Context: an optimization exercise on an open-source flow, tuned for small area and a short achievable clock period. The choices shown serve that exercise and are no tape-out recipe. Some runs may be left out. An edit can pass the tests and still lose a function that they never use. No functional check of the RTL was part of any run shown here.

**standard.sh**
```bash
#!/bin/bash
# synth_recipe.tcl (not shown) runs the flow's synth.tcl, then flattens the netlist and writes it again
# the make line also repeats each setting of config.mk as NAME=value (left out here)
make -C /OpenROAD-flow-scripts/flow DESIGN_CONFIG=/design/flow/config.mk WORK_HOME=/design/flow/orfs CLKGATE_MAP_FILE= SYNTH_SCRIPT=/design/flow/synth_recipe.tcl "${@:-finish}"
```
**design.v**
```verilog
module fp_mult_round (
    input  logic [23:0] hp,       
    input  logic       p23,
    input  logic       p22,
    input  logic       s,
    input  logic       sticky,
    input  logic [7:0] e0,        
    input  logic [2:0] ovf,
    input  logic [2:0] unf,
    input  logic       rne, incg, incn, ovinf, unmin,
    input  logic       nn,        
    input  logic       cz, cnan, cinf,
    output logic [31:0] z,
    output logic [7:0]  status
);
    function automatic logic [39:0] fmt(input logic [22:0] fr, input logic [7:0] ex,
                                        input logic ov, input logic un, input logic inexact,
                                        input logic s, input logic ovinf, input logic unmin,
                                        input logic nn, input logic cz, input logic cnan,
                                        input logic cinf);
        logic [31:0] zz;
        logic [7:0] st;
        zz[31] = s & ~cnan;
        if (nn & ov) zz[30:0] = ovinf ? {8'hFF, 23'h0} : {8'hFE, 23'h7FFFFF};
        else if (nn & un) zz[30:0] = unmin ? {8'h01, 23'h0} : 31'h0;
        else if (nn) zz[30:0] = {ex, fr};
        else if (cnan | cinf) zz[30:0] = {8'hFF, 23'h0};
        else zz[30:0] = 31'h0;
        st[7:6] = 2'b00;
        st[5] = nn & (ov | un | inexact);
        st[4] = nn & ov;
        st[3] = nn & un;
        st[2] = cnan;
        st[1] = cnan | cinf | (nn & ov & ovinf);
        st[0] = cz | (nn & un & ~unmin);
        fmt = {st, zz};
    endfunction
    logic h, inc1, inc0, up0, c, inexact;
    logic [24:0] t;               
    logic [22:0] fr;
    logic [39:0] r0, r1;
    always_comb begin
        h = hp[23];
        t = {hp, 1'b1};
        for (int l = 0; l < 5; l++)
            for (int i = 1; i < 25; i++)
                if (((i - 1) >> l) & 1) t[i] = t[i] & t[(((i - 1) >> l) << l)];
        inc1 = p23 ? (incg | (rne & hp[0])) : incn;
        inc0 = p22 ? (incg | (rne & p23)) : incn;
        up0 = inc0 & p23;
        if (h) begin
            fr = hp[22:0] ^ ({23{inc1}} & t[22:0]);
            c = inc1 & t[24];
            inexact = p23 | sticky;
        end else begin
            fr = {hp[21:0] ^ ({22{up0}} & t[21:0]), p23 ^ inc0};
            c = up0 & t[23];
            inexact = p22 | sticky;
        end
        r0 = fmt(fr, e0 + {7'b0, h}, h ? ovf[1] : ovf[0], h ? unf[1] : unf[0], inexact,
                 s, ovinf, unmin, nn, cz, cnan, cinf);
        r1 = fmt(23'h0, e0 + {6'b0, h, ~h}, h ? ovf[2] : ovf[1], h ? unf[2] : unf[1], inexact,
                 s, ovinf, unmin, nn, cz, cnan, cinf);
        {status, z} = c ? r1 : r0;
    end
endmodule
module fp_mult_prep (
    input  logic [31:0] a,
    input  logic [31:0] b,
    output logic [25:1] x3,       
    output logic [7:0]  s1, s2, s3, s4,  
    output logic [6:0]  ng,       
    output logic [9:0]  e0,       
    output logic        cz,       
    output logic        cnan,     
    output logic        cinf,     
    output logic        sticky    
);
    logic [26:0] y;               
    logic [25:0] xa;
    logic az, ai, bz, bi;
    logic [22:0] za, zb;          
    logic nst;
    assign y = {2'b00, 1'b1, b[22:0], 1'b0};
    assign xa = {2'b00, 1'b1, a[22:0]};
    assign x3 = xa[25:1] + {xa[24:0]};
    genvar j;
    generate
        for (j = 0; j < 8; j = j + 1) begin : g_rec
            logic ya, yb, yc, ye;
            assign ya = y[3*j+3];
            assign yb = y[3*j+2];
            assign yc = y[3*j+1];
            assign ye = y[3*j];
            assign s1[j] = (yc ^ ye) & ~(ya ^ yb);
            assign s2[j] = (yb & ~yc & ~ye) | (~yb & yc & ye);
            assign s3[j] = (yc ^ ye) & (ya ^ yb);
            assign s4[j] = ya ? (~yb & ~yc & ~ye) : (yb & yc & ye);
            if (j < 7) begin : g_ng
                assign ng[j] = ya;
            end
        end
    endgenerate
    assign e0 = {2'b00, a[30:23]} + {2'b00, b[30:23]} - 10'd127;
    assign az = (a[30:23] == 8'h00);
    assign ai = (a[30:23] == 8'hFF);
    assign bz = (b[30:23] == 8'h00);
    assign bi = (b[30:23] == 8'hFF);
    assign cz = (az | bz) & ~(ai | bi);
    assign cnan = (az & bi) | (ai & bz);
    assign cinf = (ai | bi) & ~(az | bz);
    always_comb begin
        za[0] = 1'b1;
        zb[0] = 1'b1;
        for (int i = 1; i < 23; i++) begin
            za[i] = za[i-1] & ~a[i-1];
            zb[i] = zb[i-1] & ~b[i-1];
        end
        nst = 1'b0;
        for (int i = 0; i < 23; i++) nst = nst | (za[i] & zb[22-i]);
        sticky = ~nst;
    end
endmodule
module fp_mult_flags (
    input  logic [9:0] e0,        
    input  logic [2:0] rnd,
    input  logic       s,
    input  logic       sticky,
    output logic [2:0] ovf,       
    output logic [2:0] unf,       
    output logic       rne,       
    output logic       incg,      
    output logic       incn,      
    output logic       ovinf,     
    output logic       unmin      
);
    always_comb begin
        for (int k = 0; k < 3; k++) begin
            ovf[k] = $signed(e0) > $signed(10'd254 - 10'(k));
            unf[k] = $signed(e0) < $signed(10'd1 - 10'(k));
        end
        rne = 1'b0; incg = 1'b0; incn = 1'b0; ovinf = 1'b1; unmin = 1'b0;
        case (rnd)
            3'd1: begin ovinf = 1'b0; end
            3'd2: begin incg = ~s; incn = ~s & sticky; ovinf = ~s; unmin = ~s; end
            3'd3: begin incg = s; incn = s & sticky; ovinf = s; unmin = s; end
            3'd4: begin incg = ~s | sticky; end
            3'd5: begin incg = 1'b1; incn = sticky; unmin = 1'b1; end
            default: begin rne = 1'b1; incg = sticky; end
        endcase
    end
endmodule
module fp_mult_tree (
    input  logic [22:0] x,    
    input  logic [25:1] x3,   
    input  logic [7:0]  s1, s2, s3, s4,  
    input  logic [6:0]  ng,   
    input  logic [6:0]  ns,   
    output logic [47:22] p    
);
  logic pp0_0;
  logic pp0_1;
  logic pp0_2;
  logic pp0_3;
  logic pp0_4;
  logic pp0_5;
  logic pp0_6;
  logic pp0_7;
  logic pp0_8;
  logic pp0_9;
  logic pp0_10;
  logic pp0_11;
  logic pp0_12;
  logic pp0_13;
  logic pp0_14;
  logic pp0_15;
  logic pp0_16;
  logic pp0_17;
  logic pp0_18;
  logic pp0_19;
  logic pp0_20;
  logic pp0_21;
  logic pp0_22;
  logic pp0_23;
  logic pp0_24;
  logic pp0_25;
  logic pp1_0;
  logic pp1_1;
  logic pp1_2;
  logic pp1_3;
  logic pp1_4;
  logic pp1_5;
  logic pp1_6;
  logic pp1_7;
  logic pp1_8;
  logic pp1_9;
  logic pp1_10;
  logic pp1_11;
  logic pp1_12;
  logic pp1_13;
  logic pp1_14;
  logic pp1_15;
  logic pp1_16;
  logic pp1_17;
  logic pp1_18;
  logic pp1_19;
  logic pp1_20;
  logic pp1_21;
  logic pp1_22;
  logic pp1_23;
  logic pp1_24;
  logic pp1_25;
  logic pp2_0;
  logic pp2_1;
  logic pp2_2;
  logic pp2_3;
  logic pp2_4;
  logic pp2_5;
  logic pp2_6;
  logic pp2_7;
  logic pp2_8;
  logic pp2_9;
  logic pp2_10;
  logic pp2_11;
  logic pp2_12;
  logic pp2_13;
  logic pp2_14;
  logic pp2_15;
  logic pp2_16;
  logic pp2_17;
  logic pp2_18;
  logic pp2_19;
  logic pp2_20;
  logic pp2_21;
  logic pp2_22;
  logic pp2_23;
  logic pp2_24;
  logic pp2_25;
  logic pp3_0;
  logic pp3_1;
  logic pp3_2;
  logic pp3_3;
  logic pp3_4;
  logic pp3_5;
  logic pp3_6;
  logic pp3_7;
  logic pp3_8;
  logic pp3_9;
  logic pp3_10;
  logic pp3_11;
  logic pp3_12;
  logic pp3_13;
  logic pp3_14;
  logic pp3_15;
  logic pp3_16;
  logic pp3_17;
  logic pp3_18;
  logic pp3_19;
  logic pp3_20;
  logic pp3_21;
  logic pp3_22;
  logic pp3_23;
  logic pp3_24;
  logic pp3_25;
  logic pp4_0;
  logic pp4_1;
  logic pp4_2;
  logic pp4_3;
  logic pp4_4;
  logic pp4_5;
  logic pp4_6;
  logic pp4_7;
  logic pp4_8;
  logic pp4_9;
  logic pp4_10;
  logic pp4_11;
  logic pp4_12;
  logic pp4_13;
  logic pp4_14;
  logic pp4_15;
  logic pp4_16;
  logic pp4_17;
  logic pp4_18;
  logic pp4_19;
  logic pp4_20;
  logic pp4_21;
  logic pp4_22;
  logic pp4_23;
  logic pp4_24;
  logic pp4_25;
  logic pp5_0;
  logic pp5_1;
  logic pp5_2;
  logic pp5_3;
  logic pp5_4;
  logic pp5_5;
  logic pp5_6;
  logic pp5_7;
  logic pp5_8;
  logic pp5_9;
  logic pp5_10;
  logic pp5_11;
  logic pp5_12;
  logic pp5_13;
  logic pp5_14;
  logic pp5_15;
  logic pp5_16;
  logic pp5_17;
  logic pp5_18;
  logic pp5_19;
  logic pp5_20;
  logic pp5_21;
  logic pp5_22;
  logic pp5_23;
  logic pp5_24;
  logic pp5_25;
  logic pp6_0;
  logic pp6_1;
  logic pp6_2;
  logic pp6_3;
  logic pp6_4;
  logic pp6_5;
  logic pp6_6;
  logic pp6_7;
  logic pp6_8;
  logic pp6_9;
  logic pp6_10;
  logic pp6_11;
  logic pp6_12;
  logic pp6_13;
  logic pp6_14;
  logic pp6_15;
  logic pp6_16;
  logic pp6_17;
  logic pp6_18;
  logic pp6_19;
  logic pp6_20;
  logic pp6_21;
  logic pp6_22;
  logic pp6_23;
  logic pp6_24;
  logic pp6_25;
  logic pp7_0;
  logic m7_0;
  logic pp7_1;
  logic m7_1;
  logic pp7_2;
  logic m7_2;
  logic pp7_3;
  logic m7_3;
  logic pp7_4;
  logic m7_4;
  logic pp7_5;
  logic m7_5;
  logic pp7_6;
  logic m7_6;
  logic pp7_7;
  logic m7_7;
  logic pp7_8;
  logic m7_8;
  logic pp7_9;
  logic m7_9;
  logic pp7_10;
  logic m7_10;
  logic pp7_11;
  logic m7_11;
  logic pp7_12;
  logic m7_12;
  logic pp7_13;
  logic m7_13;
  logic pp7_14;
  logic m7_14;
  logic pp7_15;
  logic m7_15;
  logic pp7_16;
  logic m7_16;
  logic pp7_17;
  logic m7_17;
  logic pp7_18;
  logic m7_18;
  logic pp7_19;
  logic m7_19;
  logic pp7_20;
  logic m7_20;
  logic pp7_21;
  logic m7_21;
  logic pp7_22;
  logic m7_22;
  logic pp7_23;
  logic m7_23;
  logic pp7_24;
  logic m7_24;
  logic pp7_25;
  logic m7_25;
  logic hs0;
  logic hc0;
  logic hs1;
  logic hc1;
  logic hs2;
  logic hc2;
  logic fs3;
  logic fc3;
  logic hs4;
  logic hc4;
  logic fs5;
  logic fc5;
  logic hs6;
  logic hc6;
  logic fs7;
  logic fc7;
  logic hs8;
  logic hc8;
  logic fs9;
  logic fc9;
  logic fs10;
  logic fc10;
  logic fs11;
  logic fc11;
  logic fs12;
  logic fc12;
  logic hs13;
  logic hc13;
  logic fs14;
  logic fc14;
  logic fs15;
  logic fc15;
  logic hs16;
  logic hc16;
  logic fs17;
  logic fc17;
  logic fs18;
  logic fc18;
  logic fs19;
  logic fc19;
  logic fs20;
  logic fc20;
  logic fs21;
  logic fc21;
  logic fs22;
  logic fc22;
  logic fs23;
  logic fc23;
  logic fs24;
  logic fc24;
  logic fs25;
  logic fc25;
  logic fs26;
  logic fc26;
  logic fs27;
  logic fc27;
  logic fs28;
  logic fc28;
  logic fs29;
  logic fc29;
  logic fs30;
  logic fc30;
  logic fs31;
  logic fc31;
  logic fs32;
  logic fc32;
  logic fs33;
  logic fc33;
  logic fs34;
  logic fc34;
  logic fs35;
  logic fc35;
  logic fs36;
  logic fc36;
  logic fs37;
  logic fc37;
  logic fs38;
  logic fc38;
  logic fs39;
  logic fc39;
  logic fs40;
  logic fc40;
  logic fs41;
  logic fc41;
  logic fs42;
  logic fc42;
  logic fs43;
  logic fc43;
  logic hs44;
  logic hc44;
  logic hs45;
  logic hc45;
  logic hs46;
  logic hc46;
  logic fs47;
  logic fc47;
  logic hs48;
  logic hc48;
  logic fs49;
  logic fc49;
  logic hs50;
  logic hc50;
  logic fs51;
  logic fc51;
  logic hs52;
  logic hc52;
  logic fs53;
  logic fc53;
  logic fs54;
  logic fc54;
  logic fs55;
  logic fc55;
  logic fs56;
  logic fc56;
  logic fs57;
  logic fc57;
  logic fs58;
  logic fc58;
  logic fs59;
  logic fc59;
  logic fs60;
  logic fc60;
  logic fs61;
  logic fc61;
  logic fs62;
  logic fc62;
  logic fs63;
  logic fc63;
  logic fs64;
  logic fc64;
  logic fs65;
  logic fc65;
  logic fs66;
  logic fc66;
  logic fs67;
  logic fc67;
  logic fs68;
  logic fc68;
  logic fs69;
  logic fc69;
  logic fs70;
  logic fc70;
  logic fs71;
  logic fc71;
  logic fs72;
  logic fc72;
  logic fs73;
  logic fc73;
  logic fs74;
  logic fc74;
  logic fs75;
  logic fc75;
  logic fs76;
  logic fc76;
  logic fs77;
  logic fc77;
  logic fs78;
  logic fc78;
  logic fs79;
  logic fc79;
  logic fs80;
  logic fc80;
  logic fs81;
  logic fc81;
  logic fs82;
  logic fc82;
  logic fs83;
  logic fc83;
  logic fs84;
  logic fc84;
  logic fs85;
  logic fc85;
  logic fs86;
  logic fc86;
  logic fs87;
  logic fc87;
  logic fs88;
  logic fc88;
  logic fs89;
  logic fc89;
  logic fs90;
  logic fc90;
  logic fs91;
  logic fc91;
  logic fs92;
  logic fc92;
  logic fs93;
  logic fc93;
  logic fs94;
  logic fc94;
  logic fs95;
  logic fc95;
  logic fs96;
  logic fc96;
  logic fs97;
  logic fc97;
  logic fs98;
  logic fc98;
  logic fs99;
  logic fc99;
  logic fs100;
  logic fc100;
  logic fs101;
  logic fc101;
  logic fs102;
  logic fc102;
  logic fs103;
  logic fc103;
  logic hs104;
  logic hc104;
  logic hs105;
  logic hc105;
  logic hs106;
  logic hc106;
  logic fs107;
  logic fc107;
  logic fs108;
  logic fc108;
  logic fs109;
  logic fc109;
  logic fs110;
  logic fc110;
  logic fs111;
  logic fc111;
  logic fs112;
  logic fc112;
  logic fs113;
  logic fc113;
  logic fs114;
  logic fc114;
  logic fs115;
  logic fc115;
  logic fs116;
  logic fc116;
  logic fs117;
  logic fc117;
  logic fs118;
  logic fc118;
  logic fs119;
  logic fc119;
  logic fs120;
  logic fc120;
  logic fs121;
  logic fc121;
  logic fs122;
  logic fc122;
  logic fs123;
  logic fc123;
  logic fs124;
  logic fc124;
  logic fs125;
  logic fc125;
  logic fs126;
  logic fc126;
  logic fs127;
  logic fc127;
  logic fs128;
  logic fc128;
  logic fs129;
  logic fc129;
  logic fs130;
  logic fc130;
  logic fs131;
  logic fc131;
  logic fs132;
  logic fc132;
  logic fs133;
  logic fc133;
  logic fs134;
  logic fc134;
  logic fs135;
  logic fc135;
  logic fs136;
  logic fc136;
  logic fs137;
  logic fc137;
  logic fs138;
  logic fc138;
  logic fs139;
  logic fc139;
  logic fs140;
  logic fc140;
  logic fs141;
  logic fc141;
  logic fs142;
  logic fc142;
  logic hs143;
  logic hc143;
  logic hs144;
  logic hc144;
  logic hs145;
  logic hc145;
  logic fs146;
  logic fc146;
  logic fs147;
  logic fc147;
  logic fs148;
  logic fc148;
  logic fs149;
  logic fc149;
  logic fs150;
  logic fc150;
  logic fs151;
  logic fc151;
  logic fs152;
  logic fc152;
  logic fs153;
  logic fc153;
  logic fs154;
  logic fc154;
  logic fs155;
  logic fc155;
  logic fs156;
  logic fc156;
  logic fs157;
  logic fc157;
  logic fs158;
  logic fc158;
  logic fs159;
  logic fc159;
  logic fs160;
  logic fc160;
  logic fs161;
  logic fc161;
  logic fs162;
  logic fc162;
  logic fs163;
  logic fc163;
  logic fs164;
  logic fc164;
  logic fs165;
  logic fc165;
  logic fs166;
  logic fc166;
  logic fs167;
  logic fc167;
  logic fs168;
  logic fc168;
  logic fs169;
  logic fc169;
  logic fs170;
  logic fc170;
  logic fs171;
  logic fc171;
  logic fs172;
  logic fc172;
  logic fs173;
  logic fc173;
  logic fs174;
  logic fc174;
  logic fs175;
  logic fc175;
  logic fs176;
  logic fc176;
  logic fs177;
  logic fc177;
  logic fs178;
  logic fc178;
  logic fs179;
  logic fc179;
  logic fs180;
  logic fc180;
  logic fs181;
  logic fc181;
  logic fs182;
  logic fc182;
  logic fs183;
  logic fc183;
  logic fs184;
  logic fc184;
  logic fs185;
  logic fc185;
  logic fs186;
  logic fc186;
  assign pp0_0 = ng[0] ^ ((s1[0] & x[0]) | (s3[0] & x[0]));
  assign pp0_1 = ng[0] ^ ((s1[0] & x[1]) | (s2[0] & x[0]) | (s3[0] & x3[1]));
  assign pp0_2 = ng[0] ^ ((s1[0] & x[2]) | (s2[0] & x[1]) | (s4[0] & x[0]) | (s3[0] & x3[2]));
  assign pp0_3 = ng[0] ^ ((s1[0] & x[3]) | (s2[0] & x[2]) | (s4[0] & x[1]) | (s3[0] & x3[3]));
  assign pp0_4 = ng[0] ^ ((s1[0] & x[4]) | (s2[0] & x[3]) | (s4[0] & x[2]) | (s3[0] & x3[4]));
  assign pp0_5 = ng[0] ^ ((s1[0] & x[5]) | (s2[0] & x[4]) | (s4[0] & x[3]) | (s3[0] & x3[5]));
  assign pp0_6 = ng[0] ^ ((s1[0] & x[6]) | (s2[0] & x[5]) | (s4[0] & x[4]) | (s3[0] & x3[6]));
  assign pp0_7 = ng[0] ^ ((s1[0] & x[7]) | (s2[0] & x[6]) | (s4[0] & x[5]) | (s3[0] & x3[7]));
  assign pp0_8 = ng[0] ^ ((s1[0] & x[8]) | (s2[0] & x[7]) | (s4[0] & x[6]) | (s3[0] & x3[8]));
  assign pp0_9 = ng[0] ^ ((s1[0] & x[9]) | (s2[0] & x[8]) | (s4[0] & x[7]) | (s3[0] & x3[9]));
  assign pp0_10 = ng[0] ^ ((s1[0] & x[10]) | (s2[0] & x[9]) | (s4[0] & x[8]) | (s3[0] & x3[10]));
  assign pp0_11 = ng[0] ^ ((s1[0] & x[11]) | (s2[0] & x[10]) | (s4[0] & x[9]) | (s3[0] & x3[11]));
  assign pp0_12 = ng[0] ^ ((s1[0] & x[12]) | (s2[0] & x[11]) | (s4[0] & x[10]) | (s3[0] & x3[12]));
  assign pp0_13 = ng[0] ^ ((s1[0] & x[13]) | (s2[0] & x[12]) | (s4[0] & x[11]) | (s3[0] & x3[13]));
  assign pp0_14 = ng[0] ^ ((s1[0] & x[14]) | (s2[0] & x[13]) | (s4[0] & x[12]) | (s3[0] & x3[14]));
  assign pp0_15 = ng[0] ^ ((s1[0] & x[15]) | (s2[0] & x[14]) | (s4[0] & x[13]) | (s3[0] & x3[15]));
  assign pp0_16 = ng[0] ^ ((s1[0] & x[16]) | (s2[0] & x[15]) | (s4[0] & x[14]) | (s3[0] & x3[16]));
  assign pp0_17 = ng[0] ^ ((s1[0] & x[17]) | (s2[0] & x[16]) | (s4[0] & x[15]) | (s3[0] & x3[17]));
  assign pp0_18 = ng[0] ^ ((s1[0] & x[18]) | (s2[0] & x[17]) | (s4[0] & x[16]) | (s3[0] & x3[18]));
  assign pp0_19 = ng[0] ^ ((s1[0] & x[19]) | (s2[0] & x[18]) | (s4[0] & x[17]) | (s3[0] & x3[19]));
  assign pp0_20 = ng[0] ^ ((s1[0] & x[20]) | (s2[0] & x[19]) | (s4[0] & x[18]) | (s3[0] & x3[20]));
  assign pp0_21 = ng[0] ^ ((s1[0] & x[21]) | (s2[0] & x[20]) | (s4[0] & x[19]) | (s3[0] & x3[21]));
  assign pp0_22 = ng[0] ^ ((s1[0] & x[22]) | (s2[0] & x[21]) | (s4[0] & x[20]) | (s3[0] & x3[22]));
  assign pp0_23 = ng[0] ^ (s1[0] | (s2[0] & x[22]) | (s4[0] & x[21]) | (s3[0] & x3[23]));
  assign pp0_24 = ng[0] ^ (s2[0] | (s4[0] & x[22]) | (s3[0] & x3[24]));
  assign pp0_25 = ng[0] ^ (s4[0] | (s3[0] & x3[25]));
  assign pp1_0 = ng[1] ^ ((s1[1] & x[0]) | (s3[1] & x[0]));
  assign pp1_1 = ng[1] ^ ((s1[1] & x[1]) | (s2[1] & x[0]) | (s3[1] & x3[1]));
  assign pp1_2 = ng[1] ^ ((s1[1] & x[2]) | (s2[1] & x[1]) | (s4[1] & x[0]) | (s3[1] & x3[2]));
  assign pp1_3 = ng[1] ^ ((s1[1] & x[3]) | (s2[1] & x[2]) | (s4[1] & x[1]) | (s3[1] & x3[3]));
  assign pp1_4 = ng[1] ^ ((s1[1] & x[4]) | (s2[1] & x[3]) | (s4[1] & x[2]) | (s3[1] & x3[4]));
  assign pp1_5 = ng[1] ^ ((s1[1] & x[5]) | (s2[1] & x[4]) | (s4[1] & x[3]) | (s3[1] & x3[5]));
  assign pp1_6 = ng[1] ^ ((s1[1] & x[6]) | (s2[1] & x[5]) | (s4[1] & x[4]) | (s3[1] & x3[6]));
  assign pp1_7 = ng[1] ^ ((s1[1] & x[7]) | (s2[1] & x[6]) | (s4[1] & x[5]) | (s3[1] & x3[7]));
  assign pp1_8 = ng[1] ^ ((s1[1] & x[8]) | (s2[1] & x[7]) | (s4[1] & x[6]) | (s3[1] & x3[8]));
  assign pp1_9 = ng[1] ^ ((s1[1] & x[9]) | (s2[1] & x[8]) | (s4[1] & x[7]) | (s3[1] & x3[9]));
  assign pp1_10 = ng[1] ^ ((s1[1] & x[10]) | (s2[1] & x[9]) | (s4[1] & x[8]) | (s3[1] & x3[10]));
  assign pp1_11 = ng[1] ^ ((s1[1] & x[11]) | (s2[1] & x[10]) | (s4[1] & x[9]) | (s3[1] & x3[11]));
  assign pp1_12 = ng[1] ^ ((s1[1] & x[12]) | (s2[1] & x[11]) | (s4[1] & x[10]) | (s3[1] & x3[12]));
  assign pp1_13 = ng[1] ^ ((s1[1] & x[13]) | (s2[1] & x[12]) | (s4[1] & x[11]) | (s3[1] & x3[13]));
  assign pp1_14 = ng[1] ^ ((s1[1] & x[14]) | (s2[1] & x[13]) | (s4[1] & x[12]) | (s3[1] & x3[14]));
  assign pp1_15 = ng[1] ^ ((s1[1] & x[15]) | (s2[1] & x[14]) | (s4[1] & x[13]) | (s3[1] & x3[15]));
  assign pp1_16 = ng[1] ^ ((s1[1] & x[16]) | (s2[1] & x[15]) | (s4[1] & x[14]) | (s3[1] & x3[16]));
  assign pp1_17 = ng[1] ^ ((s1[1] & x[17]) | (s2[1] & x[16]) | (s4[1] & x[15]) | (s3[1] & x3[17]));
  assign pp1_18 = ng[1] ^ ((s1[1] & x[18]) | (s2[1] & x[17]) | (s4[1] & x[16]) | (s3[1] & x3[18]));
  assign pp1_19 = ng[1] ^ ((s1[1] & x[19]) | (s2[1] & x[18]) | (s4[1] & x[17]) | (s3[1] & x3[19]));
  assign pp1_20 = ng[1] ^ ((s1[1] & x[20]) | (s2[1] & x[19]) | (s4[1] & x[18]) | (s3[1] & x3[20]));
  assign pp1_21 = ng[1] ^ ((s1[1] & x[21]) | (s2[1] & x[20]) | (s4[1] & x[19]) | (s3[1] & x3[21]));
  assign pp1_22 = ng[1] ^ ((s1[1] & x[22]) | (s2[1] & x[21]) | (s4[1] & x[20]) | (s3[1] & x3[22]));
  assign pp1_23 = ng[1] ^ (s1[1] | (s2[1] & x[22]) | (s4[1] & x[21]) | (s3[1] & x3[23]));
  assign pp1_24 = ng[1] ^ (s2[1] | (s4[1] & x[22]) | (s3[1] & x3[24]));
  assign pp1_25 = ng[1] ^ (s4[1] | (s3[1] & x3[25]));
  assign pp2_0 = ng[2] ^ ((s1[2] & x[0]) | (s3[2] & x[0]));
  assign pp2_1 = ng[2] ^ ((s1[2] & x[1]) | (s2[2] & x[0]) | (s3[2] & x3[1]));
  assign pp2_2 = ng[2] ^ ((s1[2] & x[2]) | (s2[2] & x[1]) | (s4[2] & x[0]) | (s3[2] & x3[2]));
  assign pp2_3 = ng[2] ^ ((s1[2] & x[3]) | (s2[2] & x[2]) | (s4[2] & x[1]) | (s3[2] & x3[3]));
  assign pp2_4 = ng[2] ^ ((s1[2] & x[4]) | (s2[2] & x[3]) | (s4[2] & x[2]) | (s3[2] & x3[4]));
  assign pp2_5 = ng[2] ^ ((s1[2] & x[5]) | (s2[2] & x[4]) | (s4[2] & x[3]) | (s3[2] & x3[5]));
  assign pp2_6 = ng[2] ^ ((s1[2] & x[6]) | (s2[2] & x[5]) | (s4[2] & x[4]) | (s3[2] & x3[6]));
  assign pp2_7 = ng[2] ^ ((s1[2] & x[7]) | (s2[2] & x[6]) | (s4[2] & x[5]) | (s3[2] & x3[7]));
  assign pp2_8 = ng[2] ^ ((s1[2] & x[8]) | (s2[2] & x[7]) | (s4[2] & x[6]) | (s3[2] & x3[8]));
  assign pp2_9 = ng[2] ^ ((s1[2] & x[9]) | (s2[2] & x[8]) | (s4[2] & x[7]) | (s3[2] & x3[9]));
  assign pp2_10 = ng[2] ^ ((s1[2] & x[10]) | (s2[2] & x[9]) | (s4[2] & x[8]) | (s3[2] & x3[10]));
  assign pp2_11 = ng[2] ^ ((s1[2] & x[11]) | (s2[2] & x[10]) | (s4[2] & x[9]) | (s3[2] & x3[11]));
  assign pp2_12 = ng[2] ^ ((s1[2] & x[12]) | (s2[2] & x[11]) | (s4[2] & x[10]) | (s3[2] & x3[12]));
  assign pp2_13 = ng[2] ^ ((s1[2] & x[13]) | (s2[2] & x[12]) | (s4[2] & x[11]) | (s3[2] & x3[13]));
  assign pp2_14 = ng[2] ^ ((s1[2] & x[14]) | (s2[2] & x[13]) | (s4[2] & x[12]) | (s3[2] & x3[14]));
  assign pp2_15 = ng[2] ^ ((s1[2] & x[15]) | (s2[2] & x[14]) | (s4[2] & x[13]) | (s3[2] & x3[15]));
  assign pp2_16 = ng[2] ^ ((s1[2] & x[16]) | (s2[2] & x[15]) | (s4[2] & x[14]) | (s3[2] & x3[16]));
  assign pp2_17 = ng[2] ^ ((s1[2] & x[17]) | (s2[2] & x[16]) | (s4[2] & x[15]) | (s3[2] & x3[17]));
  assign pp2_18 = ng[2] ^ ((s1[2] & x[18]) | (s2[2] & x[17]) | (s4[2] & x[16]) | (s3[2] & x3[18]));
  assign pp2_19 = ng[2] ^ ((s1[2] & x[19]) | (s2[2] & x[18]) | (s4[2] & x[17]) | (s3[2] & x3[19]));
  assign pp2_20 = ng[2] ^ ((s1[2] & x[20]) | (s2[2] & x[19]) | (s4[2] & x[18]) | (s3[2] & x3[20]));
  assign pp2_21 = ng[2] ^ ((s1[2] & x[21]) | (s2[2] & x[20]) | (s4[2] & x[19]) | (s3[2] & x3[21]));
  assign pp2_22 = ng[2] ^ ((s1[2] & x[22]) | (s2[2] & x[21]) | (s4[2] & x[20]) | (s3[2] & x3[22]));
  assign pp2_23 = ng[2] ^ (s1[2] | (s2[2] & x[22]) | (s4[2] & x[21]) | (s3[2] & x3[23]));
  assign pp2_24 = ng[2] ^ (s2[2] | (s4[2] & x[22]) | (s3[2] & x3[24]));
  assign pp2_25 = ng[2] ^ (s4[2] | (s3[2] & x3[25]));
  assign pp3_0 = ng[3] ^ ((s1[3] & x[0]) | (s3[3] & x[0]));
  assign pp3_1 = ng[3] ^ ((s1[3] & x[1]) | (s2[3] & x[0]) | (s3[3] & x3[1]));
  assign pp3_2 = ng[3] ^ ((s1[3] & x[2]) | (s2[3] & x[1]) | (s4[3] & x[0]) | (s3[3] & x3[2]));
  assign pp3_3 = ng[3] ^ ((s1[3] & x[3]) | (s2[3] & x[2]) | (s4[3] & x[1]) | (s3[3] & x3[3]));
  assign pp3_4 = ng[3] ^ ((s1[3] & x[4]) | (s2[3] & x[3]) | (s4[3] & x[2]) | (s3[3] & x3[4]));
  assign pp3_5 = ng[3] ^ ((s1[3] & x[5]) | (s2[3] & x[4]) | (s4[3] & x[3]) | (s3[3] & x3[5]));
  assign pp3_6 = ng[3] ^ ((s1[3] & x[6]) | (s2[3] & x[5]) | (s4[3] & x[4]) | (s3[3] & x3[6]));
  assign pp3_7 = ng[3] ^ ((s1[3] & x[7]) | (s2[3] & x[6]) | (s4[3] & x[5]) | (s3[3] & x3[7]));
  assign pp3_8 = ng[3] ^ ((s1[3] & x[8]) | (s2[3] & x[7]) | (s4[3] & x[6]) | (s3[3] & x3[8]));
  assign pp3_9 = ng[3] ^ ((s1[3] & x[9]) | (s2[3] & x[8]) | (s4[3] & x[7]) | (s3[3] & x3[9]));
  assign pp3_10 = ng[3] ^ ((s1[3] & x[10]) | (s2[3] & x[9]) | (s4[3] & x[8]) | (s3[3] & x3[10]));
  assign pp3_11 = ng[3] ^ ((s1[3] & x[11]) | (s2[3] & x[10]) | (s4[3] & x[9]) | (s3[3] & x3[11]));
  assign pp3_12 = ng[3] ^ ((s1[3] & x[12]) | (s2[3] & x[11]) | (s4[3] & x[10]) | (s3[3] & x3[12]));
  assign pp3_13 = ng[3] ^ ((s1[3] & x[13]) | (s2[3] & x[12]) | (s4[3] & x[11]) | (s3[3] & x3[13]));
  assign pp3_14 = ng[3] ^ ((s1[3] & x[14]) | (s2[3] & x[13]) | (s4[3] & x[12]) | (s3[3] & x3[14]));
  assign pp3_15 = ng[3] ^ ((s1[3] & x[15]) | (s2[3] & x[14]) | (s4[3] & x[13]) | (s3[3] & x3[15]));
  assign pp3_16 = ng[3] ^ ((s1[3] & x[16]) | (s2[3] & x[15]) | (s4[3] & x[14]) | (s3[3] & x3[16]));
  assign pp3_17 = ng[3] ^ ((s1[3] & x[17]) | (s2[3] & x[16]) | (s4[3] & x[15]) | (s3[3] & x3[17]));
  assign pp3_18 = ng[3] ^ ((s1[3] & x[18]) | (s2[3] & x[17]) | (s4[3] & x[16]) | (s3[3] & x3[18]));
  assign pp3_19 = ng[3] ^ ((s1[3] & x[19]) | (s2[3] & x[18]) | (s4[3] & x[17]) | (s3[3] & x3[19]));
  assign pp3_20 = ng[3] ^ ((s1[3] & x[20]) | (s2[3] & x[19]) | (s4[3] & x[18]) | (s3[3] & x3[20]));
  assign pp3_21 = ng[3] ^ ((s1[3] & x[21]) | (s2[3] & x[20]) | (s4[3] & x[19]) | (s3[3] & x3[21]));
  assign pp3_22 = ng[3] ^ ((s1[3] & x[22]) | (s2[3] & x[21]) | (s4[3] & x[20]) | (s3[3] & x3[22]));
  assign pp3_23 = ng[3] ^ (s1[3] | (s2[3] & x[22]) | (s4[3] & x[21]) | (s3[3] & x3[23]));
  assign pp3_24 = ng[3] ^ (s2[3] | (s4[3] & x[22]) | (s3[3] & x3[24]));
  assign pp3_25 = ng[3] ^ (s4[3] | (s3[3] & x3[25]));
  assign pp4_0 = ng[4] ^ ((s1[4] & x[0]) | (s3[4] & x[0]));
  assign pp4_1 = ng[4] ^ ((s1[4] & x[1]) | (s2[4] & x[0]) | (s3[4] & x3[1]));
  assign pp4_2 = ng[4] ^ ((s1[4] & x[2]) | (s2[4] & x[1]) | (s4[4] & x[0]) | (s3[4] & x3[2]));
  assign pp4_3 = ng[4] ^ ((s1[4] & x[3]) | (s2[4] & x[2]) | (s4[4] & x[1]) | (s3[4] & x3[3]));
  assign pp4_4 = ng[4] ^ ((s1[4] & x[4]) | (s2[4] & x[3]) | (s4[4] & x[2]) | (s3[4] & x3[4]));
  assign pp4_5 = ng[4] ^ ((s1[4] & x[5]) | (s2[4] & x[4]) | (s4[4] & x[3]) | (s3[4] & x3[5]));
  assign pp4_6 = ng[4] ^ ((s1[4] & x[6]) | (s2[4] & x[5]) | (s4[4] & x[4]) | (s3[4] & x3[6]));
  assign pp4_7 = ng[4] ^ ((s1[4] & x[7]) | (s2[4] & x[6]) | (s4[4] & x[5]) | (s3[4] & x3[7]));
  assign pp4_8 = ng[4] ^ ((s1[4] & x[8]) | (s2[4] & x[7]) | (s4[4] & x[6]) | (s3[4] & x3[8]));
  assign pp4_9 = ng[4] ^ ((s1[4] & x[9]) | (s2[4] & x[8]) | (s4[4] & x[7]) | (s3[4] & x3[9]));
  assign pp4_10 = ng[4] ^ ((s1[4] & x[10]) | (s2[4] & x[9]) | (s4[4] & x[8]) | (s3[4] & x3[10]));
  assign pp4_11 = ng[4] ^ ((s1[4] & x[11]) | (s2[4] & x[10]) | (s4[4] & x[9]) | (s3[4] & x3[11]));
  assign pp4_12 = ng[4] ^ ((s1[4] & x[12]) | (s2[4] & x[11]) | (s4[4] & x[10]) | (s3[4] & x3[12]));
  assign pp4_13 = ng[4] ^ ((s1[4] & x[13]) | (s2[4] & x[12]) | (s4[4] & x[11]) | (s3[4] & x3[13]));
  assign pp4_14 = ng[4] ^ ((s1[4] & x[14]) | (s2[4] & x[13]) | (s4[4] & x[12]) | (s3[4] & x3[14]));
  assign pp4_15 = ng[4] ^ ((s1[4] & x[15]) | (s2[4] & x[14]) | (s4[4] & x[13]) | (s3[4] & x3[15]));
  assign pp4_16 = ng[4] ^ ((s1[4] & x[16]) | (s2[4] & x[15]) | (s4[4] & x[14]) | (s3[4] & x3[16]));
  assign pp4_17 = ng[4] ^ ((s1[4] & x[17]) | (s2[4] & x[16]) | (s4[4] & x[15]) | (s3[4] & x3[17]));
  assign pp4_18 = ng[4] ^ ((s1[4] & x[18]) | (s2[4] & x[17]) | (s4[4] & x[16]) | (s3[4] & x3[18]));
  assign pp4_19 = ng[4] ^ ((s1[4] & x[19]) | (s2[4] & x[18]) | (s4[4] & x[17]) | (s3[4] & x3[19]));
  assign pp4_20 = ng[4] ^ ((s1[4] & x[20]) | (s2[4] & x[19]) | (s4[4] & x[18]) | (s3[4] & x3[20]));
  assign pp4_21 = ng[4] ^ ((s1[4] & x[21]) | (s2[4] & x[20]) | (s4[4] & x[19]) | (s3[4] & x3[21]));
  assign pp4_22 = ng[4] ^ ((s1[4] & x[22]) | (s2[4] & x[21]) | (s4[4] & x[20]) | (s3[4] & x3[22]));
  assign pp4_23 = ng[4] ^ (s1[4] | (s2[4] & x[22]) | (s4[4] & x[21]) | (s3[4] & x3[23]));
  assign pp4_24 = ng[4] ^ (s2[4] | (s4[4] & x[22]) | (s3[4] & x3[24]));
  assign pp4_25 = ng[4] ^ (s4[4] | (s3[4] & x3[25]));
  assign pp5_0 = ng[5] ^ ((s1[5] & x[0]) | (s3[5] & x[0]));
  assign pp5_1 = ng[5] ^ ((s1[5] & x[1]) | (s2[5] & x[0]) | (s3[5] & x3[1]));
  assign pp5_2 = ng[5] ^ ((s1[5] & x[2]) | (s2[5] & x[1]) | (s4[5] & x[0]) | (s3[5] & x3[2]));
  assign pp5_3 = ng[5] ^ ((s1[5] & x[3]) | (s2[5] & x[2]) | (s4[5] & x[1]) | (s3[5] & x3[3]));
  assign pp5_4 = ng[5] ^ ((s1[5] & x[4]) | (s2[5] & x[3]) | (s4[5] & x[2]) | (s3[5] & x3[4]));
  assign pp5_5 = ng[5] ^ ((s1[5] & x[5]) | (s2[5] & x[4]) | (s4[5] & x[3]) | (s3[5] & x3[5]));
  assign pp5_6 = ng[5] ^ ((s1[5] & x[6]) | (s2[5] & x[5]) | (s4[5] & x[4]) | (s3[5] & x3[6]));
  assign pp5_7 = ng[5] ^ ((s1[5] & x[7]) | (s2[5] & x[6]) | (s4[5] & x[5]) | (s3[5] & x3[7]));
  assign pp5_8 = ng[5] ^ ((s1[5] & x[8]) | (s2[5] & x[7]) | (s4[5] & x[6]) | (s3[5] & x3[8]));
  assign pp5_9 = ng[5] ^ ((s1[5] & x[9]) | (s2[5] & x[8]) | (s4[5] & x[7]) | (s3[5] & x3[9]));
  assign pp5_10 = ng[5] ^ ((s1[5] & x[10]) | (s2[5] & x[9]) | (s4[5] & x[8]) | (s3[5] & x3[10]));
  assign pp5_11 = ng[5] ^ ((s1[5] & x[11]) | (s2[5] & x[10]) | (s4[5] & x[9]) | (s3[5] & x3[11]));
  assign pp5_12 = ng[5] ^ ((s1[5] & x[12]) | (s2[5] & x[11]) | (s4[5] & x[10]) | (s3[5] & x3[12]));
  assign pp5_13 = ng[5] ^ ((s1[5] & x[13]) | (s2[5] & x[12]) | (s4[5] & x[11]) | (s3[5] & x3[13]));
  assign pp5_14 = ng[5] ^ ((s1[5] & x[14]) | (s2[5] & x[13]) | (s4[5] & x[12]) | (s3[5] & x3[14]));
  assign pp5_15 = ng[5] ^ ((s1[5] & x[15]) | (s2[5] & x[14]) | (s4[5] & x[13]) | (s3[5] & x3[15]));
  assign pp5_16 = ng[5] ^ ((s1[5] & x[16]) | (s2[5] & x[15]) | (s4[5] & x[14]) | (s3[5] & x3[16]));
  assign pp5_17 = ng[5] ^ ((s1[5] & x[17]) | (s2[5] & x[16]) | (s4[5] & x[15]) | (s3[5] & x3[17]));
  assign pp5_18 = ng[5] ^ ((s1[5] & x[18]) | (s2[5] & x[17]) | (s4[5] & x[16]) | (s3[5] & x3[18]));
  assign pp5_19 = ng[5] ^ ((s1[5] & x[19]) | (s2[5] & x[18]) | (s4[5] & x[17]) | (s3[5] & x3[19]));
  assign pp5_20 = ng[5] ^ ((s1[5] & x[20]) | (s2[5] & x[19]) | (s4[5] & x[18]) | (s3[5] & x3[20]));
  assign pp5_21 = ng[5] ^ ((s1[5] & x[21]) | (s2[5] & x[20]) | (s4[5] & x[19]) | (s3[5] & x3[21]));
  assign pp5_22 = ng[5] ^ ((s1[5] & x[22]) | (s2[5] & x[21]) | (s4[5] & x[20]) | (s3[5] & x3[22]));
  assign pp5_23 = ng[5] ^ (s1[5] | (s2[5] & x[22]) | (s4[5] & x[21]) | (s3[5] & x3[23]));
  assign pp5_24 = ng[5] ^ (s2[5] | (s4[5] & x[22]) | (s3[5] & x3[24]));
  assign pp5_25 = ng[5] ^ (s4[5] | (s3[5] & x3[25]));
  assign pp6_0 = ng[6] ^ ((s1[6] & x[0]) | (s3[6] & x[0]));
  assign pp6_1 = ng[6] ^ ((s1[6] & x[1]) | (s2[6] & x[0]) | (s3[6] & x3[1]));
  assign pp6_2 = ng[6] ^ ((s1[6] & x[2]) | (s2[6] & x[1]) | (s4[6] & x[0]) | (s3[6] & x3[2]));
  assign pp6_3 = ng[6] ^ ((s1[6] & x[3]) | (s2[6] & x[2]) | (s4[6] & x[1]) | (s3[6] & x3[3]));
  assign pp6_4 = ng[6] ^ ((s1[6] & x[4]) | (s2[6] & x[3]) | (s4[6] & x[2]) | (s3[6] & x3[4]));
  assign pp6_5 = ng[6] ^ ((s1[6] & x[5]) | (s2[6] & x[4]) | (s4[6] & x[3]) | (s3[6] & x3[5]));
  assign pp6_6 = ng[6] ^ ((s1[6] & x[6]) | (s2[6] & x[5]) | (s4[6] & x[4]) | (s3[6] & x3[6]));
  assign pp6_7 = ng[6] ^ ((s1[6] & x[7]) | (s2[6] & x[6]) | (s4[6] & x[5]) | (s3[6] & x3[7]));
  assign pp6_8 = ng[6] ^ ((s1[6] & x[8]) | (s2[6] & x[7]) | (s4[6] & x[6]) | (s3[6] & x3[8]));
  assign pp6_9 = ng[6] ^ ((s1[6] & x[9]) | (s2[6] & x[8]) | (s4[6] & x[7]) | (s3[6] & x3[9]));
  assign pp6_10 = ng[6] ^ ((s1[6] & x[10]) | (s2[6] & x[9]) | (s4[6] & x[8]) | (s3[6] & x3[10]));
  assign pp6_11 = ng[6] ^ ((s1[6] & x[11]) | (s2[6] & x[10]) | (s4[6] & x[9]) | (s3[6] & x3[11]));
  assign pp6_12 = ng[6] ^ ((s1[6] & x[12]) | (s2[6] & x[11]) | (s4[6] & x[10]) | (s3[6] & x3[12]));
  assign pp6_13 = ng[6] ^ ((s1[6] & x[13]) | (s2[6] & x[12]) | (s4[6] & x[11]) | (s3[6] & x3[13]));
  assign pp6_14 = ng[6] ^ ((s1[6] & x[14]) | (s2[6] & x[13]) | (s4[6] & x[12]) | (s3[6] & x3[14]));
  assign pp6_15 = ng[6] ^ ((s1[6] & x[15]) | (s2[6] & x[14]) | (s4[6] & x[13]) | (s3[6] & x3[15]));
  assign pp6_16 = ng[6] ^ ((s1[6] & x[16]) | (s2[6] & x[15]) | (s4[6] & x[14]) | (s3[6] & x3[16]));
  assign pp6_17 = ng[6] ^ ((s1[6] & x[17]) | (s2[6] & x[16]) | (s4[6] & x[15]) | (s3[6] & x3[17]));
  assign pp6_18 = ng[6] ^ ((s1[6] & x[18]) | (s2[6] & x[17]) | (s4[6] & x[16]) | (s3[6] & x3[18]));
  assign pp6_19 = ng[6] ^ ((s1[6] & x[19]) | (s2[6] & x[18]) | (s4[6] & x[17]) | (s3[6] & x3[19]));
  assign pp6_20 = ng[6] ^ ((s1[6] & x[20]) | (s2[6] & x[19]) | (s4[6] & x[18]) | (s3[6] & x3[20]));
  assign pp6_21 = ng[6] ^ ((s1[6] & x[21]) | (s2[6] & x[20]) | (s4[6] & x[19]) | (s3[6] & x3[21]));
  assign pp6_22 = ng[6] ^ ((s1[6] & x[22]) | (s2[6] & x[21]) | (s4[6] & x[20]) | (s3[6] & x3[22]));
  assign pp6_23 = ng[6] ^ (s1[6] | (s2[6] & x[22]) | (s4[6] & x[21]) | (s3[6] & x3[23]));
  assign pp6_24 = ng[6] ^ (s2[6] | (s4[6] & x[22]) | (s3[6] & x3[24]));
  assign pp6_25 = ng[6] ^ (s4[6] | (s3[6] & x3[25]));
  assign m7_0 = (s1[7] & x[0]) | (s3[7] & x[0]);
  assign pp7_0 = (~s1[7] | ~x[0]) & (~s3[7] | ~x[0]);
  assign m7_1 = (s1[7] & x[1]) | (s2[7] & x[0]) | (s3[7] & x3[1]);
  assign pp7_1 = (~s1[7] | ~x[1]) & (~s2[7] | ~x[0]) & (~s3[7] | ~x3[1]);
  assign m7_2 = (s1[7] & x[2]) | (s2[7] & x[1]) | (s4[7] & x[0]) | (s3[7] & x3[2]);
  assign pp7_2 = (~s1[7] | ~x[2]) & (~s2[7] | ~x[1]) & (~s4[7] | ~x[0]) & (~s3[7] | ~x3[2]);
  assign m7_3 = (s1[7] & x[3]) | (s2[7] & x[2]) | (s4[7] & x[1]) | (s3[7] & x3[3]);
  assign pp7_3 = (~s1[7] | ~x[3]) & (~s2[7] | ~x[2]) & (~s4[7] | ~x[1]) & (~s3[7] | ~x3[3]);
  assign m7_4 = (s1[7] & x[4]) | (s2[7] & x[3]) | (s4[7] & x[2]) | (s3[7] & x3[4]);
  assign pp7_4 = (~s1[7] | ~x[4]) & (~s2[7] | ~x[3]) & (~s4[7] | ~x[2]) & (~s3[7] | ~x3[4]);
  assign m7_5 = (s1[7] & x[5]) | (s2[7] & x[4]) | (s4[7] & x[3]) | (s3[7] & x3[5]);
  assign pp7_5 = (~s1[7] | ~x[5]) & (~s2[7] | ~x[4]) & (~s4[7] | ~x[3]) & (~s3[7] | ~x3[5]);
  assign m7_6 = (s1[7] & x[6]) | (s2[7] & x[5]) | (s4[7] & x[4]) | (s3[7] & x3[6]);
  assign pp7_6 = (~s1[7] | ~x[6]) & (~s2[7] | ~x[5]) & (~s4[7] | ~x[4]) & (~s3[7] | ~x3[6]);
  assign m7_7 = (s1[7] & x[7]) | (s2[7] & x[6]) | (s4[7] & x[5]) | (s3[7] & x3[7]);
  assign pp7_7 = (~s1[7] | ~x[7]) & (~s2[7] | ~x[6]) & (~s4[7] | ~x[5]) & (~s3[7] | ~x3[7]);
  assign m7_8 = (s1[7] & x[8]) | (s2[7] & x[7]) | (s4[7] & x[6]) | (s3[7] & x3[8]);
  assign pp7_8 = (~s1[7] | ~x[8]) & (~s2[7] | ~x[7]) & (~s4[7] | ~x[6]) & (~s3[7] | ~x3[8]);
  assign m7_9 = (s1[7] & x[9]) | (s2[7] & x[8]) | (s4[7] & x[7]) | (s3[7] & x3[9]);
  assign pp7_9 = (~s1[7] | ~x[9]) & (~s2[7] | ~x[8]) & (~s4[7] | ~x[7]) & (~s3[7] | ~x3[9]);
  assign m7_10 = (s1[7] & x[10]) | (s2[7] & x[9]) | (s4[7] & x[8]) | (s3[7] & x3[10]);
  assign pp7_10 = (~s1[7] | ~x[10]) & (~s2[7] | ~x[9]) & (~s4[7] | ~x[8]) & (~s3[7] | ~x3[10]);
  assign m7_11 = (s1[7] & x[11]) | (s2[7] & x[10]) | (s4[7] & x[9]) | (s3[7] & x3[11]);
  assign pp7_11 = (~s1[7] | ~x[11]) & (~s2[7] | ~x[10]) & (~s4[7] | ~x[9]) & (~s3[7] | ~x3[11]);
  assign m7_12 = (s1[7] & x[12]) | (s2[7] & x[11]) | (s4[7] & x[10]) | (s3[7] & x3[12]);
  assign pp7_12 = (~s1[7] | ~x[12]) & (~s2[7] | ~x[11]) & (~s4[7] | ~x[10]) & (~s3[7] | ~x3[12]);
  assign m7_13 = (s1[7] & x[13]) | (s2[7] & x[12]) | (s4[7] & x[11]) | (s3[7] & x3[13]);
  assign pp7_13 = (~s1[7] | ~x[13]) & (~s2[7] | ~x[12]) & (~s4[7] | ~x[11]) & (~s3[7] | ~x3[13]);
  assign m7_14 = (s1[7] & x[14]) | (s2[7] & x[13]) | (s4[7] & x[12]) | (s3[7] & x3[14]);
  assign pp7_14 = (~s1[7] | ~x[14]) & (~s2[7] | ~x[13]) & (~s4[7] | ~x[12]) & (~s3[7] | ~x3[14]);
  assign m7_15 = (s1[7] & x[15]) | (s2[7] & x[14]) | (s4[7] & x[13]) | (s3[7] & x3[15]);
  assign pp7_15 = (~s1[7] | ~x[15]) & (~s2[7] | ~x[14]) & (~s4[7] | ~x[13]) & (~s3[7] | ~x3[15]);
  assign m7_16 = (s1[7] & x[16]) | (s2[7] & x[15]) | (s4[7] & x[14]) | (s3[7] & x3[16]);
  assign pp7_16 = (~s1[7] | ~x[16]) & (~s2[7] | ~x[15]) & (~s4[7] | ~x[14]) & (~s3[7] | ~x3[16]);
  assign m7_17 = (s1[7] & x[17]) | (s2[7] & x[16]) | (s4[7] & x[15]) | (s3[7] & x3[17]);
  assign pp7_17 = (~s1[7] | ~x[17]) & (~s2[7] | ~x[16]) & (~s4[7] | ~x[15]) & (~s3[7] | ~x3[17]);
  assign m7_18 = (s1[7] & x[18]) | (s2[7] & x[17]) | (s4[7] & x[16]) | (s3[7] & x3[18]);
  assign pp7_18 = (~s1[7] | ~x[18]) & (~s2[7] | ~x[17]) & (~s4[7] | ~x[16]) & (~s3[7] | ~x3[18]);
  assign m7_19 = (s1[7] & x[19]) | (s2[7] & x[18]) | (s4[7] & x[17]) | (s3[7] & x3[19]);
  assign pp7_19 = (~s1[7] | ~x[19]) & (~s2[7] | ~x[18]) & (~s4[7] | ~x[17]) & (~s3[7] | ~x3[19]);
  assign m7_20 = (s1[7] & x[20]) | (s2[7] & x[19]) | (s4[7] & x[18]) | (s3[7] & x3[20]);
  assign pp7_20 = (~s1[7] | ~x[20]) & (~s2[7] | ~x[19]) & (~s4[7] | ~x[18]) & (~s3[7] | ~x3[20]);
  assign m7_21 = (s1[7] & x[21]) | (s2[7] & x[20]) | (s4[7] & x[19]) | (s3[7] & x3[21]);
  assign pp7_21 = (~s1[7] | ~x[21]) & (~s2[7] | ~x[20]) & (~s4[7] | ~x[19]) & (~s3[7] | ~x3[21]);
  assign m7_22 = (s1[7] & x[22]) | (s2[7] & x[21]) | (s4[7] & x[20]) | (s3[7] & x3[22]);
  assign pp7_22 = (~s1[7] | ~x[22]) & (~s2[7] | ~x[21]) & (~s4[7] | ~x[20]) & (~s3[7] | ~x3[22]);
  assign m7_23 = s1[7] | (s2[7] & x[22]) | (s4[7] & x[21]) | (s3[7] & x3[23]);
  assign pp7_23 = ~s1[7] & (~s2[7] | ~x[22]) & (~s4[7] | ~x[21]) & (~s3[7] | ~x3[23]);
  assign m7_24 = s2[7] | (s4[7] & x[22]) | (s3[7] & x3[24]);
  assign pp7_24 = ~s2[7] & (~s4[7] | ~x[22]) & (~s3[7] | ~x3[24]);
  assign m7_25 = s4[7] | (s3[7] & x3[25]);
  assign pp7_25 = ~s4[7] & (~s3[7] | ~x3[25]);
  assign hs0 = ng[5] ^ pp0_15;
  assign hc0 = ng[5] & pp0_15;
  assign hs1 = pp0_16 ^ pp1_13;
  assign hc1 = pp0_16 & pp1_13;
  assign hs2 = pp0_17 ^ pp1_14;
  assign hc2 = pp0_17 & pp1_14;
  assign fs3 = ng[6] ^ pp0_18 ^ pp1_15;
  assign fc3 = (ng[6] & pp0_18) | (ng[6] & pp1_15) | (pp0_18 & pp1_15);
  assign hs4 = pp2_12 ^ pp3_9;
  assign hc4 = pp2_12 & pp3_9;
  assign fs5 = pp0_19 ^ pp1_16 ^ pp2_13;
  assign fc5 = (pp0_19 & pp1_16) | (pp0_19 & pp2_13) | (pp1_16 & pp2_13);
  assign hs6 = pp3_10 ^ pp4_7;
  assign hc6 = pp3_10 & pp4_7;
  assign fs7 = pp0_20 ^ pp1_17 ^ pp2_14;
  assign fc7 = (pp0_20 & pp1_17) | (pp0_20 & pp2_14) | (pp1_17 & pp2_14);
  assign hs8 = pp3_11 ^ pp4_8;
  assign hc8 = pp3_11 & pp4_8;
  assign fs9 = pp0_21 ^ pp1_18 ^ pp2_15;
  assign fc9 = (pp0_21 & pp1_18) | (pp0_21 & pp2_15) | (pp1_18 & pp2_15);
  assign fs10 = pp3_12 ^ pp4_9 ^ pp5_6;
  assign fc10 = (pp3_12 & pp4_9) | (pp3_12 & pp5_6) | (pp4_9 & pp5_6);
  assign fs11 = pp0_22 ^ pp1_19 ^ pp2_16;
  assign fc11 = (pp0_22 & pp1_19) | (pp0_22 & pp2_16) | (pp1_19 & pp2_16);
  assign fs12 = pp3_13 ^ pp4_10 ^ pp5_7;
  assign fc12 = (pp3_13 & pp4_10) | (pp3_13 & pp5_7) | (pp4_10 & pp5_7);
  assign hs13 = pp6_4 ^ pp7_1;
  assign hc13 = pp6_4 & pp7_1;
  assign fs14 = pp0_23 ^ pp1_20 ^ pp2_17;
  assign fc14 = (pp0_23 & pp1_20) | (pp0_23 & pp2_17) | (pp1_20 & pp2_17);
  assign fs15 = pp3_14 ^ pp4_11 ^ pp5_8;
  assign fc15 = (pp3_14 & pp4_11) | (pp3_14 & pp5_8) | (pp4_11 & pp5_8);
  assign hs16 = pp6_5 ^ pp7_2;
  assign hc16 = pp6_5 & pp7_2;
  assign fs17 = x[0] ^ pp0_24 ^ pp1_21;
  assign fc17 = (x[0] & pp0_24) | (x[0] & pp1_21) | (pp0_24 & pp1_21);
  assign fs18 = pp2_18 ^ pp3_15 ^ pp4_12;
  assign fc18 = (pp2_18 & pp3_15) | (pp2_18 & pp4_12) | (pp3_15 & pp4_12);
  assign fs19 = pp5_9 ^ pp6_6 ^ pp7_3;
  assign fc19 = (pp5_9 & pp6_6) | (pp5_9 & pp7_3) | (pp6_6 & pp7_3);
  assign fs20 = x[1] ^ pp0_25 ^ pp1_22;
  assign fc20 = (x[1] & pp0_25) | (x[1] & pp1_22) | (pp0_25 & pp1_22);
  assign fs21 = pp2_19 ^ pp3_16 ^ pp4_13;
  assign fc21 = (pp2_19 & pp3_16) | (pp2_19 & pp4_13) | (pp3_16 & pp4_13);
  assign fs22 = pp5_10 ^ pp6_7 ^ pp7_4;
  assign fc22 = (pp5_10 & pp6_7) | (pp5_10 & pp7_4) | (pp6_7 & pp7_4);
  assign fs23 = ng[0] ^ x[2] ^ pp1_23;
  assign fc23 = (ng[0] & x[2]) | (ng[0] & pp1_23) | (x[2] & pp1_23);
  assign fs24 = pp2_20 ^ pp3_17 ^ pp4_14;
  assign fc24 = (pp2_20 & pp3_17) | (pp2_20 & pp4_14) | (pp3_17 & pp4_14);
  assign fs25 = pp5_11 ^ pp6_8 ^ pp7_5;
  assign fc25 = (pp5_11 & pp6_8) | (pp5_11 & pp7_5) | (pp6_8 & pp7_5);
  assign fs26 = ng[0] ^ x[3] ^ pp1_24;
  assign fc26 = (ng[0] & x[3]) | (ng[0] & pp1_24) | (x[3] & pp1_24);
  assign fs27 = pp2_21 ^ pp3_18 ^ pp4_15;
  assign fc27 = (pp2_21 & pp3_18) | (pp2_21 & pp4_15) | (pp3_18 & pp4_15);
  assign fs28 = pp5_12 ^ pp6_9 ^ pp7_6;
  assign fc28 = (pp5_12 & pp6_9) | (pp5_12 & pp7_6) | (pp6_9 & pp7_6);
  assign fs29 = ng[0] ^ x[4] ^ pp1_25;
  assign fc29 = (ng[0] & x[4]) | (ng[0] & pp1_25) | (x[4] & pp1_25);
  assign fs30 = pp2_22 ^ pp3_19 ^ pp4_16;
  assign fc30 = (pp2_22 & pp3_19) | (pp2_22 & pp4_16) | (pp3_19 & pp4_16);
  assign fs31 = pp5_13 ^ pp6_10 ^ pp7_7;
  assign fc31 = (pp5_13 & pp6_10) | (pp5_13 & pp7_7) | (pp6_10 & pp7_7);
  assign fs32 = ns[0] ^ ns[1] ^ x[5];
  assign fc32 = (ns[0] & ns[1]) | (ns[0] & x[5]) | (ns[1] & x[5]);
  assign fs33 = pp2_23 ^ pp3_20 ^ pp4_17;
  assign fc33 = (pp2_23 & pp3_20) | (pp2_23 & pp4_17) | (pp3_20 & pp4_17);
  assign fs34 = pp5_14 ^ pp6_11 ^ pp7_8;
  assign fc34 = (pp5_14 & pp6_11) | (pp5_14 & pp7_8) | (pp6_11 & pp7_8);
  assign fs35 = x[6] ^ pp2_24 ^ pp3_21;
  assign fc35 = (x[6] & pp2_24) | (x[6] & pp3_21) | (pp2_24 & pp3_21);
  assign fs36 = pp4_18 ^ pp5_15 ^ pp6_12;
  assign fc36 = (pp4_18 & pp5_15) | (pp4_18 & pp6_12) | (pp5_15 & pp6_12);
  assign fs37 = x[7] ^ pp2_25 ^ pp3_22;
  assign fc37 = (x[7] & pp2_25) | (x[7] & pp3_22) | (pp2_25 & pp3_22);
  assign fs38 = pp4_19 ^ pp5_16 ^ pp6_13;
  assign fc38 = (pp4_19 & pp5_16) | (pp4_19 & pp6_13) | (pp5_16 & pp6_13);
  assign fs39 = ns[2] ^ x[8] ^ pp3_23;
  assign fc39 = (ns[2] & x[8]) | (ns[2] & pp3_23) | (x[8] & pp3_23);
  assign fs40 = pp4_20 ^ pp5_17 ^ pp6_14;
  assign fc40 = (pp4_20 & pp5_17) | (pp4_20 & pp6_14) | (pp5_17 & pp6_14);
  assign fs41 = x[9] ^ pp3_24 ^ pp4_21;
  assign fc41 = (x[9] & pp3_24) | (x[9] & pp4_21) | (pp3_24 & pp4_21);
  assign fs42 = x[10] ^ pp3_25 ^ pp4_22;
  assign fc42 = (x[10] & pp3_25) | (x[10] & pp4_22) | (pp3_25 & pp4_22);
  assign fs43 = ns[3] ^ x[11] ^ pp4_23;
  assign fc43 = (ns[3] & x[11]) | (ns[3] & pp4_23) | (x[11] & pp4_23);
  assign hs44 = ng[3] ^ pp0_9;
  assign hc44 = ng[3] & pp0_9;
  assign hs45 = pp0_10 ^ pp1_7;
  assign hc45 = pp0_10 & pp1_7;
  assign hs46 = pp0_11 ^ pp1_8;
  assign hc46 = pp0_11 & pp1_8;
  assign fs47 = ng[4] ^ pp0_12 ^ pp1_9;
  assign fc47 = (ng[4] & pp0_12) | (ng[4] & pp1_9) | (pp0_12 & pp1_9);
  assign hs48 = pp2_6 ^ pp3_3;
  assign hc48 = pp2_6 & pp3_3;
  assign fs49 = pp0_13 ^ pp1_10 ^ pp2_7;
  assign fc49 = (pp0_13 & pp1_10) | (pp0_13 & pp2_7) | (pp1_10 & pp2_7);
  assign hs50 = pp3_4 ^ pp4_1;
  assign hc50 = pp3_4 & pp4_1;
  assign fs51 = pp0_14 ^ pp1_11 ^ pp2_8;
  assign fc51 = (pp0_14 & pp1_11) | (pp0_14 & pp2_8) | (pp1_11 & pp2_8);
  assign hs52 = pp3_5 ^ pp4_2;
  assign hc52 = pp3_5 & pp4_2;
  assign fs53 = pp1_12 ^ pp2_9 ^ pp3_6;
  assign fc53 = (pp1_12 & pp2_9) | (pp1_12 & pp3_6) | (pp2_9 & pp3_6);
  assign fs54 = pp4_3 ^ pp5_0 ^ hs0;
  assign fc54 = (pp4_3 & pp5_0) | (pp4_3 & hs0) | (pp5_0 & hs0);
  assign fs55 = pp2_10 ^ pp3_7 ^ pp4_4;
  assign fc55 = (pp2_10 & pp3_7) | (pp2_10 & pp4_4) | (pp3_7 & pp4_4);
  assign fs56 = pp5_1 ^ hc0 ^ hs1;
  assign fc56 = (pp5_1 & hc0) | (pp5_1 & hs1) | (hc0 & hs1);
  assign fs57 = pp2_11 ^ pp3_8 ^ pp4_5;
  assign fc57 = (pp2_11 & pp3_8) | (pp2_11 & pp4_5) | (pp3_8 & pp4_5);
  assign fs58 = pp5_2 ^ hc1 ^ hs2;
  assign fc58 = (pp5_2 & hc1) | (pp5_2 & hs2) | (hc1 & hs2);
  assign fs59 = pp4_6 ^ pp5_3 ^ pp6_0;
  assign fc59 = (pp4_6 & pp5_3) | (pp4_6 & pp6_0) | (pp5_3 & pp6_0);
  assign fs60 = hc2 ^ hs4 ^ fs3;
  assign fc60 = (hc2 & hs4) | (hc2 & fs3) | (hs4 & fs3);
  assign fs61 = pp5_4 ^ pp6_1 ^ hc4;
  assign fc61 = (pp5_4 & pp6_1) | (pp5_4 & hc4) | (pp6_1 & hc4);
  assign fs62 = hs6 ^ fc3 ^ fs5;
  assign fc62 = (hs6 & fc3) | (hs6 & fs5) | (fc3 & fs5);
  assign fs63 = pp5_5 ^ pp6_2 ^ hc6;
  assign fc63 = (pp5_5 & pp6_2) | (pp5_5 & hc6) | (pp6_2 & hc6);
  assign fs64 = hs8 ^ fc5 ^ fs7;
  assign fc64 = (hs8 & fc5) | (hs8 & fs7) | (fc5 & fs7);
  assign fs65 = pp6_3 ^ m7_0 ^ hc8;
  assign fc65 = (pp6_3 & m7_0) | (pp6_3 & hc8) | (m7_0 & hc8);
  assign fs66 = fc7 ^ fs9 ^ fs10;
  assign fc66 = (fc7 & fs9) | (fc7 & fs10) | (fs9 & fs10);
  assign fs67 = pp7_0 ^ hs13 ^ fc9;
  assign fc67 = (pp7_0 & hs13) | (pp7_0 & fc9) | (hs13 & fc9);
  assign fs68 = fc10 ^ fs11 ^ fs12;
  assign fc68 = (fc10 & fs11) | (fc10 & fs12) | (fs11 & fs12);
  assign fs69 = hc13 ^ hs16 ^ fc11;
  assign fc69 = (hc13 & hs16) | (hc13 & fc11) | (hs16 & fc11);
  assign fs70 = fc12 ^ fs14 ^ fs15;
  assign fc70 = (fc12 & fs14) | (fc12 & fs15) | (fs14 & fs15);
  assign fs71 = hc16 ^ fc14 ^ fc15;
  assign fc71 = (hc16 & fc14) | (hc16 & fc15) | (fc14 & fc15);
  assign fs72 = fs17 ^ fs18 ^ fs19;
  assign fc72 = (fs17 & fs18) | (fs17 & fs19) | (fs18 & fs19);
  assign fs73 = fc17 ^ fc18 ^ fc19;
  assign fc73 = (fc17 & fc18) | (fc17 & fc19) | (fc18 & fc19);
  assign fs74 = fs20 ^ fs21 ^ fs22;
  assign fc74 = (fs20 & fs21) | (fs20 & fs22) | (fs21 & fs22);
  assign fs75 = fc20 ^ fc21 ^ fc22;
  assign fc75 = (fc20 & fc21) | (fc20 & fc22) | (fc21 & fc22);
  assign fs76 = fs23 ^ fs24 ^ fs25;
  assign fc76 = (fs23 & fs24) | (fs23 & fs25) | (fs24 & fs25);
  assign fs77 = fc23 ^ fc24 ^ fc25;
  assign fc77 = (fc23 & fc24) | (fc23 & fc25) | (fc24 & fc25);
  assign fs78 = fs26 ^ fs27 ^ fs28;
  assign fc78 = (fs26 & fs27) | (fs26 & fs28) | (fs27 & fs28);
  assign fs79 = fc26 ^ fc27 ^ fc28;
  assign fc79 = (fc26 & fc27) | (fc26 & fc28) | (fc27 & fc28);
  assign fs80 = fs29 ^ fs30 ^ fs31;
  assign fc80 = (fs29 & fs30) | (fs29 & fs31) | (fs30 & fs31);
  assign fs81 = fs32 ^ fc29 ^ fc30;
  assign fc81 = (fs32 & fc29) | (fs32 & fc30) | (fc29 & fc30);
  assign fs82 = fc31 ^ fs33 ^ fs34;
  assign fc82 = (fc31 & fs33) | (fc31 & fs34) | (fs33 & fs34);
  assign fs83 = m7_9 ^ fc32 ^ fc33;
  assign fc83 = (m7_9 & fc32) | (m7_9 & fc33) | (fc32 & fc33);
  assign fs84 = fc34 ^ fs35 ^ fs36;
  assign fc84 = (fc34 & fs35) | (fc34 & fs36) | (fs35 & fs36);
  assign fs85 = pp7_9 ^ m7_10 ^ fc35;
  assign fc85 = (pp7_9 & m7_10) | (pp7_9 & fc35) | (m7_10 & fc35);
  assign fs86 = fc36 ^ fs37 ^ fs38;
  assign fc86 = (fc36 & fs37) | (fc36 & fs38) | (fs37 & fs38);
  assign fs87 = pp7_11 ^ pp7_10 ^ fc37;
  assign fc87 = (pp7_11 & pp7_10) | (pp7_11 & fc37) | (pp7_10 & fc37);
  assign fs88 = fc38 ^ fs39 ^ fs40;
  assign fc88 = (fc38 & fs39) | (fc38 & fs40) | (fs39 & fs40);
  assign fs89 = pp5_18 ^ pp6_15 ^ m7_12;
  assign fc89 = (pp5_18 & pp6_15) | (pp5_18 & m7_12) | (pp6_15 & m7_12);
  assign fs90 = fc39 ^ fc40 ^ fs41;
  assign fc90 = (fc39 & fc40) | (fc39 & fs41) | (fc40 & fs41);
  assign fs91 = pp5_19 ^ pp6_16 ^ pp7_12;
  assign fc91 = (pp5_19 & pp6_16) | (pp5_19 & pp7_12) | (pp6_16 & pp7_12);
  assign fs92 = m7_13 ^ fc41 ^ fs42;
  assign fc92 = (m7_13 & fc41) | (m7_13 & fs42) | (fc41 & fs42);
  assign fs93 = pp5_20 ^ pp6_17 ^ pp7_14;
  assign fc93 = (pp5_20 & pp6_17) | (pp5_20 & pp7_14) | (pp6_17 & pp7_14);
  assign fs94 = pp7_13 ^ fc42 ^ fs43;
  assign fc94 = (pp7_13 & fc42) | (pp7_13 & fs43) | (fc42 & fs43);
  assign fs95 = x[12] ^ pp4_24 ^ pp5_21;
  assign fc95 = (x[12] & pp4_24) | (x[12] & pp5_21) | (pp4_24 & pp5_21);
  assign fs96 = pp6_18 ^ m7_15 ^ fc43;
  assign fc96 = (pp6_18 & m7_15) | (pp6_18 & fc43) | (m7_15 & fc43);
  assign fs97 = x[13] ^ pp4_25 ^ pp5_22;
  assign fc97 = (x[13] & pp4_25) | (x[13] & pp5_22) | (pp4_25 & pp5_22);
  assign fs98 = pp6_19 ^ pp7_15 ^ m7_16;
  assign fc98 = (pp6_19 & pp7_15) | (pp6_19 & m7_16) | (pp7_15 & m7_16);
  assign fs99 = ns[4] ^ x[14] ^ pp5_23;
  assign fc99 = (ns[4] & x[14]) | (ns[4] & pp5_23) | (x[14] & pp5_23);
  assign fs100 = pp6_20 ^ pp7_17 ^ pp7_16;
  assign fc100 = (pp6_20 & pp7_17) | (pp6_20 & pp7_16) | (pp7_17 & pp7_16);
  assign fs101 = x[15] ^ pp5_24 ^ pp6_21;
  assign fc101 = (x[15] & pp5_24) | (x[15] & pp6_21) | (pp5_24 & pp6_21);
  assign fs102 = x[16] ^ pp5_25 ^ pp6_22;
  assign fc102 = (x[16] & pp5_25) | (x[16] & pp6_22) | (pp5_25 & pp6_22);
  assign fs103 = ns[5] ^ x[17] ^ pp6_23;
  assign fc103 = (ns[5] & x[17]) | (ns[5] & pp6_23) | (x[17] & pp6_23);
  assign hs104 = ng[2] ^ pp0_6;
  assign hc104 = ng[2] & pp0_6;
  assign hs105 = pp0_7 ^ pp1_4;
  assign hc105 = pp0_7 & pp1_4;
  assign hs106 = pp0_8 ^ pp1_5;
  assign hc106 = pp0_8 & pp1_5;
  assign fs107 = pp1_6 ^ pp2_3 ^ pp3_0;
  assign fc107 = (pp1_6 & pp2_3) | (pp1_6 & pp3_0) | (pp2_3 & pp3_0);
  assign fs108 = pp2_4 ^ pp3_1 ^ hc44;
  assign fc108 = (pp2_4 & pp3_1) | (pp2_4 & hc44) | (pp3_1 & hc44);
  assign fs109 = pp2_5 ^ pp3_2 ^ hc45;
  assign fc109 = (pp2_5 & pp3_2) | (pp2_5 & hc45) | (pp3_2 & hc45);
  assign fs110 = pp4_0 ^ hc46 ^ hs48;
  assign fc110 = (pp4_0 & hc46) | (pp4_0 & hs48) | (hc46 & hs48);
  assign fs111 = hc48 ^ hs50 ^ fc47;
  assign fc111 = (hc48 & hs50) | (hc48 & fc47) | (hs50 & fc47);
  assign fs112 = hc50 ^ hs52 ^ fc49;
  assign fc112 = (hc50 & hs52) | (hc50 & fc49) | (hs52 & fc49);
  assign fs113 = hc52 ^ fc51 ^ fs53;
  assign fc113 = (hc52 & fc51) | (hc52 & fs53) | (fc51 & fs53);
  assign fs114 = fc53 ^ fs55 ^ fc54;
  assign fc114 = (fc53 & fs55) | (fc53 & fc54) | (fs55 & fc54);
  assign fs115 = fc55 ^ fs57 ^ fc56;
  assign fc115 = (fc55 & fs57) | (fc55 & fc56) | (fs57 & fc56);
  assign fs116 = fc57 ^ fs59 ^ fc58;
  assign fc116 = (fc57 & fs59) | (fc57 & fc58) | (fs59 & fc58);
  assign fs117 = fc59 ^ fs61 ^ fc60;
  assign fc117 = (fc59 & fs61) | (fc59 & fc60) | (fs61 & fc60);
  assign fs118 = fc61 ^ fs63 ^ fc62;
  assign fc118 = (fc61 & fs63) | (fc61 & fc62) | (fs63 & fc62);
  assign fs119 = fc63 ^ fs65 ^ fc64;
  assign fc119 = (fc63 & fs65) | (fc63 & fc64) | (fs65 & fc64);
  assign fs120 = fc65 ^ fc66 ^ fs67;
  assign fc120 = (fc65 & fc66) | (fc65 & fs67) | (fc66 & fs67);
  assign fs121 = fc67 ^ fc68 ^ fs69;
  assign fc121 = (fc67 & fc68) | (fc67 & fs69) | (fc68 & fs69);
  assign fs122 = fc69 ^ fc70 ^ fs71;
  assign fc122 = (fc69 & fc70) | (fc69 & fs71) | (fc70 & fs71);
  assign fs123 = fc71 ^ fc72 ^ fs73;
  assign fc123 = (fc71 & fc72) | (fc71 & fs73) | (fc72 & fs73);
  assign fs124 = fc73 ^ fc74 ^ fs75;
  assign fc124 = (fc73 & fc74) | (fc73 & fs75) | (fc74 & fs75);
  assign fs125 = fc75 ^ fc76 ^ fs77;
  assign fc125 = (fc75 & fc76) | (fc75 & fs77) | (fc76 & fs77);
  assign fs126 = fc77 ^ fc78 ^ fs79;
  assign fc126 = (fc77 & fc78) | (fc77 & fs79) | (fc78 & fs79);
  assign fs127 = fc79 ^ fc80 ^ fs81;
  assign fc127 = (fc79 & fc80) | (fc79 & fs81) | (fc80 & fs81);
  assign fs128 = fc81 ^ fc82 ^ fs83;
  assign fc128 = (fc81 & fc82) | (fc81 & fs83) | (fc82 & fs83);
  assign fs129 = fc83 ^ fc84 ^ fs85;
  assign fc129 = (fc83 & fc84) | (fc83 & fs85) | (fc84 & fs85);
  assign fs130 = fc85 ^ fc86 ^ fs87;
  assign fc130 = (fc85 & fc86) | (fc85 & fs87) | (fc86 & fs87);
  assign fs131 = fs89 ^ fc87 ^ fc88;
  assign fc131 = (fs89 & fc87) | (fs89 & fc88) | (fc87 & fc88);
  assign fs132 = fc89 ^ fs91 ^ fc90;
  assign fc132 = (fc89 & fs91) | (fc89 & fc90) | (fs91 & fc90);
  assign fs133 = fc91 ^ fs93 ^ fc92;
  assign fc133 = (fc91 & fs93) | (fc91 & fc92) | (fs93 & fc92);
  assign fs134 = fc93 ^ fs95 ^ fc94;
  assign fc134 = (fc93 & fs95) | (fc93 & fc94) | (fs95 & fc94);
  assign fs135 = fc95 ^ fs97 ^ fs98;
  assign fc135 = (fc95 & fs97) | (fc95 & fs98) | (fs97 & fs98);
  assign fs136 = fc97 ^ fc98 ^ fs99;
  assign fc136 = (fc97 & fc98) | (fc97 & fs99) | (fc98 & fs99);
  assign fs137 = m7_18 ^ fc99 ^ fc100;
  assign fc137 = (m7_18 & fc99) | (m7_18 & fc100) | (fc99 & fc100);
  assign fs138 = pp7_18 ^ m7_19 ^ fc101;
  assign fc138 = (pp7_18 & m7_19) | (pp7_18 & fc101) | (m7_19 & fc101);
  assign fs139 = pp7_20 ^ pp7_19 ^ fc102;
  assign fc139 = (pp7_20 & pp7_19) | (pp7_20 & fc102) | (pp7_19 & fc102);
  assign fs140 = x[18] ^ pp6_24 ^ m7_21;
  assign fc140 = (x[18] & pp6_24) | (x[18] & m7_21) | (pp6_24 & m7_21);
  assign fs141 = x[19] ^ pp6_25 ^ pp7_21;
  assign fc141 = (x[19] & pp6_25) | (x[19] & pp7_21) | (pp6_25 & pp7_21);
  assign fs142 = ns[6] ^ x[20] ^ pp7_23;
  assign fc142 = (ns[6] & x[20]) | (ns[6] & pp7_23) | (x[20] & pp7_23);
  assign hs143 = ng[1] ^ pp0_3;
  assign hc143 = ng[1] & pp0_3;
  assign hs144 = pp0_4 ^ pp1_1;
  assign hc144 = pp0_4 & pp1_1;
  assign hs145 = pp0_5 ^ pp1_2;
  assign hc145 = pp0_5 & pp1_2;
  assign fs146 = pp1_3 ^ pp2_0 ^ hs104;
  assign fc146 = (pp1_3 & pp2_0) | (pp1_3 & hs104) | (pp2_0 & hs104);
  assign fs147 = pp2_1 ^ hc104 ^ hs105;
  assign fc147 = (pp2_1 & hc104) | (pp2_1 & hs105) | (hc104 & hs105);
  assign fs148 = pp2_2 ^ hc105 ^ hs106;
  assign fc148 = (pp2_2 & hc105) | (pp2_2 & hs106) | (hc105 & hs106);
  assign fs149 = hc106 ^ hs44 ^ fs107;
  assign fc149 = (hc106 & hs44) | (hc106 & fs107) | (hs44 & fs107);
  assign fs150 = hs45 ^ fc107 ^ fs108;
  assign fc150 = (hs45 & fc107) | (hs45 & fs108) | (fc107 & fs108);
  assign fs151 = hs46 ^ fc108 ^ fs109;
  assign fc151 = (hs46 & fc108) | (hs46 & fs109) | (fc108 & fs109);
  assign fs152 = fs47 ^ fc109 ^ fs110;
  assign fc152 = (fs47 & fc109) | (fs47 & fs110) | (fc109 & fs110);
  assign fs153 = fs49 ^ fc110 ^ fs111;
  assign fc153 = (fs49 & fc110) | (fs49 & fs111) | (fc110 & fs111);
  assign fs154 = fs51 ^ fc111 ^ fs112;
  assign fc154 = (fs51 & fc111) | (fs51 & fs112) | (fc111 & fs112);
  assign fs155 = fc112 ^ fs54 ^ fs113;
  assign fc155 = (fc112 & fs54) | (fc112 & fs113) | (fs54 & fs113);
  assign fs156 = fs56 ^ fc113 ^ fs114;
  assign fc156 = (fs56 & fc113) | (fs56 & fs114) | (fc113 & fs114);
  assign fs157 = fs58 ^ fc114 ^ fs115;
  assign fc157 = (fs58 & fc114) | (fs58 & fs115) | (fc114 & fs115);
  assign fs158 = fs60 ^ fc115 ^ fs116;
  assign fc158 = (fs60 & fc115) | (fs60 & fs116) | (fc115 & fs116);
  assign fs159 = fs62 ^ fc116 ^ fs117;
  assign fc159 = (fs62 & fc116) | (fs62 & fs117) | (fc116 & fs117);
  assign fs160 = fs64 ^ fc117 ^ fs118;
  assign fc160 = (fs64 & fc117) | (fs64 & fs118) | (fc117 & fs118);
  assign fs161 = fs66 ^ fc118 ^ fs119;
  assign fc161 = (fs66 & fc118) | (fs66 & fs119) | (fc118 & fs119);
  assign fs162 = fs68 ^ fc119 ^ fs120;
  assign fc162 = (fs68 & fc119) | (fs68 & fs120) | (fc119 & fs120);
  assign fs163 = fs70 ^ fc120 ^ fs121;
  assign fc163 = (fs70 & fc120) | (fs70 & fs121) | (fc120 & fs121);
  assign fs164 = fs72 ^ fc121 ^ fs122;
  assign fc164 = (fs72 & fc121) | (fs72 & fs122) | (fc121 & fs122);
  assign fs165 = fs74 ^ fc122 ^ fs123;
  assign fc165 = (fs74 & fc122) | (fs74 & fs123) | (fc122 & fs123);
  assign fs166 = fs76 ^ fc123 ^ fs124;
  assign fc166 = (fs76 & fc123) | (fs76 & fs124) | (fc123 & fs124);
  assign fs167 = fs78 ^ fc124 ^ fs125;
  assign fc167 = (fs78 & fc124) | (fs78 & fs125) | (fc124 & fs125);
  assign fs168 = fs80 ^ fc125 ^ fs126;
  assign fc168 = (fs80 & fc125) | (fs80 & fs126) | (fc125 & fs126);
  assign fs169 = fs82 ^ fc126 ^ fs127;
  assign fc169 = (fs82 & fc126) | (fs82 & fs127) | (fc126 & fs127);
  assign fs170 = fs84 ^ fc127 ^ fs128;
  assign fc170 = (fs84 & fc127) | (fs84 & fs128) | (fc127 & fs128);
  assign fs171 = fs86 ^ fc128 ^ fs129;
  assign fc171 = (fs86 & fc128) | (fs86 & fs129) | (fc128 & fs129);
  assign fs172 = fs88 ^ fc129 ^ fs130;
  assign fc172 = (fs88 & fc129) | (fs88 & fs130) | (fc129 & fs130);
  assign fs173 = fs90 ^ fc130 ^ fs131;
  assign fc173 = (fs90 & fc130) | (fs90 & fs131) | (fc130 & fs131);
  assign fs174 = fs92 ^ fc131 ^ fs132;
  assign fc174 = (fs92 & fc131) | (fs92 & fs132) | (fc131 & fs132);
  assign fs175 = fs94 ^ fc132 ^ fs133;
  assign fc175 = (fs94 & fc132) | (fs94 & fs133) | (fc132 & fs133);
  assign fs176 = fs96 ^ fc133 ^ fs134;
  assign fc176 = (fs96 & fc133) | (fs96 & fs134) | (fc133 & fs134);
  assign fs177 = fc96 ^ fs135 ^ fc134;
  assign fc177 = (fc96 & fs135) | (fc96 & fc134) | (fs135 & fc134);
  assign fs178 = fs100 ^ fc135 ^ fs136;
  assign fc178 = (fs100 & fc135) | (fs100 & fs136) | (fc135 & fs136);
  assign fs179 = fs101 ^ fc136 ^ fs137;
  assign fc179 = (fs101 & fc136) | (fs101 & fs137) | (fc136 & fs137);
  assign fs180 = fs102 ^ fc137 ^ fs138;
  assign fc180 = (fs102 & fc137) | (fs102 & fs138) | (fc137 & fs138);
  assign fs181 = fs103 ^ fc138 ^ fs139;
  assign fc181 = (fs103 & fc138) | (fs103 & fs139) | (fc138 & fs139);
  assign fs182 = fc103 ^ fs140 ^ fc139;
  assign fc182 = (fc103 & fs140) | (fc103 & fc139) | (fs140 & fc139);
  assign fs183 = m7_22 ^ fc140 ^ fs141;
  assign fc183 = (m7_22 & fc140) | (m7_22 & fs141) | (fc140 & fs141);
  assign fs184 = pp7_22 ^ fc141 ^ fs142;
  assign fc184 = (pp7_22 & fc141) | (pp7_22 & fs142) | (fc141 & fs142);
  assign fs185 = x[21] ^ m7_24 ^ fc142;
  assign fc185 = (x[21] & m7_24) | (x[21] & fc142) | (m7_24 & fc142);
  assign fs186 = x[22] ^ pp7_24 ^ m7_25;
  assign fc186 = (x[22] & pp7_24) | (x[22] & m7_25) | (pp7_24 & m7_25);
  logic [47:0] ra, rb, sum;
  assign ra = {fc186, fc185, fc184, fc183, fc182, fc181, fc180, fc179, fc178, fc177, fc176, fc175, fc174, fc173, fc172, fc171, fc170, fc169, fc168, fc167, fc166, fc165, fc164, fc163, fc162, fc161, fc160, fc159, fc158, fc157, fc156, fc155, fc154, fc153, fc152, fc151, fc150, fc149, fc148, fc147, fc146, hc145, hc144, hc143, hs143, pp0_2, pp0_1, ng[0]};
  assign rb = {m7_25, fs186, fs185, fs184, fs183, fs182, fs181, fs180, fs179, fs178, fs177, fs176, fs175, fs174, fs173, fs172, fs171, fs170, fs169, fs168, fs167, fs166, fs165, fs164, fs163, fs162, fs161, fs160, fs159, fs158, fs157, fs156, fs155, fs154, fs153, fs152, fs151, fs150, fs149, fs148, fs147, fs146, hs145, hs144, pp1_0, 1'b0, 1'b0, pp0_0};
  assign sum = ra + rb;
  assign p = sum[47:22];
endmodule
module fp_mult_top (
     clk, rst, rnd, a, b, z, status
);
    input logic [31:0] a, b;
    input logic [2:0] rnd;
    output logic [31:0] z;
    output logic [7:0] status;
    input logic clk, rst;
    logic [25:1] x3_a;
    logic [7:0] s1_a, s2_a, s3_a, s4_a;
    logic [6:0] ng_a;
    logic [9:0] e0_a;
    logic cz_a, cnan_a, cinf_a, sticky_a;
    fp_mult_prep prep (
        .a(a), .b(b), .x3(x3_a), .s1(s1_a), .s2(s2_a), .s3(s3_a), .s4(s4_a),
        .ng(ng_a), .e0(e0_a), .cz(cz_a), .cnan(cnan_a), .cinf(cinf_a),
        .sticky(sticky_a)
    );
    logic [22:0] x1;
    logic [25:1] x31;
    logic [7:0] s11, s21, s31, s41;
    logic [6:0] ng1, ns1;    
    logic [9:0] e01;
    logic [2:0] rnd1;
    logic sticky1, sg1, cz1, cnan1, cinf1;
    always_ff @(posedge clk) begin
        x1 <= a[22:0];
        x31 <= x3_a;
        s11 <= s1_a; s21 <= s2_a; s31 <= s3_a; s41 <= s4_a;
        ng1 <= ng_a;
        ns1 <= ~ng_a;
        e01 <= e0_a;
        rnd1 <= rnd;
        sticky1 <= sticky_a;
    end
    always_ff @(posedge clk) begin
        if (rst) begin
            sg1 <= 1'b0; cz1 <= 1'b1; cnan1 <= 1'b0; cinf1 <= 1'b0;
        end else begin
            sg1 <= a[31] ^ b[31]; cz1 <= cz_a; cnan1 <= cnan_a; cinf1 <= cinf_a;
        end
    end
    logic [47:22] p_b;
    logic [2:0] ovf_b, unf_b;
    logic rne_b, incg_b, incn_b, ovinf_b, unmin_b;
    fp_mult_tree tree (
        .x(x1), .x3(x31), .s1(s11), .s2(s21), .s3(s31), .s4(s41), .ng(ng1), .ns(ns1),
        .p(p_b)
    );
    fp_mult_flags flags (
        .e0(e01), .rnd(rnd1), .s(sg1), .sticky(sticky1),
        .ovf(ovf_b), .unf(unf_b), .rne(rne_b), .incg(incg_b), .incn(incn_b),
        .ovinf(ovinf_b), .unmin(unmin_b)
    );
    logic [47:22] p2;
    logic [7:0] e02;
    logic [2:0] ovf2, unf2;
    logic rne2, incg2, incn2, ovinf2, unmin2, sticky2;
    logic sg2, nn2, cz2, cnan2, cinf2;
    always_ff @(posedge clk) begin
        p2 <= p_b;
        e02 <= e01[7:0];
        ovf2 <= ovf_b; unf2 <= unf_b;
        rne2 <= rne_b; incg2 <= incg_b; incn2 <= incn_b;
        ovinf2 <= ovinf_b; unmin2 <= unmin_b;
        sticky2 <= sticky1;
    end
    always_ff @(posedge clk) begin
        if (rst) begin
            sg2 <= 1'b0; nn2 <= 1'b0; cz2 <= 1'b0; cnan2 <= 1'b0; cinf2 <= 1'b0;
        end else begin
            sg2 <= sg1; nn2 <= ~(cz1 | cnan1 | cinf1);
            cz2 <= cz1; cnan2 <= cnan1; cinf2 <= cinf1;
        end
    end
    fp_mult_round round (
        .hp(p2[47:24]), .p23(p2[23]), .p22(p2[22]), .s(sg2), .sticky(sticky2), .e0(e02), .ovf(ovf2), .unf(unf2),
        .rne(rne2), .incg(incg2), .incn(incn2), .ovinf(ovinf2), .unmin(unmin2),
        .nn(nn2), .cz(cz2), .cnan(cnan2), .cinf(cinf2),
        .z(z), .status(status)
    );
endmodule
```
**constraint.sdc**
```tcl
create_clock -name core_clock -period 11.0 [get_ports {clk}]
set_input_delay 2.2000 -clock core_clock [delete_from_list [all_inputs] [get_ports {clk}]]
set_output_delay 2.2000 -clock core_clock [all_outputs]
set_load 0.01 [all_outputs]
```
**config.mk**
```make
export PLATFORM = sky130hd
export DESIGN_NAME = fp_mult_top
export DESIGN_NICKNAME = fp_mult_top
export VERILOG_FILES = /design/flow/design.v
export SDC_FILE = /design/flow/constraint.sdc
export NUM_CORES = 4
export LEC_CHECK = 0
export CAP_MARGIN = 20
export CORE_MARGIN = 2
export CORE_UTILIZATION = 60
export SLEW_MARGIN = 20
```
**flow/run.sh**
```bash
#!/bin/bash
# The standard layout (standard.sh) with these make settings:
#  - port buffers are sky130_fd_sc_hd__buf_2 cells
#  - SYNTH_ARGS=-noabc: Yosys synth skips its early generic ABC pass, so that the
#    adder extraction sees the RTL's full adders as written
set -euo pipefail
bash standard.sh SETUP_SLACK_MARGIN=5.5 "BUFFER_PORTS_ARGS=-buffer_cell sky130_fd_sc_hd__buf_2" "SYNTH_ARGS=-noabc" finish > standard_make.log 2>&1
```
**Run 1: power grid**

Bar = 50 µm. Pins as bars on the die edge.
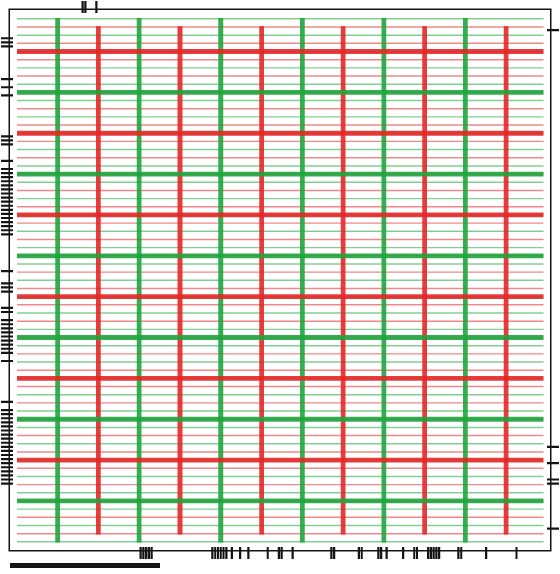
legend:
  VSS:
    colour: green
  VDD:
    colour: red
signal pins: 109
met4 straps: 12
met1 rails: 65
rows: 64
met5 straps: 12
Core Area: 0.0305 mm²
Die Ht: 180 µm
chip width: 180 µm

**Run 1: cells coloured by class**

Fill, decap, tap and diode cells in grey.
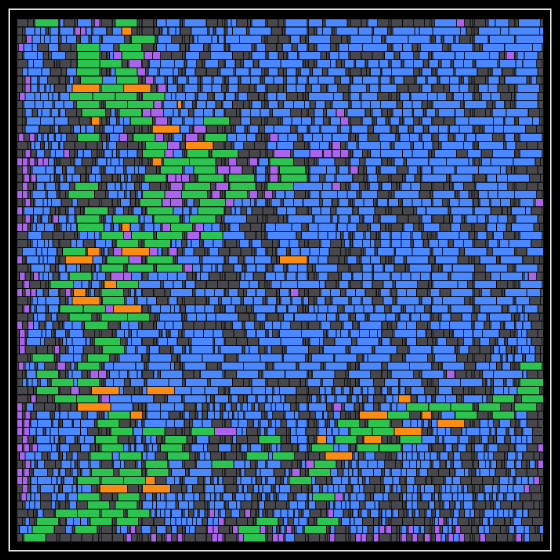
legend:
  clock drivers and dummy loads:
    colour: orange
    cells: 32
    share_of_their_area: 2.9%
  remaining buffers and delay cells:
    colour: purple
    cells: 180
    share_of_their_area: 5.8%
  combinational and other logic:
    colour: blue
    cells: 1676
    share_of_their_area: 75%
  sequential cells:
    colour: green
    cells: 163
    share_of_their_area: 17%

**Run 1: clock distribution**

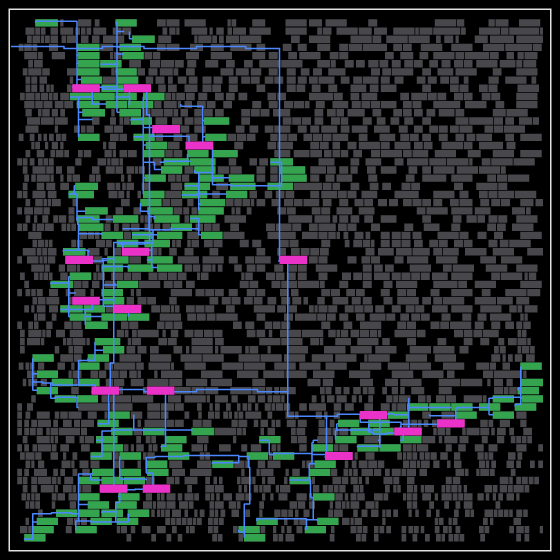
legend:
  clock wires:
    colour: blue
    length: 1810 µm
  clock drivers:
    colour: magenta
    count: 17
  flip-flops:
    colour: green
    count: 163
routed clock nets: 18
Layout Skew: 0.0155 ns
clk latency of the worst-skew pair: 0.45 ns

==> key figures, run 1 <==
Layout
  • Multi-input gates: around 1600
  • Diode count: 0
  • Most common cell after layout, fill and taps aside: xnor2_1
  • Top class by area: multi-input combinational cells
  • Fillers: between 2000 and 2500
  • Non-clock buffers: 180
  • Layout cell share with drive strength beyond 1: between 10% and 20%
  • Finished Layout Cells: 2447
  • Area occupied by multi-input gates: about 0.015 mm²
  • Layout Utilization: 67.9%
  • Clock network area share: 2.85%
  • Reg with most FFs: p2
  • Clock buffer count: 18
  • Nets: 2383

Worst setup path
  • R2r startpoint: x31[22]
  • CP startpoint kind: flop
  • RR Endpoint: p2[44]
  • Worst setup path endpoint: p2[44]
  • Crit-path cells: a22o_1, a221oi_2, xnor2_1, fa_1, fa_1, fa_1, fa_1, ha_2, a21o_1, a21oi_2, o221ai_4, a22o_4, a221o_1, or4_1, and4_1
  • Critical Path Slowest Stage Cell: dfxtp_1
  • CP Buf/Inv Count: 0
  • Max incr delay on CP: roughly 0.66 ns
  • CP startpoint: x31[22]
  • CP endpoint kind: flop

Global routing
  • First-pass GRT wire length: 91600 µm
  • Vias in the first global route: approximately 16000
  • GRT met3 Usage: 10.5%

Synthesis
  • Share of flip-flops with an asynchronous set or reset: 0%
  • Synth Area in XOR/XNOR: 12.7%
  • Post-synthesis instance total: 2048
  • Post-synthesis simple-gate area fraction: 10.2%
  • Synth warn: 4
  • Mux cell area share after synthesis: 0.405%
  • Synth area leaders: fa_1, dfxtp_1, xnor2_1
  • Largest family of logic cells by synthesized area: compound AO/OA/AOI/OAI gates

Die
  • Ports: 109
  • Row cnt: 64

Detailed routing
  • Met2 wire length: approximately 25000 µm
  • DR iter-0 viols: between 2000 and 2500
  • Met1 WL: 24800 µm
  • Routed wl met3: ~7600 µm
  • ANT nets after route: 0

Clock tree
  • Hold Buf Count CTS: 0
  • CTS tree: done
  • CTS sink cnt: 163
  • Post-CTS setup buffers: 16
  • Clk pin slew, worst setup/hold paths: 0.07 ns
  • H-tree depth: 4

Status
  • Status: no timing/DRC/antenna violations

Hold path
  • Min-Delay Endpoint: e02[2]

Placed design
  • Placed cells: 2380
  • GP Congestion: 0.902

STA
  • Worst hold slack: roughly 0.37 ns
  • Final Hold Fails: 0
  • Final WS setup: 5.47 ns
  • Final min period: 5.53 ns
## Run 2: files that changed since run 1, shown whole
removed: flow/run.sh
removed: standard.sh
==> design.v <==
module fp_mult_round (
    input  logic [47:22] p,       
    input  logic       s,
    input  logic       sticky,
    input  logic [7:0] e0,        
    input  logic [2:0] ovf,
    input  logic [2:0] unf,
    input  logic       rne, incg, incn, ovinf, unmin,
    input  logic       nn,        
    input  logic       cz, cnan, cinf,
    output logic [31:0] z,
    output logic [7:0]  status
);
    logic h, g, lsb, inc, carry, inexact, ov, un;
    logic [22:0] frac, fr;
    logic [7:0] ex;
    logic [1:0] k;
    always_comb begin
        h = p[47];
        frac = h ? p[46:24] : p[45:23];
        g = h ? p[23] : p[22];
        lsb = h ? p[24] : p[23];
        inc = g ? (incg | (rne & lsb)) : incn;
        fr = frac + {22'b0, inc};
        carry = inc & (&frac);
        k = {1'b0, h} + {1'b0, carry};
        ov = ovf[k];
        un = unf[k];
        ex = e0 + {6'b0, k};
        inexact = g | sticky;
        z[31] = s & ~cnan;
        if (nn & ov) z[30:0] = ovinf ? {8'hFF, 23'h0} : {8'hFE, 23'h7FFFFF};
        else if (nn & un) z[30:0] = unmin ? {8'h01, 23'h0} : 31'h0;
        else if (nn) z[30:0] = {ex, fr};
        else if (cnan | cinf) z[30:0] = {8'hFF, 23'h0};
        else z[30:0] = 31'h0;
        status[7:6] = 2'b00;
        status[5] = nn & (ov | un | inexact);
        status[4] = nn & ov;
        status[3] = nn & un;
        status[2] = cnan;
        status[1] = cnan | cinf | (nn & ov & ovinf);
        status[0] = cz | (nn & un & ~unmin);
    end
endmodule
module fp_mult_prep (
    input  logic [31:0] a,
    input  logic [31:0] b,
    output logic [25:1] x3,       
    output logic [7:0]  s1, s2, s3, s4,  
    output logic [6:0]  ng,       
    output logic [9:0]  e0,       
    output logic        cz,       
    output logic        cnan,     
    output logic        cinf,     
    output logic        sticky    
);
    logic [26:0] y;               
    logic [25:0] xa;
    logic az, ai, bz, bi;
    logic [22:0] za, zb;          
    logic nst;
    assign y = {2'b00, 1'b1, b[22:0], 1'b0};
    assign xa = {2'b00, 1'b1, a[22:0]};
    assign x3 = xa[25:1] + {xa[24:0]};
    genvar j;
    generate
        for (j = 0; j < 8; j = j + 1) begin : g_rec
            logic ya, yb, yc, ye;
            assign ya = y[3*j+3];
            assign yb = y[3*j+2];
            assign yc = y[3*j+1];
            assign ye = y[3*j];
            assign s1[j] = (yc ^ ye) & ~(ya ^ yb);
            assign s2[j] = (yb & ~yc & ~ye) | (~yb & yc & ye);
            assign s3[j] = (yc ^ ye) & (ya ^ yb);
            assign s4[j] = ya ? (~yb & ~yc & ~ye) : (yb & yc & ye);
            if (j < 7) begin : g_ng
                assign ng[j] = ya;
            end
        end
    endgenerate
    assign e0 = {2'b00, a[30:23]} + {2'b00, b[30:23]} - 10'd127;
    assign az = (a[30:23] == 8'h00);
    assign ai = (a[30:23] == 8'hFF);
    assign bz = (b[30:23] == 8'h00);
    assign bi = (b[30:23] == 8'hFF);
    assign cz = (az | bz) & ~(ai | bi);
    assign cnan = (az & bi) | (ai & bz);
    assign cinf = (ai | bi) & ~(az | bz);
    always_comb begin
        za[0] = 1'b1;
        zb[0] = 1'b1;
        for (int i = 1; i < 23; i++) begin
            za[i] = za[i-1] & ~a[i-1];
            zb[i] = zb[i-1] & ~b[i-1];
        end
        nst = 1'b0;
        for (int i = 0; i < 23; i++) nst = nst | (za[i] & zb[22-i]);
        sticky = ~nst;
    end
endmodule
module fp_mult_flags (
    input  logic [9:0] e0,        
    input  logic [2:0] rnd,
    input  logic       s,
    input  logic       sticky,
    output logic [2:0] ovf,       
    output logic [2:0] unf,       
    output logic       rne,       
    output logic       incg,      
    output logic       incn,      
    output logic       ovinf,     
    output logic       unmin      
);
    always_comb begin
        for (int k = 0; k < 3; k++) begin
            ovf[k] = $signed(e0) > $signed(10'd254 - 10'(k));
            unf[k] = $signed(e0) < $signed(10'd1 - 10'(k));
        end
        rne = 1'b0; incg = 1'b0; incn = 1'b0; ovinf = 1'b1; unmin = 1'b0;
        case (rnd)
            3'd1: begin ovinf = 1'b0; end
            3'd2: begin incg = ~s; incn = ~s & sticky; ovinf = ~s; unmin = ~s; end
            3'd3: begin incg = s; incn = s & sticky; ovinf = s; unmin = s; end
            3'd4: begin incg = ~s | sticky; end
            3'd5: begin incg = 1'b1; incn = sticky; unmin = 1'b1; end
            default: begin rne = 1'b1; incg = sticky; end
        endcase
    end
endmodule
module fp_mult_tree (
    input  logic [22:0] x,    
    input  logic [25:1] x3,   
    input  logic [7:0]  s1, s2, s3, s4,  
    input  logic [6:0]  ng,   
    output logic [47:22] p    
);
  logic pp0_0;
  logic pp0_1;
  logic pp0_2;
  logic pp0_3;
  logic pp0_4;
  logic pp0_5;
  logic pp0_6;
  logic pp0_7;
  logic pp0_8;
  logic pp0_9;
  logic pp0_10;
  logic pp0_11;
  logic pp0_12;
  logic pp0_13;
  logic pp0_14;
  logic pp0_15;
  logic pp0_16;
  logic pp0_17;
  logic pp0_18;
  logic pp0_19;
  logic pp0_20;
  logic pp0_21;
  logic pp0_22;
  logic pp0_23;
  logic pp0_24;
  logic pp0_25;
  logic ns0;
  logic pp1_0;
  logic pp1_1;
  logic pp1_2;
  logic pp1_3;
  logic pp1_4;
  logic pp1_5;
  logic pp1_6;
  logic pp1_7;
  logic pp1_8;
  logic pp1_9;
  logic pp1_10;
  logic pp1_11;
  logic pp1_12;
  logic pp1_13;
  logic pp1_14;
  logic pp1_15;
  logic pp1_16;
  logic pp1_17;
  logic pp1_18;
  logic pp1_19;
  logic pp1_20;
  logic pp1_21;
  logic pp1_22;
  logic pp1_23;
  logic pp1_24;
  logic pp1_25;
  logic ns1;
  logic pp2_0;
  logic pp2_1;
  logic pp2_2;
  logic pp2_3;
  logic pp2_4;
  logic pp2_5;
  logic pp2_6;
  logic pp2_7;
  logic pp2_8;
  logic pp2_9;
  logic pp2_10;
  logic pp2_11;
  logic pp2_12;
  logic pp2_13;
  logic pp2_14;
  logic pp2_15;
  logic pp2_16;
  logic pp2_17;
  logic pp2_18;
  logic pp2_19;
  logic pp2_20;
  logic pp2_21;
  logic pp2_22;
  logic pp2_23;
  logic pp2_24;
  logic pp2_25;
  logic ns2;
  logic pp3_0;
  logic pp3_1;
  logic pp3_2;
  logic pp3_3;
  logic pp3_4;
  logic pp3_5;
  logic pp3_6;
  logic pp3_7;
  logic pp3_8;
  logic pp3_9;
  logic pp3_10;
  logic pp3_11;
  logic pp3_12;
  logic pp3_13;
  logic pp3_14;
  logic pp3_15;
  logic pp3_16;
  logic pp3_17;
  logic pp3_18;
  logic pp3_19;
  logic pp3_20;
  logic pp3_21;
  logic pp3_22;
  logic pp3_23;
  logic pp3_24;
  logic pp3_25;
  logic ns3;
  logic pp4_0;
  logic pp4_1;
  logic pp4_2;
  logic pp4_3;
  logic pp4_4;
  logic pp4_5;
  logic pp4_6;
  logic pp4_7;
  logic pp4_8;
  logic pp4_9;
  logic pp4_10;
  logic pp4_11;
  logic pp4_12;
  logic pp4_13;
  logic pp4_14;
  logic pp4_15;
  logic pp4_16;
  logic pp4_17;
  logic pp4_18;
  logic pp4_19;
  logic pp4_20;
  logic pp4_21;
  logic pp4_22;
  logic pp4_23;
  logic pp4_24;
  logic pp4_25;
  logic ns4;
  logic pp5_0;
  logic pp5_1;
  logic pp5_2;
  logic pp5_3;
  logic pp5_4;
  logic pp5_5;
  logic pp5_6;
  logic pp5_7;
  logic pp5_8;
  logic pp5_9;
  logic pp5_10;
  logic pp5_11;
  logic pp5_12;
  logic pp5_13;
  logic pp5_14;
  logic pp5_15;
  logic pp5_16;
  logic pp5_17;
  logic pp5_18;
  logic pp5_19;
  logic pp5_20;
  logic pp5_21;
  logic pp5_22;
  logic pp5_23;
  logic pp5_24;
  logic pp5_25;
  logic ns5;
  logic pp6_0;
  logic pp6_1;
  logic pp6_2;
  logic pp6_3;
  logic pp6_4;
  logic pp6_5;
  logic pp6_6;
  logic pp6_7;
  logic pp6_8;
  logic pp6_9;
  logic pp6_10;
  logic pp6_11;
  logic pp6_12;
  logic pp6_13;
  logic pp6_14;
  logic pp6_15;
  logic pp6_16;
  logic pp6_17;
  logic pp6_18;
  logic pp6_19;
  logic pp6_20;
  logic pp6_21;
  logic pp6_22;
  logic pp6_23;
  logic pp6_24;
  logic pp6_25;
  logic ns6;
  logic pp7_0;
  logic pp7_1;
  logic pp7_2;
  logic pp7_3;
  logic pp7_4;
  logic pp7_5;
  logic pp7_6;
  logic pp7_7;
  logic pp7_8;
  logic pp7_9;
  logic pp7_10;
  logic pp7_11;
  logic pp7_12;
  logic pp7_13;
  logic pp7_14;
  logic pp7_15;
  logic pp7_16;
  logic pp7_17;
  logic pp7_18;
  logic pp7_19;
  logic pp7_20;
  logic pp7_21;
  logic pp7_22;
  logic pp7_23;
  logic pp7_24;
  logic pp7_25;
  logic hs0;
  logic hc0;
  logic hs1;
  logic hc1;
  logic hs2;
  logic hc2;
  logic fs3;
  logic fc3;
  logic hs4;
  logic hc4;
  logic fs5;
  logic fc5;
  logic hs6;
  logic hc6;
  logic fs7;
  logic fc7;
  logic hs8;
  logic hc8;
  logic fs9;
  logic fc9;
  logic fs10;
  logic fc10;
  logic hs11;
  logic hc11;
  logic fs12;
  logic fc12;
  logic fs13;
  logic fc13;
  logic hs14;
  logic hc14;
  logic fs15;
  logic fc15;
  logic fs16;
  logic fc16;
  logic hs17;
  logic hc17;
  logic fs18;
  logic fc18;
  logic fs19;
  logic fc19;
  logic fs20;
  logic fc20;
  logic hs21;
  logic hc21;
  logic fs22;
  logic fc22;
  logic fs23;
  logic fc23;
  logic fs24;
  logic fc24;
  logic hs25;
  logic hc25;
  logic fs26;
  logic fc26;
  logic fs27;
  logic fc27;
  logic fs28;
  logic fc28;
  logic hs29;
  logic hc29;
  logic fs30;
  logic fc30;
  logic fs31;
  logic fc31;
  logic fs32;
  logic fc32;
  logic fs33;
  logic fc33;
  logic hs34;
  logic hc34;
  logic fs35;
  logic fc35;
  logic fs36;
  logic fc36;
  logic fs37;
  logic fc37;
  logic fs38;
  logic fc38;
  logic hs39;
  logic hc39;
  logic fs40;
  logic fc40;
  logic fs41;
  logic fc41;
  logic fs42;
  logic fc42;
  logic fs43;
  logic fc43;
  logic hs44;
  logic hc44;
  logic fs45;
  logic fc45;
  logic fs46;
  logic fc46;
  logic fs47;
  logic fc47;
  logic fs48;
  logic fc48;
  logic fs49;
  logic fc49;
  logic hs50;
  logic hc50;
  logic fs51;
  logic fc51;
  logic fs52;
  logic fc52;
  logic fs53;
  logic fc53;
  logic fs54;
  logic fc54;
  logic fs55;
  logic fc55;
  logic hs56;
  logic hc56;
  logic fs57;
  logic fc57;
  logic fs58;
  logic fc58;
  logic fs59;
  logic fc59;
  logic fs60;
  logic fc60;
  logic fs61;
  logic fc61;
  logic hs62;
  logic hc62;
  logic fs63;
  logic fc63;
  logic fs64;
  logic fc64;
  logic fs65;
  logic fc65;
  logic fs66;
  logic fc66;
  logic fs67;
  logic fc67;
  logic fs68;
  logic fc68;
  logic hs69;
  logic hc69;
  logic fs70;
  logic fc70;
  logic fs71;
  logic fc71;
  logic fs72;
  logic fc72;
  logic fs73;
  logic fc73;
  logic fs74;
  logic fc74;
  logic fs75;
  logic fc75;
  logic hs76;
  logic hc76;
  logic fs77;
  logic fc77;
  logic fs78;
  logic fc78;
  logic fs79;
  logic fc79;
  logic fs80;
  logic fc80;
  logic fs81;
  logic fc81;
  logic fs82;
  logic fc82;
  logic hs83;
  logic hc83;
  logic fs84;
  logic fc84;
  logic fs85;
  logic fc85;
  logic fs86;
  logic fc86;
  logic fs87;
  logic fc87;
  logic fs88;
  logic fc88;
  logic fs89;
  logic fc89;
  logic fs90;
  logic fc90;
  logic fs91;
  logic fc91;
  logic fs92;
  logic fc92;
  logic fs93;
  logic fc93;
  logic fs94;
  logic fc94;
  logic fs95;
  logic fc95;
  logic fs96;
  logic fc96;
  logic fs97;
  logic fc97;
  logic fs98;
  logic fc98;
  logic fs99;
  logic fc99;
  logic fs100;
  logic fc100;
  logic fs101;
  logic fc101;
  logic fs102;
  logic fc102;
  logic fs103;
  logic fc103;
  logic fs104;
  logic fc104;
  logic hs105;
  logic hc105;
  logic fs106;
  logic fc106;
  logic fs107;
  logic fc107;
  logic fs108;
  logic fc108;
  logic fs109;
  logic fc109;
  logic fs110;
  logic fc110;
  logic fs111;
  logic fc111;
  logic fs112;
  logic fc112;
  logic hs113;
  logic hc113;
  logic fs114;
  logic fc114;
  logic fs115;
  logic fc115;
  logic fs116;
  logic fc116;
  logic fs117;
  logic fc117;
  logic fs118;
  logic fc118;
  logic fs119;
  logic fc119;
  logic fs120;
  logic fc120;
  logic hs121;
  logic hc121;
  logic fs122;
  logic fc122;
  logic fs123;
  logic fc123;
  logic fs124;
  logic fc124;
  logic fs125;
  logic fc125;
  logic fs126;
  logic fc126;
  logic fs127;
  logic fc127;
  logic fs128;
  logic fc128;
  logic fs129;
  logic fc129;
  logic fs130;
  logic fc130;
  logic fs131;
  logic fc131;
  logic fs132;
  logic fc132;
  logic fs133;
  logic fc133;
  logic fs134;
  logic fc134;
  logic hs135;
  logic hc135;
  logic fs136;
  logic fc136;
  logic fs137;
  logic fc137;
  logic fs138;
  logic fc138;
  logic fs139;
  logic fc139;
  logic fs140;
  logic fc140;
  logic fs141;
  logic fc141;
  logic hs142;
  logic hc142;
  logic fs143;
  logic fc143;
  logic fs144;
  logic fc144;
  logic fs145;
  logic fc145;
  logic fs146;
  logic fc146;
  logic fs147;
  logic fc147;
  logic fs148;
  logic fc148;
  logic fs149;
  logic fc149;
  logic fs150;
  logic fc150;
  logic fs151;
  logic fc151;
  logic fs152;
  logic fc152;
  logic fs153;
  logic fc153;
  logic hs154;
  logic hc154;
  logic fs155;
  logic fc155;
  logic fs156;
  logic fc156;
  logic fs157;
  logic fc157;
  logic fs158;
  logic fc158;
  logic fs159;
  logic fc159;
  logic hs160;
  logic hc160;
  logic fs161;
  logic fc161;
  logic fs162;
  logic fc162;
  logic fs163;
  logic fc163;
  logic fs164;
  logic fc164;
  logic fs165;
  logic fc165;
  logic fs166;
  logic fc166;
  logic fs167;
  logic fc167;
  logic fs168;
  logic fc168;
  logic fs169;
  logic fc169;
  logic hs170;
  logic hc170;
  logic fs171;
  logic fc171;
  logic fs172;
  logic fc172;
  logic fs173;
  logic fc173;
  logic fs174;
  logic fc174;
  logic hs175;
  logic hc175;
  logic fs176;
  logic fc176;
  logic fs177;
  logic fc177;
  logic fs178;
  logic fc178;
  logic fs179;
  logic fc179;
  logic fs180;
  logic fc180;
  logic fs181;
  logic fc181;
  logic fs182;
  logic fc182;
  logic hs183;
  logic hc183;
  logic fs184;
  logic fc184;
  logic fs185;
  logic fc185;
  logic fs186;
  logic fc186;
  logic hs187;
  logic hc187;
  logic fs188;
  logic fc188;
  logic fs189;
  logic fc189;
  logic fs190;
  logic fc190;
  logic fs191;
  logic fc191;
  logic fs192;
  logic fc192;
  logic hs193;
  logic hc193;
  logic fs194;
  logic fc194;
  logic fs195;
  logic fc195;
  logic hs196;
  logic hc196;
  logic fs197;
  logic fc197;
  logic fs198;
  logic fc198;
  logic fs199;
  logic fc199;
  logic hs200;
  logic hc200;
  logic fs201;
  logic fc201;
  logic hs202;
  logic hc202;
  logic hs203;
  logic hc203;
  assign pp0_0 = ng[0] ^ ((s1[0] & x[0]) | (s3[0] & x[0]));
  assign pp0_1 = ng[0] ^ ((s1[0] & x[1]) | (s2[0] & x[0]) | (s3[0] & x3[1]));
  assign pp0_2 = ng[0] ^ ((s1[0] & x[2]) | (s2[0] & x[1]) | (s4[0] & x[0]) | (s3[0] & x3[2]));
  assign pp0_3 = ng[0] ^ ((s1[0] & x[3]) | (s2[0] & x[2]) | (s4[0] & x[1]) | (s3[0] & x3[3]));
  assign pp0_4 = ng[0] ^ ((s1[0] & x[4]) | (s2[0] & x[3]) | (s4[0] & x[2]) | (s3[0] & x3[4]));
  assign pp0_5 = ng[0] ^ ((s1[0] & x[5]) | (s2[0] & x[4]) | (s4[0] & x[3]) | (s3[0] & x3[5]));
  assign pp0_6 = ng[0] ^ ((s1[0] & x[6]) | (s2[0] & x[5]) | (s4[0] & x[4]) | (s3[0] & x3[6]));
  assign pp0_7 = ng[0] ^ ((s1[0] & x[7]) | (s2[0] & x[6]) | (s4[0] & x[5]) | (s3[0] & x3[7]));
  assign pp0_8 = ng[0] ^ ((s1[0] & x[8]) | (s2[0] & x[7]) | (s4[0] & x[6]) | (s3[0] & x3[8]));
  assign pp0_9 = ng[0] ^ ((s1[0] & x[9]) | (s2[0] & x[8]) | (s4[0] & x[7]) | (s3[0] & x3[9]));
  assign pp0_10 = ng[0] ^ ((s1[0] & x[10]) | (s2[0] & x[9]) | (s4[0] & x[8]) | (s3[0] & x3[10]));
  assign pp0_11 = ng[0] ^ ((s1[0] & x[11]) | (s2[0] & x[10]) | (s4[0] & x[9]) | (s3[0] & x3[11]));
  assign pp0_12 = ng[0] ^ ((s1[0] & x[12]) | (s2[0] & x[11]) | (s4[0] & x[10]) | (s3[0] & x3[12]));
  assign pp0_13 = ng[0] ^ ((s1[0] & x[13]) | (s2[0] & x[12]) | (s4[0] & x[11]) | (s3[0] & x3[13]));
  assign pp0_14 = ng[0] ^ ((s1[0] & x[14]) | (s2[0] & x[13]) | (s4[0] & x[12]) | (s3[0] & x3[14]));
  assign pp0_15 = ng[0] ^ ((s1[0] & x[15]) | (s2[0] & x[14]) | (s4[0] & x[13]) | (s3[0] & x3[15]));
  assign pp0_16 = ng[0] ^ ((s1[0] & x[16]) | (s2[0] & x[15]) | (s4[0] & x[14]) | (s3[0] & x3[16]));
  assign pp0_17 = ng[0] ^ ((s1[0] & x[17]) | (s2[0] & x[16]) | (s4[0] & x[15]) | (s3[0] & x3[17]));
  assign pp0_18 = ng[0] ^ ((s1[0] & x[18]) | (s2[0] & x[17]) | (s4[0] & x[16]) | (s3[0] & x3[18]));
  assign pp0_19 = ng[0] ^ ((s1[0] & x[19]) | (s2[0] & x[18]) | (s4[0] & x[17]) | (s3[0] & x3[19]));
  assign pp0_20 = ng[0] ^ ((s1[0] & x[20]) | (s2[0] & x[19]) | (s4[0] & x[18]) | (s3[0] & x3[20]));
  assign pp0_21 = ng[0] ^ ((s1[0] & x[21]) | (s2[0] & x[20]) | (s4[0] & x[19]) | (s3[0] & x3[21]));
  assign pp0_22 = ng[0] ^ ((s1[0] & x[22]) | (s2[0] & x[21]) | (s4[0] & x[20]) | (s3[0] & x3[22]));
  assign pp0_23 = ng[0] ^ (s1[0] | (s2[0] & x[22]) | (s4[0] & x[21]) | (s3[0] & x3[23]));
  assign pp0_24 = ng[0] ^ (s2[0] | (s4[0] & x[22]) | (s3[0] & x3[24]));
  assign pp0_25 = ng[0] ^ (s4[0] | (s3[0] & x3[25]));
  assign ns0 = ~ng[0];
  assign pp1_0 = ng[1] ^ ((s1[1] & x[0]) | (s3[1] & x[0]));
  assign pp1_1 = ng[1] ^ ((s1[1] & x[1]) | (s2[1] & x[0]) | (s3[1] & x3[1]));
  assign pp1_2 = ng[1] ^ ((s1[1] & x[2]) | (s2[1] & x[1]) | (s4[1] & x[0]) | (s3[1] & x3[2]));
  assign pp1_3 = ng[1] ^ ((s1[1] & x[3]) | (s2[1] & x[2]) | (s4[1] & x[1]) | (s3[1] & x3[3]));
  assign pp1_4 = ng[1] ^ ((s1[1] & x[4]) | (s2[1] & x[3]) | (s4[1] & x[2]) | (s3[1] & x3[4]));
  assign pp1_5 = ng[1] ^ ((s1[1] & x[5]) | (s2[1] & x[4]) | (s4[1] & x[3]) | (s3[1] & x3[5]));
  assign pp1_6 = ng[1] ^ ((s1[1] & x[6]) | (s2[1] & x[5]) | (s4[1] & x[4]) | (s3[1] & x3[6]));
  assign pp1_7 = ng[1] ^ ((s1[1] & x[7]) | (s2[1] & x[6]) | (s4[1] & x[5]) | (s3[1] & x3[7]));
  assign pp1_8 = ng[1] ^ ((s1[1] & x[8]) | (s2[1] & x[7]) | (s4[1] & x[6]) | (s3[1] & x3[8]));
  assign pp1_9 = ng[1] ^ ((s1[1] & x[9]) | (s2[1] & x[8]) | (s4[1] & x[7]) | (s3[1] & x3[9]));
  assign pp1_10 = ng[1] ^ ((s1[1] & x[10]) | (s2[1] & x[9]) | (s4[1] & x[8]) | (s3[1] & x3[10]));
  assign pp1_11 = ng[1] ^ ((s1[1] & x[11]) | (s2[1] & x[10]) | (s4[1] & x[9]) | (s3[1] & x3[11]));
  assign pp1_12 = ng[1] ^ ((s1[1] & x[12]) | (s2[1] & x[11]) | (s4[1] & x[10]) | (s3[1] & x3[12]));
  assign pp1_13 = ng[1] ^ ((s1[1] & x[13]) | (s2[1] & x[12]) | (s4[1] & x[11]) | (s3[1] & x3[13]));
  assign pp1_14 = ng[1] ^ ((s1[1] & x[14]) | (s2[1] & x[13]) | (s4[1] & x[12]) | (s3[1] & x3[14]));
  assign pp1_15 = ng[1] ^ ((s1[1] & x[15]) | (s2[1] & x[14]) | (s4[1] & x[13]) | (s3[1] & x3[15]));
  assign pp1_16 = ng[1] ^ ((s1[1] & x[16]) | (s2[1] & x[15]) | (s4[1] & x[14]) | (s3[1] & x3[16]));
  assign pp1_17 = ng[1] ^ ((s1[1] & x[17]) | (s2[1] & x[16]) | (s4[1] & x[15]) | (s3[1] & x3[17]));
  assign pp1_18 = ng[1] ^ ((s1[1] & x[18]) | (s2[1] & x[17]) | (s4[1] & x[16]) | (s3[1] & x3[18]));
  assign pp1_19 = ng[1] ^ ((s1[1] & x[19]) | (s2[1] & x[18]) | (s4[1] & x[17]) | (s3[1] & x3[19]));
  assign pp1_20 = ng[1] ^ ((s1[1] & x[20]) | (s2[1] & x[19]) | (s4[1] & x[18]) | (s3[1] & x3[20]));
  assign pp1_21 = ng[1] ^ ((s1[1] & x[21]) | (s2[1] & x[20]) | (s4[1] & x[19]) | (s3[1] & x3[21]));
  assign pp1_22 = ng[1] ^ ((s1[1] & x[22]) | (s2[1] & x[21]) | (s4[1] & x[20]) | (s3[1] & x3[22]));
  assign pp1_23 = ng[1] ^ (s1[1] | (s2[1] & x[22]) | (s4[1] & x[21]) | (s3[1] & x3[23]));
  assign pp1_24 = ng[1] ^ (s2[1] | (s4[1] & x[22]) | (s3[1] & x3[24]));
  assign pp1_25 = ng[1] ^ (s4[1] | (s3[1] & x3[25]));
  assign ns1 = ~ng[1];
  assign pp2_0 = ng[2] ^ ((s1[2] & x[0]) | (s3[2] & x[0]));
  assign pp2_1 = ng[2] ^ ((s1[2] & x[1]) | (s2[2] & x[0]) | (s3[2] & x3[1]));
  assign pp2_2 = ng[2] ^ ((s1[2] & x[2]) | (s2[2] & x[1]) | (s4[2] & x[0]) | (s3[2] & x3[2]));
  assign pp2_3 = ng[2] ^ ((s1[2] & x[3]) | (s2[2] & x[2]) | (s4[2] & x[1]) | (s3[2] & x3[3]));
  assign pp2_4 = ng[2] ^ ((s1[2] & x[4]) | (s2[2] & x[3]) | (s4[2] & x[2]) | (s3[2] & x3[4]));
  assign pp2_5 = ng[2] ^ ((s1[2] & x[5]) | (s2[2] & x[4]) | (s4[2] & x[3]) | (s3[2] & x3[5]));
  assign pp2_6 = ng[2] ^ ((s1[2] & x[6]) | (s2[2] & x[5]) | (s4[2] & x[4]) | (s3[2] & x3[6]));
  assign pp2_7 = ng[2] ^ ((s1[2] & x[7]) | (s2[2] & x[6]) | (s4[2] & x[5]) | (s3[2] & x3[7]));
  assign pp2_8 = ng[2] ^ ((s1[2] & x[8]) | (s2[2] & x[7]) | (s4[2] & x[6]) | (s3[2] & x3[8]));
  assign pp2_9 = ng[2] ^ ((s1[2] & x[9]) | (s2[2] & x[8]) | (s4[2] & x[7]) | (s3[2] & x3[9]));
  assign pp2_10 = ng[2] ^ ((s1[2] & x[10]) | (s2[2] & x[9]) | (s4[2] & x[8]) | (s3[2] & x3[10]));
  assign pp2_11 = ng[2] ^ ((s1[2] & x[11]) | (s2[2] & x[10]) | (s4[2] & x[9]) | (s3[2] & x3[11]));
  assign pp2_12 = ng[2] ^ ((s1[2] & x[12]) | (s2[2] & x[11]) | (s4[2] & x[10]) | (s3[2] & x3[12]));
  assign pp2_13 = ng[2] ^ ((s1[2] & x[13]) | (s2[2] & x[12]) | (s4[2] & x[11]) | (s3[2] & x3[13]));
  assign pp2_14 = ng[2] ^ ((s1[2] & x[14]) | (s2[2] & x[13]) | (s4[2] & x[12]) | (s3[2] & x3[14]));
  assign pp2_15 = ng[2] ^ ((s1[2] & x[15]) | (s2[2] & x[14]) | (s4[2] & x[13]) | (s3[2] & x3[15]));
  assign pp2_16 = ng[2] ^ ((s1[2] & x[16]) | (s2[2] & x[15]) | (s4[2] & x[14]) | (s3[2] & x3[16]));
  assign pp2_17 = ng[2] ^ ((s1[2] & x[17]) | (s2[2] & x[16]) | (s4[2] & x[15]) | (s3[2] & x3[17]));
  assign pp2_18 = ng[2] ^ ((s1[2] & x[18]) | (s2[2] & x[17]) | (s4[2] & x[16]) | (s3[2] & x3[18]));
  assign pp2_19 = ng[2] ^ ((s1[2] & x[19]) | (s2[2] & x[18]) | (s4[2] & x[17]) | (s3[2] & x3[19]));
  assign pp2_20 = ng[2] ^ ((s1[2] & x[20]) | (s2[2] & x[19]) | (s4[2] & x[18]) | (s3[2] & x3[20]));
  assign pp2_21 = ng[2] ^ ((s1[2] & x[21]) | (s2[2] & x[20]) | (s4[2] & x[19]) | (s3[2] & x3[21]));
  assign pp2_22 = ng[2] ^ ((s1[2] & x[22]) | (s2[2] & x[21]) | (s4[2] & x[20]) | (s3[2] & x3[22]));
  assign pp2_23 = ng[2] ^ (s1[2] | (s2[2] & x[22]) | (s4[2] & x[21]) | (s3[2] & x3[23]));
  assign pp2_24 = ng[2] ^ (s2[2] | (s4[2] & x[22]) | (s3[2] & x3[24]));
  assign pp2_25 = ng[2] ^ (s4[2] | (s3[2] & x3[25]));
  assign ns2 = ~ng[2];
  assign pp3_0 = ng[3] ^ ((s1[3] & x[0]) | (s3[3] & x[0]));
  assign pp3_1 = ng[3] ^ ((s1[3] & x[1]) | (s2[3] & x[0]) | (s3[3] & x3[1]));
  assign pp3_2 = ng[3] ^ ((s1[3] & x[2]) | (s2[3] & x[1]) | (s4[3] & x[0]) | (s3[3] & x3[2]));
  assign pp3_3 = ng[3] ^ ((s1[3] & x[3]) | (s2[3] & x[2]) | (s4[3] & x[1]) | (s3[3] & x3[3]));
  assign pp3_4 = ng[3] ^ ((s1[3] & x[4]) | (s2[3] & x[3]) | (s4[3] & x[2]) | (s3[3] & x3[4]));
  assign pp3_5 = ng[3] ^ ((s1[3] & x[5]) | (s2[3] & x[4]) | (s4[3] & x[3]) | (s3[3] & x3[5]));
  assign pp3_6 = ng[3] ^ ((s1[3] & x[6]) | (s2[3] & x[5]) | (s4[3] & x[4]) | (s3[3] & x3[6]));
  assign pp3_7 = ng[3] ^ ((s1[3] & x[7]) | (s2[3] & x[6]) | (s4[3] & x[5]) | (s3[3] & x3[7]));
  assign pp3_8 = ng[3] ^ ((s1[3] & x[8]) | (s2[3] & x[7]) | (s4[3] & x[6]) | (s3[3] & x3[8]));
  assign pp3_9 = ng[3] ^ ((s1[3] & x[9]) | (s2[3] & x[8]) | (s4[3] & x[7]) | (s3[3] & x3[9]));
  assign pp3_10 = ng[3] ^ ((s1[3] & x[10]) | (s2[3] & x[9]) | (s4[3] & x[8]) | (s3[3] & x3[10]));
  assign pp3_11 = ng[3] ^ ((s1[3] & x[11]) | (s2[3] & x[10]) | (s4[3] & x[9]) | (s3[3] & x3[11]));
  assign pp3_12 = ng[3] ^ ((s1[3] & x[12]) | (s2[3] & x[11]) | (s4[3] & x[10]) | (s3[3] & x3[12]));
  assign pp3_13 = ng[3] ^ ((s1[3] & x[13]) | (s2[3] & x[12]) | (s4[3] & x[11]) | (s3[3] & x3[13]));
  assign pp3_14 = ng[3] ^ ((s1[3] & x[14]) | (s2[3] & x[13]) | (s4[3] & x[12]) | (s3[3] & x3[14]));
  assign pp3_15 = ng[3] ^ ((s1[3] & x[15]) | (s2[3] & x[14]) | (s4[3] & x[13]) | (s3[3] & x3[15]));
  assign pp3_16 = ng[3] ^ ((s1[3] & x[16]) | (s2[3] & x[15]) | (s4[3] & x[14]) | (s3[3] & x3[16]));
  assign pp3_17 = ng[3] ^ ((s1[3] & x[17]) | (s2[3] & x[16]) | (s4[3] & x[15]) | (s3[3] & x3[17]));
  assign pp3_18 = ng[3] ^ ((s1[3] & x[18]) | (s2[3] & x[17]) | (s4[3] & x[16]) | (s3[3] & x3[18]));
  assign pp3_19 = ng[3] ^ ((s1[3] & x[19]) | (s2[3] & x[18]) | (s4[3] & x[17]) | (s3[3] & x3[19]));
  assign pp3_20 = ng[3] ^ ((s1[3] & x[20]) | (s2[3] & x[19]) | (s4[3] & x[18]) | (s3[3] & x3[20]));
  assign pp3_21 = ng[3] ^ ((s1[3] & x[21]) | (s2[3] & x[20]) | (s4[3] & x[19]) | (s3[3] & x3[21]));
  assign pp3_22 = ng[3] ^ ((s1[3] & x[22]) | (s2[3] & x[21]) | (s4[3] & x[20]) | (s3[3] & x3[22]));
  assign pp3_23 = ng[3] ^ (s1[3] | (s2[3] & x[22]) | (s4[3] & x[21]) | (s3[3] & x3[23]));
  assign pp3_24 = ng[3] ^ (s2[3] | (s4[3] & x[22]) | (s3[3] & x3[24]));
  assign pp3_25 = ng[3] ^ (s4[3] | (s3[3] & x3[25]));
  assign ns3 = ~ng[3];
  assign pp4_0 = ng[4] ^ ((s1[4] & x[0]) | (s3[4] & x[0]));
  assign pp4_1 = ng[4] ^ ((s1[4] & x[1]) | (s2[4] & x[0]) | (s3[4] & x3[1]));
  assign pp4_2 = ng[4] ^ ((s1[4] & x[2]) | (s2[4] & x[1]) | (s4[4] & x[0]) | (s3[4] & x3[2]));
  assign pp4_3 = ng[4] ^ ((s1[4] & x[3]) | (s2[4] & x[2]) | (s4[4] & x[1]) | (s3[4] & x3[3]));
  assign pp4_4 = ng[4] ^ ((s1[4] & x[4]) | (s2[4] & x[3]) | (s4[4] & x[2]) | (s3[4] & x3[4]));
  assign pp4_5 = ng[4] ^ ((s1[4] & x[5]) | (s2[4] & x[4]) | (s4[4] & x[3]) | (s3[4] & x3[5]));
  assign pp4_6 = ng[4] ^ ((s1[4] & x[6]) | (s2[4] & x[5]) | (s4[4] & x[4]) | (s3[4] & x3[6]));
  assign pp4_7 = ng[4] ^ ((s1[4] & x[7]) | (s2[4] & x[6]) | (s4[4] & x[5]) | (s3[4] & x3[7]));
  assign pp4_8 = ng[4] ^ ((s1[4] & x[8]) | (s2[4] & x[7]) | (s4[4] & x[6]) | (s3[4] & x3[8]));
  assign pp4_9 = ng[4] ^ ((s1[4] & x[9]) | (s2[4] & x[8]) | (s4[4] & x[7]) | (s3[4] & x3[9]));
  assign pp4_10 = ng[4] ^ ((s1[4] & x[10]) | (s2[4] & x[9]) | (s4[4] & x[8]) | (s3[4] & x3[10]));
  assign pp4_11 = ng[4] ^ ((s1[4] & x[11]) | (s2[4] & x[10]) | (s4[4] & x[9]) | (s3[4] & x3[11]));
  assign pp4_12 = ng[4] ^ ((s1[4] & x[12]) | (s2[4] & x[11]) | (s4[4] & x[10]) | (s3[4] & x3[12]));
  assign pp4_13 = ng[4] ^ ((s1[4] & x[13]) | (s2[4] & x[12]) | (s4[4] & x[11]) | (s3[4] & x3[13]));
  assign pp4_14 = ng[4] ^ ((s1[4] & x[14]) | (s2[4] & x[13]) | (s4[4] & x[12]) | (s3[4] & x3[14]));
  assign pp4_15 = ng[4] ^ ((s1[4] & x[15]) | (s2[4] & x[14]) | (s4[4] & x[13]) | (s3[4] & x3[15]));
  assign pp4_16 = ng[4] ^ ((s1[4] & x[16]) | (s2[4] & x[15]) | (s4[4] & x[14]) | (s3[4] & x3[16]));
  assign pp4_17 = ng[4] ^ ((s1[4] & x[17]) | (s2[4] & x[16]) | (s4[4] & x[15]) | (s3[4] & x3[17]));
  assign pp4_18 = ng[4] ^ ((s1[4] & x[18]) | (s2[4] & x[17]) | (s4[4] & x[16]) | (s3[4] & x3[18]));
  assign pp4_19 = ng[4] ^ ((s1[4] & x[19]) | (s2[4] & x[18]) | (s4[4] & x[17]) | (s3[4] & x3[19]));
  assign pp4_20 = ng[4] ^ ((s1[4] & x[20]) | (s2[4] & x[19]) | (s4[4] & x[18]) | (s3[4] & x3[20]));
  assign pp4_21 = ng[4] ^ ((s1[4] & x[21]) | (s2[4] & x[20]) | (s4[4] & x[19]) | (s3[4] & x3[21]));
  assign pp4_22 = ng[4] ^ ((s1[4] & x[22]) | (s2[4] & x[21]) | (s4[4] & x[20]) | (s3[4] & x3[22]));
  assign pp4_23 = ng[4] ^ (s1[4] | (s2[4] & x[22]) | (s4[4] & x[21]) | (s3[4] & x3[23]));
  assign pp4_24 = ng[4] ^ (s2[4] | (s4[4] & x[22]) | (s3[4] & x3[24]));
  assign pp4_25 = ng[4] ^ (s4[4] | (s3[4] & x3[25]));
  assign ns4 = ~ng[4];
  assign pp5_0 = ng[5] ^ ((s1[5] & x[0]) | (s3[5] & x[0]));
  assign pp5_1 = ng[5] ^ ((s1[5] & x[1]) | (s2[5] & x[0]) | (s3[5] & x3[1]));
  assign pp5_2 = ng[5] ^ ((s1[5] & x[2]) | (s2[5] & x[1]) | (s4[5] & x[0]) | (s3[5] & x3[2]));
  assign pp5_3 = ng[5] ^ ((s1[5] & x[3]) | (s2[5] & x[2]) | (s4[5] & x[1]) | (s3[5] & x3[3]));
  assign pp5_4 = ng[5] ^ ((s1[5] & x[4]) | (s2[5] & x[3]) | (s4[5] & x[2]) | (s3[5] & x3[4]));
  assign pp5_5 = ng[5] ^ ((s1[5] & x[5]) | (s2[5] & x[4]) | (s4[5] & x[3]) | (s3[5] & x3[5]));
  assign pp5_6 = ng[5] ^ ((s1[5] & x[6]) | (s2[5] & x[5]) | (s4[5] & x[4]) | (s3[5] & x3[6]));
  assign pp5_7 = ng[5] ^ ((s1[5] & x[7]) | (s2[5] & x[6]) | (s4[5] & x[5]) | (s3[5] & x3[7]));
  assign pp5_8 = ng[5] ^ ((s1[5] & x[8]) | (s2[5] & x[7]) | (s4[5] & x[6]) | (s3[5] & x3[8]));
  assign pp5_9 = ng[5] ^ ((s1[5] & x[9]) | (s2[5] & x[8]) | (s4[5] & x[7]) | (s3[5] & x3[9]));
  assign pp5_10 = ng[5] ^ ((s1[5] & x[10]) | (s2[5] & x[9]) | (s4[5] & x[8]) | (s3[5] & x3[10]));
  assign pp5_11 = ng[5] ^ ((s1[5] & x[11]) | (s2[5] & x[10]) | (s4[5] & x[9]) | (s3[5] & x3[11]));
  assign pp5_12 = ng[5] ^ ((s1[5] & x[12]) | (s2[5] & x[11]) | (s4[5] & x[10]) | (s3[5] & x3[12]));
  assign pp5_13 = ng[5] ^ ((s1[5] & x[13]) | (s2[5] & x[12]) | (s4[5] & x[11]) | (s3[5] & x3[13]));
  assign pp5_14 = ng[5] ^ ((s1[5] & x[14]) | (s2[5] & x[13]) | (s4[5] & x[12]) | (s3[5] & x3[14]));
  assign pp5_15 = ng[5] ^ ((s1[5] & x[15]) | (s2[5] & x[14]) | (s4[5] & x[13]) | (s3[5] & x3[15]));
  assign pp5_16 = ng[5] ^ ((s1[5] & x[16]) | (s2[5] & x[15]) | (s4[5] & x[14]) | (s3[5] & x3[16]));
  assign pp5_17 = ng[5] ^ ((s1[5] & x[17]) | (s2[5] & x[16]) | (s4[5] & x[15]) | (s3[5] & x3[17]));
  assign pp5_18 = ng[5] ^ ((s1[5] & x[18]) | (s2[5] & x[17]) | (s4[5] & x[16]) | (s3[5] & x3[18]));
  assign pp5_19 = ng[5] ^ ((s1[5] & x[19]) | (s2[5] & x[18]) | (s4[5] & x[17]) | (s3[5] & x3[19]));
  assign pp5_20 = ng[5] ^ ((s1[5] & x[20]) | (s2[5] & x[19]) | (s4[5] & x[18]) | (s3[5] & x3[20]));
  assign pp5_21 = ng[5] ^ ((s1[5] & x[21]) | (s2[5] & x[20]) | (s4[5] & x[19]) | (s3[5] & x3[21]));
  assign pp5_22 = ng[5] ^ ((s1[5] & x[22]) | (s2[5] & x[21]) | (s4[5] & x[20]) | (s3[5] & x3[22]));
  assign pp5_23 = ng[5] ^ (s1[5] | (s2[5] & x[22]) | (s4[5] & x[21]) | (s3[5] & x3[23]));
  assign pp5_24 = ng[5] ^ (s2[5] | (s4[5] & x[22]) | (s3[5] & x3[24]));
  assign pp5_25 = ng[5] ^ (s4[5] | (s3[5] & x3[25]));
  assign ns5 = ~ng[5];
  assign pp6_0 = ng[6] ^ ((s1[6] & x[0]) | (s3[6] & x[0]));
  assign pp6_1 = ng[6] ^ ((s1[6] & x[1]) | (s2[6] & x[0]) | (s3[6] & x3[1]));
  assign pp6_2 = ng[6] ^ ((s1[6] & x[2]) | (s2[6] & x[1]) | (s4[6] & x[0]) | (s3[6] & x3[2]));
  assign pp6_3 = ng[6] ^ ((s1[6] & x[3]) | (s2[6] & x[2]) | (s4[6] & x[1]) | (s3[6] & x3[3]));
  assign pp6_4 = ng[6] ^ ((s1[6] & x[4]) | (s2[6] & x[3]) | (s4[6] & x[2]) | (s3[6] & x3[4]));
  assign pp6_5 = ng[6] ^ ((s1[6] & x[5]) | (s2[6] & x[4]) | (s4[6] & x[3]) | (s3[6] & x3[5]));
  assign pp6_6 = ng[6] ^ ((s1[6] & x[6]) | (s2[6] & x[5]) | (s4[6] & x[4]) | (s3[6] & x3[6]));
  assign pp6_7 = ng[6] ^ ((s1[6] & x[7]) | (s2[6] & x[6]) | (s4[6] & x[5]) | (s3[6] & x3[7]));
  assign pp6_8 = ng[6] ^ ((s1[6] & x[8]) | (s2[6] & x[7]) | (s4[6] & x[6]) | (s3[6] & x3[8]));
  assign pp6_9 = ng[6] ^ ((s1[6] & x[9]) | (s2[6] & x[8]) | (s4[6] & x[7]) | (s3[6] & x3[9]));
  assign pp6_10 = ng[6] ^ ((s1[6] & x[10]) | (s2[6] & x[9]) | (s4[6] & x[8]) | (s3[6] & x3[10]));
  assign pp6_11 = ng[6] ^ ((s1[6] & x[11]) | (s2[6] & x[10]) | (s4[6] & x[9]) | (s3[6] & x3[11]));
  assign pp6_12 = ng[6] ^ ((s1[6] & x[12]) | (s2[6] & x[11]) | (s4[6] & x[10]) | (s3[6] & x3[12]));
  assign pp6_13 = ng[6] ^ ((s1[6] & x[13]) | (s2[6] & x[12]) | (s4[6] & x[11]) | (s3[6] & x3[13]));
  assign pp6_14 = ng[6] ^ ((s1[6] & x[14]) | (s2[6] & x[13]) | (s4[6] & x[12]) | (s3[6] & x3[14]));
  assign pp6_15 = ng[6] ^ ((s1[6] & x[15]) | (s2[6] & x[14]) | (s4[6] & x[13]) | (s3[6] & x3[15]));
  assign pp6_16 = ng[6] ^ ((s1[6] & x[16]) | (s2[6] & x[15]) | (s4[6] & x[14]) | (s3[6] & x3[16]));
  assign pp6_17 = ng[6] ^ ((s1[6] & x[17]) | (s2[6] & x[16]) | (s4[6] & x[15]) | (s3[6] & x3[17]));
  assign pp6_18 = ng[6] ^ ((s1[6] & x[18]) | (s2[6] & x[17]) | (s4[6] & x[16]) | (s3[6] & x3[18]));
  assign pp6_19 = ng[6] ^ ((s1[6] & x[19]) | (s2[6] & x[18]) | (s4[6] & x[17]) | (s3[6] & x3[19]));
  assign pp6_20 = ng[6] ^ ((s1[6] & x[20]) | (s2[6] & x[19]) | (s4[6] & x[18]) | (s3[6] & x3[20]));
  assign pp6_21 = ng[6] ^ ((s1[6] & x[21]) | (s2[6] & x[20]) | (s4[6] & x[19]) | (s3[6] & x3[21]));
  assign pp6_22 = ng[6] ^ ((s1[6] & x[22]) | (s2[6] & x[21]) | (s4[6] & x[20]) | (s3[6] & x3[22]));
  assign pp6_23 = ng[6] ^ (s1[6] | (s2[6] & x[22]) | (s4[6] & x[21]) | (s3[6] & x3[23]));
  assign pp6_24 = ng[6] ^ (s2[6] | (s4[6] & x[22]) | (s3[6] & x3[24]));
  assign pp6_25 = ng[6] ^ (s4[6] | (s3[6] & x3[25]));
  assign ns6 = ~ng[6];
  assign pp7_0 = ~((s1[7] & x[0]) | (s3[7] & x[0]));
  assign pp7_1 = ~((s1[7] & x[1]) | (s2[7] & x[0]) | (s3[7] & x3[1]));
  assign pp7_2 = ~((s1[7] & x[2]) | (s2[7] & x[1]) | (s4[7] & x[0]) | (s3[7] & x3[2]));
  assign pp7_3 = ~((s1[7] & x[3]) | (s2[7] & x[2]) | (s4[7] & x[1]) | (s3[7] & x3[3]));
  assign pp7_4 = ~((s1[7] & x[4]) | (s2[7] & x[3]) | (s4[7] & x[2]) | (s3[7] & x3[4]));
  assign pp7_5 = ~((s1[7] & x[5]) | (s2[7] & x[4]) | (s4[7] & x[3]) | (s3[7] & x3[5]));
  assign pp7_6 = ~((s1[7] & x[6]) | (s2[7] & x[5]) | (s4[7] & x[4]) | (s3[7] & x3[6]));
  assign pp7_7 = ~((s1[7] & x[7]) | (s2[7] & x[6]) | (s4[7] & x[5]) | (s3[7] & x3[7]));
  assign pp7_8 = ~((s1[7] & x[8]) | (s2[7] & x[7]) | (s4[7] & x[6]) | (s3[7] & x3[8]));
  assign pp7_9 = ~((s1[7] & x[9]) | (s2[7] & x[8]) | (s4[7] & x[7]) | (s3[7] & x3[9]));
  assign pp7_10 = ~((s1[7] & x[10]) | (s2[7] & x[9]) | (s4[7] & x[8]) | (s3[7] & x3[10]));
  assign pp7_11 = ~((s1[7] & x[11]) | (s2[7] & x[10]) | (s4[7] & x[9]) | (s3[7] & x3[11]));
  assign pp7_12 = ~((s1[7] & x[12]) | (s2[7] & x[11]) | (s4[7] & x[10]) | (s3[7] & x3[12]));
  assign pp7_13 = ~((s1[7] & x[13]) | (s2[7] & x[12]) | (s4[7] & x[11]) | (s3[7] & x3[13]));
  assign pp7_14 = ~((s1[7] & x[14]) | (s2[7] & x[13]) | (s4[7] & x[12]) | (s3[7] & x3[14]));
  assign pp7_15 = ~((s1[7] & x[15]) | (s2[7] & x[14]) | (s4[7] & x[13]) | (s3[7] & x3[15]));
  assign pp7_16 = ~((s1[7] & x[16]) | (s2[7] & x[15]) | (s4[7] & x[14]) | (s3[7] & x3[16]));
  assign pp7_17 = ~((s1[7] & x[17]) | (s2[7] & x[16]) | (s4[7] & x[15]) | (s3[7] & x3[17]));
  assign pp7_18 = ~((s1[7] & x[18]) | (s2[7] & x[17]) | (s4[7] & x[16]) | (s3[7] & x3[18]));
  assign pp7_19 = ~((s1[7] & x[19]) | (s2[7] & x[18]) | (s4[7] & x[17]) | (s3[7] & x3[19]));
  assign pp7_20 = ~((s1[7] & x[20]) | (s2[7] & x[19]) | (s4[7] & x[18]) | (s3[7] & x3[20]));
  assign pp7_21 = ~((s1[7] & x[21]) | (s2[7] & x[20]) | (s4[7] & x[19]) | (s3[7] & x3[21]));
  assign pp7_22 = ~((s1[7] & x[22]) | (s2[7] & x[21]) | (s4[7] & x[20]) | (s3[7] & x3[22]));
  assign pp7_23 = ~(s1[7] | (s2[7] & x[22]) | (s4[7] & x[21]) | (s3[7] & x3[23]));
  assign pp7_24 = ~(s2[7] | (s4[7] & x[22]) | (s3[7] & x3[24]));
  assign pp7_25 = ~(s4[7] | (s3[7] & x3[25]));
  assign hs0 = ng[1] ^ pp0_3;
  assign hc0 = ng[1] & pp0_3;
  assign hs1 = pp0_4 ^ pp1_1;
  assign hc1 = pp0_4 & pp1_1;
  assign hs2 = pp0_5 ^ pp1_2;
  assign hc2 = pp0_5 & pp1_2;
  assign fs3 = ng[2] ^ pp0_6 ^ pp1_3;
  assign fc3 = (ng[2] & pp0_6) | (ng[2] & pp1_3) | (pp0_6 & pp1_3);
  assign hs4 = pp2_0 ^ hc2;
  assign hc4 = pp2_0 & hc2;
  assign fs5 = pp0_7 ^ pp1_4 ^ pp2_1;
  assign fc5 = (pp0_7 & pp1_4) | (pp0_7 & pp2_1) | (pp1_4 & pp2_1);
  assign hs6 = fc3 ^ hc4;
  assign hc6 = fc3 & hc4;
  assign fs7 = pp0_8 ^ pp1_5 ^ pp2_2;
  assign fc7 = (pp0_8 & pp1_5) | (pp0_8 & pp2_2) | (pp1_5 & pp2_2);
  assign hs8 = fc5 ^ fs7;
  assign hc8 = fc5 & fs7;
  assign fs9 = ng[3] ^ pp0_9 ^ pp1_6;
  assign fc9 = (ng[3] & pp0_9) | (ng[3] & pp1_6) | (pp0_9 & pp1_6);
  assign fs10 = pp2_3 ^ pp3_0 ^ fc7;
  assign fc10 = (pp2_3 & pp3_0) | (pp2_3 & fc7) | (pp3_0 & fc7);
  assign hs11 = fs9 ^ hc8;
  assign hc11 = fs9 & hc8;
  assign fs12 = pp0_10 ^ pp1_7 ^ pp2_4;
  assign fc12 = (pp0_10 & pp1_7) | (pp0_10 & pp2_4) | (pp1_7 & pp2_4);
  assign fs13 = pp3_1 ^ fc9 ^ fs12;
  assign fc13 = (pp3_1 & fc9) | (pp3_1 & fs12) | (fc9 & fs12);
  assign hs14 = fc10 ^ hc11;
  assign hc14 = fc10 & hc11;
  assign fs15 = pp0_11 ^ pp1_8 ^ pp2_5;
  assign fc15 = (pp0_11 & pp1_8) | (pp0_11 & pp2_5) | (pp1_8 & pp2_5);
  assign fs16 = pp3_2 ^ fc12 ^ fs15;
  assign fc16 = (pp3_2 & fc12) | (pp3_2 & fs15) | (fc12 & fs15);
  assign hs17 = fc13 ^ fs16;
  assign hc17 = fc13 & fs16;
  assign fs18 = ng[4] ^ pp0_12 ^ pp1_9;
  assign fc18 = (ng[4] & pp0_12) | (ng[4] & pp1_9) | (pp0_12 & pp1_9);
  assign fs19 = pp2_6 ^ pp3_3 ^ pp4_0;
  assign fc19 = (pp2_6 & pp3_3) | (pp2_6 & pp4_0) | (pp3_3 & pp4_0);
  assign fs20 = fc15 ^ fs18 ^ fs19;
  assign fc20 = (fc15 & fs18) | (fc15 & fs19) | (fs18 & fs19);
  assign hs21 = fc16 ^ fs20;
  assign hc21 = fc16 & fs20;
  assign fs22 = pp0_13 ^ pp1_10 ^ pp2_7;
  assign fc22 = (pp0_13 & pp1_10) | (pp0_13 & pp2_7) | (pp1_10 & pp2_7);
  assign fs23 = pp3_4 ^ pp4_1 ^ fc18;
  assign fc23 = (pp3_4 & pp4_1) | (pp3_4 & fc18) | (pp4_1 & fc18);
  assign fs24 = fc19 ^ fs22 ^ fc20;
  assign fc24 = (fc19 & fs22) | (fc19 & fc20) | (fs22 & fc20);
  assign hs25 = fs23 ^ hc21;
  assign hc25 = fs23 & hc21;
  assign fs26 = pp0_14 ^ pp1_11 ^ pp2_8;
  assign fc26 = (pp0_14 & pp1_11) | (pp0_14 & pp2_8) | (pp1_11 & pp2_8);
  assign fs27 = pp3_5 ^ pp4_2 ^ fc22;
  assign fc27 = (pp3_5 & pp4_2) | (pp3_5 & fc22) | (pp4_2 & fc22);
  assign fs28 = fs26 ^ fc23 ^ fs27;
  assign fc28 = (fs26 & fc23) | (fs26 & fs27) | (fc23 & fs27);
  assign hs29 = fc24 ^ hc25;
  assign hc29 = fc24 & hc25;
  assign fs30 = ng[5] ^ pp0_15 ^ pp1_12;
  assign fc30 = (ng[5] & pp0_15) | (ng[5] & pp1_12) | (pp0_15 & pp1_12);
  assign fs31 = pp2_9 ^ pp3_6 ^ pp4_3;
  assign fc31 = (pp2_9 & pp3_6) | (pp2_9 & pp4_3) | (pp3_6 & pp4_3);
  assign fs32 = pp5_0 ^ fc26 ^ fs30;
  assign fc32 = (pp5_0 & fc26) | (pp5_0 & fs30) | (fc26 & fs30);
  assign fs33 = fs31 ^ fc27 ^ fs32;
  assign fc33 = (fs31 & fc27) | (fs31 & fs32) | (fc27 & fs32);
  assign hs34 = fc28 ^ fs33;
  assign hc34 = fc28 & fs33;
  assign fs35 = pp0_16 ^ pp1_13 ^ pp2_10;
  assign fc35 = (pp0_16 & pp1_13) | (pp0_16 & pp2_10) | (pp1_13 & pp2_10);
  assign fs36 = pp3_7 ^ pp4_4 ^ pp5_1;
  assign fc36 = (pp3_7 & pp4_4) | (pp3_7 & pp5_1) | (pp4_4 & pp5_1);
  assign fs37 = fc30 ^ fc31 ^ fs35;
  assign fc37 = (fc30 & fc31) | (fc30 & fs35) | (fc31 & fs35);
  assign fs38 = fs36 ^ fc32 ^ fs37;
  assign fc38 = (fs36 & fc32) | (fs36 & fs37) | (fc32 & fs37);
  assign hs39 = fc33 ^ fs38;
  assign hc39 = fc33 & fs38;
  assign fs40 = pp0_17 ^ pp1_14 ^ pp2_11;
  assign fc40 = (pp0_17 & pp1_14) | (pp0_17 & pp2_11) | (pp1_14 & pp2_11);
  assign fs41 = pp3_8 ^ pp4_5 ^ pp5_2;
  assign fc41 = (pp3_8 & pp4_5) | (pp3_8 & pp5_2) | (pp4_5 & pp5_2);
  assign fs42 = fc35 ^ fc36 ^ fs40;
  assign fc42 = (fc35 & fc36) | (fc35 & fs40) | (fc36 & fs40);
  assign fs43 = fs41 ^ fc37 ^ fs42;
  assign fc43 = (fs41 & fc37) | (fs41 & fs42) | (fc37 & fs42);
  assign hs44 = fc38 ^ fs43;
  assign hc44 = fc38 & fs43;
  assign fs45 = ng[6] ^ pp0_18 ^ pp1_15;
  assign fc45 = (ng[6] & pp0_18) | (ng[6] & pp1_15) | (pp0_18 & pp1_15);
  assign fs46 = pp2_12 ^ pp3_9 ^ pp4_6;
  assign fc46 = (pp2_12 & pp3_9) | (pp2_12 & pp4_6) | (pp3_9 & pp4_6);
  assign fs47 = pp5_3 ^ pp6_0 ^ fc40;
  assign fc47 = (pp5_3 & pp6_0) | (pp5_3 & fc40) | (pp6_0 & fc40);
  assign fs48 = fc41 ^ fs45 ^ fs46;
  assign fc48 = (fc41 & fs45) | (fc41 & fs46) | (fs45 & fs46);
  assign fs49 = fc42 ^ fs47 ^ fs48;
  assign fc49 = (fc42 & fs47) | (fc42 & fs48) | (fs47 & fs48);
  assign hs50 = fc43 ^ fs49;
  assign hc50 = fc43 & fs49;
  assign fs51 = pp0_19 ^ pp1_16 ^ pp2_13;
  assign fc51 = (pp0_19 & pp1_16) | (pp0_19 & pp2_13) | (pp1_16 & pp2_13);
  assign fs52 = pp3_10 ^ pp4_7 ^ pp5_4;
  assign fc52 = (pp3_10 & pp4_7) | (pp3_10 & pp5_4) | (pp4_7 & pp5_4);
  assign fs53 = pp6_1 ^ fc45 ^ fc46;
  assign fc53 = (pp6_1 & fc45) | (pp6_1 & fc46) | (fc45 & fc46);
  assign fs54 = fs51 ^ fs52 ^ fc47;
  assign fc54 = (fs51 & fs52) | (fs51 & fc47) | (fs52 & fc47);
  assign fs55 = fc48 ^ fs53 ^ fs54;
  assign fc55 = (fc48 & fs53) | (fc48 & fs54) | (fs53 & fs54);
  assign hs56 = fc49 ^ hc50;
  assign hc56 = fc49 & hc50;
  assign fs57 = pp0_20 ^ pp1_17 ^ pp2_14;
  assign fc57 = (pp0_20 & pp1_17) | (pp0_20 & pp2_14) | (pp1_17 & pp2_14);
  assign fs58 = pp3_11 ^ pp4_8 ^ pp5_5;
  assign fc58 = (pp3_11 & pp4_8) | (pp3_11 & pp5_5) | (pp4_8 & pp5_5);
  assign fs59 = pp6_2 ^ fc51 ^ fc52;
  assign fc59 = (pp6_2 & fc51) | (pp6_2 & fc52) | (fc51 & fc52);
  assign fs60 = fs57 ^ fs58 ^ fc53;
  assign fc60 = (fs57 & fs58) | (fs57 & fc53) | (fs58 & fc53);
  assign fs61 = fs59 ^ fc54 ^ fs60;
  assign fc61 = (fs59 & fc54) | (fs59 & fs60) | (fc54 & fs60);
  assign hs62 = fc55 ^ fs61;
  assign hc62 = fc55 & fs61;
  assign fs63 = 1'b1 ^ pp0_21 ^ pp1_18;
  assign fc63 = (1'b1 & pp0_21) | (1'b1 & pp1_18) | (pp0_21 & pp1_18);
  assign fs64 = pp2_15 ^ pp3_12 ^ pp4_9;
  assign fc64 = (pp2_15 & pp3_12) | (pp2_15 & pp4_9) | (pp3_12 & pp4_9);
  assign fs65 = pp5_6 ^ pp6_3 ^ pp7_0;
  assign fc65 = (pp5_6 & pp6_3) | (pp5_6 & pp7_0) | (pp6_3 & pp7_0);
  assign fs66 = fc57 ^ fc58 ^ fs63;
  assign fc66 = (fc57 & fc58) | (fc57 & fs63) | (fc58 & fs63);
  assign fs67 = fs64 ^ fs65 ^ fc59;
  assign fc67 = (fs64 & fs65) | (fs64 & fc59) | (fs65 & fc59);
  assign fs68 = fs66 ^ fc60 ^ fs67;
  assign fc68 = (fs66 & fc60) | (fs66 & fs67) | (fc60 & fs67);
  assign hs69 = fc61 ^ fs68;
  assign hc69 = fc61 & fs68;
  assign fs70 = pp0_22 ^ pp1_19 ^ pp2_16;
  assign fc70 = (pp0_22 & pp1_19) | (pp0_22 & pp2_16) | (pp1_19 & pp2_16);
  assign fs71 = pp3_13 ^ pp4_10 ^ pp5_7;
  assign fc71 = (pp3_13 & pp4_10) | (pp3_13 & pp5_7) | (pp4_10 & pp5_7);
  assign fs72 = pp6_4 ^ pp7_1 ^ fc63;
  assign fc72 = (pp6_4 & pp7_1) | (pp6_4 & fc63) | (pp7_1 & fc63);
  assign fs73 = fc64 ^ fc65 ^ fs70;
  assign fc73 = (fc64 & fc65) | (fc64 & fs70) | (fc65 & fs70);
  assign fs74 = fs71 ^ fc66 ^ fs72;
  assign fc74 = (fs71 & fc66) | (fs71 & fs72) | (fc66 & fs72);
  assign fs75 = fs73 ^ fc67 ^ fs74;
  assign fc75 = (fs73 & fc67) | (fs73 & fs74) | (fc67 & fs74);
  assign hs76 = fc68 ^ fs75;
  assign hc76 = fc68 & fs75;
  assign fs77 = pp0_23 ^ pp1_20 ^ pp2_17;
  assign fc77 = (pp0_23 & pp1_20) | (pp0_23 & pp2_17) | (pp1_20 & pp2_17);
  assign fs78 = pp3_14 ^ pp4_11 ^ pp5_8;
  assign fc78 = (pp3_14 & pp4_11) | (pp3_14 & pp5_8) | (pp4_11 & pp5_8);
  assign fs79 = pp6_5 ^ pp7_2 ^ fc70;
  assign fc79 = (pp6_5 & pp7_2) | (pp6_5 & fc70) | (pp7_2 & fc70);
  assign fs80 = fc71 ^ fs77 ^ fs78;
  assign fc80 = (fc71 & fs77) | (fc71 & fs78) | (fs77 & fs78);
  assign fs81 = fc72 ^ fc73 ^ fs79;
  assign fc81 = (fc72 & fc73) | (fc72 & fs79) | (fc73 & fs79);
  assign fs82 = fs80 ^ fc74 ^ fs81;
  assign fc82 = (fs80 & fc74) | (fs80 & fs81) | (fc74 & fs81);
  assign hs83 = fc75 ^ fs82;
  assign hc83 = fc75 & fs82;
  assign fs84 = x[0] ^ pp0_24 ^ pp1_21;
  assign fc84 = (x[0] & pp0_24) | (x[0] & pp1_21) | (pp0_24 & pp1_21);
  assign fs85 = pp2_18 ^ pp3_15 ^ pp4_12;
  assign fc85 = (pp2_18 & pp3_15) | (pp2_18 & pp4_12) | (pp3_15 & pp4_12);
  assign fs86 = pp5_9 ^ pp6_6 ^ pp7_3;
  assign fc86 = (pp5_9 & pp6_6) | (pp5_9 & pp7_3) | (pp6_6 & pp7_3);
  assign fs87 = fc77 ^ fc78 ^ fs84;
  assign fc87 = (fc77 & fc78) | (fc77 & fs84) | (fc78 & fs84);
  assign fs88 = fs85 ^ fs86 ^ fc79;
  assign fc88 = (fs85 & fs86) | (fs85 & fc79) | (fs86 & fc79);
  assign fs89 = fc80 ^ fs87 ^ fc81;
  assign fc89 = (fc80 & fs87) | (fc80 & fc81) | (fs87 & fc81);
  assign fs90 = fs88 ^ fc82 ^ fs89;
  assign fc90 = (fs88 & fc82) | (fs88 & fs89) | (fc82 & fs89);
  assign fs91 = x[1] ^ pp0_25 ^ pp1_22;
  assign fc91 = (x[1] & pp0_25) | (x[1] & pp1_22) | (pp0_25 & pp1_22);
  assign fs92 = pp2_19 ^ pp3_16 ^ pp4_13;
  assign fc92 = (pp2_19 & pp3_16) | (pp2_19 & pp4_13) | (pp3_16 & pp4_13);
  assign fs93 = pp5_10 ^ pp6_7 ^ pp7_4;
  assign fc93 = (pp5_10 & pp6_7) | (pp5_10 & pp7_4) | (pp6_7 & pp7_4);
  assign fs94 = fc84 ^ fc85 ^ fc86;
  assign fc94 = (fc84 & fc85) | (fc84 & fc86) | (fc85 & fc86);
  assign fs95 = fs91 ^ fs92 ^ fs93;
  assign fc95 = (fs91 & fs92) | (fs91 & fs93) | (fs92 & fs93);
  assign fs96 = fc87 ^ fs94 ^ fs95;
  assign fc96 = (fc87 & fs94) | (fc87 & fs95) | (fs94 & fs95);
  assign fs97 = fc88 ^ fs96 ^ fc89;
  assign fc97 = (fc88 & fs96) | (fc88 & fc89) | (fs96 & fc89);
  assign fs98 = 1'b1 ^ ns0 ^ x[2];
  assign fc98 = (1'b1 & ns0) | (1'b1 & x[2]) | (ns0 & x[2]);
  assign fs99 = pp1_23 ^ pp2_20 ^ pp3_17;
  assign fc99 = (pp1_23 & pp2_20) | (pp1_23 & pp3_17) | (pp2_20 & pp3_17);
  assign fs100 = pp4_14 ^ pp5_11 ^ pp6_8;
  assign fc100 = (pp4_14 & pp5_11) | (pp4_14 & pp6_8) | (pp5_11 & pp6_8);
  assign fs101 = pp7_5 ^ fs98 ^ fc91;
  assign fc101 = (pp7_5 & fs98) | (pp7_5 & fc91) | (fs98 & fc91);
  assign fs102 = fc92 ^ fc93 ^ fs99;
  assign fc102 = (fc92 & fc93) | (fc92 & fs99) | (fc93 & fs99);
  assign fs103 = fs100 ^ fc94 ^ fc95;
  assign fc103 = (fs100 & fc94) | (fs100 & fc95) | (fc94 & fc95);
  assign fs104 = fs101 ^ fs102 ^ fc96;
  assign fc104 = (fs101 & fs102) | (fs101 & fc96) | (fs102 & fc96);
  assign hs105 = fs103 ^ fs104;
  assign hc105 = fs103 & fs104;
  assign fs106 = 1'b1 ^ x[3] ^ pp1_24;
  assign fc106 = (1'b1 & x[3]) | (1'b1 & pp1_24) | (x[3] & pp1_24);
  assign fs107 = pp2_21 ^ pp3_18 ^ pp4_15;
  assign fc107 = (pp2_21 & pp3_18) | (pp2_21 & pp4_15) | (pp3_18 & pp4_15);
  assign fs108 = pp5_12 ^ pp6_9 ^ pp7_6;
  assign fc108 = (pp5_12 & pp6_9) | (pp5_12 & pp7_6) | (pp6_9 & pp7_6);
  assign fs109 = fc98 ^ fc99 ^ fc100;
  assign fc109 = (fc98 & fc99) | (fc98 & fc100) | (fc99 & fc100);
  assign fs110 = fs106 ^ fs107 ^ fs108;
  assign fc110 = (fs106 & fs107) | (fs106 & fs108) | (fs107 & fs108);
  assign fs111 = fc101 ^ fc102 ^ fs109;
  assign fc111 = (fc101 & fc102) | (fc101 & fs109) | (fc102 & fs109);
  assign fs112 = fs110 ^ fc103 ^ fs111;
  assign fc112 = (fs110 & fc103) | (fs110 & fs111) | (fc103 & fs111);
  assign hs113 = fc104 ^ fs112;
  assign hc113 = fc104 & fs112;
  assign fs114 = 1'b1 ^ x[4] ^ pp1_25;
  assign fc114 = (1'b1 & x[4]) | (1'b1 & pp1_25) | (x[4] & pp1_25);
  assign fs115 = pp2_22 ^ pp3_19 ^ pp4_16;
  assign fc115 = (pp2_22 & pp3_19) | (pp2_22 & pp4_16) | (pp3_19 & pp4_16);
  assign fs116 = pp5_13 ^ pp6_10 ^ pp7_7;
  assign fc116 = (pp5_13 & pp6_10) | (pp5_13 & pp7_7) | (pp6_10 & pp7_7);
  assign fs117 = fc106 ^ fc107 ^ fc108;
  assign fc117 = (fc106 & fc107) | (fc106 & fc108) | (fc107 & fc108);
  assign fs118 = fs114 ^ fs115 ^ fs116;
  assign fc118 = (fs114 & fs115) | (fs114 & fs116) | (fs115 & fs116);
  assign fs119 = fc109 ^ fc110 ^ fs117;
  assign fc119 = (fc109 & fc110) | (fc109 & fs117) | (fc110 & fs117);
  assign fs120 = fs118 ^ fc111 ^ fs119;
  assign fc120 = (fs118 & fc111) | (fs118 & fs119) | (fc111 & fs119);
  assign hs121 = fc112 ^ fs120;
  assign hc121 = fc112 & fs120;
  assign fs122 = ns1 ^ x[5] ^ pp2_23;
  assign fc122 = (ns1 & x[5]) | (ns1 & pp2_23) | (x[5] & pp2_23);
  assign fs123 = pp3_20 ^ pp4_17 ^ pp5_14;
  assign fc123 = (pp3_20 & pp4_17) | (pp3_20 & pp5_14) | (pp4_17 & pp5_14);
  assign fs124 = pp6_11 ^ pp7_8 ^ fc114;
  assign fc124 = (pp6_11 & pp7_8) | (pp6_11 & fc114) | (pp7_8 & fc114);
  assign fs125 = fc115 ^ fc116 ^ fs122;
  assign fc125 = (fc115 & fc116) | (fc115 & fs122) | (fc116 & fs122);
  assign fs126 = fs123 ^ fc117 ^ fc118;
  assign fc126 = (fs123 & fc117) | (fs123 & fc118) | (fc117 & fc118);
  assign fs127 = fs124 ^ fs125 ^ fc119;
  assign fc127 = (fs124 & fs125) | (fs124 & fc119) | (fs125 & fc119);
  assign fs128 = fs126 ^ fc120 ^ fs127;
  assign fc128 = (fs126 & fc120) | (fs126 & fs127) | (fc120 & fs127);
  assign fs129 = 1'b1 ^ x[6] ^ pp2_24;
  assign fc129 = (1'b1 & x[6]) | (1'b1 & pp2_24) | (x[6] & pp2_24);
  assign fs130 = pp3_21 ^ pp4_18 ^ pp5_15;
  assign fc130 = (pp3_21 & pp4_18) | (pp3_21 & pp5_15) | (pp4_18 & pp5_15);
  assign fs131 = pp6_12 ^ pp7_9 ^ fc122;
  assign fc131 = (pp6_12 & pp7_9) | (pp6_12 & fc122) | (pp7_9 & fc122);
  assign fs132 = fc123 ^ fs129 ^ fs130;
  assign fc132 = (fc123 & fs129) | (fc123 & fs130) | (fs129 & fs130);
  assign fs133 = fc124 ^ fc125 ^ fs131;
  assign fc133 = (fc124 & fc125) | (fc124 & fs131) | (fc125 & fs131);
  assign fs134 = fs132 ^ fc126 ^ fs133;
  assign fc134 = (fs132 & fc126) | (fs132 & fs133) | (fc126 & fs133);
  assign hs135 = fc127 ^ fs134;
  assign hc135 = fc127 & fs134;
  assign fs136 = 1'b1 ^ x[7] ^ pp2_25;
  assign fc136 = (1'b1 & x[7]) | (1'b1 & pp2_25) | (x[7] & pp2_25);
  assign fs137 = pp3_22 ^ pp4_19 ^ pp5_16;
  assign fc137 = (pp3_22 & pp4_19) | (pp3_22 & pp5_16) | (pp4_19 & pp5_16);
  assign fs138 = pp6_13 ^ pp7_10 ^ fc129;
  assign fc138 = (pp6_13 & pp7_10) | (pp6_13 & fc129) | (pp7_10 & fc129);
  assign fs139 = fc130 ^ fs136 ^ fs137;
  assign fc139 = (fc130 & fs136) | (fc130 & fs137) | (fs136 & fs137);
  assign fs140 = fc131 ^ fc132 ^ fs138;
  assign fc140 = (fc131 & fc132) | (fc131 & fs138) | (fc132 & fs138);
  assign fs141 = fs139 ^ fc133 ^ fs140;
  assign fc141 = (fs139 & fc133) | (fs139 & fs140) | (fc133 & fs140);
  assign hs142 = fc134 ^ fs141;
  assign hc142 = fc134 & fs141;
  assign fs143 = ns2 ^ x[8] ^ pp3_23;
  assign fc143 = (ns2 & x[8]) | (ns2 & pp3_23) | (x[8] & pp3_23);
  assign fs144 = pp4_20 ^ pp5_17 ^ pp6_14;
  assign fc144 = (pp4_20 & pp5_17) | (pp4_20 & pp6_14) | (pp5_17 & pp6_14);
  assign fs145 = pp7_11 ^ fc136 ^ fc137;
  assign fc145 = (pp7_11 & fc136) | (pp7_11 & fc137) | (fc136 & fc137);
  assign fs146 = fs143 ^ fs144 ^ fc138;
  assign fc146 = (fs143 & fs144) | (fs143 & fc138) | (fs144 & fc138);
  assign fs147 = fc139 ^ fs145 ^ fc140;
  assign fc147 = (fc139 & fs145) | (fc139 & fc140) | (fs145 & fc140);
  assign fs148 = fs146 ^ fc141 ^ fs147;
  assign fc148 = (fs146 & fc141) | (fs146 & fs147) | (fc141 & fs147);
  assign fs149 = 1'b1 ^ x[9] ^ pp3_24;
  assign fc149 = (1'b1 & x[9]) | (1'b1 & pp3_24) | (x[9] & pp3_24);
  assign fs150 = pp4_21 ^ pp5_18 ^ pp6_15;
  assign fc150 = (pp4_21 & pp5_18) | (pp4_21 & pp6_15) | (pp5_18 & pp6_15);
  assign fs151 = pp7_12 ^ fc143 ^ fc144;
  assign fc151 = (pp7_12 & fc143) | (pp7_12 & fc144) | (fc143 & fc144);
  assign fs152 = fs149 ^ fs150 ^ fc145;
  assign fc152 = (fs149 & fs150) | (fs149 & fc145) | (fs150 & fc145);
  assign fs153 = fs151 ^ fc146 ^ fs152;
  assign fc153 = (fs151 & fc146) | (fs151 & fs152) | (fc146 & fs152);
  assign hs154 = fc147 ^ fs153;
  assign hc154 = fc147 & fs153;
  assign fs155 = 1'b1 ^ x[10] ^ pp3_25;
  assign fc155 = (1'b1 & x[10]) | (1'b1 & pp3_25) | (x[10] & pp3_25);
  assign fs156 = pp4_22 ^ pp5_19 ^ pp6_16;
  assign fc156 = (pp4_22 & pp5_19) | (pp4_22 & pp6_16) | (pp5_19 & pp6_16);
  assign fs157 = pp7_13 ^ fc149 ^ fc150;
  assign fc157 = (pp7_13 & fc149) | (pp7_13 & fc150) | (fc149 & fc150);
  assign fs158 = fs155 ^ fs156 ^ fc151;
  assign fc158 = (fs155 & fs156) | (fs155 & fc151) | (fs156 & fc151);
  assign fs159 = fs157 ^ fc152 ^ fs158;
  assign fc159 = (fs157 & fc152) | (fs157 & fs158) | (fc152 & fs158);
  assign hs160 = fc153 ^ fs159;
  assign hc160 = fc153 & fs159;
  assign fs161 = ns3 ^ x[11] ^ pp4_23;
  assign fc161 = (ns3 & x[11]) | (ns3 & pp4_23) | (x[11] & pp4_23);
  assign fs162 = pp5_20 ^ pp6_17 ^ pp7_14;
  assign fc162 = (pp5_20 & pp6_17) | (pp5_20 & pp7_14) | (pp6_17 & pp7_14);
  assign fs163 = fc155 ^ fc156 ^ fs161;
  assign fc163 = (fc155 & fc156) | (fc155 & fs161) | (fc156 & fs161);
  assign fs164 = fs162 ^ fc157 ^ fs163;
  assign fc164 = (fs162 & fc157) | (fs162 & fs163) | (fc157 & fs163);
  assign fs165 = fc158 ^ fs164 ^ fc159;
  assign fc165 = (fc158 & fs164) | (fc158 & fc159) | (fs164 & fc159);
  assign fs166 = 1'b1 ^ x[12] ^ pp4_24;
  assign fc166 = (1'b1 & x[12]) | (1'b1 & pp4_24) | (x[12] & pp4_24);
  assign fs167 = pp5_21 ^ pp6_18 ^ pp7_15;
  assign fc167 = (pp5_21 & pp6_18) | (pp5_21 & pp7_15) | (pp6_18 & pp7_15);
  assign fs168 = fc161 ^ fc162 ^ fs166;
  assign fc168 = (fc161 & fc162) | (fc161 & fs166) | (fc162 & fs166);
  assign fs169 = fs167 ^ fc163 ^ fs168;
  assign fc169 = (fs167 & fc163) | (fs167 & fs168) | (fc163 & fs168);
  assign hs170 = fc164 ^ fs169;
  assign hc170 = fc164 & fs169;
  assign fs171 = 1'b1 ^ x[13] ^ pp4_25;
  assign fc171 = (1'b1 & x[13]) | (1'b1 & pp4_25) | (x[13] & pp4_25);
  assign fs172 = pp5_22 ^ pp6_19 ^ pp7_16;
  assign fc172 = (pp5_22 & pp6_19) | (pp5_22 & pp7_16) | (pp6_19 & pp7_16);
  assign fs173 = fc166 ^ fc167 ^ fs171;
  assign fc173 = (fc166 & fc167) | (fc166 & fs171) | (fc167 & fs171);
  assign fs174 = fs172 ^ fc168 ^ fs173;
  assign fc174 = (fs172 & fc168) | (fs172 & fs173) | (fc168 & fs173);
  assign hs175 = fc169 ^ fs174;
  assign hc175 = fc169 & fs174;
  assign fs176 = ns4 ^ x[14] ^ pp5_23;
  assign fc176 = (ns4 & x[14]) | (ns4 & pp5_23) | (x[14] & pp5_23);
  assign fs177 = pp6_20 ^ pp7_17 ^ fc171;
  assign fc177 = (pp6_20 & pp7_17) | (pp6_20 & fc171) | (pp7_17 & fc171);
  assign fs178 = fc172 ^ fs176 ^ fc173;
  assign fc178 = (fc172 & fs176) | (fc172 & fc173) | (fs176 & fc173);
  assign fs179 = fs177 ^ fc174 ^ fs178;
  assign fc179 = (fs177 & fc174) | (fs177 & fs178) | (fc174 & fs178);
  assign fs180 = 1'b1 ^ x[15] ^ pp5_24;
  assign fc180 = (1'b1 & x[15]) | (1'b1 & pp5_24) | (x[15] & pp5_24);
  assign fs181 = pp6_21 ^ pp7_18 ^ fc176;
  assign fc181 = (pp6_21 & pp7_18) | (pp6_21 & fc176) | (pp7_18 & fc176);
  assign fs182 = fs180 ^ fc177 ^ fs181;
  assign fc182 = (fs180 & fc177) | (fs180 & fs181) | (fc177 & fs181);
  assign hs183 = fc178 ^ fs182;
  assign hc183 = fc178 & fs182;
  assign fs184 = 1'b1 ^ x[16] ^ pp5_25;
  assign fc184 = (1'b1 & x[16]) | (1'b1 & pp5_25) | (x[16] & pp5_25);
  assign fs185 = pp6_22 ^ pp7_19 ^ fc180;
  assign fc185 = (pp6_22 & pp7_19) | (pp6_22 & fc180) | (pp7_19 & fc180);
  assign fs186 = fs184 ^ fc181 ^ fs185;
  assign fc186 = (fs184 & fc181) | (fs184 & fs185) | (fc181 & fs185);
  assign hs187 = fc182 ^ fs186;
  assign hc187 = fc182 & fs186;
  assign fs188 = ns5 ^ x[17] ^ pp6_23;
  assign fc188 = (ns5 & x[17]) | (ns5 & pp6_23) | (x[17] & pp6_23);
  assign fs189 = pp7_20 ^ fc184 ^ fs188;
  assign fc189 = (pp7_20 & fc184) | (pp7_20 & fs188) | (fc184 & fs188);
  assign fs190 = fc185 ^ fs189 ^ fc186;
  assign fc190 = (fc185 & fs189) | (fc185 & fc186) | (fs189 & fc186);
  assign fs191 = 1'b1 ^ x[18] ^ pp6_24;
  assign fc191 = (1'b1 & x[18]) | (1'b1 & pp6_24) | (x[18] & pp6_24);
  assign fs192 = pp7_21 ^ fc188 ^ fs191;
  assign fc192 = (pp7_21 & fc188) | (pp7_21 & fs191) | (fc188 & fs191);
  assign hs193 = fc189 ^ fs192;
  assign hc193 = fc189 & fs192;
  assign fs194 = 1'b1 ^ x[19] ^ pp6_25;
  assign fc194 = (1'b1 & x[19]) | (1'b1 & pp6_25) | (x[19] & pp6_25);
  assign fs195 = pp7_22 ^ fc191 ^ fs194;
  assign fc195 = (pp7_22 & fc191) | (pp7_22 & fs194) | (fc191 & fs194);
  assign hs196 = fc192 ^ fs195;
  assign hc196 = fc192 & fs195;
  assign fs197 = ns6 ^ x[20] ^ pp7_23;
  assign fc197 = (ns6 & x[20]) | (ns6 & pp7_23) | (x[20] & pp7_23);
  assign fs198 = fc194 ^ fs197 ^ fc195;
  assign fc198 = (fc194 & fs197) | (fc194 & fc195) | (fs197 & fc195);
  assign fs199 = 1'b1 ^ x[21] ^ pp7_24;
  assign fc199 = (1'b1 & x[21]) | (1'b1 & pp7_24) | (x[21] & pp7_24);
  assign hs200 = fc197 ^ fs199;
  assign hc200 = fc197 & fs199;
  assign fs201 = 1'b1 ^ x[22] ^ pp7_25;
  assign fc201 = (1'b1 & x[22]) | (1'b1 & pp7_25) | (x[22] & pp7_25);
  assign hs202 = fc199 ^ fs201;
  assign hc202 = fc199 & fs201;
  assign hs203 = 1'b1 ^ fc201;
  assign hc203 = 1'b1 & fc201;
  logic [47:0] ra, rb, sum;
  assign ra = {hc202, hc200, fc198, hc196, hc193, fc190, hc187, hc183, fc179, hc175, hc170, fc165, hc160, hc154, fc148, hc142, hc135, fc128, hc121, hc113, hc105, fc97, fc90, hc83, hc76, hc69, hc62, hc56, fs55, hc44, hc39, hc34, hc29, fs28, fs24, hc17, hc14, fs13, fs10, hc6, fs5, fs3, hc1, hc0, pp1_0, pp0_2, pp0_1, pp0_0};
  assign rb = {hs203, hs202, hs200, fs198, hs196, hs193, fs190, hs187, hs183, fs179, hs175, hs170, fs165, hs160, hs154, fs148, hs142, hs135, fs128, hs121, hs113, hs105, fs97, fs90, hs83, hs76, hs69, hs62, hs56, hs50, hs44, hs39, hs34, hs29, hs25, hs21, hs17, hs14, hs11, hs8, hs6, hs4, hs2, hs1, hs0, 1'b0, 1'b0, ng[0]};
  assign sum = ra + rb;
  assign p = sum[47:22];
endmodule
module fp_mult_top (
     clk, rst, rnd, a, b, z, status
);
    input logic [31:0] a, b;
    input logic [2:0] rnd;
    output logic [31:0] z;
    output logic [7:0] status;
    input logic clk, rst;
    logic [25:1] x3_a;
    logic [7:0] s1_a, s2_a, s3_a, s4_a;
    logic [6:0] ng_a;
    logic [9:0] e0_a;
    logic cz_a, cnan_a, cinf_a, sticky_a;
    fp_mult_prep prep (
        .a(a), .b(b), .x3(x3_a), .s1(s1_a), .s2(s2_a), .s3(s3_a), .s4(s4_a),
        .ng(ng_a), .e0(e0_a), .cz(cz_a), .cnan(cnan_a), .cinf(cinf_a),
        .sticky(sticky_a)
    );
    logic [22:0] x1;
    logic [25:1] x31;
    logic [7:0] s11, s21, s31, s41;
    logic [6:0] ng1;
    logic [9:0] e01;
    logic [2:0] rnd1;
    logic sticky1, sg1, cz1, cnan1, cinf1;
    always_ff @(posedge clk) begin
        x1 <= a[22:0];
        x31 <= x3_a;
        s11 <= s1_a; s21 <= s2_a; s31 <= s3_a; s41 <= s4_a;
        ng1 <= ng_a;
        e01 <= e0_a;
        rnd1 <= rnd;
        sticky1 <= sticky_a;
    end
    always_ff @(posedge clk) begin
        if (rst) begin
            sg1 <= 1'b0; cz1 <= 1'b1; cnan1 <= 1'b0; cinf1 <= 1'b0;
        end else begin
            sg1 <= a[31] ^ b[31]; cz1 <= cz_a; cnan1 <= cnan_a; cinf1 <= cinf_a;
        end
    end
    logic [47:22] p_b;
    logic [2:0] ovf_b, unf_b;
    logic rne_b, incg_b, incn_b, ovinf_b, unmin_b;
    fp_mult_tree tree (
        .x(x1), .x3(x31), .s1(s11), .s2(s21), .s3(s31), .s4(s41), .ng(ng1),
        .p(p_b)
    );
    fp_mult_flags flags (
        .e0(e01), .rnd(rnd1), .s(sg1), .sticky(sticky1),
        .ovf(ovf_b), .unf(unf_b), .rne(rne_b), .incg(incg_b), .incn(incn_b),
        .ovinf(ovinf_b), .unmin(unmin_b)
    );
    logic [47:22] p2;
    logic [7:0] e02;
    logic [2:0] ovf2, unf2;
    logic rne2, incg2, incn2, ovinf2, unmin2, sticky2;
    logic sg2, nn2, cz2, cnan2, cinf2;
    always_ff @(posedge clk) begin
        p2 <= p_b;
        e02 <= e01[7:0];
        ovf2 <= ovf_b; unf2 <= unf_b;
        rne2 <= rne_b; incg2 <= incg_b; incn2 <= incn_b;
        ovinf2 <= ovinf_b; unmin2 <= unmin_b;
        sticky2 <= sticky1;
    end
    always_ff @(posedge clk) begin
        if (rst) begin
            sg2 <= 1'b0; nn2 <= 1'b0; cz2 <= 1'b0; cnan2 <= 1'b0; cinf2 <= 1'b0;
        end else begin
            sg2 <= sg1; nn2 <= ~(cz1 | cnan1 | cinf1);
            cz2 <= cz1; cnan2 <= cnan1; cinf2 <= cinf1;
        end
    end
    fp_mult_round round (
        .p(p2), .s(sg2), .sticky(sticky2), .e0(e02), .ovf(ovf2), .unf(unf2),
        .rne(rne2), .incg(incg2), .incn(incn2), .ovinf(ovinf2), .unmin(unmin2),
        .nn(nn2), .cz(cz2), .cnan(cnan2), .cinf(cinf2),
        .z(z), .status(status)
    );
endmodule
==> run.sh <==
#!/bin/bash
# synth_recipe.tcl (not shown) runs the flow's synth.tcl, then flattens the netlist and writes it again
# the make line also repeats each setting of config.mk as NAME=value (left out here)
make -C /OpenROAD-flow-scripts/flow DESIGN_CONFIG=/design/flow/config.mk WORK_HOME=/design/flow/orfs CLKGATE_MAP_FILE= SYNTH_SCRIPT=/design/flow/synth_recipe.tcl finish
==> config.mk <==
export PLATFORM = sky130hd
export DESIGN_NAME = fp_mult_top
export DESIGN_NICKNAME = fp_mult_top
export VERILOG_FILES = /design/flow/design.v
export SDC_FILE = /design/flow/constraint.sdc
export NUM_CORES = 4
export LEC_CHECK = 0
export CAP_MARGIN = 20
export CORE_MARGIN = 2
export CORE_UTILIZATION = 40
export SLEW_MARGIN = 20
**Run 2: full-chip view from the flow's report step**

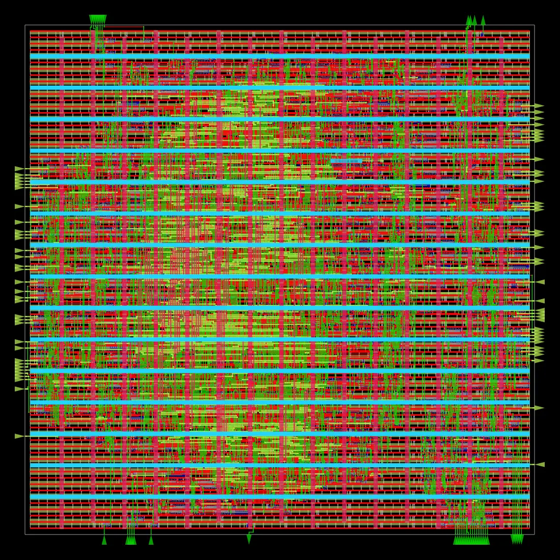
Finished Layout Cells: 2758
row cnt: 79
chip width: 220 µm

**Run 2: power grid**

Bar = 50 µm. Pins as bars on the die edge.
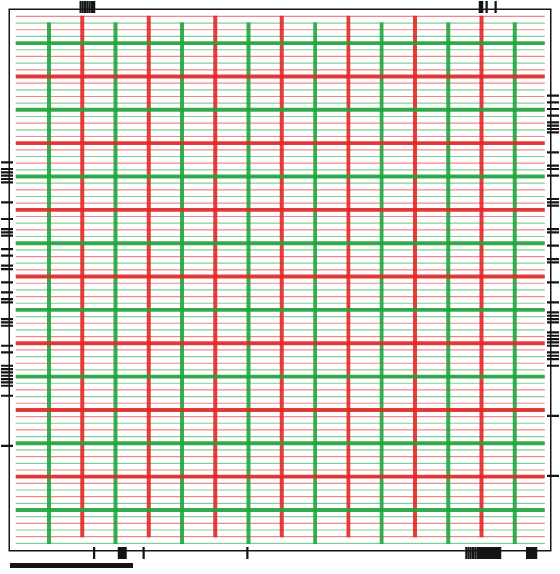
legend:
  VSS:
    colour: green
  VDD:
    colour: red
rows: 79
met4 straps: 15
met1 rails: 80

**Run 2: cells coloured by class**

Fill, decap, tap and diode cells in grey.
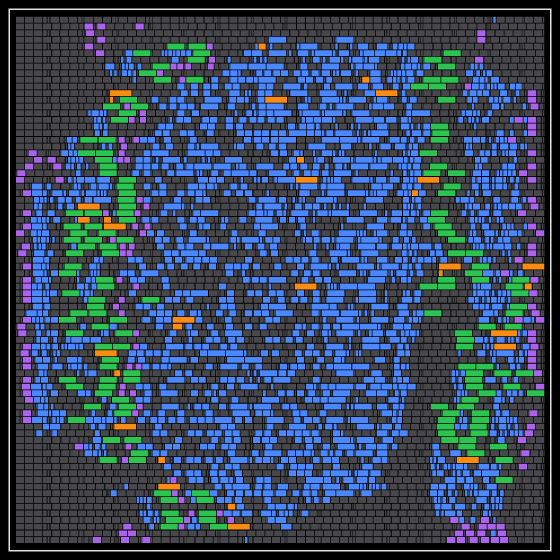
legend:
  remaining buffers and delay cells:
    colour: purple
    cells: 161
    share_of_their_area: 7.4%
  combinational and other logic:
    colour: blue
    cells: 1803
    share_of_their_area: 74%
  clock drivers and dummy loads:
    colour: orange
    cells: 31
    share_of_their_area: 2.8%
  sequential cells:
    colour: green
    cells: 156
    share_of_their_area: 16%

**Run 2: metal layers overlaid**

Two of the layers only.
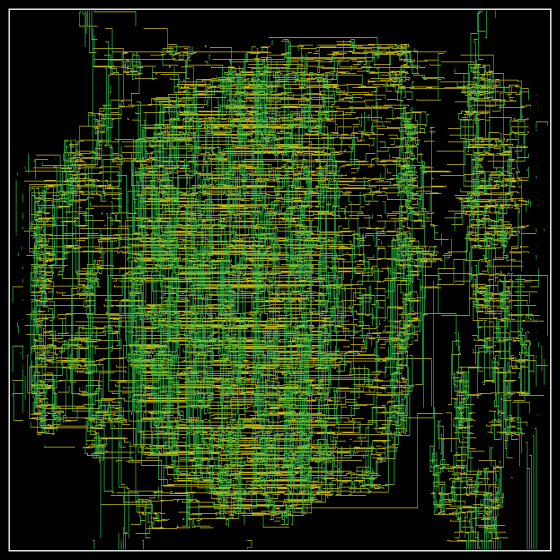
legend:
  metal 2:
    colour: green
    wire_length: 27.9 mm
  metal 1:
    colour: yellow
    wire_length: 27.1 mm
routed len/inst: 23.5 µm
total track usage: 27.1%
WL final: 64900 µm
via count: 16900

==> run 2 against run 1 <==
Against the previous run:
- still clean
- die area up 50%
- via count is 1.5% lower
- setup slack worse by 1.5 ns
- critical path type is now flop to primary output
- critical endpoint is now z[6]
- highest routed layer is now met5
==> key figures, run 2 <==
Worst setup path
  • Worst reg2reg setup slack: roughly 4.7 ns
  • Max incr delay on CP: 0.80 ns (+0.14 ns)
  • Crit-path cells: buf_4, nand2_1, and2_1, nor3_1, nand4_1, nor4b_1, ha_1, mux2i_1, o21ai_0, nor3_1, o21ai_0, o31ai_1, clkdlybuf4s50_1
  • Critical Path Slowest Stage Cell: nor3_1
  • R2r startpoint: s41[0]
  • WS Path Type: flop to primary output
  • Worst Path Arrival: around 4.8 ns
  • CP startpoint: p2[47]
  • CP startpoint kind: flop
  • CP Buf/Inv Count: 2 (+2)
  • CP endpoint kind: primary output
  • RR Endpoint: p2[38]
  • R2r worst-path depth: 19
  • Worst setup path endpoint: z[6]

Placed design
  • GP Congestion: 0.953 (+5.7%)
  • Placed Area: 0.0202 mm²
  • DPL Wire Length: 44700 µm
  • Placed cells: 2727 (+15%)

Global routing
  • Grt ovf: 0
  • Met1 GRT Util: 34.9%
  • Grt met2 use: 41.5%
  • First-pass GRT wire length: 99300 µm (+8.5%)
  • GRT met3 Usage: 8.14% (-2.4 points)
  • Vias in the first global route: 16700 (+3.1%)

Layout
  • Fillers: 4544 (+82%)
  • Layout cell share with drive strength beyond 1: 4.74% (-13 points)
  • Final non-filler cell area: 0.0208 mm²
  • Top class by area: multi-input combinational cells
  • Non-clock buffers: 161 (-11%)
  • Nets: 2499 (+4.9%)
  • Diode count: 0 (unchanged)
  • Largest registers: p2: 26 flops, x31: 25 flops, x1: 23 flops
  • Reg with most FFs: p2
  • Seq Cell Count: 156
  • Multi-input gate share of total cell area: approximately two thirds
  • Area occupied by multi-input gates: 0.0140 mm² (-5.7%)
  • Multi-input gates: 1593 (-2.1%)
  • Area Overhead vs Synth: 11.0%
  • Clock buffer count: 18 (unchanged)
  • Layout Utilization: 44.8% (-23 points)
  • Most common cell after layout, fill and taps aside: xnor2_1
  • Clock network area share: 2.73% (-0.12 points)
  • Max reg flops: 26

Clock tree
  • Clk latency of the worst-skew pair: 0.50 ns (+0.05 ns)
  • Clock root buffer: clkbuf_16
  • H-tree depth: 4 (unchanged)
  • Post-CTS setup buffers: 0 (-16)
  • Clk pin slew, worst setup/hold paths: 0.06 ns (about the same)
  • CTS sink cnt: 156 (-4.3%)
  • Hold Buf Count CTS: 0 (unchanged)
  • CTS tree: done

Die
  • Die ar.: 0.0485 mm²
  • Initial core utilization: 40.3%
  • N_taps: around 600
  • Ports: 109 (unchanged)
  • Core Area: 0.0464 mm² (+52%)

STA
  • Final min period: 7.00 ns (+1.48 ns)
  • Fin. max-slew vios: 0
  • Setup TNS: 0 ns
  • Final WS setup: 4.00 ns (-1.48 ns)
  • Layout Skew: 0.0243 ns (+0.00873 ns)
  • Final Hold Fails: 0 (unchanged)
  • Worst hold slack: 0.370 ns (+0.000505 ns)

Detailed routing
  • Routed wl met3: 7020 µm (-7.2%)
  • DR iter-0 viols: 1785 (-17%)
  • Met2 wire length: 27900 µm (+13%)
  • Met1 WL: 27100 µm (+9.5%)
  • ANT nets after route: 0 (unchanged)
  • Remaining DRCs: 0

Synthesis
  • Leading area contributor after synthesis: dfxtp_1
  • Top FF cell, synth: dfxtp_1
  • Share of flip-flops with an asynchronous set or reset: 0% (unchanged)
  • Register area share after synthesis: 16.7%
  • EDFF count, synth: 0
  • Largest family of logic cells by synthesized area: compound AO/OA/AOI/OAI gates
  • Synth area leaders: dfxtp_1, fa_1, xnor2_1
  • Count leader, synth: xnor2_1
  • Adder-Cell Fraction of Synth Area: between 20% and 30%
  • Synth Area in XOR/XNOR: 12.6% (-0.12 points)
  • Post-synthesis simple-gate area fraction: 9.66% (-0.54 points)
  • Post-synthesis compound-gate area fraction: 26.5%
  • Mux cell area share after synthesis: 0.696% (+0.29 points)
  • Synth warn: 4 (unchanged)
  • Post-synthesis instance total: 2153 (+5.1%)

Status
  • Status: no timing/DRC/antenna violations

Hold path
  • Min-delay src: e01[6]
  • Min-Delay Endpoint: e02[6]
  • Hold Crit Class: flop to flop
--- run 3 (diff from run 2) ---
--- a/config.mk
+++ b/config.mk
@@ -9,3 +9,4 @@
 export CORE_MARGIN = 2
 export CORE_UTILIZATION = 40
+export SETUP_SLACK_MARGIN = 5
 export SLEW_MARGIN = 20
**Run 3: clock distribution**

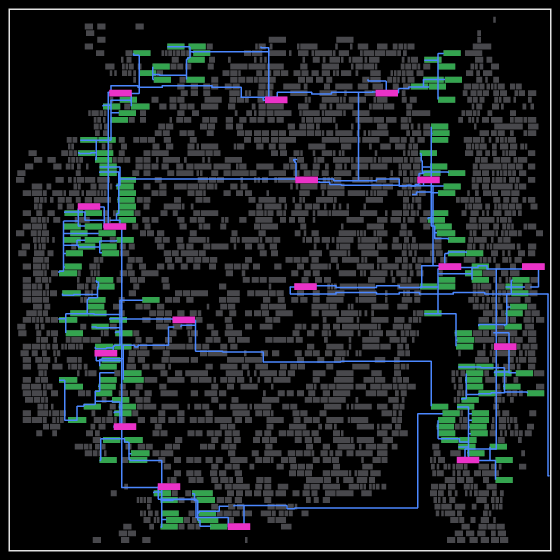
legend:
  flip-flops:
    colour: green
    count: 156
  clock drivers:
    colour: magenta
    count: 17
  clock wires:
    colour: blue
    length: 2600 µm
routed clock nets: 18
flops lie: widely spread

**Run 3: metal layers overlaid**

Two of the layers only.
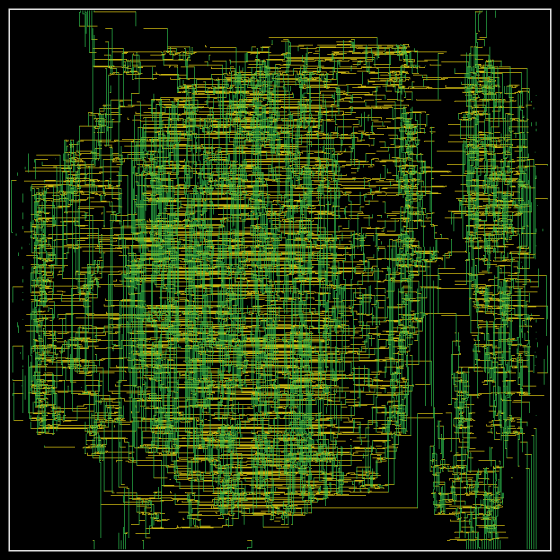
legend:
  metal 2:
    colour: green
    wire_length: 29.1 mm
  metal 1:
    colour: yellow
    wire_length: 26.6 mm

**Run 3: full-chip view from the flow's report step**

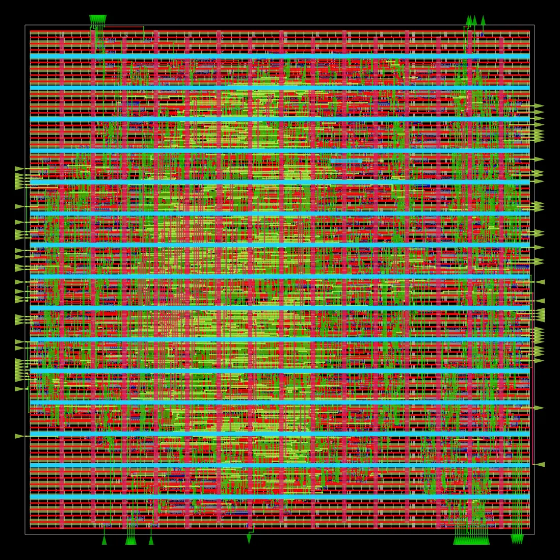
Finished Layout Cells: 2789
Die ar.: 0.0485 mm²
final non-filler cell area: 0.0215 mm²
Die Ht: 220 µm

**Run 3: cells coloured by class**

Fill, decap, tap and diode cells in grey.
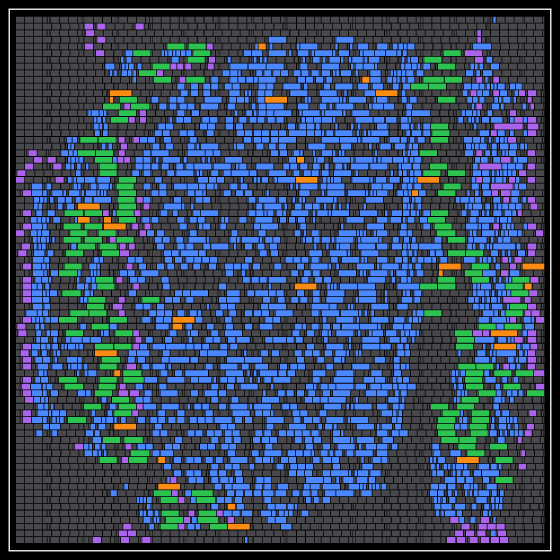
legend:
  sequential cells:
    colour: green
    cells: 156
    share_of_their_area: 15%
  combinational and other logic:
    colour: blue
    cells: 1806
    share_of_their_area: 74%
  clock drivers and dummy loads:
    colour: orange
    cells: 31
    share_of_their_area: 2.7%
  remaining buffers and delay cells:
    colour: purple
    cells: 189
    share_of_their_area: 8.4%

==> run 3 against run 2 <==
Against the previous run:
- still clean
- hold slack about the same
- setup slack better by 1.1 ns
- clock-buffer cell count unchanged
- via count up 1.4%
- clock skew up 0.0028 ns
- critical path type unchanged
==> key figures, run 3 <==
Layout
  • Area occupied by multi-input gates: 0.0144 mm² (+2.7%)
  • Multi-input gate share of total cell area: 67.2% (-0.44 points)
  • Area Overhead vs Synth: 14.7%
  • Diode count: 0 (unchanged)
  • Seq Cell Count: 156 (unchanged)
  • Top class by area: multi-input combinational cells
  • Nets: 2530 (+1.2%)
  • Clock buffer count: 18 (unchanged)
  • Clock network area share: 2.64% (-0.089 points)
  • Fillers: 4469 (-1.7%)

Detailed routing
  • Via count: 17100 (+1.4%)
  • Routed len/inst: 23.8 µm (+1.2%)
  • DR iter-0 viols: 1875 (+5.0%)
  • Remaining DRCs: 0 (unchanged)
  • Routed wl met3: 7790 µm (+11%)

Synthesis
  • Top FF cell, synth: dfxtp_1
  • Adder-Cell Fraction of Synth Area: 25.7% (unchanged)
  • Register area share after synthesis: 16.7% (unchanged)
  • Share of flip-flops with an asynchronous set or reset: 0% (unchanged)
  • Synth area leaders: dfxtp_1, fa_1, xnor2_1
  • Leading area contributor after synthesis: dfxtp_1
  • EDFF count, synth: 0 (unchanged)

Hold path
  • Hold Crit Class: flop to flop

Placed design
  • Placed cells: 2727 (unchanged)

Status
  • Status: no timing/DRC/antenna violations

STA
  • Fin. max-slew vios: 0 (unchanged)
  • Setup TNS: 0 ns (unchanged)
  • Final min period: 5.89 ns (-1.12 ns)

Die
  • Row cnt: 79 (unchanged)
  • Core Area: 0.0464 mm² (unchanged)
  • Chip width: 220 µm (unchanged)
  • Initial core utilization: 40.3% (unchanged)

Worst setup path
  • CP Buf/Inv Count: 5 (+3)
  • CP startpoint: p2[47]
  • R2r startpoint: x31[19]
  • R2r worst-path depth: 19 (unchanged)
  • WS Path Type: flop to primary output

Global routing
  • Vias in the first global route: 16800 (+0.70%)
  • GRT met3 Usage: 8.36% (+0.22 points)
  • Grt met2 use: 42.3% (+0.79 points)
  • Grt ovf: 0 (unchanged)

Clock tree
  • CTS tree: done
  • Hold Buf Count CTS: 0 (unchanged)
  • Clk pin slew, worst setup/hold paths: 0.06 ns (about the same)
  • Clock root buffer: clkbuf_16
--- run 4 (diff from run 3) ---
--- a/config.mk
+++ b/config.mk
@@ -6,4 +6,5 @@
 export NUM_CORES = 4
 export LEC_CHECK = 0
+export ABC_CLOCK_PERIOD_IN_PS = 4000
 export CAP_MARGIN = 20
 export CORE_MARGIN = 2
==> run 4 against run 3 <==
Against the previous run:
- via count unchanged
- critical path type unchanged
- first-iteration DRC count unchanged
- critical endpoint unchanged
- global-route usage unchanged
- highest routed layer unchanged
- sequential share of layout area unchanged
- register-to-register slack about the same
- clock skew unchanged
- flip-flop and latch count unchanged
- critical path depth unchanged
==> key figures, run 4 <==
Status
  • Status: no timing/DRC/antenna violations

Die
  • Die Ht: 220 µm (unchanged)
  • Initial core utilization: 40.3% (unchanged)
  • Core Area: 0.0464 mm² (unchanged)
  • Die ar.: 0.0485 mm² (unchanged)
  • Chip width: 220 µm (unchanged)
  • Row cnt: 79 (unchanged)

Layout
  • Fillers: 4469 (unchanged)
  • Finished Layout Cells: 2789 (unchanged)
  • Diode count: 0 (unchanged)
  • Nets: 2530 (unchanged)
  • Layout Utilization: 46.3%
  • Clock buffer count: 18 (unchanged)
  • Seq Cell Count: 156 (unchanged)
  • Area Overhead vs Synth: 14.7% (unchanged)
  • Clock network area share: 2.64% (unchanged)
  • Final non-filler cell area: 0.0215 mm² (unchanged)
  • Multi-input gate share of total cell area: 67.2% (unchanged)
  • Top class by area: multi-input combinational cells

Synthesis
  • Share of flip-flops with an asynchronous set or reset: 0% (unchanged)
  • EDFF count, synth: 0 (unchanged)
  • Register area share after synthesis: 16.7% (unchanged)
  • Synth Area in XOR/XNOR: 12.6%
  • Adder-Cell Fraction of Synth Area: 25.7% (unchanged)
  • Leading area contributor after synthesis: dfxtp_1
  • Post-synthesis instance total: 2153
  • Synth area leaders: dfxtp_1, fa_1, xnor2_1
  • Synth top area share: approximately 17%

Worst setup path
  • CP Buf/Inv Count: 5 (unchanged)
  • CP endpoint kind: primary output
  • R2r startpoint: x31[19]
  • CP startpoint: p2[47]
  • WS Path Type: flop to primary output
  • R2r worst-path depth: 19 (unchanged)

STA
  • Setup TNS: 0 ns (unchanged)
  • Unrepaired setup endpoints after global routing: true
  • Final min period: 5.89 ns (unchanged)

Detailed routing
  • DR iter-0 viols: 1875 (unchanged)
  • Routed len/inst: 23.8 µm (unchanged)
  • Remaining DRCs: 0 (unchanged)

Hold path
  • Hold Crit Class: flop to flop

Global routing
  • Initial antenna violation count: 1
  • Grt met2 use: 42.3% (unchanged)
  • Vias in the first global route: 16800 (unchanged)
  • Grt ovf: 0 (unchanged)

Clock tree
  • Clk buf depth: 2
  • Hold Buf Count CTS: 0 (unchanged)
  • CTS tree: done
  • Clk pin slew, worst setup/hold paths: 0.06 ns (about the same)
  • Clock root buffer: clkbuf_16

Placed design
  • Placed cells: 2727 (unchanged)
--- run 5 (diff from run 4) ---
==> flow/run.sh (new file) <==
#!/bin/bash
set -euo pipefail
bash standard.sh SETUP_SLACK_MARGIN=6 finish > standard_make.log 2>&1
==> standard.sh (new file) <==
#!/bin/bash
# synth_recipe.tcl (not shown) runs the flow's synth.tcl, then flattens the netlist and writes it again
# the make line also repeats each setting of config.mk as NAME=value (left out here)
make -C /OpenROAD-flow-scripts/flow DESIGN_CONFIG=/design/flow/config.mk WORK_HOME=/design/flow/orfs CLKGATE_MAP_FILE= SYNTH_SCRIPT=/design/flow/synth_recipe.tcl "${@:-finish}"
--- a/config.mk
+++ b/config.mk
@@ -6,8 +6,6 @@
 export NUM_CORES = 4
 export LEC_CHECK = 0
-export ABC_CLOCK_PERIOD_IN_PS = 4000
 export CAP_MARGIN = 20
 export CORE_MARGIN = 2
 export CORE_UTILIZATION = 40
-export SETUP_SLACK_MARGIN = 5
 export SLEW_MARGIN = 20
removed: run.sh
**Run 5: clock distribution**

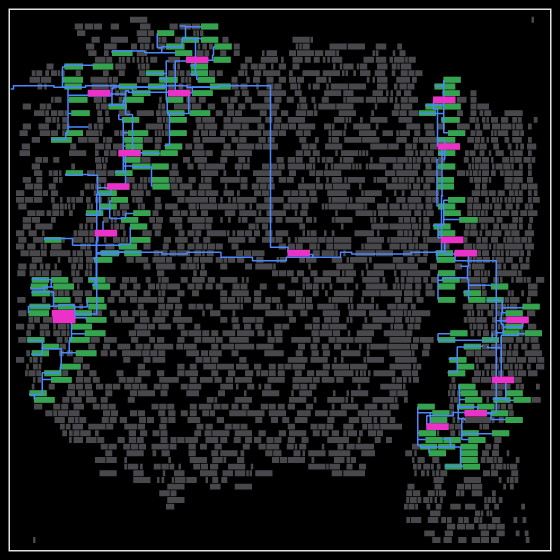
legend:
  clock drivers:
    colour: magenta
    count: 17
  clock wires:
    colour: blue
    length: 1930 µm
  flip-flops:
    colour: green
    count: 156
flops lie: widely spread

**Run 5: power grid**

Bar = 50 µm. Pins as bars on the die edge.
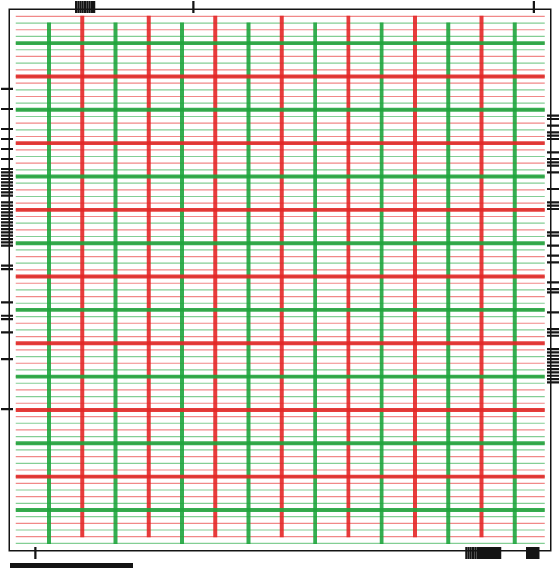
legend:
  VSS:
    colour: green
  VDD:
    colour: red
met4 straps: 15
met5 straps: 15
signal pins: 109
Core Area: 0.0464 mm²

**Run 5: metal layers overlaid**

Two of the layers only.
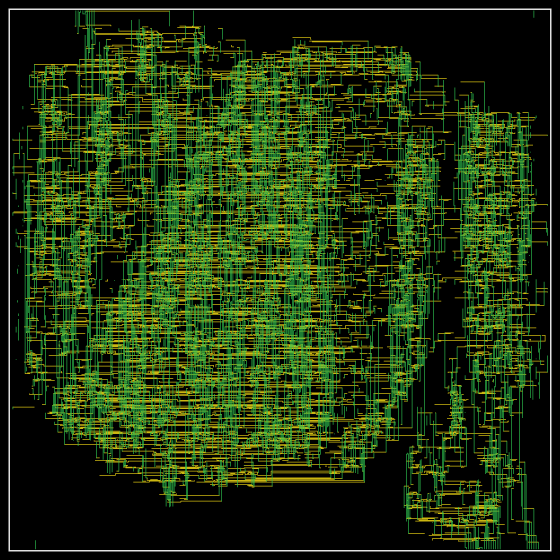
legend:
  metal 2:
    colour: green
    wire_length: 29.3 mm
  metal 1:
    colour: yellow
    wire_length: 27.0 mm
WL final: 65800 µm
routed len/inst: 23.0 µm
total track usage: 26.8%
via count: 17500

**Run 5: cells coloured by class**

Fill, decap, tap and diode cells in grey.
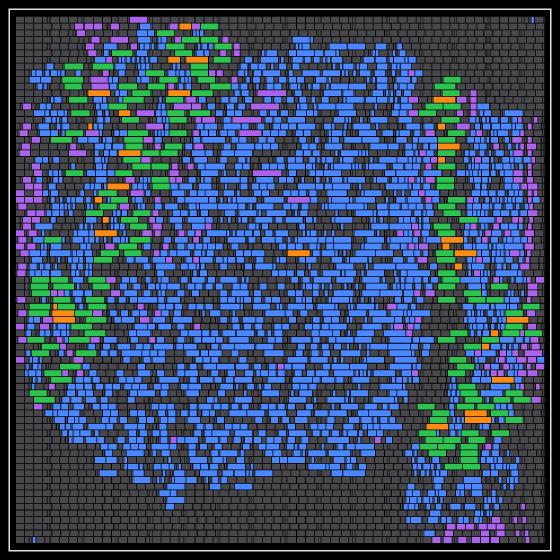
legend:
  combinational and other logic:
    colour: blue
    cells: 1805
    share_of_their_area: 72%
  remaining buffers and delay cells:
    colour: purple
    cells: 260
    share_of_their_area: 11%
  sequential cells:
    colour: green
    cells: 156
    share_of_their_area: 14%
  clock drivers and dummy loads:
    colour: orange
    cells: 31
    share_of_their_area: 2.6%

==> run 5 against run 4 <==
Against the previous run:
- wire length fell by 1.1%
- clock-buffer cell count grew 2
- clock skew decreased by 0.012 ns
- flip-flop and latch count unchanged
- synthesized cell count unchanged
- setup slack better by 0.24 ns
- cell count up 2.5%
- maximum frequency rose by 4.2%
- synthesized area unchanged
- critical endpoint is now z[22]
==> key figures, run 5 <==
Layout
  • Finished Layout Cells: 2859 (+2.5%)
  • Register area: roughly 0.0032 mm²
  • Seq Cell Count: 156 (unchanged)
  • Clock buffer count: 20 (+2)
  • Layout Utilization: 50.2% (+3.9 points)
  • Final non-filler cell area: 0.0233 mm² (+8.4%)
  • Nets: 2600 (+2.8%)
  • Clock network area share: 2.47% (-0.17 points)
  • Diode count: 0 (unchanged)
  • Nonclk inv count: 210
  • Multi-input gate share of total cell area: 66.2% (-1.1 points)
  • Area Overhead vs Synth: 24.4%
  • Fillers: 4305 (-3.7%)
  • Largest registers: p2: 26 flops, x31: 25 flops, x1: 23 flops
  • Top class by area: multi-input combinational cells
  • Max reg flops: 26

Detailed routing
  • Remaining DRCs: 0 (unchanged)
  • DR iter-0 viols: 1691 (-9.8%)
  • Met1 WL: around 27000 µm
  • Top Metal Used: met4

Synthesis
  • Register area share after synthesis: 16.7% (unchanged)
  • Post-synthesis compound-gate area fraction: 26.5%
  • Adder-Cell Fraction of Synth Area: 25.7% (unchanged)
  • Synth warn: 4
  • EDFF count, synth: 0 (unchanged)
  • Synth top area share: 16.7% (unchanged)
  • Share of flip-flops with an asynchronous set or reset: 0% (unchanged)
  • Synth Area in XOR/XNOR: 12.6% (unchanged)
  • Synth area leaders: dfxtp_1, fa_1, xnor2_1
  • Count leader, synth: xnor2_1
  • Post-synthesis simple-gate area fraction: 9.66%
  • Post-synthesis instance total: 2153 (unchanged)
  • Synth unique cells: 73
  • Largest family of logic cells by synthesized area: compound AO/OA/AOI/OAI gates
  • Leading area contributor after synthesis: dfxtp_1

STA
  • Unrepaired setup endpoints after global routing: true
  • Worst rel slew slack: between 50% and 60%
  • Final Setup Violations: 0
  • Setup TNS: 0 ns (unchanged)
  • Final min period: 5.65 ns (-0.238 ns)
  • Worst hold slack: 0.371 ns

Hold path
  • Min-Delay Endpoint: e02[3]
  • Hold Crit Class: flop to flop
  • Hold Path Depth: 0

Clock tree
  • Clock root buffer: clkbuf_16
  • Post-CTS setup buffers: a little over 70
  • Clk buf depth: 2 (unchanged)
  • Clk latency of the worst-skew pair: approximately 0.46 ns
  • Hold Buf Count CTS: 0 (unchanged)
  • CTS tree: done
  • Clk pin slew, worst setup/hold paths: 0.06 ns (about the same)

Worst setup path
  • CP startpoint: p2[47]
  • R2r startpoint: x1[20]
  • WS Path Type: flop to primary output
  • Max Fanout on Critical Path: 7
  • CP Buf/Inv Count: 5 (unchanged)
  • CP endpoint kind: primary output
  • Worst reg2reg setup slack: 5.47 ns
  • R2r worst-path depth: 21 (+2)

Die
  • Die ar.: 0.0485 mm² (unchanged)
  • Die Ht: 220 µm (unchanged)
  • Chip width: 220 µm (unchanged)
  • Initial core utilization: 40.3% (unchanged)
  • Row cnt: 79 (unchanged)
  • Ports: 109

Placed design
  • Placed cells: 2721 (-0.22%)
  • IO buf count: 106

Global routing
  • Grt met2 use: 42.2% (-0.073 points)
  • Vias in the first global route: 17300 (+3.2%)
  • Grt ovf: 0 (unchanged)
  • Initial antenna violation count: 0 (-1)

Status
  • Status: no timing/DRC/antenna violations
--- run 6 (diff from run 5) ---
==> flow/run.sh (replaced) <==
#!/bin/bash
set -euo pipefail
bash standard.sh SETUP_SLACK_MARGIN=7 finish > standard_make.log 2>&1
**Run 6: cells coloured by class**

Fill, decap, tap and diode cells in grey.
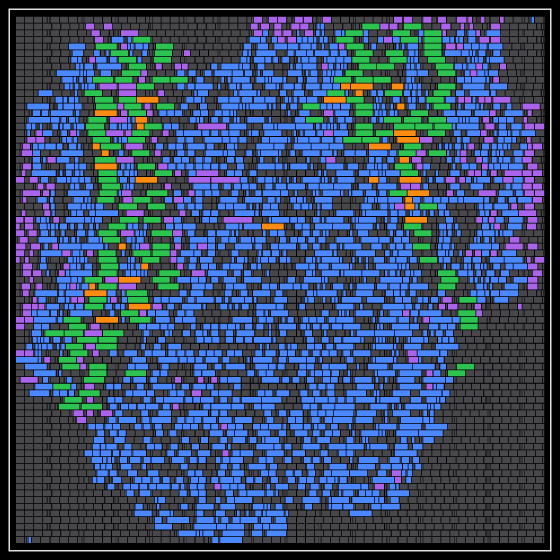
legend:
  combinational and other logic:
    colour: blue
    cells: 1806
    share_of_their_area: 72%
  remaining buffers and delay cells:
    colour: purple
    cells: 271
    share_of_their_area: 12%
  clock drivers and dummy loads:
    colour: orange
    cells: 32
    share_of_their_area: 2.4%
  sequential cells:
    colour: green
    cells: 156
    share_of_their_area: 14%

**Run 6: clock distribution**

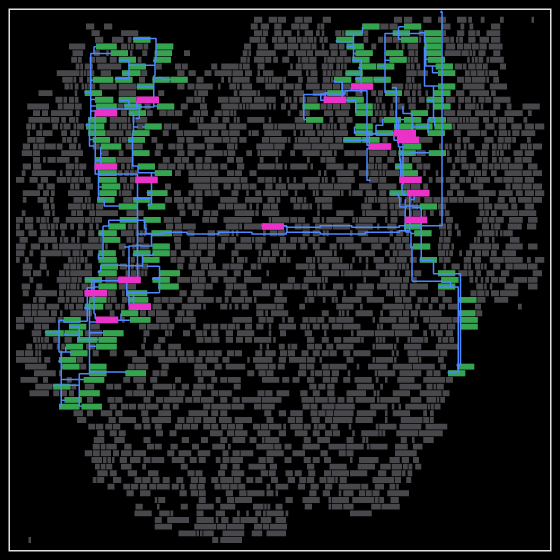
legend:
  clock drivers:
    colour: magenta
    count: 17
  clock wires:
    colour: blue
    length: 1860 µm
  flip-flops:
    colour: green
    count: 156
routed clock nets: 18
clk latency of the worst-skew pair: 0.43 ns
Layout Skew: 0.0126 ns

**Run 6: full-chip view from the flow's report step**

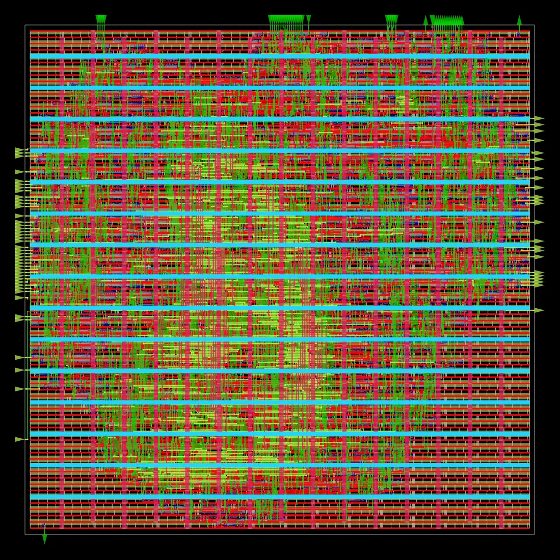
Ports: 109
Finished Layout Cells: 2872

**Run 6: power grid**

Bar = 50 µm. Pins as bars on the die edge.
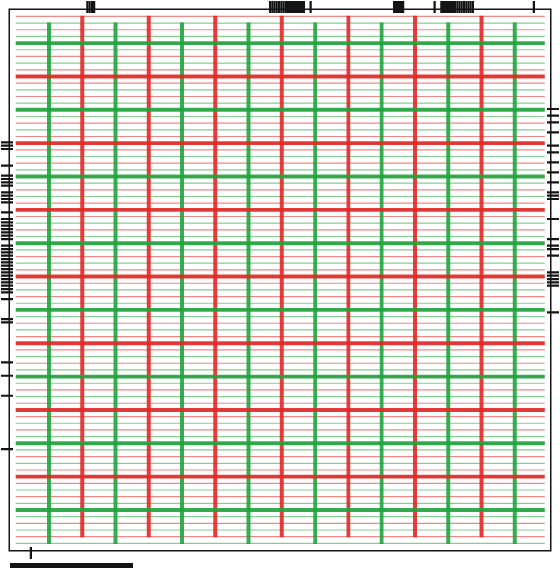
legend:
  VDD:
    colour: red
  VSS:
    colour: green
signal pins: 109
met1 rails: 80
met5 straps: 15
rows: 79
met4 straps: 15

==> run 6 against run 5 <==
Against the previous run:
- critical path depth stayed put
- die area did not move
- still clean
- via count about the same
- critical endpoint is now z[21]
- wire length up 0.60%
- register-to-register slack about the same
- maximum frequency rose by 0.43%
- largest cell class unchanged
==> key figures, run 6 <==
Layout
  • Final non-filler cell area: 0.0244 mm² (+5.0%)
  • Register area: 0.00322 mm² (-0.23%)
  • Layout Utilization: 52.7% (+2.5 points)
  • Fillers: 4176 (-3.0%)
  • Multi-input gates: between 1500 and 2000
  • Max reg flops: 26 (unchanged)
  • Diode count: 0 (unchanged)
  • Most common cell after layout, fill and taps aside: xnor2_1
  • Area Overhead vs Synth: 30.6%
  • Nonclk inv count: 210 (unchanged)
  • Seq/total area: between 10% and 20%
  • Multi-input gate share of total cell area: 66.7% (+0.53 points)
  • Buffer share of cell area: 11.2%
  • Clock network area share: 2.36% (-0.12 points)
  • Top class by area: multi-input combinational cells
  • Nets: 2612 (+0.46%)
  • Seq Cell Count: 156 (unchanged)
  • Clock buffer count: 19 (-5.0%)
  • Largest registers: p2: 26 flops, x31: 25 flops, x1: 23 flops

Clock tree
  • Clock root buffer: clkbuf_16
  • Resized cells post-CTS: between 400 and 500
  • CTS tree: done
  • Post-CTS setup buffers: 79 (+9.7%)
  • Hold Buf Count CTS: 0 (unchanged)
  • Clk buf depth: 2 (unchanged)
  • Clk pin slew, worst setup/hold paths: 0.07 ns (about the same)

Detailed routing
  • ANT nets after route: 0
  • Remaining DRCs: 0 (unchanged)
  • WL final: 66100 µm (+0.60%)
  • Vias per inst: 6.11
  • Routed len/inst: 23.0 µm (+0.14%)
  • Top Metal Used: met4
  • Met2 wire length: 29000 µm
  • Via count: 17600 (+0.068%)
  • Routed wl met3: 6550 µm
  • DR iter-0 viols: 1440 (-15%)
  • Met1 WL: 27700 µm (+2.4%)

STA
  • Setup TNS: 0 ns (unchanged)
  • Final Setup Violations: 0 (unchanged)
  • Fin. max-slew vios: 0
  • Worst hold slack: 0.370 ns (-0.000573 ns)
  • Worst rel slew slack: 51.2% (-0.51 points)
  • Final WS setup: 5.38 ns
  • Unrepaired setup endpoints after global routing: true
  • Final min period: 5.62 ns (-0.0240 ns)

Worst setup path
  • Crit-path leading delay family: simple AND/OR/NAND/NOR gates
  • RR Endpoint: p2[38]
  • R2r worst-path depth: 20 (-4.8%)
  • Most used cell, CP: buf_6
  • CP endpoint kind: primary output
  • CP startpoint: p2[47]
  • Max Fanout on Critical Path: 6 (-1)
  • R2r startpoint: s41[0]
  • Crit-path cells: buf_6, nand2b_4, and2_4, nor3_2, nand4_1, nor4b_2, ha_2, mux2i_2, o21ai_4, nand2_4, or2_4, buf_6, buf_6, o21ai_4, buf_6
  • CP Buf/Inv Count: 4 (-1)
  • Worst reg2reg setup slack: 5.46 ns (about the same)
  • WS Path Type: flop to primary output

Die
  • Initial core utilization: 40.3% (unchanged)
  • Die ar.: 0.0485 mm² (unchanged)
  • Die Ht: 220 µm (unchanged)
  • Row cnt: 79 (unchanged)
  • N_taps: 607
  • Chip width: 220 µm (unchanged)
  • Core Area: 0.0464 mm² (unchanged)

Synthesis
  • Synth unique cells: 73 (unchanged)
  • Register area share after synthesis: 16.7% (unchanged)
  • Count leader, synth: xnor2_1
  • Synth Register Bits: 156
  • Post-synthesis simple-gate area fraction: 9.66% (unchanged)
  • Synth Area in XOR/XNOR: 12.6% (unchanged)
  • Synth warn: 4 (unchanged)
  • Synth area leaders: dfxtp_1, fa_1, xnor2_1
  • Post-synthesis instance total: 2153 (unchanged)
  • Syn avg cell area: 8.69 µm²
  • Post-synthesis compound-gate area fraction: 26.5% (unchanged)
  • Largest family of logic cells by synthesized area: compound AO/OA/AOI/OAI gates
  • Adder-Cell Fraction of Synth Area: 25.7% (unchanged)
  • EDFF count, synth: 0 (unchanged)
  • Leading area contributor after synthesis: dfxtp_1
  • Mux cell area share after synthesis: 0.696%
  • Top cells by count, synth: xnor2_1, inv_1, a221oi_1, clkbuf_1, a22o_1
  • Share of flip-flops with an asynchronous set or reset: 0% (unchanged)
  • Synth top area share: 16.7% (unchanged)

Placed design
  • IO buf count: 106 (unchanged)
  • DPL Wire Length: 44900 µm
  • Placed cells: 2720 (-0.037%)

Hold path
  • Min-Delay Endpoint: e02[5]
  • Hold Path Depth: 0 (unchanged)
  • Hold Crit Class: flop to flop

Global routing
  • Initial antenna violation count: 0 (unchanged)
  • First-pass GRT wire length: 102000 µm
  • Grt met2 use: 42.0% (-0.18 points)
  • Total track usage: 26.9% (+0.096 points)
  • Grt ovf: 0 (unchanged)
  • Vias in the first global route: 17700 (+1.9%)

Status
  • Status: no timing/DRC/antenna violations
==> run 7: too many edits to list; what changed since run 6 <==
design.v: 1471 -> 1480 lines; modules unchanged: 2
  fp_mult_round: edited, 45 -> 66 lines
  fp_mult_tree: edited, 1259 -> 1247 lines
  fp_mult_top: edited, 81 -> 81 lines
==> module fp_mult_round as of run 7 <==
module fp_mult_round (
    input  logic [23:0] hp,       
    input  logic       p23,
    input  logic       p22,
    input  logic       s,
    input  logic       sticky,
    input  logic [7:0] e0,        
    input  logic [2:0] ovf,
    input  logic [2:0] unf,
    input  logic       rne, incg, incn, ovinf, unmin,
    input  logic       nn,        
    input  logic       cz, cnan, cinf,
    output logic [31:0] z,
    output logic [7:0]  status
);
    function automatic logic [39:0] fmt(input logic [22:0] fr, input logic [7:0] ex,
                                        input logic ov, input logic un, input logic inexact,
                                        input logic s, input logic ovinf, input logic unmin,
                                        input logic nn, input logic cz, input logic cnan,
                                        input logic cinf);
        logic [31:0] zz;
        logic [7:0] st;
        zz[31] = s & ~cnan;
        if (nn & ov) zz[30:0] = ovinf ? {8'hFF, 23'h0} : {8'hFE, 23'h7FFFFF};
        else if (nn & un) zz[30:0] = unmin ? {8'h01, 23'h0} : 31'h0;
        else if (nn) zz[30:0] = {ex, fr};
        else if (cnan | cinf) zz[30:0] = {8'hFF, 23'h0};
        else zz[30:0] = 31'h0;
        st[7:6] = 2'b00;
        st[5] = nn & (ov | un | inexact);
        st[4] = nn & ov;
        st[3] = nn & un;
        st[2] = cnan;
        st[1] = cnan | cinf | (nn & ov & ovinf);
        st[0] = cz | (nn & un & ~unmin);
        fmt = {st, zz};
    endfunction
    logic h, inc1, inc0, up0, c, inexact;
    logic [24:0] t;               
    logic [22:0] fr;
    logic [39:0] r0, r1;
    always_comb begin
        h = hp[23];
        t = {hp, 1'b1};
        for (int l = 0; l < 5; l++)
            for (int i = 1; i < 25; i++)
                if (((i - 1) >> l) & 1) t[i] = t[i] & t[(((i - 1) >> l) << l)];
        inc1 = p23 ? (incg | (rne & hp[0])) : incn;
        inc0 = p22 ? (incg | (rne & p23)) : incn;
        up0 = inc0 & p23;
        if (h) begin
            fr = hp[22:0] ^ ({23{inc1}} & t[22:0]);
            c = inc1 & t[24];
            inexact = p23 | sticky;
        end else begin
            fr = {hp[21:0] ^ ({22{up0}} & t[21:0]), p23 ^ inc0};
            c = up0 & t[23];
            inexact = p22 | sticky;
        end
        r0 = fmt(fr, e0 + {7'b0, h}, h ? ovf[1] : ovf[0], h ? unf[1] : unf[0], inexact,
                 s, ovinf, unmin, nn, cz, cnan, cinf);
        r1 = fmt(23'h0, e0 + {6'b0, h, ~h}, h ? ovf[2] : ovf[1], h ? unf[2] : unf[1], inexact,
                 s, ovinf, unmin, nn, cz, cnan, cinf);
        {status, z} = c ? r1 : r0;
    end
endmodule
==> module fp_mult_top as of run 7 <==
module fp_mult_top (
     clk, rst, rnd, a, b, z, status
);
    input logic [31:0] a, b;
    input logic [2:0] rnd;
    output logic [31:0] z;
    output logic [7:0] status;
    input logic clk, rst;
    logic [25:1] x3_a;
    logic [7:0] s1_a, s2_a, s3_a, s4_a;
    logic [6:0] ng_a;
    logic [9:0] e0_a;
    logic cz_a, cnan_a, cinf_a, sticky_a;
    fp_mult_prep prep (
        .a(a), .b(b), .x3(x3_a), .s1(s1_a), .s2(s2_a), .s3(s3_a), .s4(s4_a),
        .ng(ng_a), .e0(e0_a), .cz(cz_a), .cnan(cnan_a), .cinf(cinf_a),
        .sticky(sticky_a)
    );
    logic [22:0] x1;
    logic [25:1] x31;
    logic [7:0] s11, s21, s31, s41;
    logic [6:0] ng1;
    logic [9:0] e01;
    logic [2:0] rnd1;
    logic sticky1, sg1, cz1, cnan1, cinf1;
    always_ff @(posedge clk) begin
        x1 <= a[22:0];
        x31 <= x3_a;
        s11 <= s1_a; s21 <= s2_a; s31 <= s3_a; s41 <= s4_a;
        ng1 <= ng_a;
        e01 <= e0_a;
        rnd1 <= rnd;
        sticky1 <= sticky_a;
    end
    always_ff @(posedge clk) begin
        if (rst) begin
            sg1 <= 1'b0; cz1 <= 1'b1; cnan1 <= 1'b0; cinf1 <= 1'b0;
        end else begin
            sg1 <= a[31] ^ b[31]; cz1 <= cz_a; cnan1 <= cnan_a; cinf1 <= cinf_a;
        end
    end
    logic [47:22] p_b;
    logic [2:0] ovf_b, unf_b;
    logic rne_b, incg_b, incn_b, ovinf_b, unmin_b;
    fp_mult_tree tree (
        .x(x1), .x3(x31), .s1(s11), .s2(s21), .s3(s31), .s4(s41), .ng(ng1),
        .p(p_b)
    );
    fp_mult_flags flags (
        .e0(e01), .rnd(rnd1), .s(sg1), .sticky(sticky1),
        .ovf(ovf_b), .unf(unf_b), .rne(rne_b), .incg(incg_b), .incn(incn_b),
        .ovinf(ovinf_b), .unmin(unmin_b)
    );
    logic [47:22] p2;
    logic [7:0] e02;
    logic [2:0] ovf2, unf2;
    logic rne2, incg2, incn2, ovinf2, unmin2, sticky2;
    logic sg2, nn2, cz2, cnan2, cinf2;
    always_ff @(posedge clk) begin
        p2 <= p_b;
        e02 <= e01[7:0];
        ovf2 <= ovf_b; unf2 <= unf_b;
        rne2 <= rne_b; incg2 <= incg_b; incn2 <= incn_b;
        ovinf2 <= ovinf_b; unmin2 <= unmin_b;
        sticky2 <= sticky1;
    end
    always_ff @(posedge clk) begin
        if (rst) begin
            sg2 <= 1'b0; nn2 <= 1'b0; cz2 <= 1'b0; cnan2 <= 1'b0; cinf2 <= 1'b0;
        end else begin
            sg2 <= sg1; nn2 <= ~(cz1 | cnan1 | cinf1);
            cz2 <= cz1; cnan2 <= cnan1; cinf2 <= cinf1;
        end
    end
    fp_mult_round round (
        .hp(p2[47:24]), .p23(p2[23]), .p22(p2[22]), .s(sg2), .sticky(sticky2), .e0(e02), .ovf(ovf2), .unf(unf2),
        .rne(rne2), .incg(incg2), .incn(incn2), .ovinf(ovinf2), .unmin(unmin2),
        .nn(nn2), .cz(cz2), .cnan(cnan2), .cinf(cinf2),
        .z(z), .status(status)
    );
endmodule
==> run.sh (new file) <==
#!/bin/bash
# synth_recipe.tcl (not shown) runs the flow's synth.tcl, then flattens the netlist and writes it again
# the make line also repeats each setting of config.mk as NAME=value (left out here)
make -C /OpenROAD-flow-scripts/flow DESIGN_CONFIG=/design/flow/config.mk WORK_HOME=/design/flow/orfs CLKGATE_MAP_FILE= SYNTH_SCRIPT=/design/flow/synth_recipe.tcl finish
--- a/config.mk
+++ b/config.mk
@@ -9,3 +9,4 @@
 export CORE_MARGIN = 2
 export CORE_UTILIZATION = 40
+export SETUP_SLACK_MARGIN = 5
 export SLEW_MARGIN = 20
removed: flow/run.sh
removed: standard.sh
**Run 7: power grid**

Bar = 50 µm. Pins as bars on the die edge.
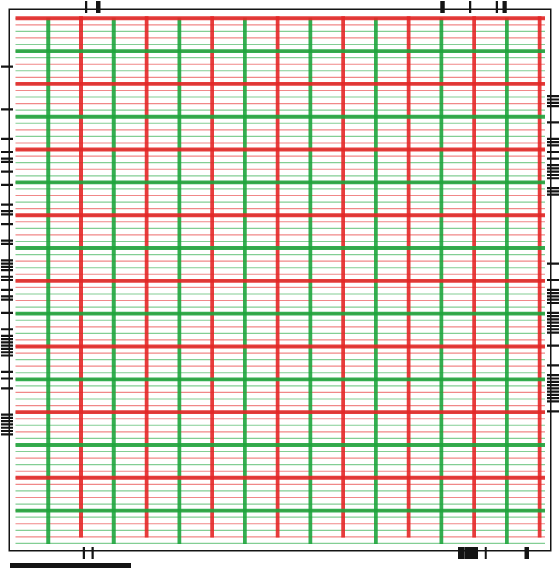
legend:
  VSS:
    colour: green
  VDD:
    colour: red
rows: 80
met5 straps: 16
met1 rails: 81
chip width: 224 µm
Die Ht: 224 µm

**Run 7: metal layers overlaid**

Two of the layers only.
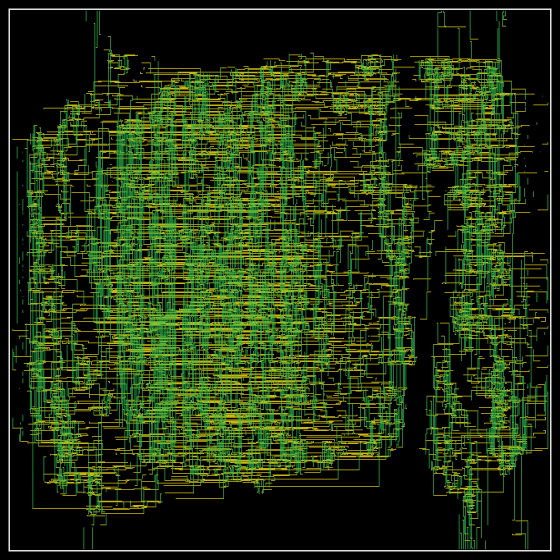
legend:
  metal 1:
    colour: yellow
    wire_length: 27.8 mm
  metal 2:
    colour: green
    wire_length: 28.1 mm

**Run 7: full-chip view from the flow's report step**

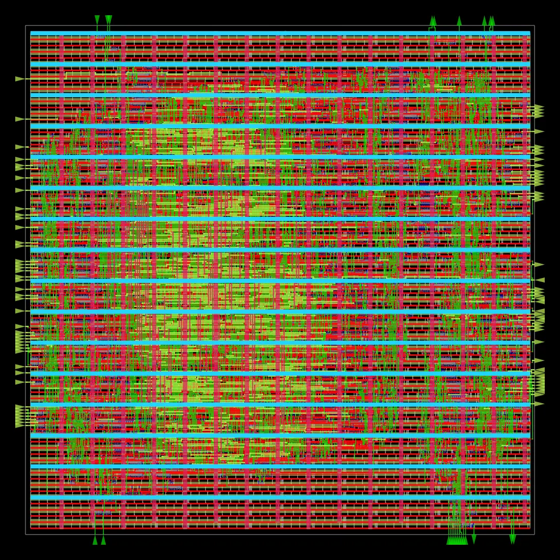
final non-filler cell area: 0.0215 mm²
WL final: 66400 µm
Die ar.: 0.0501 mm²
row cnt: 80
Layout Utilization: 45.0%

**Run 7: cells coloured by class**

Fill, decap, tap and diode cells in grey.
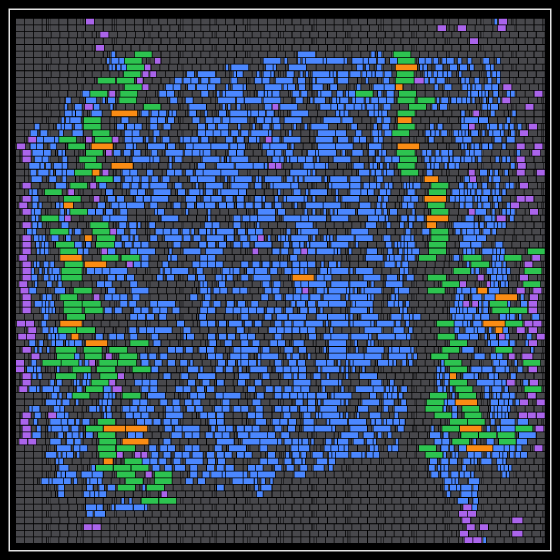
legend:
  clock drivers and dummy loads:
    colour: orange
    cells: 32
    share_of_their_area: 3.1%
  remaining buffers and delay cells:
    colour: purple
    cells: 157
    share_of_their_area: 7.1%
  combinational and other logic:
    colour: blue
    cells: 1875
    share_of_their_area: 74%
  sequential cells:
    colour: green
    cells: 156
    share_of_their_area: 15%
Seq/total area: 14.8%
Core Area: 0.0477 mm²

==> run 7 against run 6 <==
Against the previous run:
- hold slack better by 0.0031 ns
- register-to-register slack worse by 0.18 ns
- setup slack worse by 0.15 ns
- synthesized area is 3.3% higher
==> key figures, run 7 <==
Detailed routing
  • Top Metal Used: met4
  • Met1 WL: 27800 µm (+0.40%)
  • Met2 wire length: 28100 µm (-3.3%)
  • Routed len/inst: 23.4 µm (+1.7%)
  • DR iter-0 viols: 2052 (+43%)
  • Via count: 17900 (+1.8%)
  • Routed wl met3: 7870 µm (+20%)

Synthesis
  • Synth Area in XOR/XNOR: 11.9% (-0.72 points)
  • Synth top area share: 16.9% (+0.20 points)
  • Top cells by count, synth: xnor2_1, inv_1, clkbuf_1
  • Leading area contributor after synthesis: fa_1
  • Post-synthesis compound-gate area fraction: 29.0% (+2.5 points)
  • EDFF count, synth: 0 (unchanged)
  • Post-synthesis instance total: 2245 (+4.3%)
  • Synth Register Bits: 156 (unchanged)
  • Syn avg cell area: 8.60 µm² (-0.95%)
  • Mux cell area share after synthesis: 0.758% (+0.062 points)
  • Count leader, synth: xnor2_1
  • Synth warn: 4 (unchanged)

Global routing
  • First-pass GRT wire length: 103000 µm (+1.4%)
  • Grt ovf: 0 (unchanged)

Layout
  • Area Overhead vs Synth: 11.2%
  • Multi-input gates: 1682 (+5.4%)
  • Clock buffer count: 17 (-2)
  • Diode count: 0 (unchanged)
  • Largest registers: p2: 26 flops, x31: 25 flops, x1: 23 flops
  • Max reg flops: 26 (unchanged)
  • Finished Layout Cells: 2835 (-1.3%)
  • Buffer share of cell area: 6.80% (-4.4 points)
  • Clock network area share: 3.00% (+0.64 points)
  • Seq Cell Count: 156 (unchanged)
  • Register area: 0.00318 mm² (-1.4%)
  • Nets: 2560 (-2.0%)
  • Fillers: 4652 (+11%)
  • Multi-input gate share of total cell area: 68.4% (+1.7 points)
  • Top class by area: multi-input combinational cells
  • Nonclk inv count: 193 (-8.1%)
  • Most common cell after layout, fill and taps aside: xnor2_1

Die
  • Ports: 109 (unchanged)
  • N_taps: 615 (+1.3%)

Worst setup path
  • R2r startpoint: ng1[3]
  • RR Endpoint: p2[47]
  • Crit-path leading delay family: simple AND/OR/NAND/NOR gates
  • Max Fanout on Critical Path: 6 (unchanged)
  • CP startpoint: p2[23]
  • Crit-path cells: a21oi_1, a21oi_1, ha_2, and4_2, nand2_2, nor2_4, a21oi_2, nor3_4, buf_6, buf_4, mux2i_1, nand2_1, and3_1, a21o_1, clkdlybuf4s50_1
  • WS Path Type: flop to primary output
  • CP endpoint kind: primary output
  • Most used cell, CP: a21oi_1
  • CP Buf/Inv Count: 3 (-1)

Hold path
  • Hold Crit Class: flop to flop

STA
  • Worst hold slack: 0.374 ns (+0.00312 ns)
  • Unrepaired setup endpoints after global routing: false
  • Final WS setup: 5.22 ns (-0.155 ns)
  • Final min period: 5.78 ns (+0.155 ns)

Clock tree
  • Resized cells post-CTS: 15 (-97%)
  • Clk pin slew, worst setup/hold paths: 0.07 ns (about the same)
  • Hold Buf Count CTS: 0 (unchanged)
  • CTS tree: done
  • Clk buf depth: 2 (unchanged)

Placed design
  • DPL Wire Length: 46000 µm (+2.4%)
  • Placed cells: 2785 (+2.4%)
  • IO buf count: 106 (unchanged)

Status
  • Status: no timing/DRC/antenna violations
--- run 8 (diff from run 7) ---
==> flow/run.sh (new file) <==
#!/bin/bash
set -euo pipefail
bash standard.sh SETUP_SLACK_MARGIN=6 finish > standard_make.log 2>&1
==> standard.sh (new file) <==
#!/bin/bash
# synth_recipe.tcl (not shown) runs the flow's synth.tcl, then flattens the netlist and writes it again
# the make line also repeats each setting of config.mk as NAME=value (left out here)
make -C /OpenROAD-flow-scripts/flow DESIGN_CONFIG=/design/flow/config.mk WORK_HOME=/design/flow/orfs CLKGATE_MAP_FILE= SYNTH_SCRIPT=/design/flow/synth_recipe.tcl "${@:-finish}"
--- a/config.mk
+++ b/config.mk
@@ -9,4 +9,3 @@
 export CORE_MARGIN = 2
 export CORE_UTILIZATION = 40
-export SETUP_SLACK_MARGIN = 5
 export SLEW_MARGIN = 20
removed: run.sh
**Run 8: metal layers overlaid**

Two of the layers only.
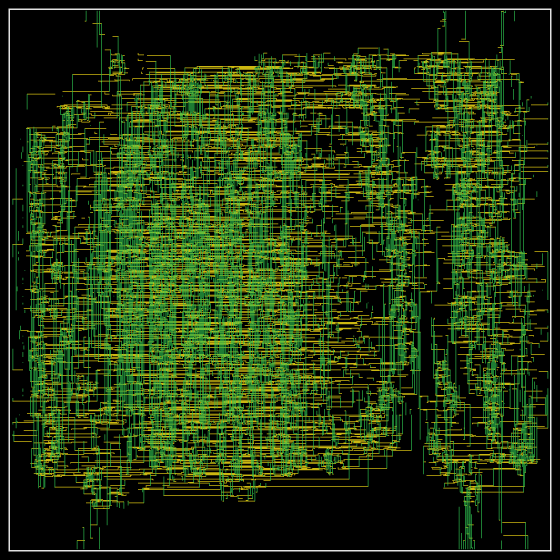
legend:
  metal 2:
    colour: green
    wire_length: 30.4 mm
  metal 1:
    colour: yellow
    wire_length: 28.8 mm

**Run 8: power grid**

Bar = 50 µm. Pins as bars on the die edge.
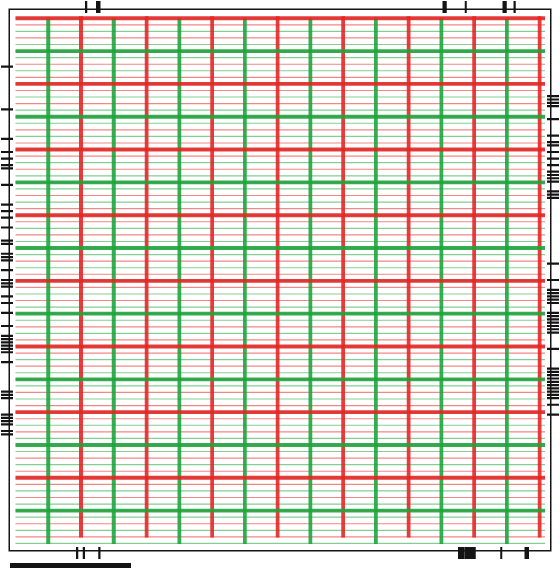
legend:
  VSS:
    colour: green
  VDD:
    colour: red
rows: 80
met5 straps: 16
met4 straps: 16
signal pins: 109
met1 rails: 81

**Run 8: cells coloured by class**

Fill, decap, tap and diode cells in grey.
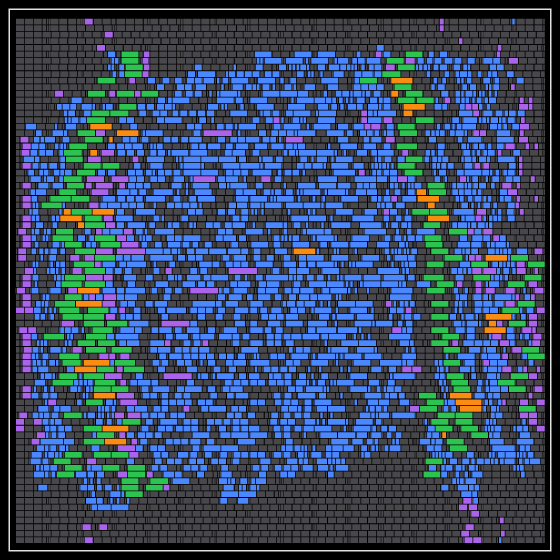
legend:
  combinational and other logic:
    colour: blue
    cells: 1877
    share_of_their_area: 72%
  clock drivers and dummy loads:
    colour: orange
    cells: 32
    share_of_their_area: 2.9%
  remaining buffers and delay cells:
    colour: purple
    cells: 236
    share_of_their_area: 11%
  sequential cells:
    colour: green
    cells: 156
    share_of_their_area: 14%
Seq/total area: 13.8%
final non-filler cell area: 0.0238 mm²
Layout Utilization: 49.8%

**Run 8: full-chip view from the flow's report step**

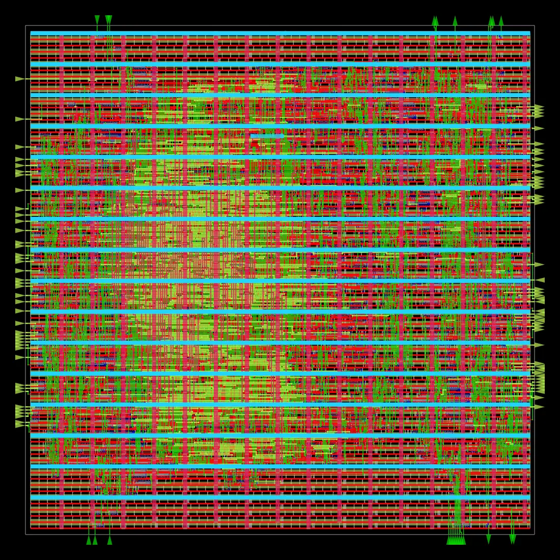
WL final: 72400 µm
Finished Layout Cells: 2916

==> run 8 against run 7 <==
Against the previous run:
- still clean on timing, DRC and antenna
- critical path depth fell by 3
- first-iteration DRC count rose by 15%
==> key figures, run 8 <==
Placed design
  • IO buf count: 106 (unchanged)

Status
  • Status: no timing/DRC/antenna violations

Global routing
  • First-pass GRT wire length: 110000 µm (+6.9%)
  • Grt ovf: 0 (unchanged)

Worst setup path
  • R2r startpoint: s31[1]
  • CP startpoint: p2[32]
  • Crit-path leading delay family: simple AND/OR/NAND/NOR gates
  • Max Fanout on Critical Path: 8 (+2)
  • CP endpoint kind: primary output
  • Crit-path cells: and3_1, and2_4, and4_2, nand2_2, nor3_4, buf_6, mux2i_2, mux2i_2, a21boi_2, buf_6, o311ai_2, buf_2
  • WS Path Type: flop to primary output

Die
  • Row cnt: 80 (unchanged)
  • Ports: 109 (unchanged)
  • N_taps: 615 (unchanged)
  • Chip width: 224 µm (unchanged)
  • Die Ht: 224 µm (unchanged)

STA
  • Final min period: 5.26 ns (-0.521 ns)
  • Worst hold slack: 0.366 ns (-0.00775 ns)
  • Final WS setup: 5.74 ns (+0.521 ns)
  • Unrepaired setup endpoints after global routing: true

Clock tree
  • Clk pin slew, worst setup/hold paths: 0.07 ns (about the same)
  • Clk buf depth: 2 (unchanged)
  • Resized cells post-CTS: 459 (+444)

Detailed routing
  • Via count: 18600 (+4.0%)
  • Routed wl met3: 9170 µm (+16%)
  • Met2 wire length: 30400 µm (+8.4%)

Synthesis
  • Top cells by count, synth: xnor2_1, inv_1, clkbuf_1
  • Count leader, synth: xnor2_1
  • Post-synthesis instance total: 2245 (unchanged)
  • Synth Area in XOR/XNOR: 11.9% (unchanged)
  • Synth top area share: 16.9% (unchanged)
  • Syn avg cell area: 8.60 µm² (unchanged)
  • Synth Register Bits: 156 (unchanged)
  • Post-synthesis compound-gate area fraction: 29.0% (unchanged)

Layout
  • Area Overhead vs Synth: 23.1%
  • Fillers: 4465 (-4.0%)
  • Buffer share of cell area: 10.2% (+3.4 points)
  • Diode count: 0 (unchanged)
  • Clock network area share: 2.77% (-0.23 points)
  • Top class by area: multi-input combinational cells
  • Nonclk inv count: 193 (unchanged)
  • Max reg flops: 26 (unchanged)

Hold path
  • Hold Crit Class: flop to flop
--- run 9 (diff from run 8) ---
==> flow/run.sh (replaced) <==
#!/bin/bash
# Standard layout; repair_timing aims for 5 ns of setup slack at the design's
# clock period, and the port buffers are buf_2 cells.
set -euo pipefail
bash standard.sh SETUP_SLACK_MARGIN=5 "BUFFER_PORTS_ARGS=-buffer_cell sky130_fd_sc_hd__buf_2" finish > standard_make.log 2>&1
--- a/config.mk
+++ b/config.mk
@@ -8,4 +8,4 @@
 export CAP_MARGIN = 20
 export CORE_MARGIN = 2
-export CORE_UTILIZATION = 40
+export CORE_UTILIZATION = 60
 export SLEW_MARGIN = 20
**Run 9: metal layers overlaid**

Two of the layers only.
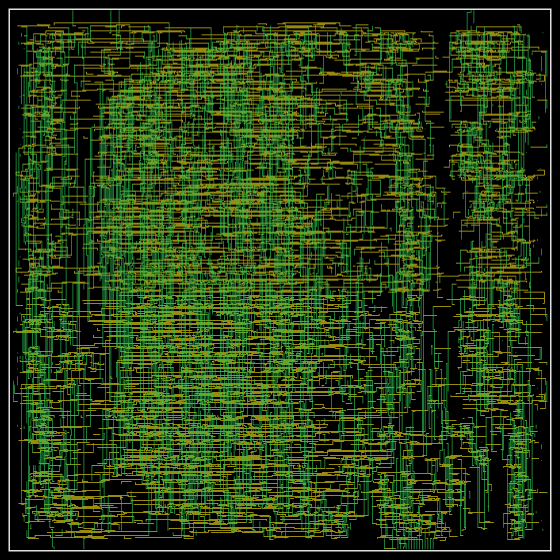
legend:
  metal 2:
    colour: green
    wire_length: 25.7 mm
  metal 1:
    colour: yellow
    wire_length: 24.5 mm
via count: 17700
routed len/inst: 23.1 µm
total track usage: 36.4%

**Run 9: full-chip view from the flow's report step**

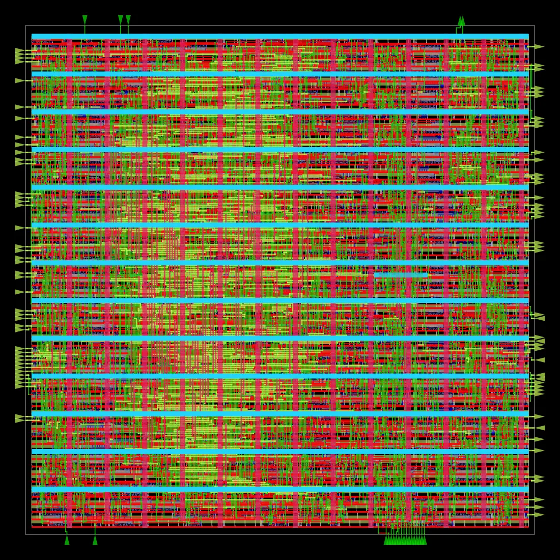
row cnt: 65
chip width: 183 µm
final non-filler cell area: 0.0205 mm²
Die Ht: 183 µm

**Run 9: power grid**

Bar = 50 µm. Pins as bars on the die edge.
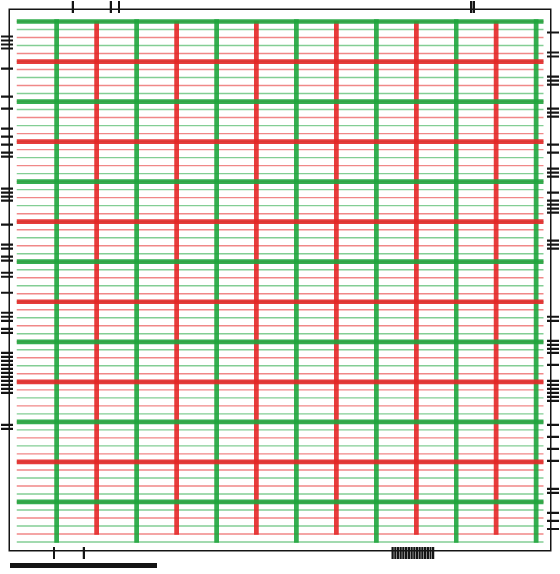
legend:
  VDD:
    colour: red
  VSS:
    colour: green
rows: 65
met5 straps: 13
met1 rails: 66
met4 straps: 13

**Run 9: cells coloured by class**

Fill, decap, tap and diode cells in grey.
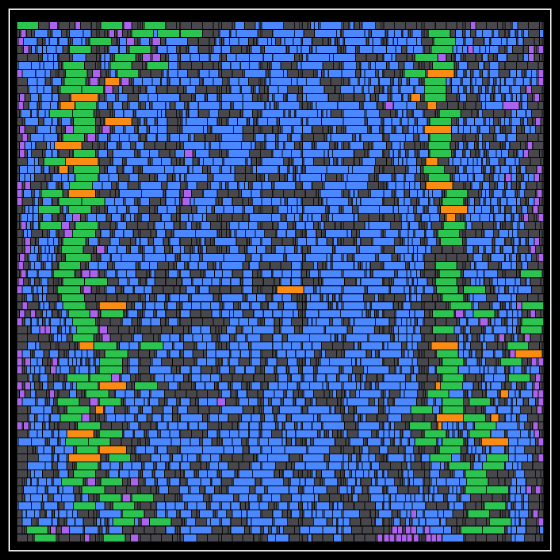
legend:
  sequential cells:
    colour: green
    cells: 156
    share_of_their_area: 16%
  clock drivers and dummy loads:
    colour: orange
    cells: 32
    share_of_their_area: 3.0%
  combinational and other logic:
    colour: blue
    cells: 1873
    share_of_their_area: 77%
  remaining buffers and delay cells:
    colour: purple
    cells: 147
    share_of_their_area: 4.2%

==> run 9 against run 8 <==
Against the previous run:
- still clean on timing, DRC and antenna
- maximum frequency shrank 7.8%
- critical path depth grew 5
- synthesized area is the same
- setup slack lost 0.45 ns
- flip-flop and latch count is the same
- die area shrank 33%
- sequential share of layout area grew 1.7 points
==> key figures, run 9 <==
Die
  • Core Area: 0.0316 mm²
  • Ports: 109 (unchanged)
  • N_taps: 402 (-35%)
  • Initial core utilization: 61.1%

Worst setup path
  • RR Endpoint: p2[47]
  • CP Buf/Inv Count: 2
  • Required @ worst endpoint: 11.36 ns
  • Crit-path leading delay family: adder cells
  • CP endpoint kind: flop
  • Critical Path Slowest Stage Cell: dfxtp_2
  • Max Fanout on Critical Path: 17 (+9)
  • Crit-path cells: inv_2, xnor2_1, fa_1, fa_1, inv_1, fa_1, fa_1, ha_1, a21oi_1, o21a_1, o21ai_0, a221oi_1, o2111ai_1, a221oi_2, o21ai_1, a211oi_1, xnor2_1
  • WS Path Type: flop to flop
  • Levels on crit path: 17
  • R2r worst-path depth: 17
  • CP startpoint: ng1[3]
  • Worst Path Arrival: 6.07 ns
  • CP startpoint kind: flop
  • R2r startpoint: ng1[3]

Placed design
  • GP Congestion: 0.971
  • Placed Area: 0.0198 mm²
  • DPL Wire Length: 42600 µm
  • IO buf count: 106 (unchanged)

Layout
  • Clock network area share: 2.95% (+0.18 points)
  • Fillers: 2794 (-37%)
  • Non-clock buffers: ~150
  • Nonclk inv count: 192 (-0.52%)
  • Buffer share of cell area: 4.13% (-6.1 points)
  • Diode count: 0 (unchanged)
  • Max reg flops: 26 (unchanged)
  • Area occupied by multi-input gates: ~0.015 mm²
  • Layout cell share with drive strength beyond 1: 11.1%
  • Most common cell after layout, fill and taps aside: xnor2_1
  • Seq Cell Count: roughly 160
  • Top class by area: multi-input combinational cells
  • Largest registers: p2: 26 flops, x31: 25 flops, x1: 23 flops
  • Nets: 2548
  • Most frequent cells in the layout: xnor2_1, inv_1, a221oi_1, fa_1, a22o_1
  • Layout Utilization: 64.7% (+15 points)
  • Area Overhead vs Synth: 6.00%
  • Seq/total area: 15.5% (+1.7 points)
  • Multi-input gates: approximately 1700
  • Clock buffer count: 21
  • Finished Layout Cells: 2610 (-10%)

Synthesis
  • Synth top area share: 16.9% (unchanged)
  • Synth Register Bits: 156 (unchanged)
  • EDFF count, synth: 0
  • Top FF cell, synth: dfxtp_1
  • Top cells by count, synth: xnor2_1, inv_1, clkbuf_1
  • Register area share after synthesis: approximately 16%
  • Post-synthesis simple-gate area fraction: 9.30%
  • Count leader, synth: xnor2_1
  • Syn avg cell area: 8.60 µm² (unchanged)
  • Synth area leaders: fa_1, dfxtp_1, xnor2_1
  • Share of flip-flops with an asynchronous set or reset: 0%
  • Post-synthesis instance total: 2245 (unchanged)
  • Largest family of logic cells by synthesized area: compound AO/OA/AOI/OAI gates
  • Post-synthesis compound-gate area fraction: 29.0% (unchanged)
  • Synth Area in XOR/XNOR: 11.9% (unchanged)
  • Mux cell area share after synthesis: 0.758%
  • Leading area contributor after synthesis: fa_1

Detailed routing
  • Remaining DRCs: 0
  • ANT nets after route: 0
  • Routed wl met3: 7200 µm (-21%)
  • Met2 wire length: 25700 µm (-15%)
  • WL final: 60400 µm (-17%)
  • Top Metal Used: met5
  • DR pass1 iterations: 8

Clock tree
  • Hold Buf Count CTS: 0
  • Clk buf depth: 2 (unchanged)
  • Num CTS Buffers: 17
  • CTS tree: done
  • Resized cells post-CTS: 6 (-99%)
  • Clk pin slew, worst setup/hold paths: 0.06 ns (about the same)
  • Clock root buffer: clkbuf_16
  • Clk latency of the worst-skew pair: about 0.45 ns
  • H-tree depth: 4

Global routing
  • Met1 GRT Util: 47.9%
  • Grt ovf: 0 (unchanged)
  • First-pass GRT wire length: 96000 µm (-13%)

STA
  • Final WS setup: 5.29 ns (-0.446 ns)
  • Worst rel slew slack: approximately 21%
  • Unrepaired setup endpoints after global routing: false
  • Final min period: 5.71 ns (+0.446 ns)
  • Layout Skew: ~0.015 ns
  • Measured slew at the worst slew-check pin: 1.19 ns
  • Setup TNS: 0 ns
  • Fin. max-slew vios: 0
  • Final Setup Violations: 0
  • Worst hold slack: 0.379 ns (+0.0128 ns)

Hold path
  • Hold Crit Class: flop to flop
  • Min-Delay Endpoint: e02[6]
  • Min-delay src: e01[6]

Run
  • MaxCap Viol Count: 0

Status
  • Status: no timing/DRC/antenna violations
## Run 10: large edit since run 9, in outline
design.v: 1480 -> 339 lines; modules unchanged: 0
  round_mult: new, 37 lines
  normalize_mult: new, 27 lines
  exception_handling: new, 169 lines
  fp_mult: new, 75 lines
  fp_mult_top: edited, 81 -> 31 lines
  removed: fp_mult_round, fp_mult_prep, fp_mult_flags, fp_mult_tree
==> module round_mult as of run 10 <==
module round_mult (
    input logic [23:0] mantissa_in,           
    input logic guard_bit,                    
    input logic sticky_bit,                   
    input logic sign,                         
    input logic [2:0] round,                  
    output logic [24:0] result,               
    output logic inexact                      
);
    typedef enum logic [2:0] {
        IEEE_near = 3'b000,   
        IEEE_zero = 3'b001,   
        IEEE_pinf = 3'b010,   
        IEEE_ninf = 3'b011,   
        near_up  = 3'b100,    
        away_zero = 3'b101    
    } round_t;
    logic round_increment;        
    logic [24:0] mantissa_temp;   
    always_comb begin
        round_t rounding_mode;
        rounding_mode = round_t'(round);
        round_increment = 1'b0;
        unique case (rounding_mode)  
            IEEE_near: round_increment = (guard_bit && (sticky_bit || mantissa_in[0]));  
            IEEE_zero: round_increment = 1'b0;  
            IEEE_pinf: round_increment = (sign == 1'b0) && (guard_bit || sticky_bit);  
            IEEE_ninf: round_increment = (sign == 1'b1) && (guard_bit || sticky_bit);  
            near_up: round_increment = guard_bit && (sign == 1'b0 || sticky_bit);  
            away_zero: round_increment = guard_bit || sticky_bit;  
            default: round_increment = (guard_bit && (sticky_bit || mantissa_in[0]));  
        endcase
        mantissa_temp = {1'b0, mantissa_in} + round_increment;  
        inexact = guard_bit || sticky_bit;
        result = mantissa_temp;
    end
endmodule
==> module fp_mult as of run 10 <==
module fp_mult (
    input logic [31:0] a,       
    input logic [31:0] b,       
    input logic [2:0] rnd,      
    output logic [31:0] z,      
    output logic [7:0] status   
);
    logic sign_a, sign_b, sign_z;
    logic [7:0] exp_a, exp_b; 
    logic [9:0] exp_sum, exp_norm;  
    logic [47:0] prod;
    logic [23:0] mant_a, mant_b;  
    logic [22:0] mant_norm;  
    logic guard_bit, sticky_bit;
    logic [24:0] mant_round;  
    logic overflow, underflow, inexact;
    logic zero_f, inf_f, nan_f, tiny_f, huge_f, inexact_f;
    logic [23:0] post_rounding_mantissa;
    logic [9:0] temp;
    logic addition;
    always_comb begin
        sign_a = a[31];
        sign_b = b[31];
        sign_z = sign_a ^ sign_b;  
        exp_a = a[30:23];
        exp_b = b[30:23];
        exp_sum = exp_a + exp_b - 8'd127;  
        mant_a = {1'b1, a[22:0]};
        mant_b = {1'b1, b[22:0]};
        prod = mant_a * mant_b;
        addition = (mant_round[24] == 1'b1) ? 1 : 0;  
        if (addition == 1) begin
            post_rounding_mantissa = mant_round >> 1;  
        end else begin
            post_rounding_mantissa = mant_round;  
        end
        temp = exp_norm + addition;  
        overflow = ($signed(temp) > $signed(254));
        underflow = ($signed(temp) < $signed(1));
        status = {2'b0, inexact_f, huge_f, tiny_f, nan_f, inf_f, zero_f};
    end
    normalize_mult norm_mult_inst (
        .P(prod),
        .exponent_sum(exp_sum[9:0]),
        .guard_bit(guard_bit),
        .sticky_bit(sticky_bit),
        .normalized_mantissa(mant_norm),
        .normalized_exponent(exp_norm)
    );
    round_mult round_mult_inst (
        .mantissa_in({1'b1, mant_norm}),
        .guard_bit(guard_bit),
        .sticky_bit(sticky_bit),
        .sign(sign_z),
        .round(rnd),
        .result(mant_round),
        .inexact(inexact)
    );
    exception_handling exc_handling_inst (
        .a(a),
        .b(b),
        .z_calc({sign_z, temp[7:0], post_rounding_mantissa[22:0]}),  
        .overflow(overflow),
        .underflow(underflow),
        .inexact(inexact),
        .round(rnd),
        .z(z),
        .zero_f(zero_f),
        .inf_f(inf_f),
        .nan_f(nan_f),
        .tiny_f(tiny_f),
        .huge_f(huge_f),
        .inexact_f(inexact_f)
    );
endmodule
==> module normalize_mult as of run 10 <==
module normalize_mult (
    input logic [47:0] P,                     
    input logic [9:0] exponent_sum,           
    output logic guard_bit,                   
    output logic sticky_bit,                  
    output logic [22:0] normalized_mantissa,  
    output logic [9:0] normalized_exponent    
);
    logic msb;         
    logic [22:0] mantissa_temp;  
    logic [21:0] sticky_source;  
    always_comb begin
        msb = P[47];
        if (msb == 1'b1) begin
            normalized_exponent = exponent_sum + 10'b0000000001;
            normalized_mantissa = P[46:24];
            guard_bit = P[23];
            sticky_source = P[22:0];
        end else begin
            normalized_exponent = exponent_sum;
            normalized_mantissa = P[45:23];
            guard_bit = P[22];
            sticky_source = P[21:0];
        end
        sticky_bit = |sticky_source;  
    end
endmodule
==> module fp_mult_top as of run 10 <==
module fp_mult_top (
     clk, rst, rnd, a, b, z, status
);
    input logic [31:0] a, b;   
    input logic [2:0] rnd;  
    output logic [31:0] z;     
    output logic [7:0] status;   
    input logic clk, rst; 
    logic [31:0] a1, b1;   
    logic [2:0] rnd1;  
    logic [31:0] z1;     
    logic [7:0] status1;   
    fp_mult multiplier(a1,b1,rnd1,z1,status1);
    always @(posedge clk)
       if (rst == 1)
          begin 
             a1 <= '0;
             b1 <= '0;
	     rnd1 <= '0;
             z <= '0;
             status <= '0;
          end
       else
          begin
             a1 <= a;
             b1 <= b;
	     rnd1 <= rnd;
             z <= z1;
             status <= status1;
          end
endmodule
==> run.sh (new file) <==
#!/bin/bash
# synth_recipe.tcl (not shown) runs the flow's synth.tcl, then flattens the netlist and writes it again
# the make line also repeats each setting of config.mk as NAME=value (left out here)
make -C /OpenROAD-flow-scripts/flow DESIGN_CONFIG=/design/flow/config.mk WORK_HOME=/design/flow/orfs CLKGATE_MAP_FILE= SYNTH_SCRIPT=/design/flow/synth_recipe.tcl finish
--- a/config.mk
+++ b/config.mk
@@ -8,4 +8,4 @@
 export CAP_MARGIN = 20
 export CORE_MARGIN = 2
-export CORE_UTILIZATION = 60
+export CORE_UTILIZATION = 40
 export SLEW_MARGIN = 20
removed: flow/run.sh
removed: standard.sh
**Run 10: cells coloured by class**

Fill, decap, tap and diode cells in grey.
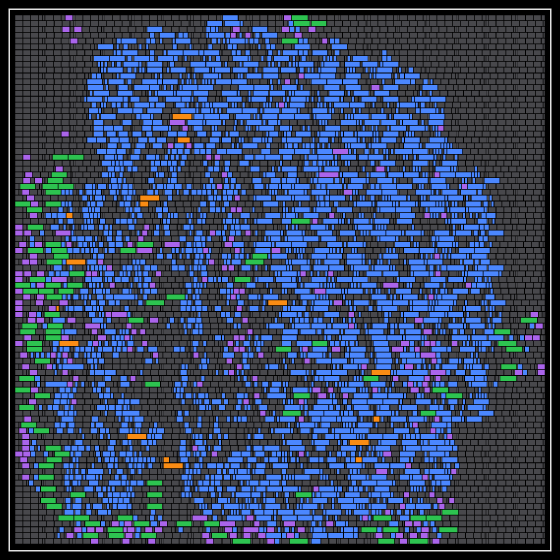
legend:
  sequential cells:
    colour: green
    cells: 105
    share_of_their_area: 7.9%
  remaining buffers and delay cells:
    colour: purple
    cells: 274
    share_of_their_area: 9.6%
  combinational and other logic:
    colour: blue
    cells: 2625
    share_of_their_area: 81%
  clock drivers and dummy loads:
    colour: orange
    cells: 16
    share_of_their_area: 1.1%
Layout Utilization: 46.0%
final non-filler cell area: 0.0283 mm²
row cnt: 91
Core Area: 0.0614 mm²
Seq/total area: 7.65%

**Run 10: power grid**

Bar = 100 µm. Pins as bars on the die edge.
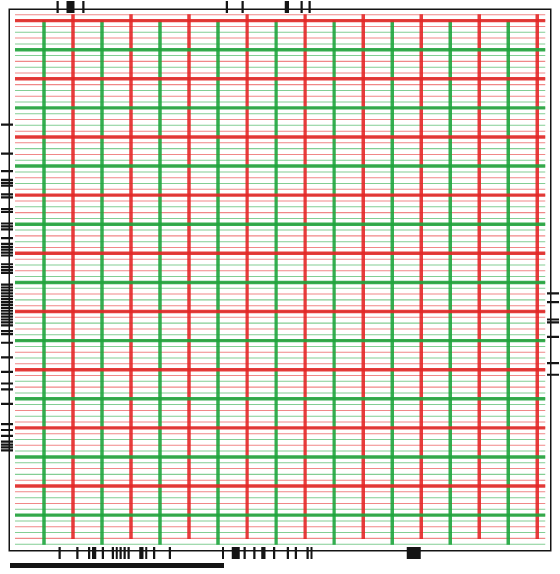
legend:
  VSS:
    colour: green
  VDD:
    colour: red
signal pins: 109
met1 rails: 92
rows: 91

**Run 10: full-chip view from the flow's report step**

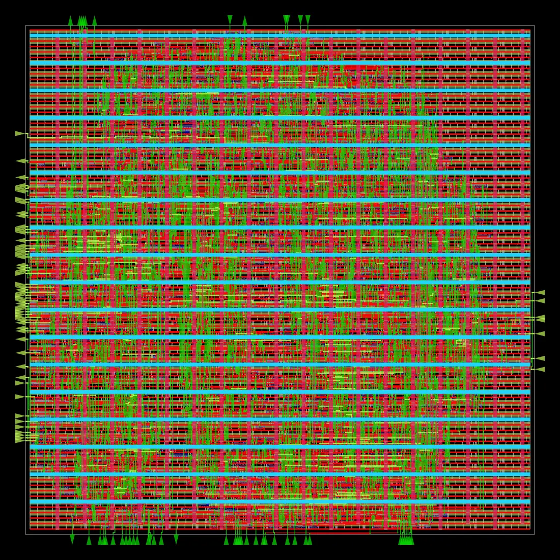
chip width: 253 µm
Die ar.: 0.0638 mm²
WL final: 72900 µm

**Run 10: metal layers overlaid**

Two of the layers only.
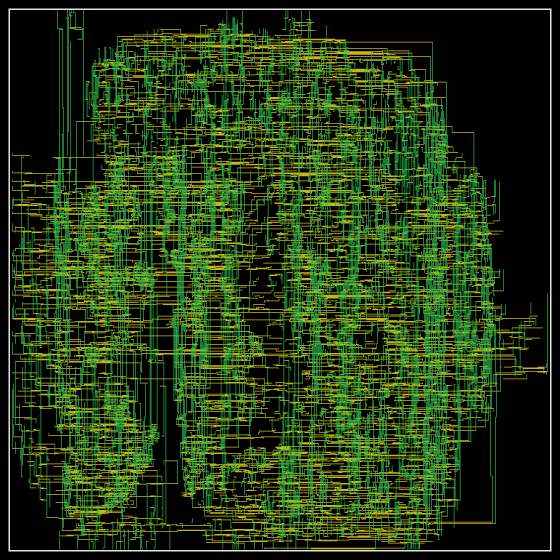
legend:
  metal 2:
    colour: green
    wire_length: 35.4 mm
  metal 1:
    colour: yellow
    wire_length: 32.6 mm
routed len/inst: 19.1 µm
total track usage: 24.0%

==> run 10 against run 9 <==
Against the previous run:
- sequential share of layout area decreased by 7.8 points
- critical endpoint is now z[10]
- critical path depth increased by 29
- setup slack got worse by 4.9 ns
- flip-flop and latch count decreased by 51
==> key figures, run 10 <==
Clock tree
  • Clk pin slew, worst setup/hold paths: 0.09 ns (+0.03 ns)
  • Num CTS Buffers: 9 (-8)
  • Clk buf depth: 2 (unchanged)
  • Clk latency of the worst-skew pair: 0.41 ns (-0.04 ns)
  • CTS tree: done
  • Hold Buf Count CTS: 0 (unchanged)
  • H-tree depth: 3 (-1)
  • Resized cells post-CTS: 9 (+3)

Detailed routing
  • Met2 wire length: 35400 µm (+38%)
  • Top Metal Used: met4
  • Via count: 19700 (+11%)
  • ANT nets after route: 0 (unchanged)
  • Routed wl met3: 3150 µm (-56%)

Synthesis
  • Register area share after synthesis: 8.51% (-7.7 points)
  • Syn avg cell area: 8.63 µm² (+0.35%)
  • Top cells by count, synth: inv_1, fa_1, nand2_1
  • Count leader, synth: inv_1
  • Synth Area in XOR/XNOR: 2.83% (-9.0 points)
  • Synth Register Bits: 105 (-33%)
  • Mux cell area share after synthesis: 0.618% (-0.14 points)
  • Share of flip-flops with an asynchronous set or reset: 0% (unchanged)
  • Synth top area share: 39.1% (+22 points)
  • Leading area contributor after synthesis: fa_1

STA
  • Setup TNS: 0 ns (unchanged)
  • Worst rel slew slack: 36.8% (+16 points)
  • Measured slew at the worst slew-check pin: 0.940 ns (-0.248 ns)

Layout
  • Non-clock buffers: 274 (+86%)
  • Area Overhead vs Synth: 14.4%
  • Multi-input gates: 2044 (+22%)
  • Layout cell share with drive strength beyond 1: 9.04% (-2.1 points)
  • Area occupied by multi-input gates: 0.0200 mm² (+37%)
  • Fillers: 5917 (+110%)
  • Buffer share of cell area: 9.23% (+5.1 points)
  • Top class by area: multi-input combinational cells
  • Diode count: 0 (unchanged)
  • Nets: 3757 (+47%)
  • Largest registers: a1: 32 flops, b1: 32 flops, z: 32 flops
  • Clock network area share: 1.03% (-1.9 points)

Worst setup path
  • CP startpoint: b1[11]
  • CP endpoint kind: flop
  • CP startpoint kind: flop
  • Levels on crit path: 46 (+29)
  • Max Fanout on Critical Path: 19 (+2)
  • Worst Path Arrival: 10.91 ns (+4.84 ns)

Global routing
  • First-pass GRT wire length: 119000 µm (+24%)

Placed design
  • DPL Wire Length: 62500 µm (+47%)
  • GP Congestion: 0.915 (-5.8%)

Hold path
  • Hold Crit Class: flop to flop
  • Min-delay src: a1[31]
  • Min-Delay Endpoint: z[31]

Status
  • Status: no timing/DRC/antenna violations

Die
  • Ports: 109 (unchanged)

Run
  • MaxCap Viol Count: 0 (unchanged)

==> notes/layouts.md <==
Pictures saved along the way, in no particular order.

Clock distribution.
panel A
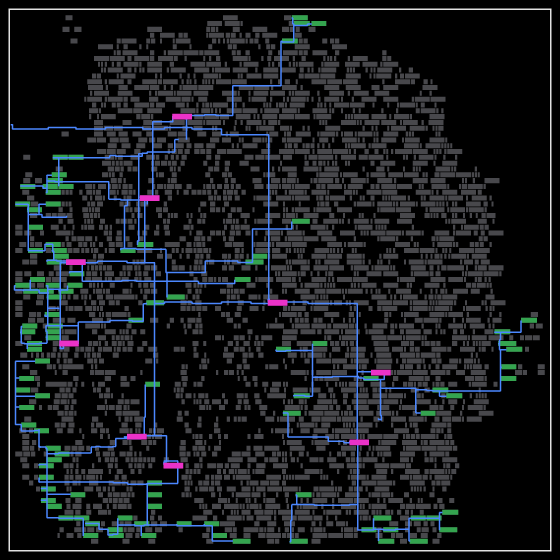
panel B
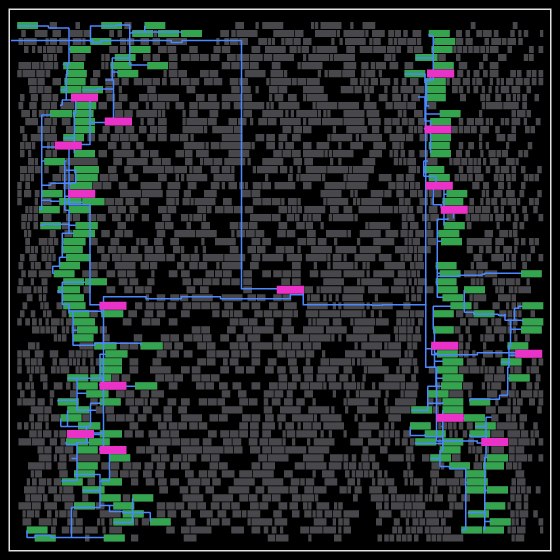
panel C
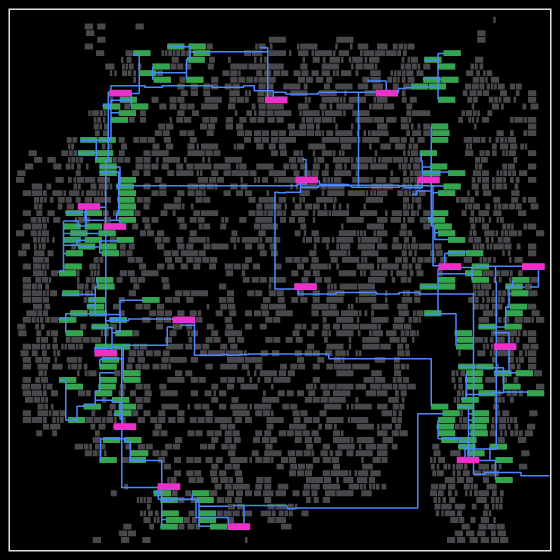
For run 9, see panel B.
For run 10, see panel A.
For run 2, see panel C.

## afterwards: timing with drivers on the ports
How much do the figures lean on ideal ports? The routed layouts below were timed once more, with nothing changed but the port constraints. Step 1 assumes that a clkbuf_16 drives the clock port and a buf_2 every other input. Step 2 adds t to the input delays and takes it off the output delays; t is the mean of the earliest and latest rising clock arrival at the registers after step 1. Input paths then give back, and output paths get back, about the clock's delay inside the block. a / b / c = ideal / step 1 / step 2; a / b = the first two.
run | t, ns | setup slack, ns | hold slack, ns | worst data-port slew with drivers (ns) | cell pins on the clock port's net
run 1 | 0.493 | 5.474 / 5.474 / 5.474 | 0.369 / 0.369 / 0.369 | 0.05 | 1
run 2 | 0.542 | 3.995 / 3.944 / 4.485 | 0.370 / 0.370 / 0.370 | 0.06 | 1
run 3 | 0.540 | 5.113 / 5.062 / 5.116 | 0.370 / 0.370 / 0.370 | 0.06 | 1
run 4 | 0.540 | 5.113 / 5.062 / 5.116 | 0.370 / 0.370 / 0.370 | 0.06 | 1
run 5 | 0.504 | 5.351 / 5.296 / 5.472 | 0.371 / 0.371 / 0.371 | 0.05 | 1
run 6 | 0.475 | 5.375 / 5.326 / 5.460 | 0.370 / 0.370 / 0.370 | 0.06 | 1
run 7 | 0.510 | 5.221 / 5.163 / 5.283 | 0.374 / 0.374 / 0.374 | 0.05 | 1
run 8 | 0.506 | 5.741 / 5.686 / 5.642 | 0.366 / 0.366 / 0.366 | 0.05 | 1
run 9 | 0.500 | 5.295 / 5.263 / 5.295 | 0.379 / 0.379 / 0.379 | 0.05 | 1
run 10 | 0.457 | 0.425 / 0.425 / 0.425 | 0.771 / 0.771 / 0.771 | 0.13 | 1
After both steps every run listed still meets setup and hold. The setup slack of run 8, which loses most, moves by -0.055 ns with the drivers and by -0.099 ns with both steps.
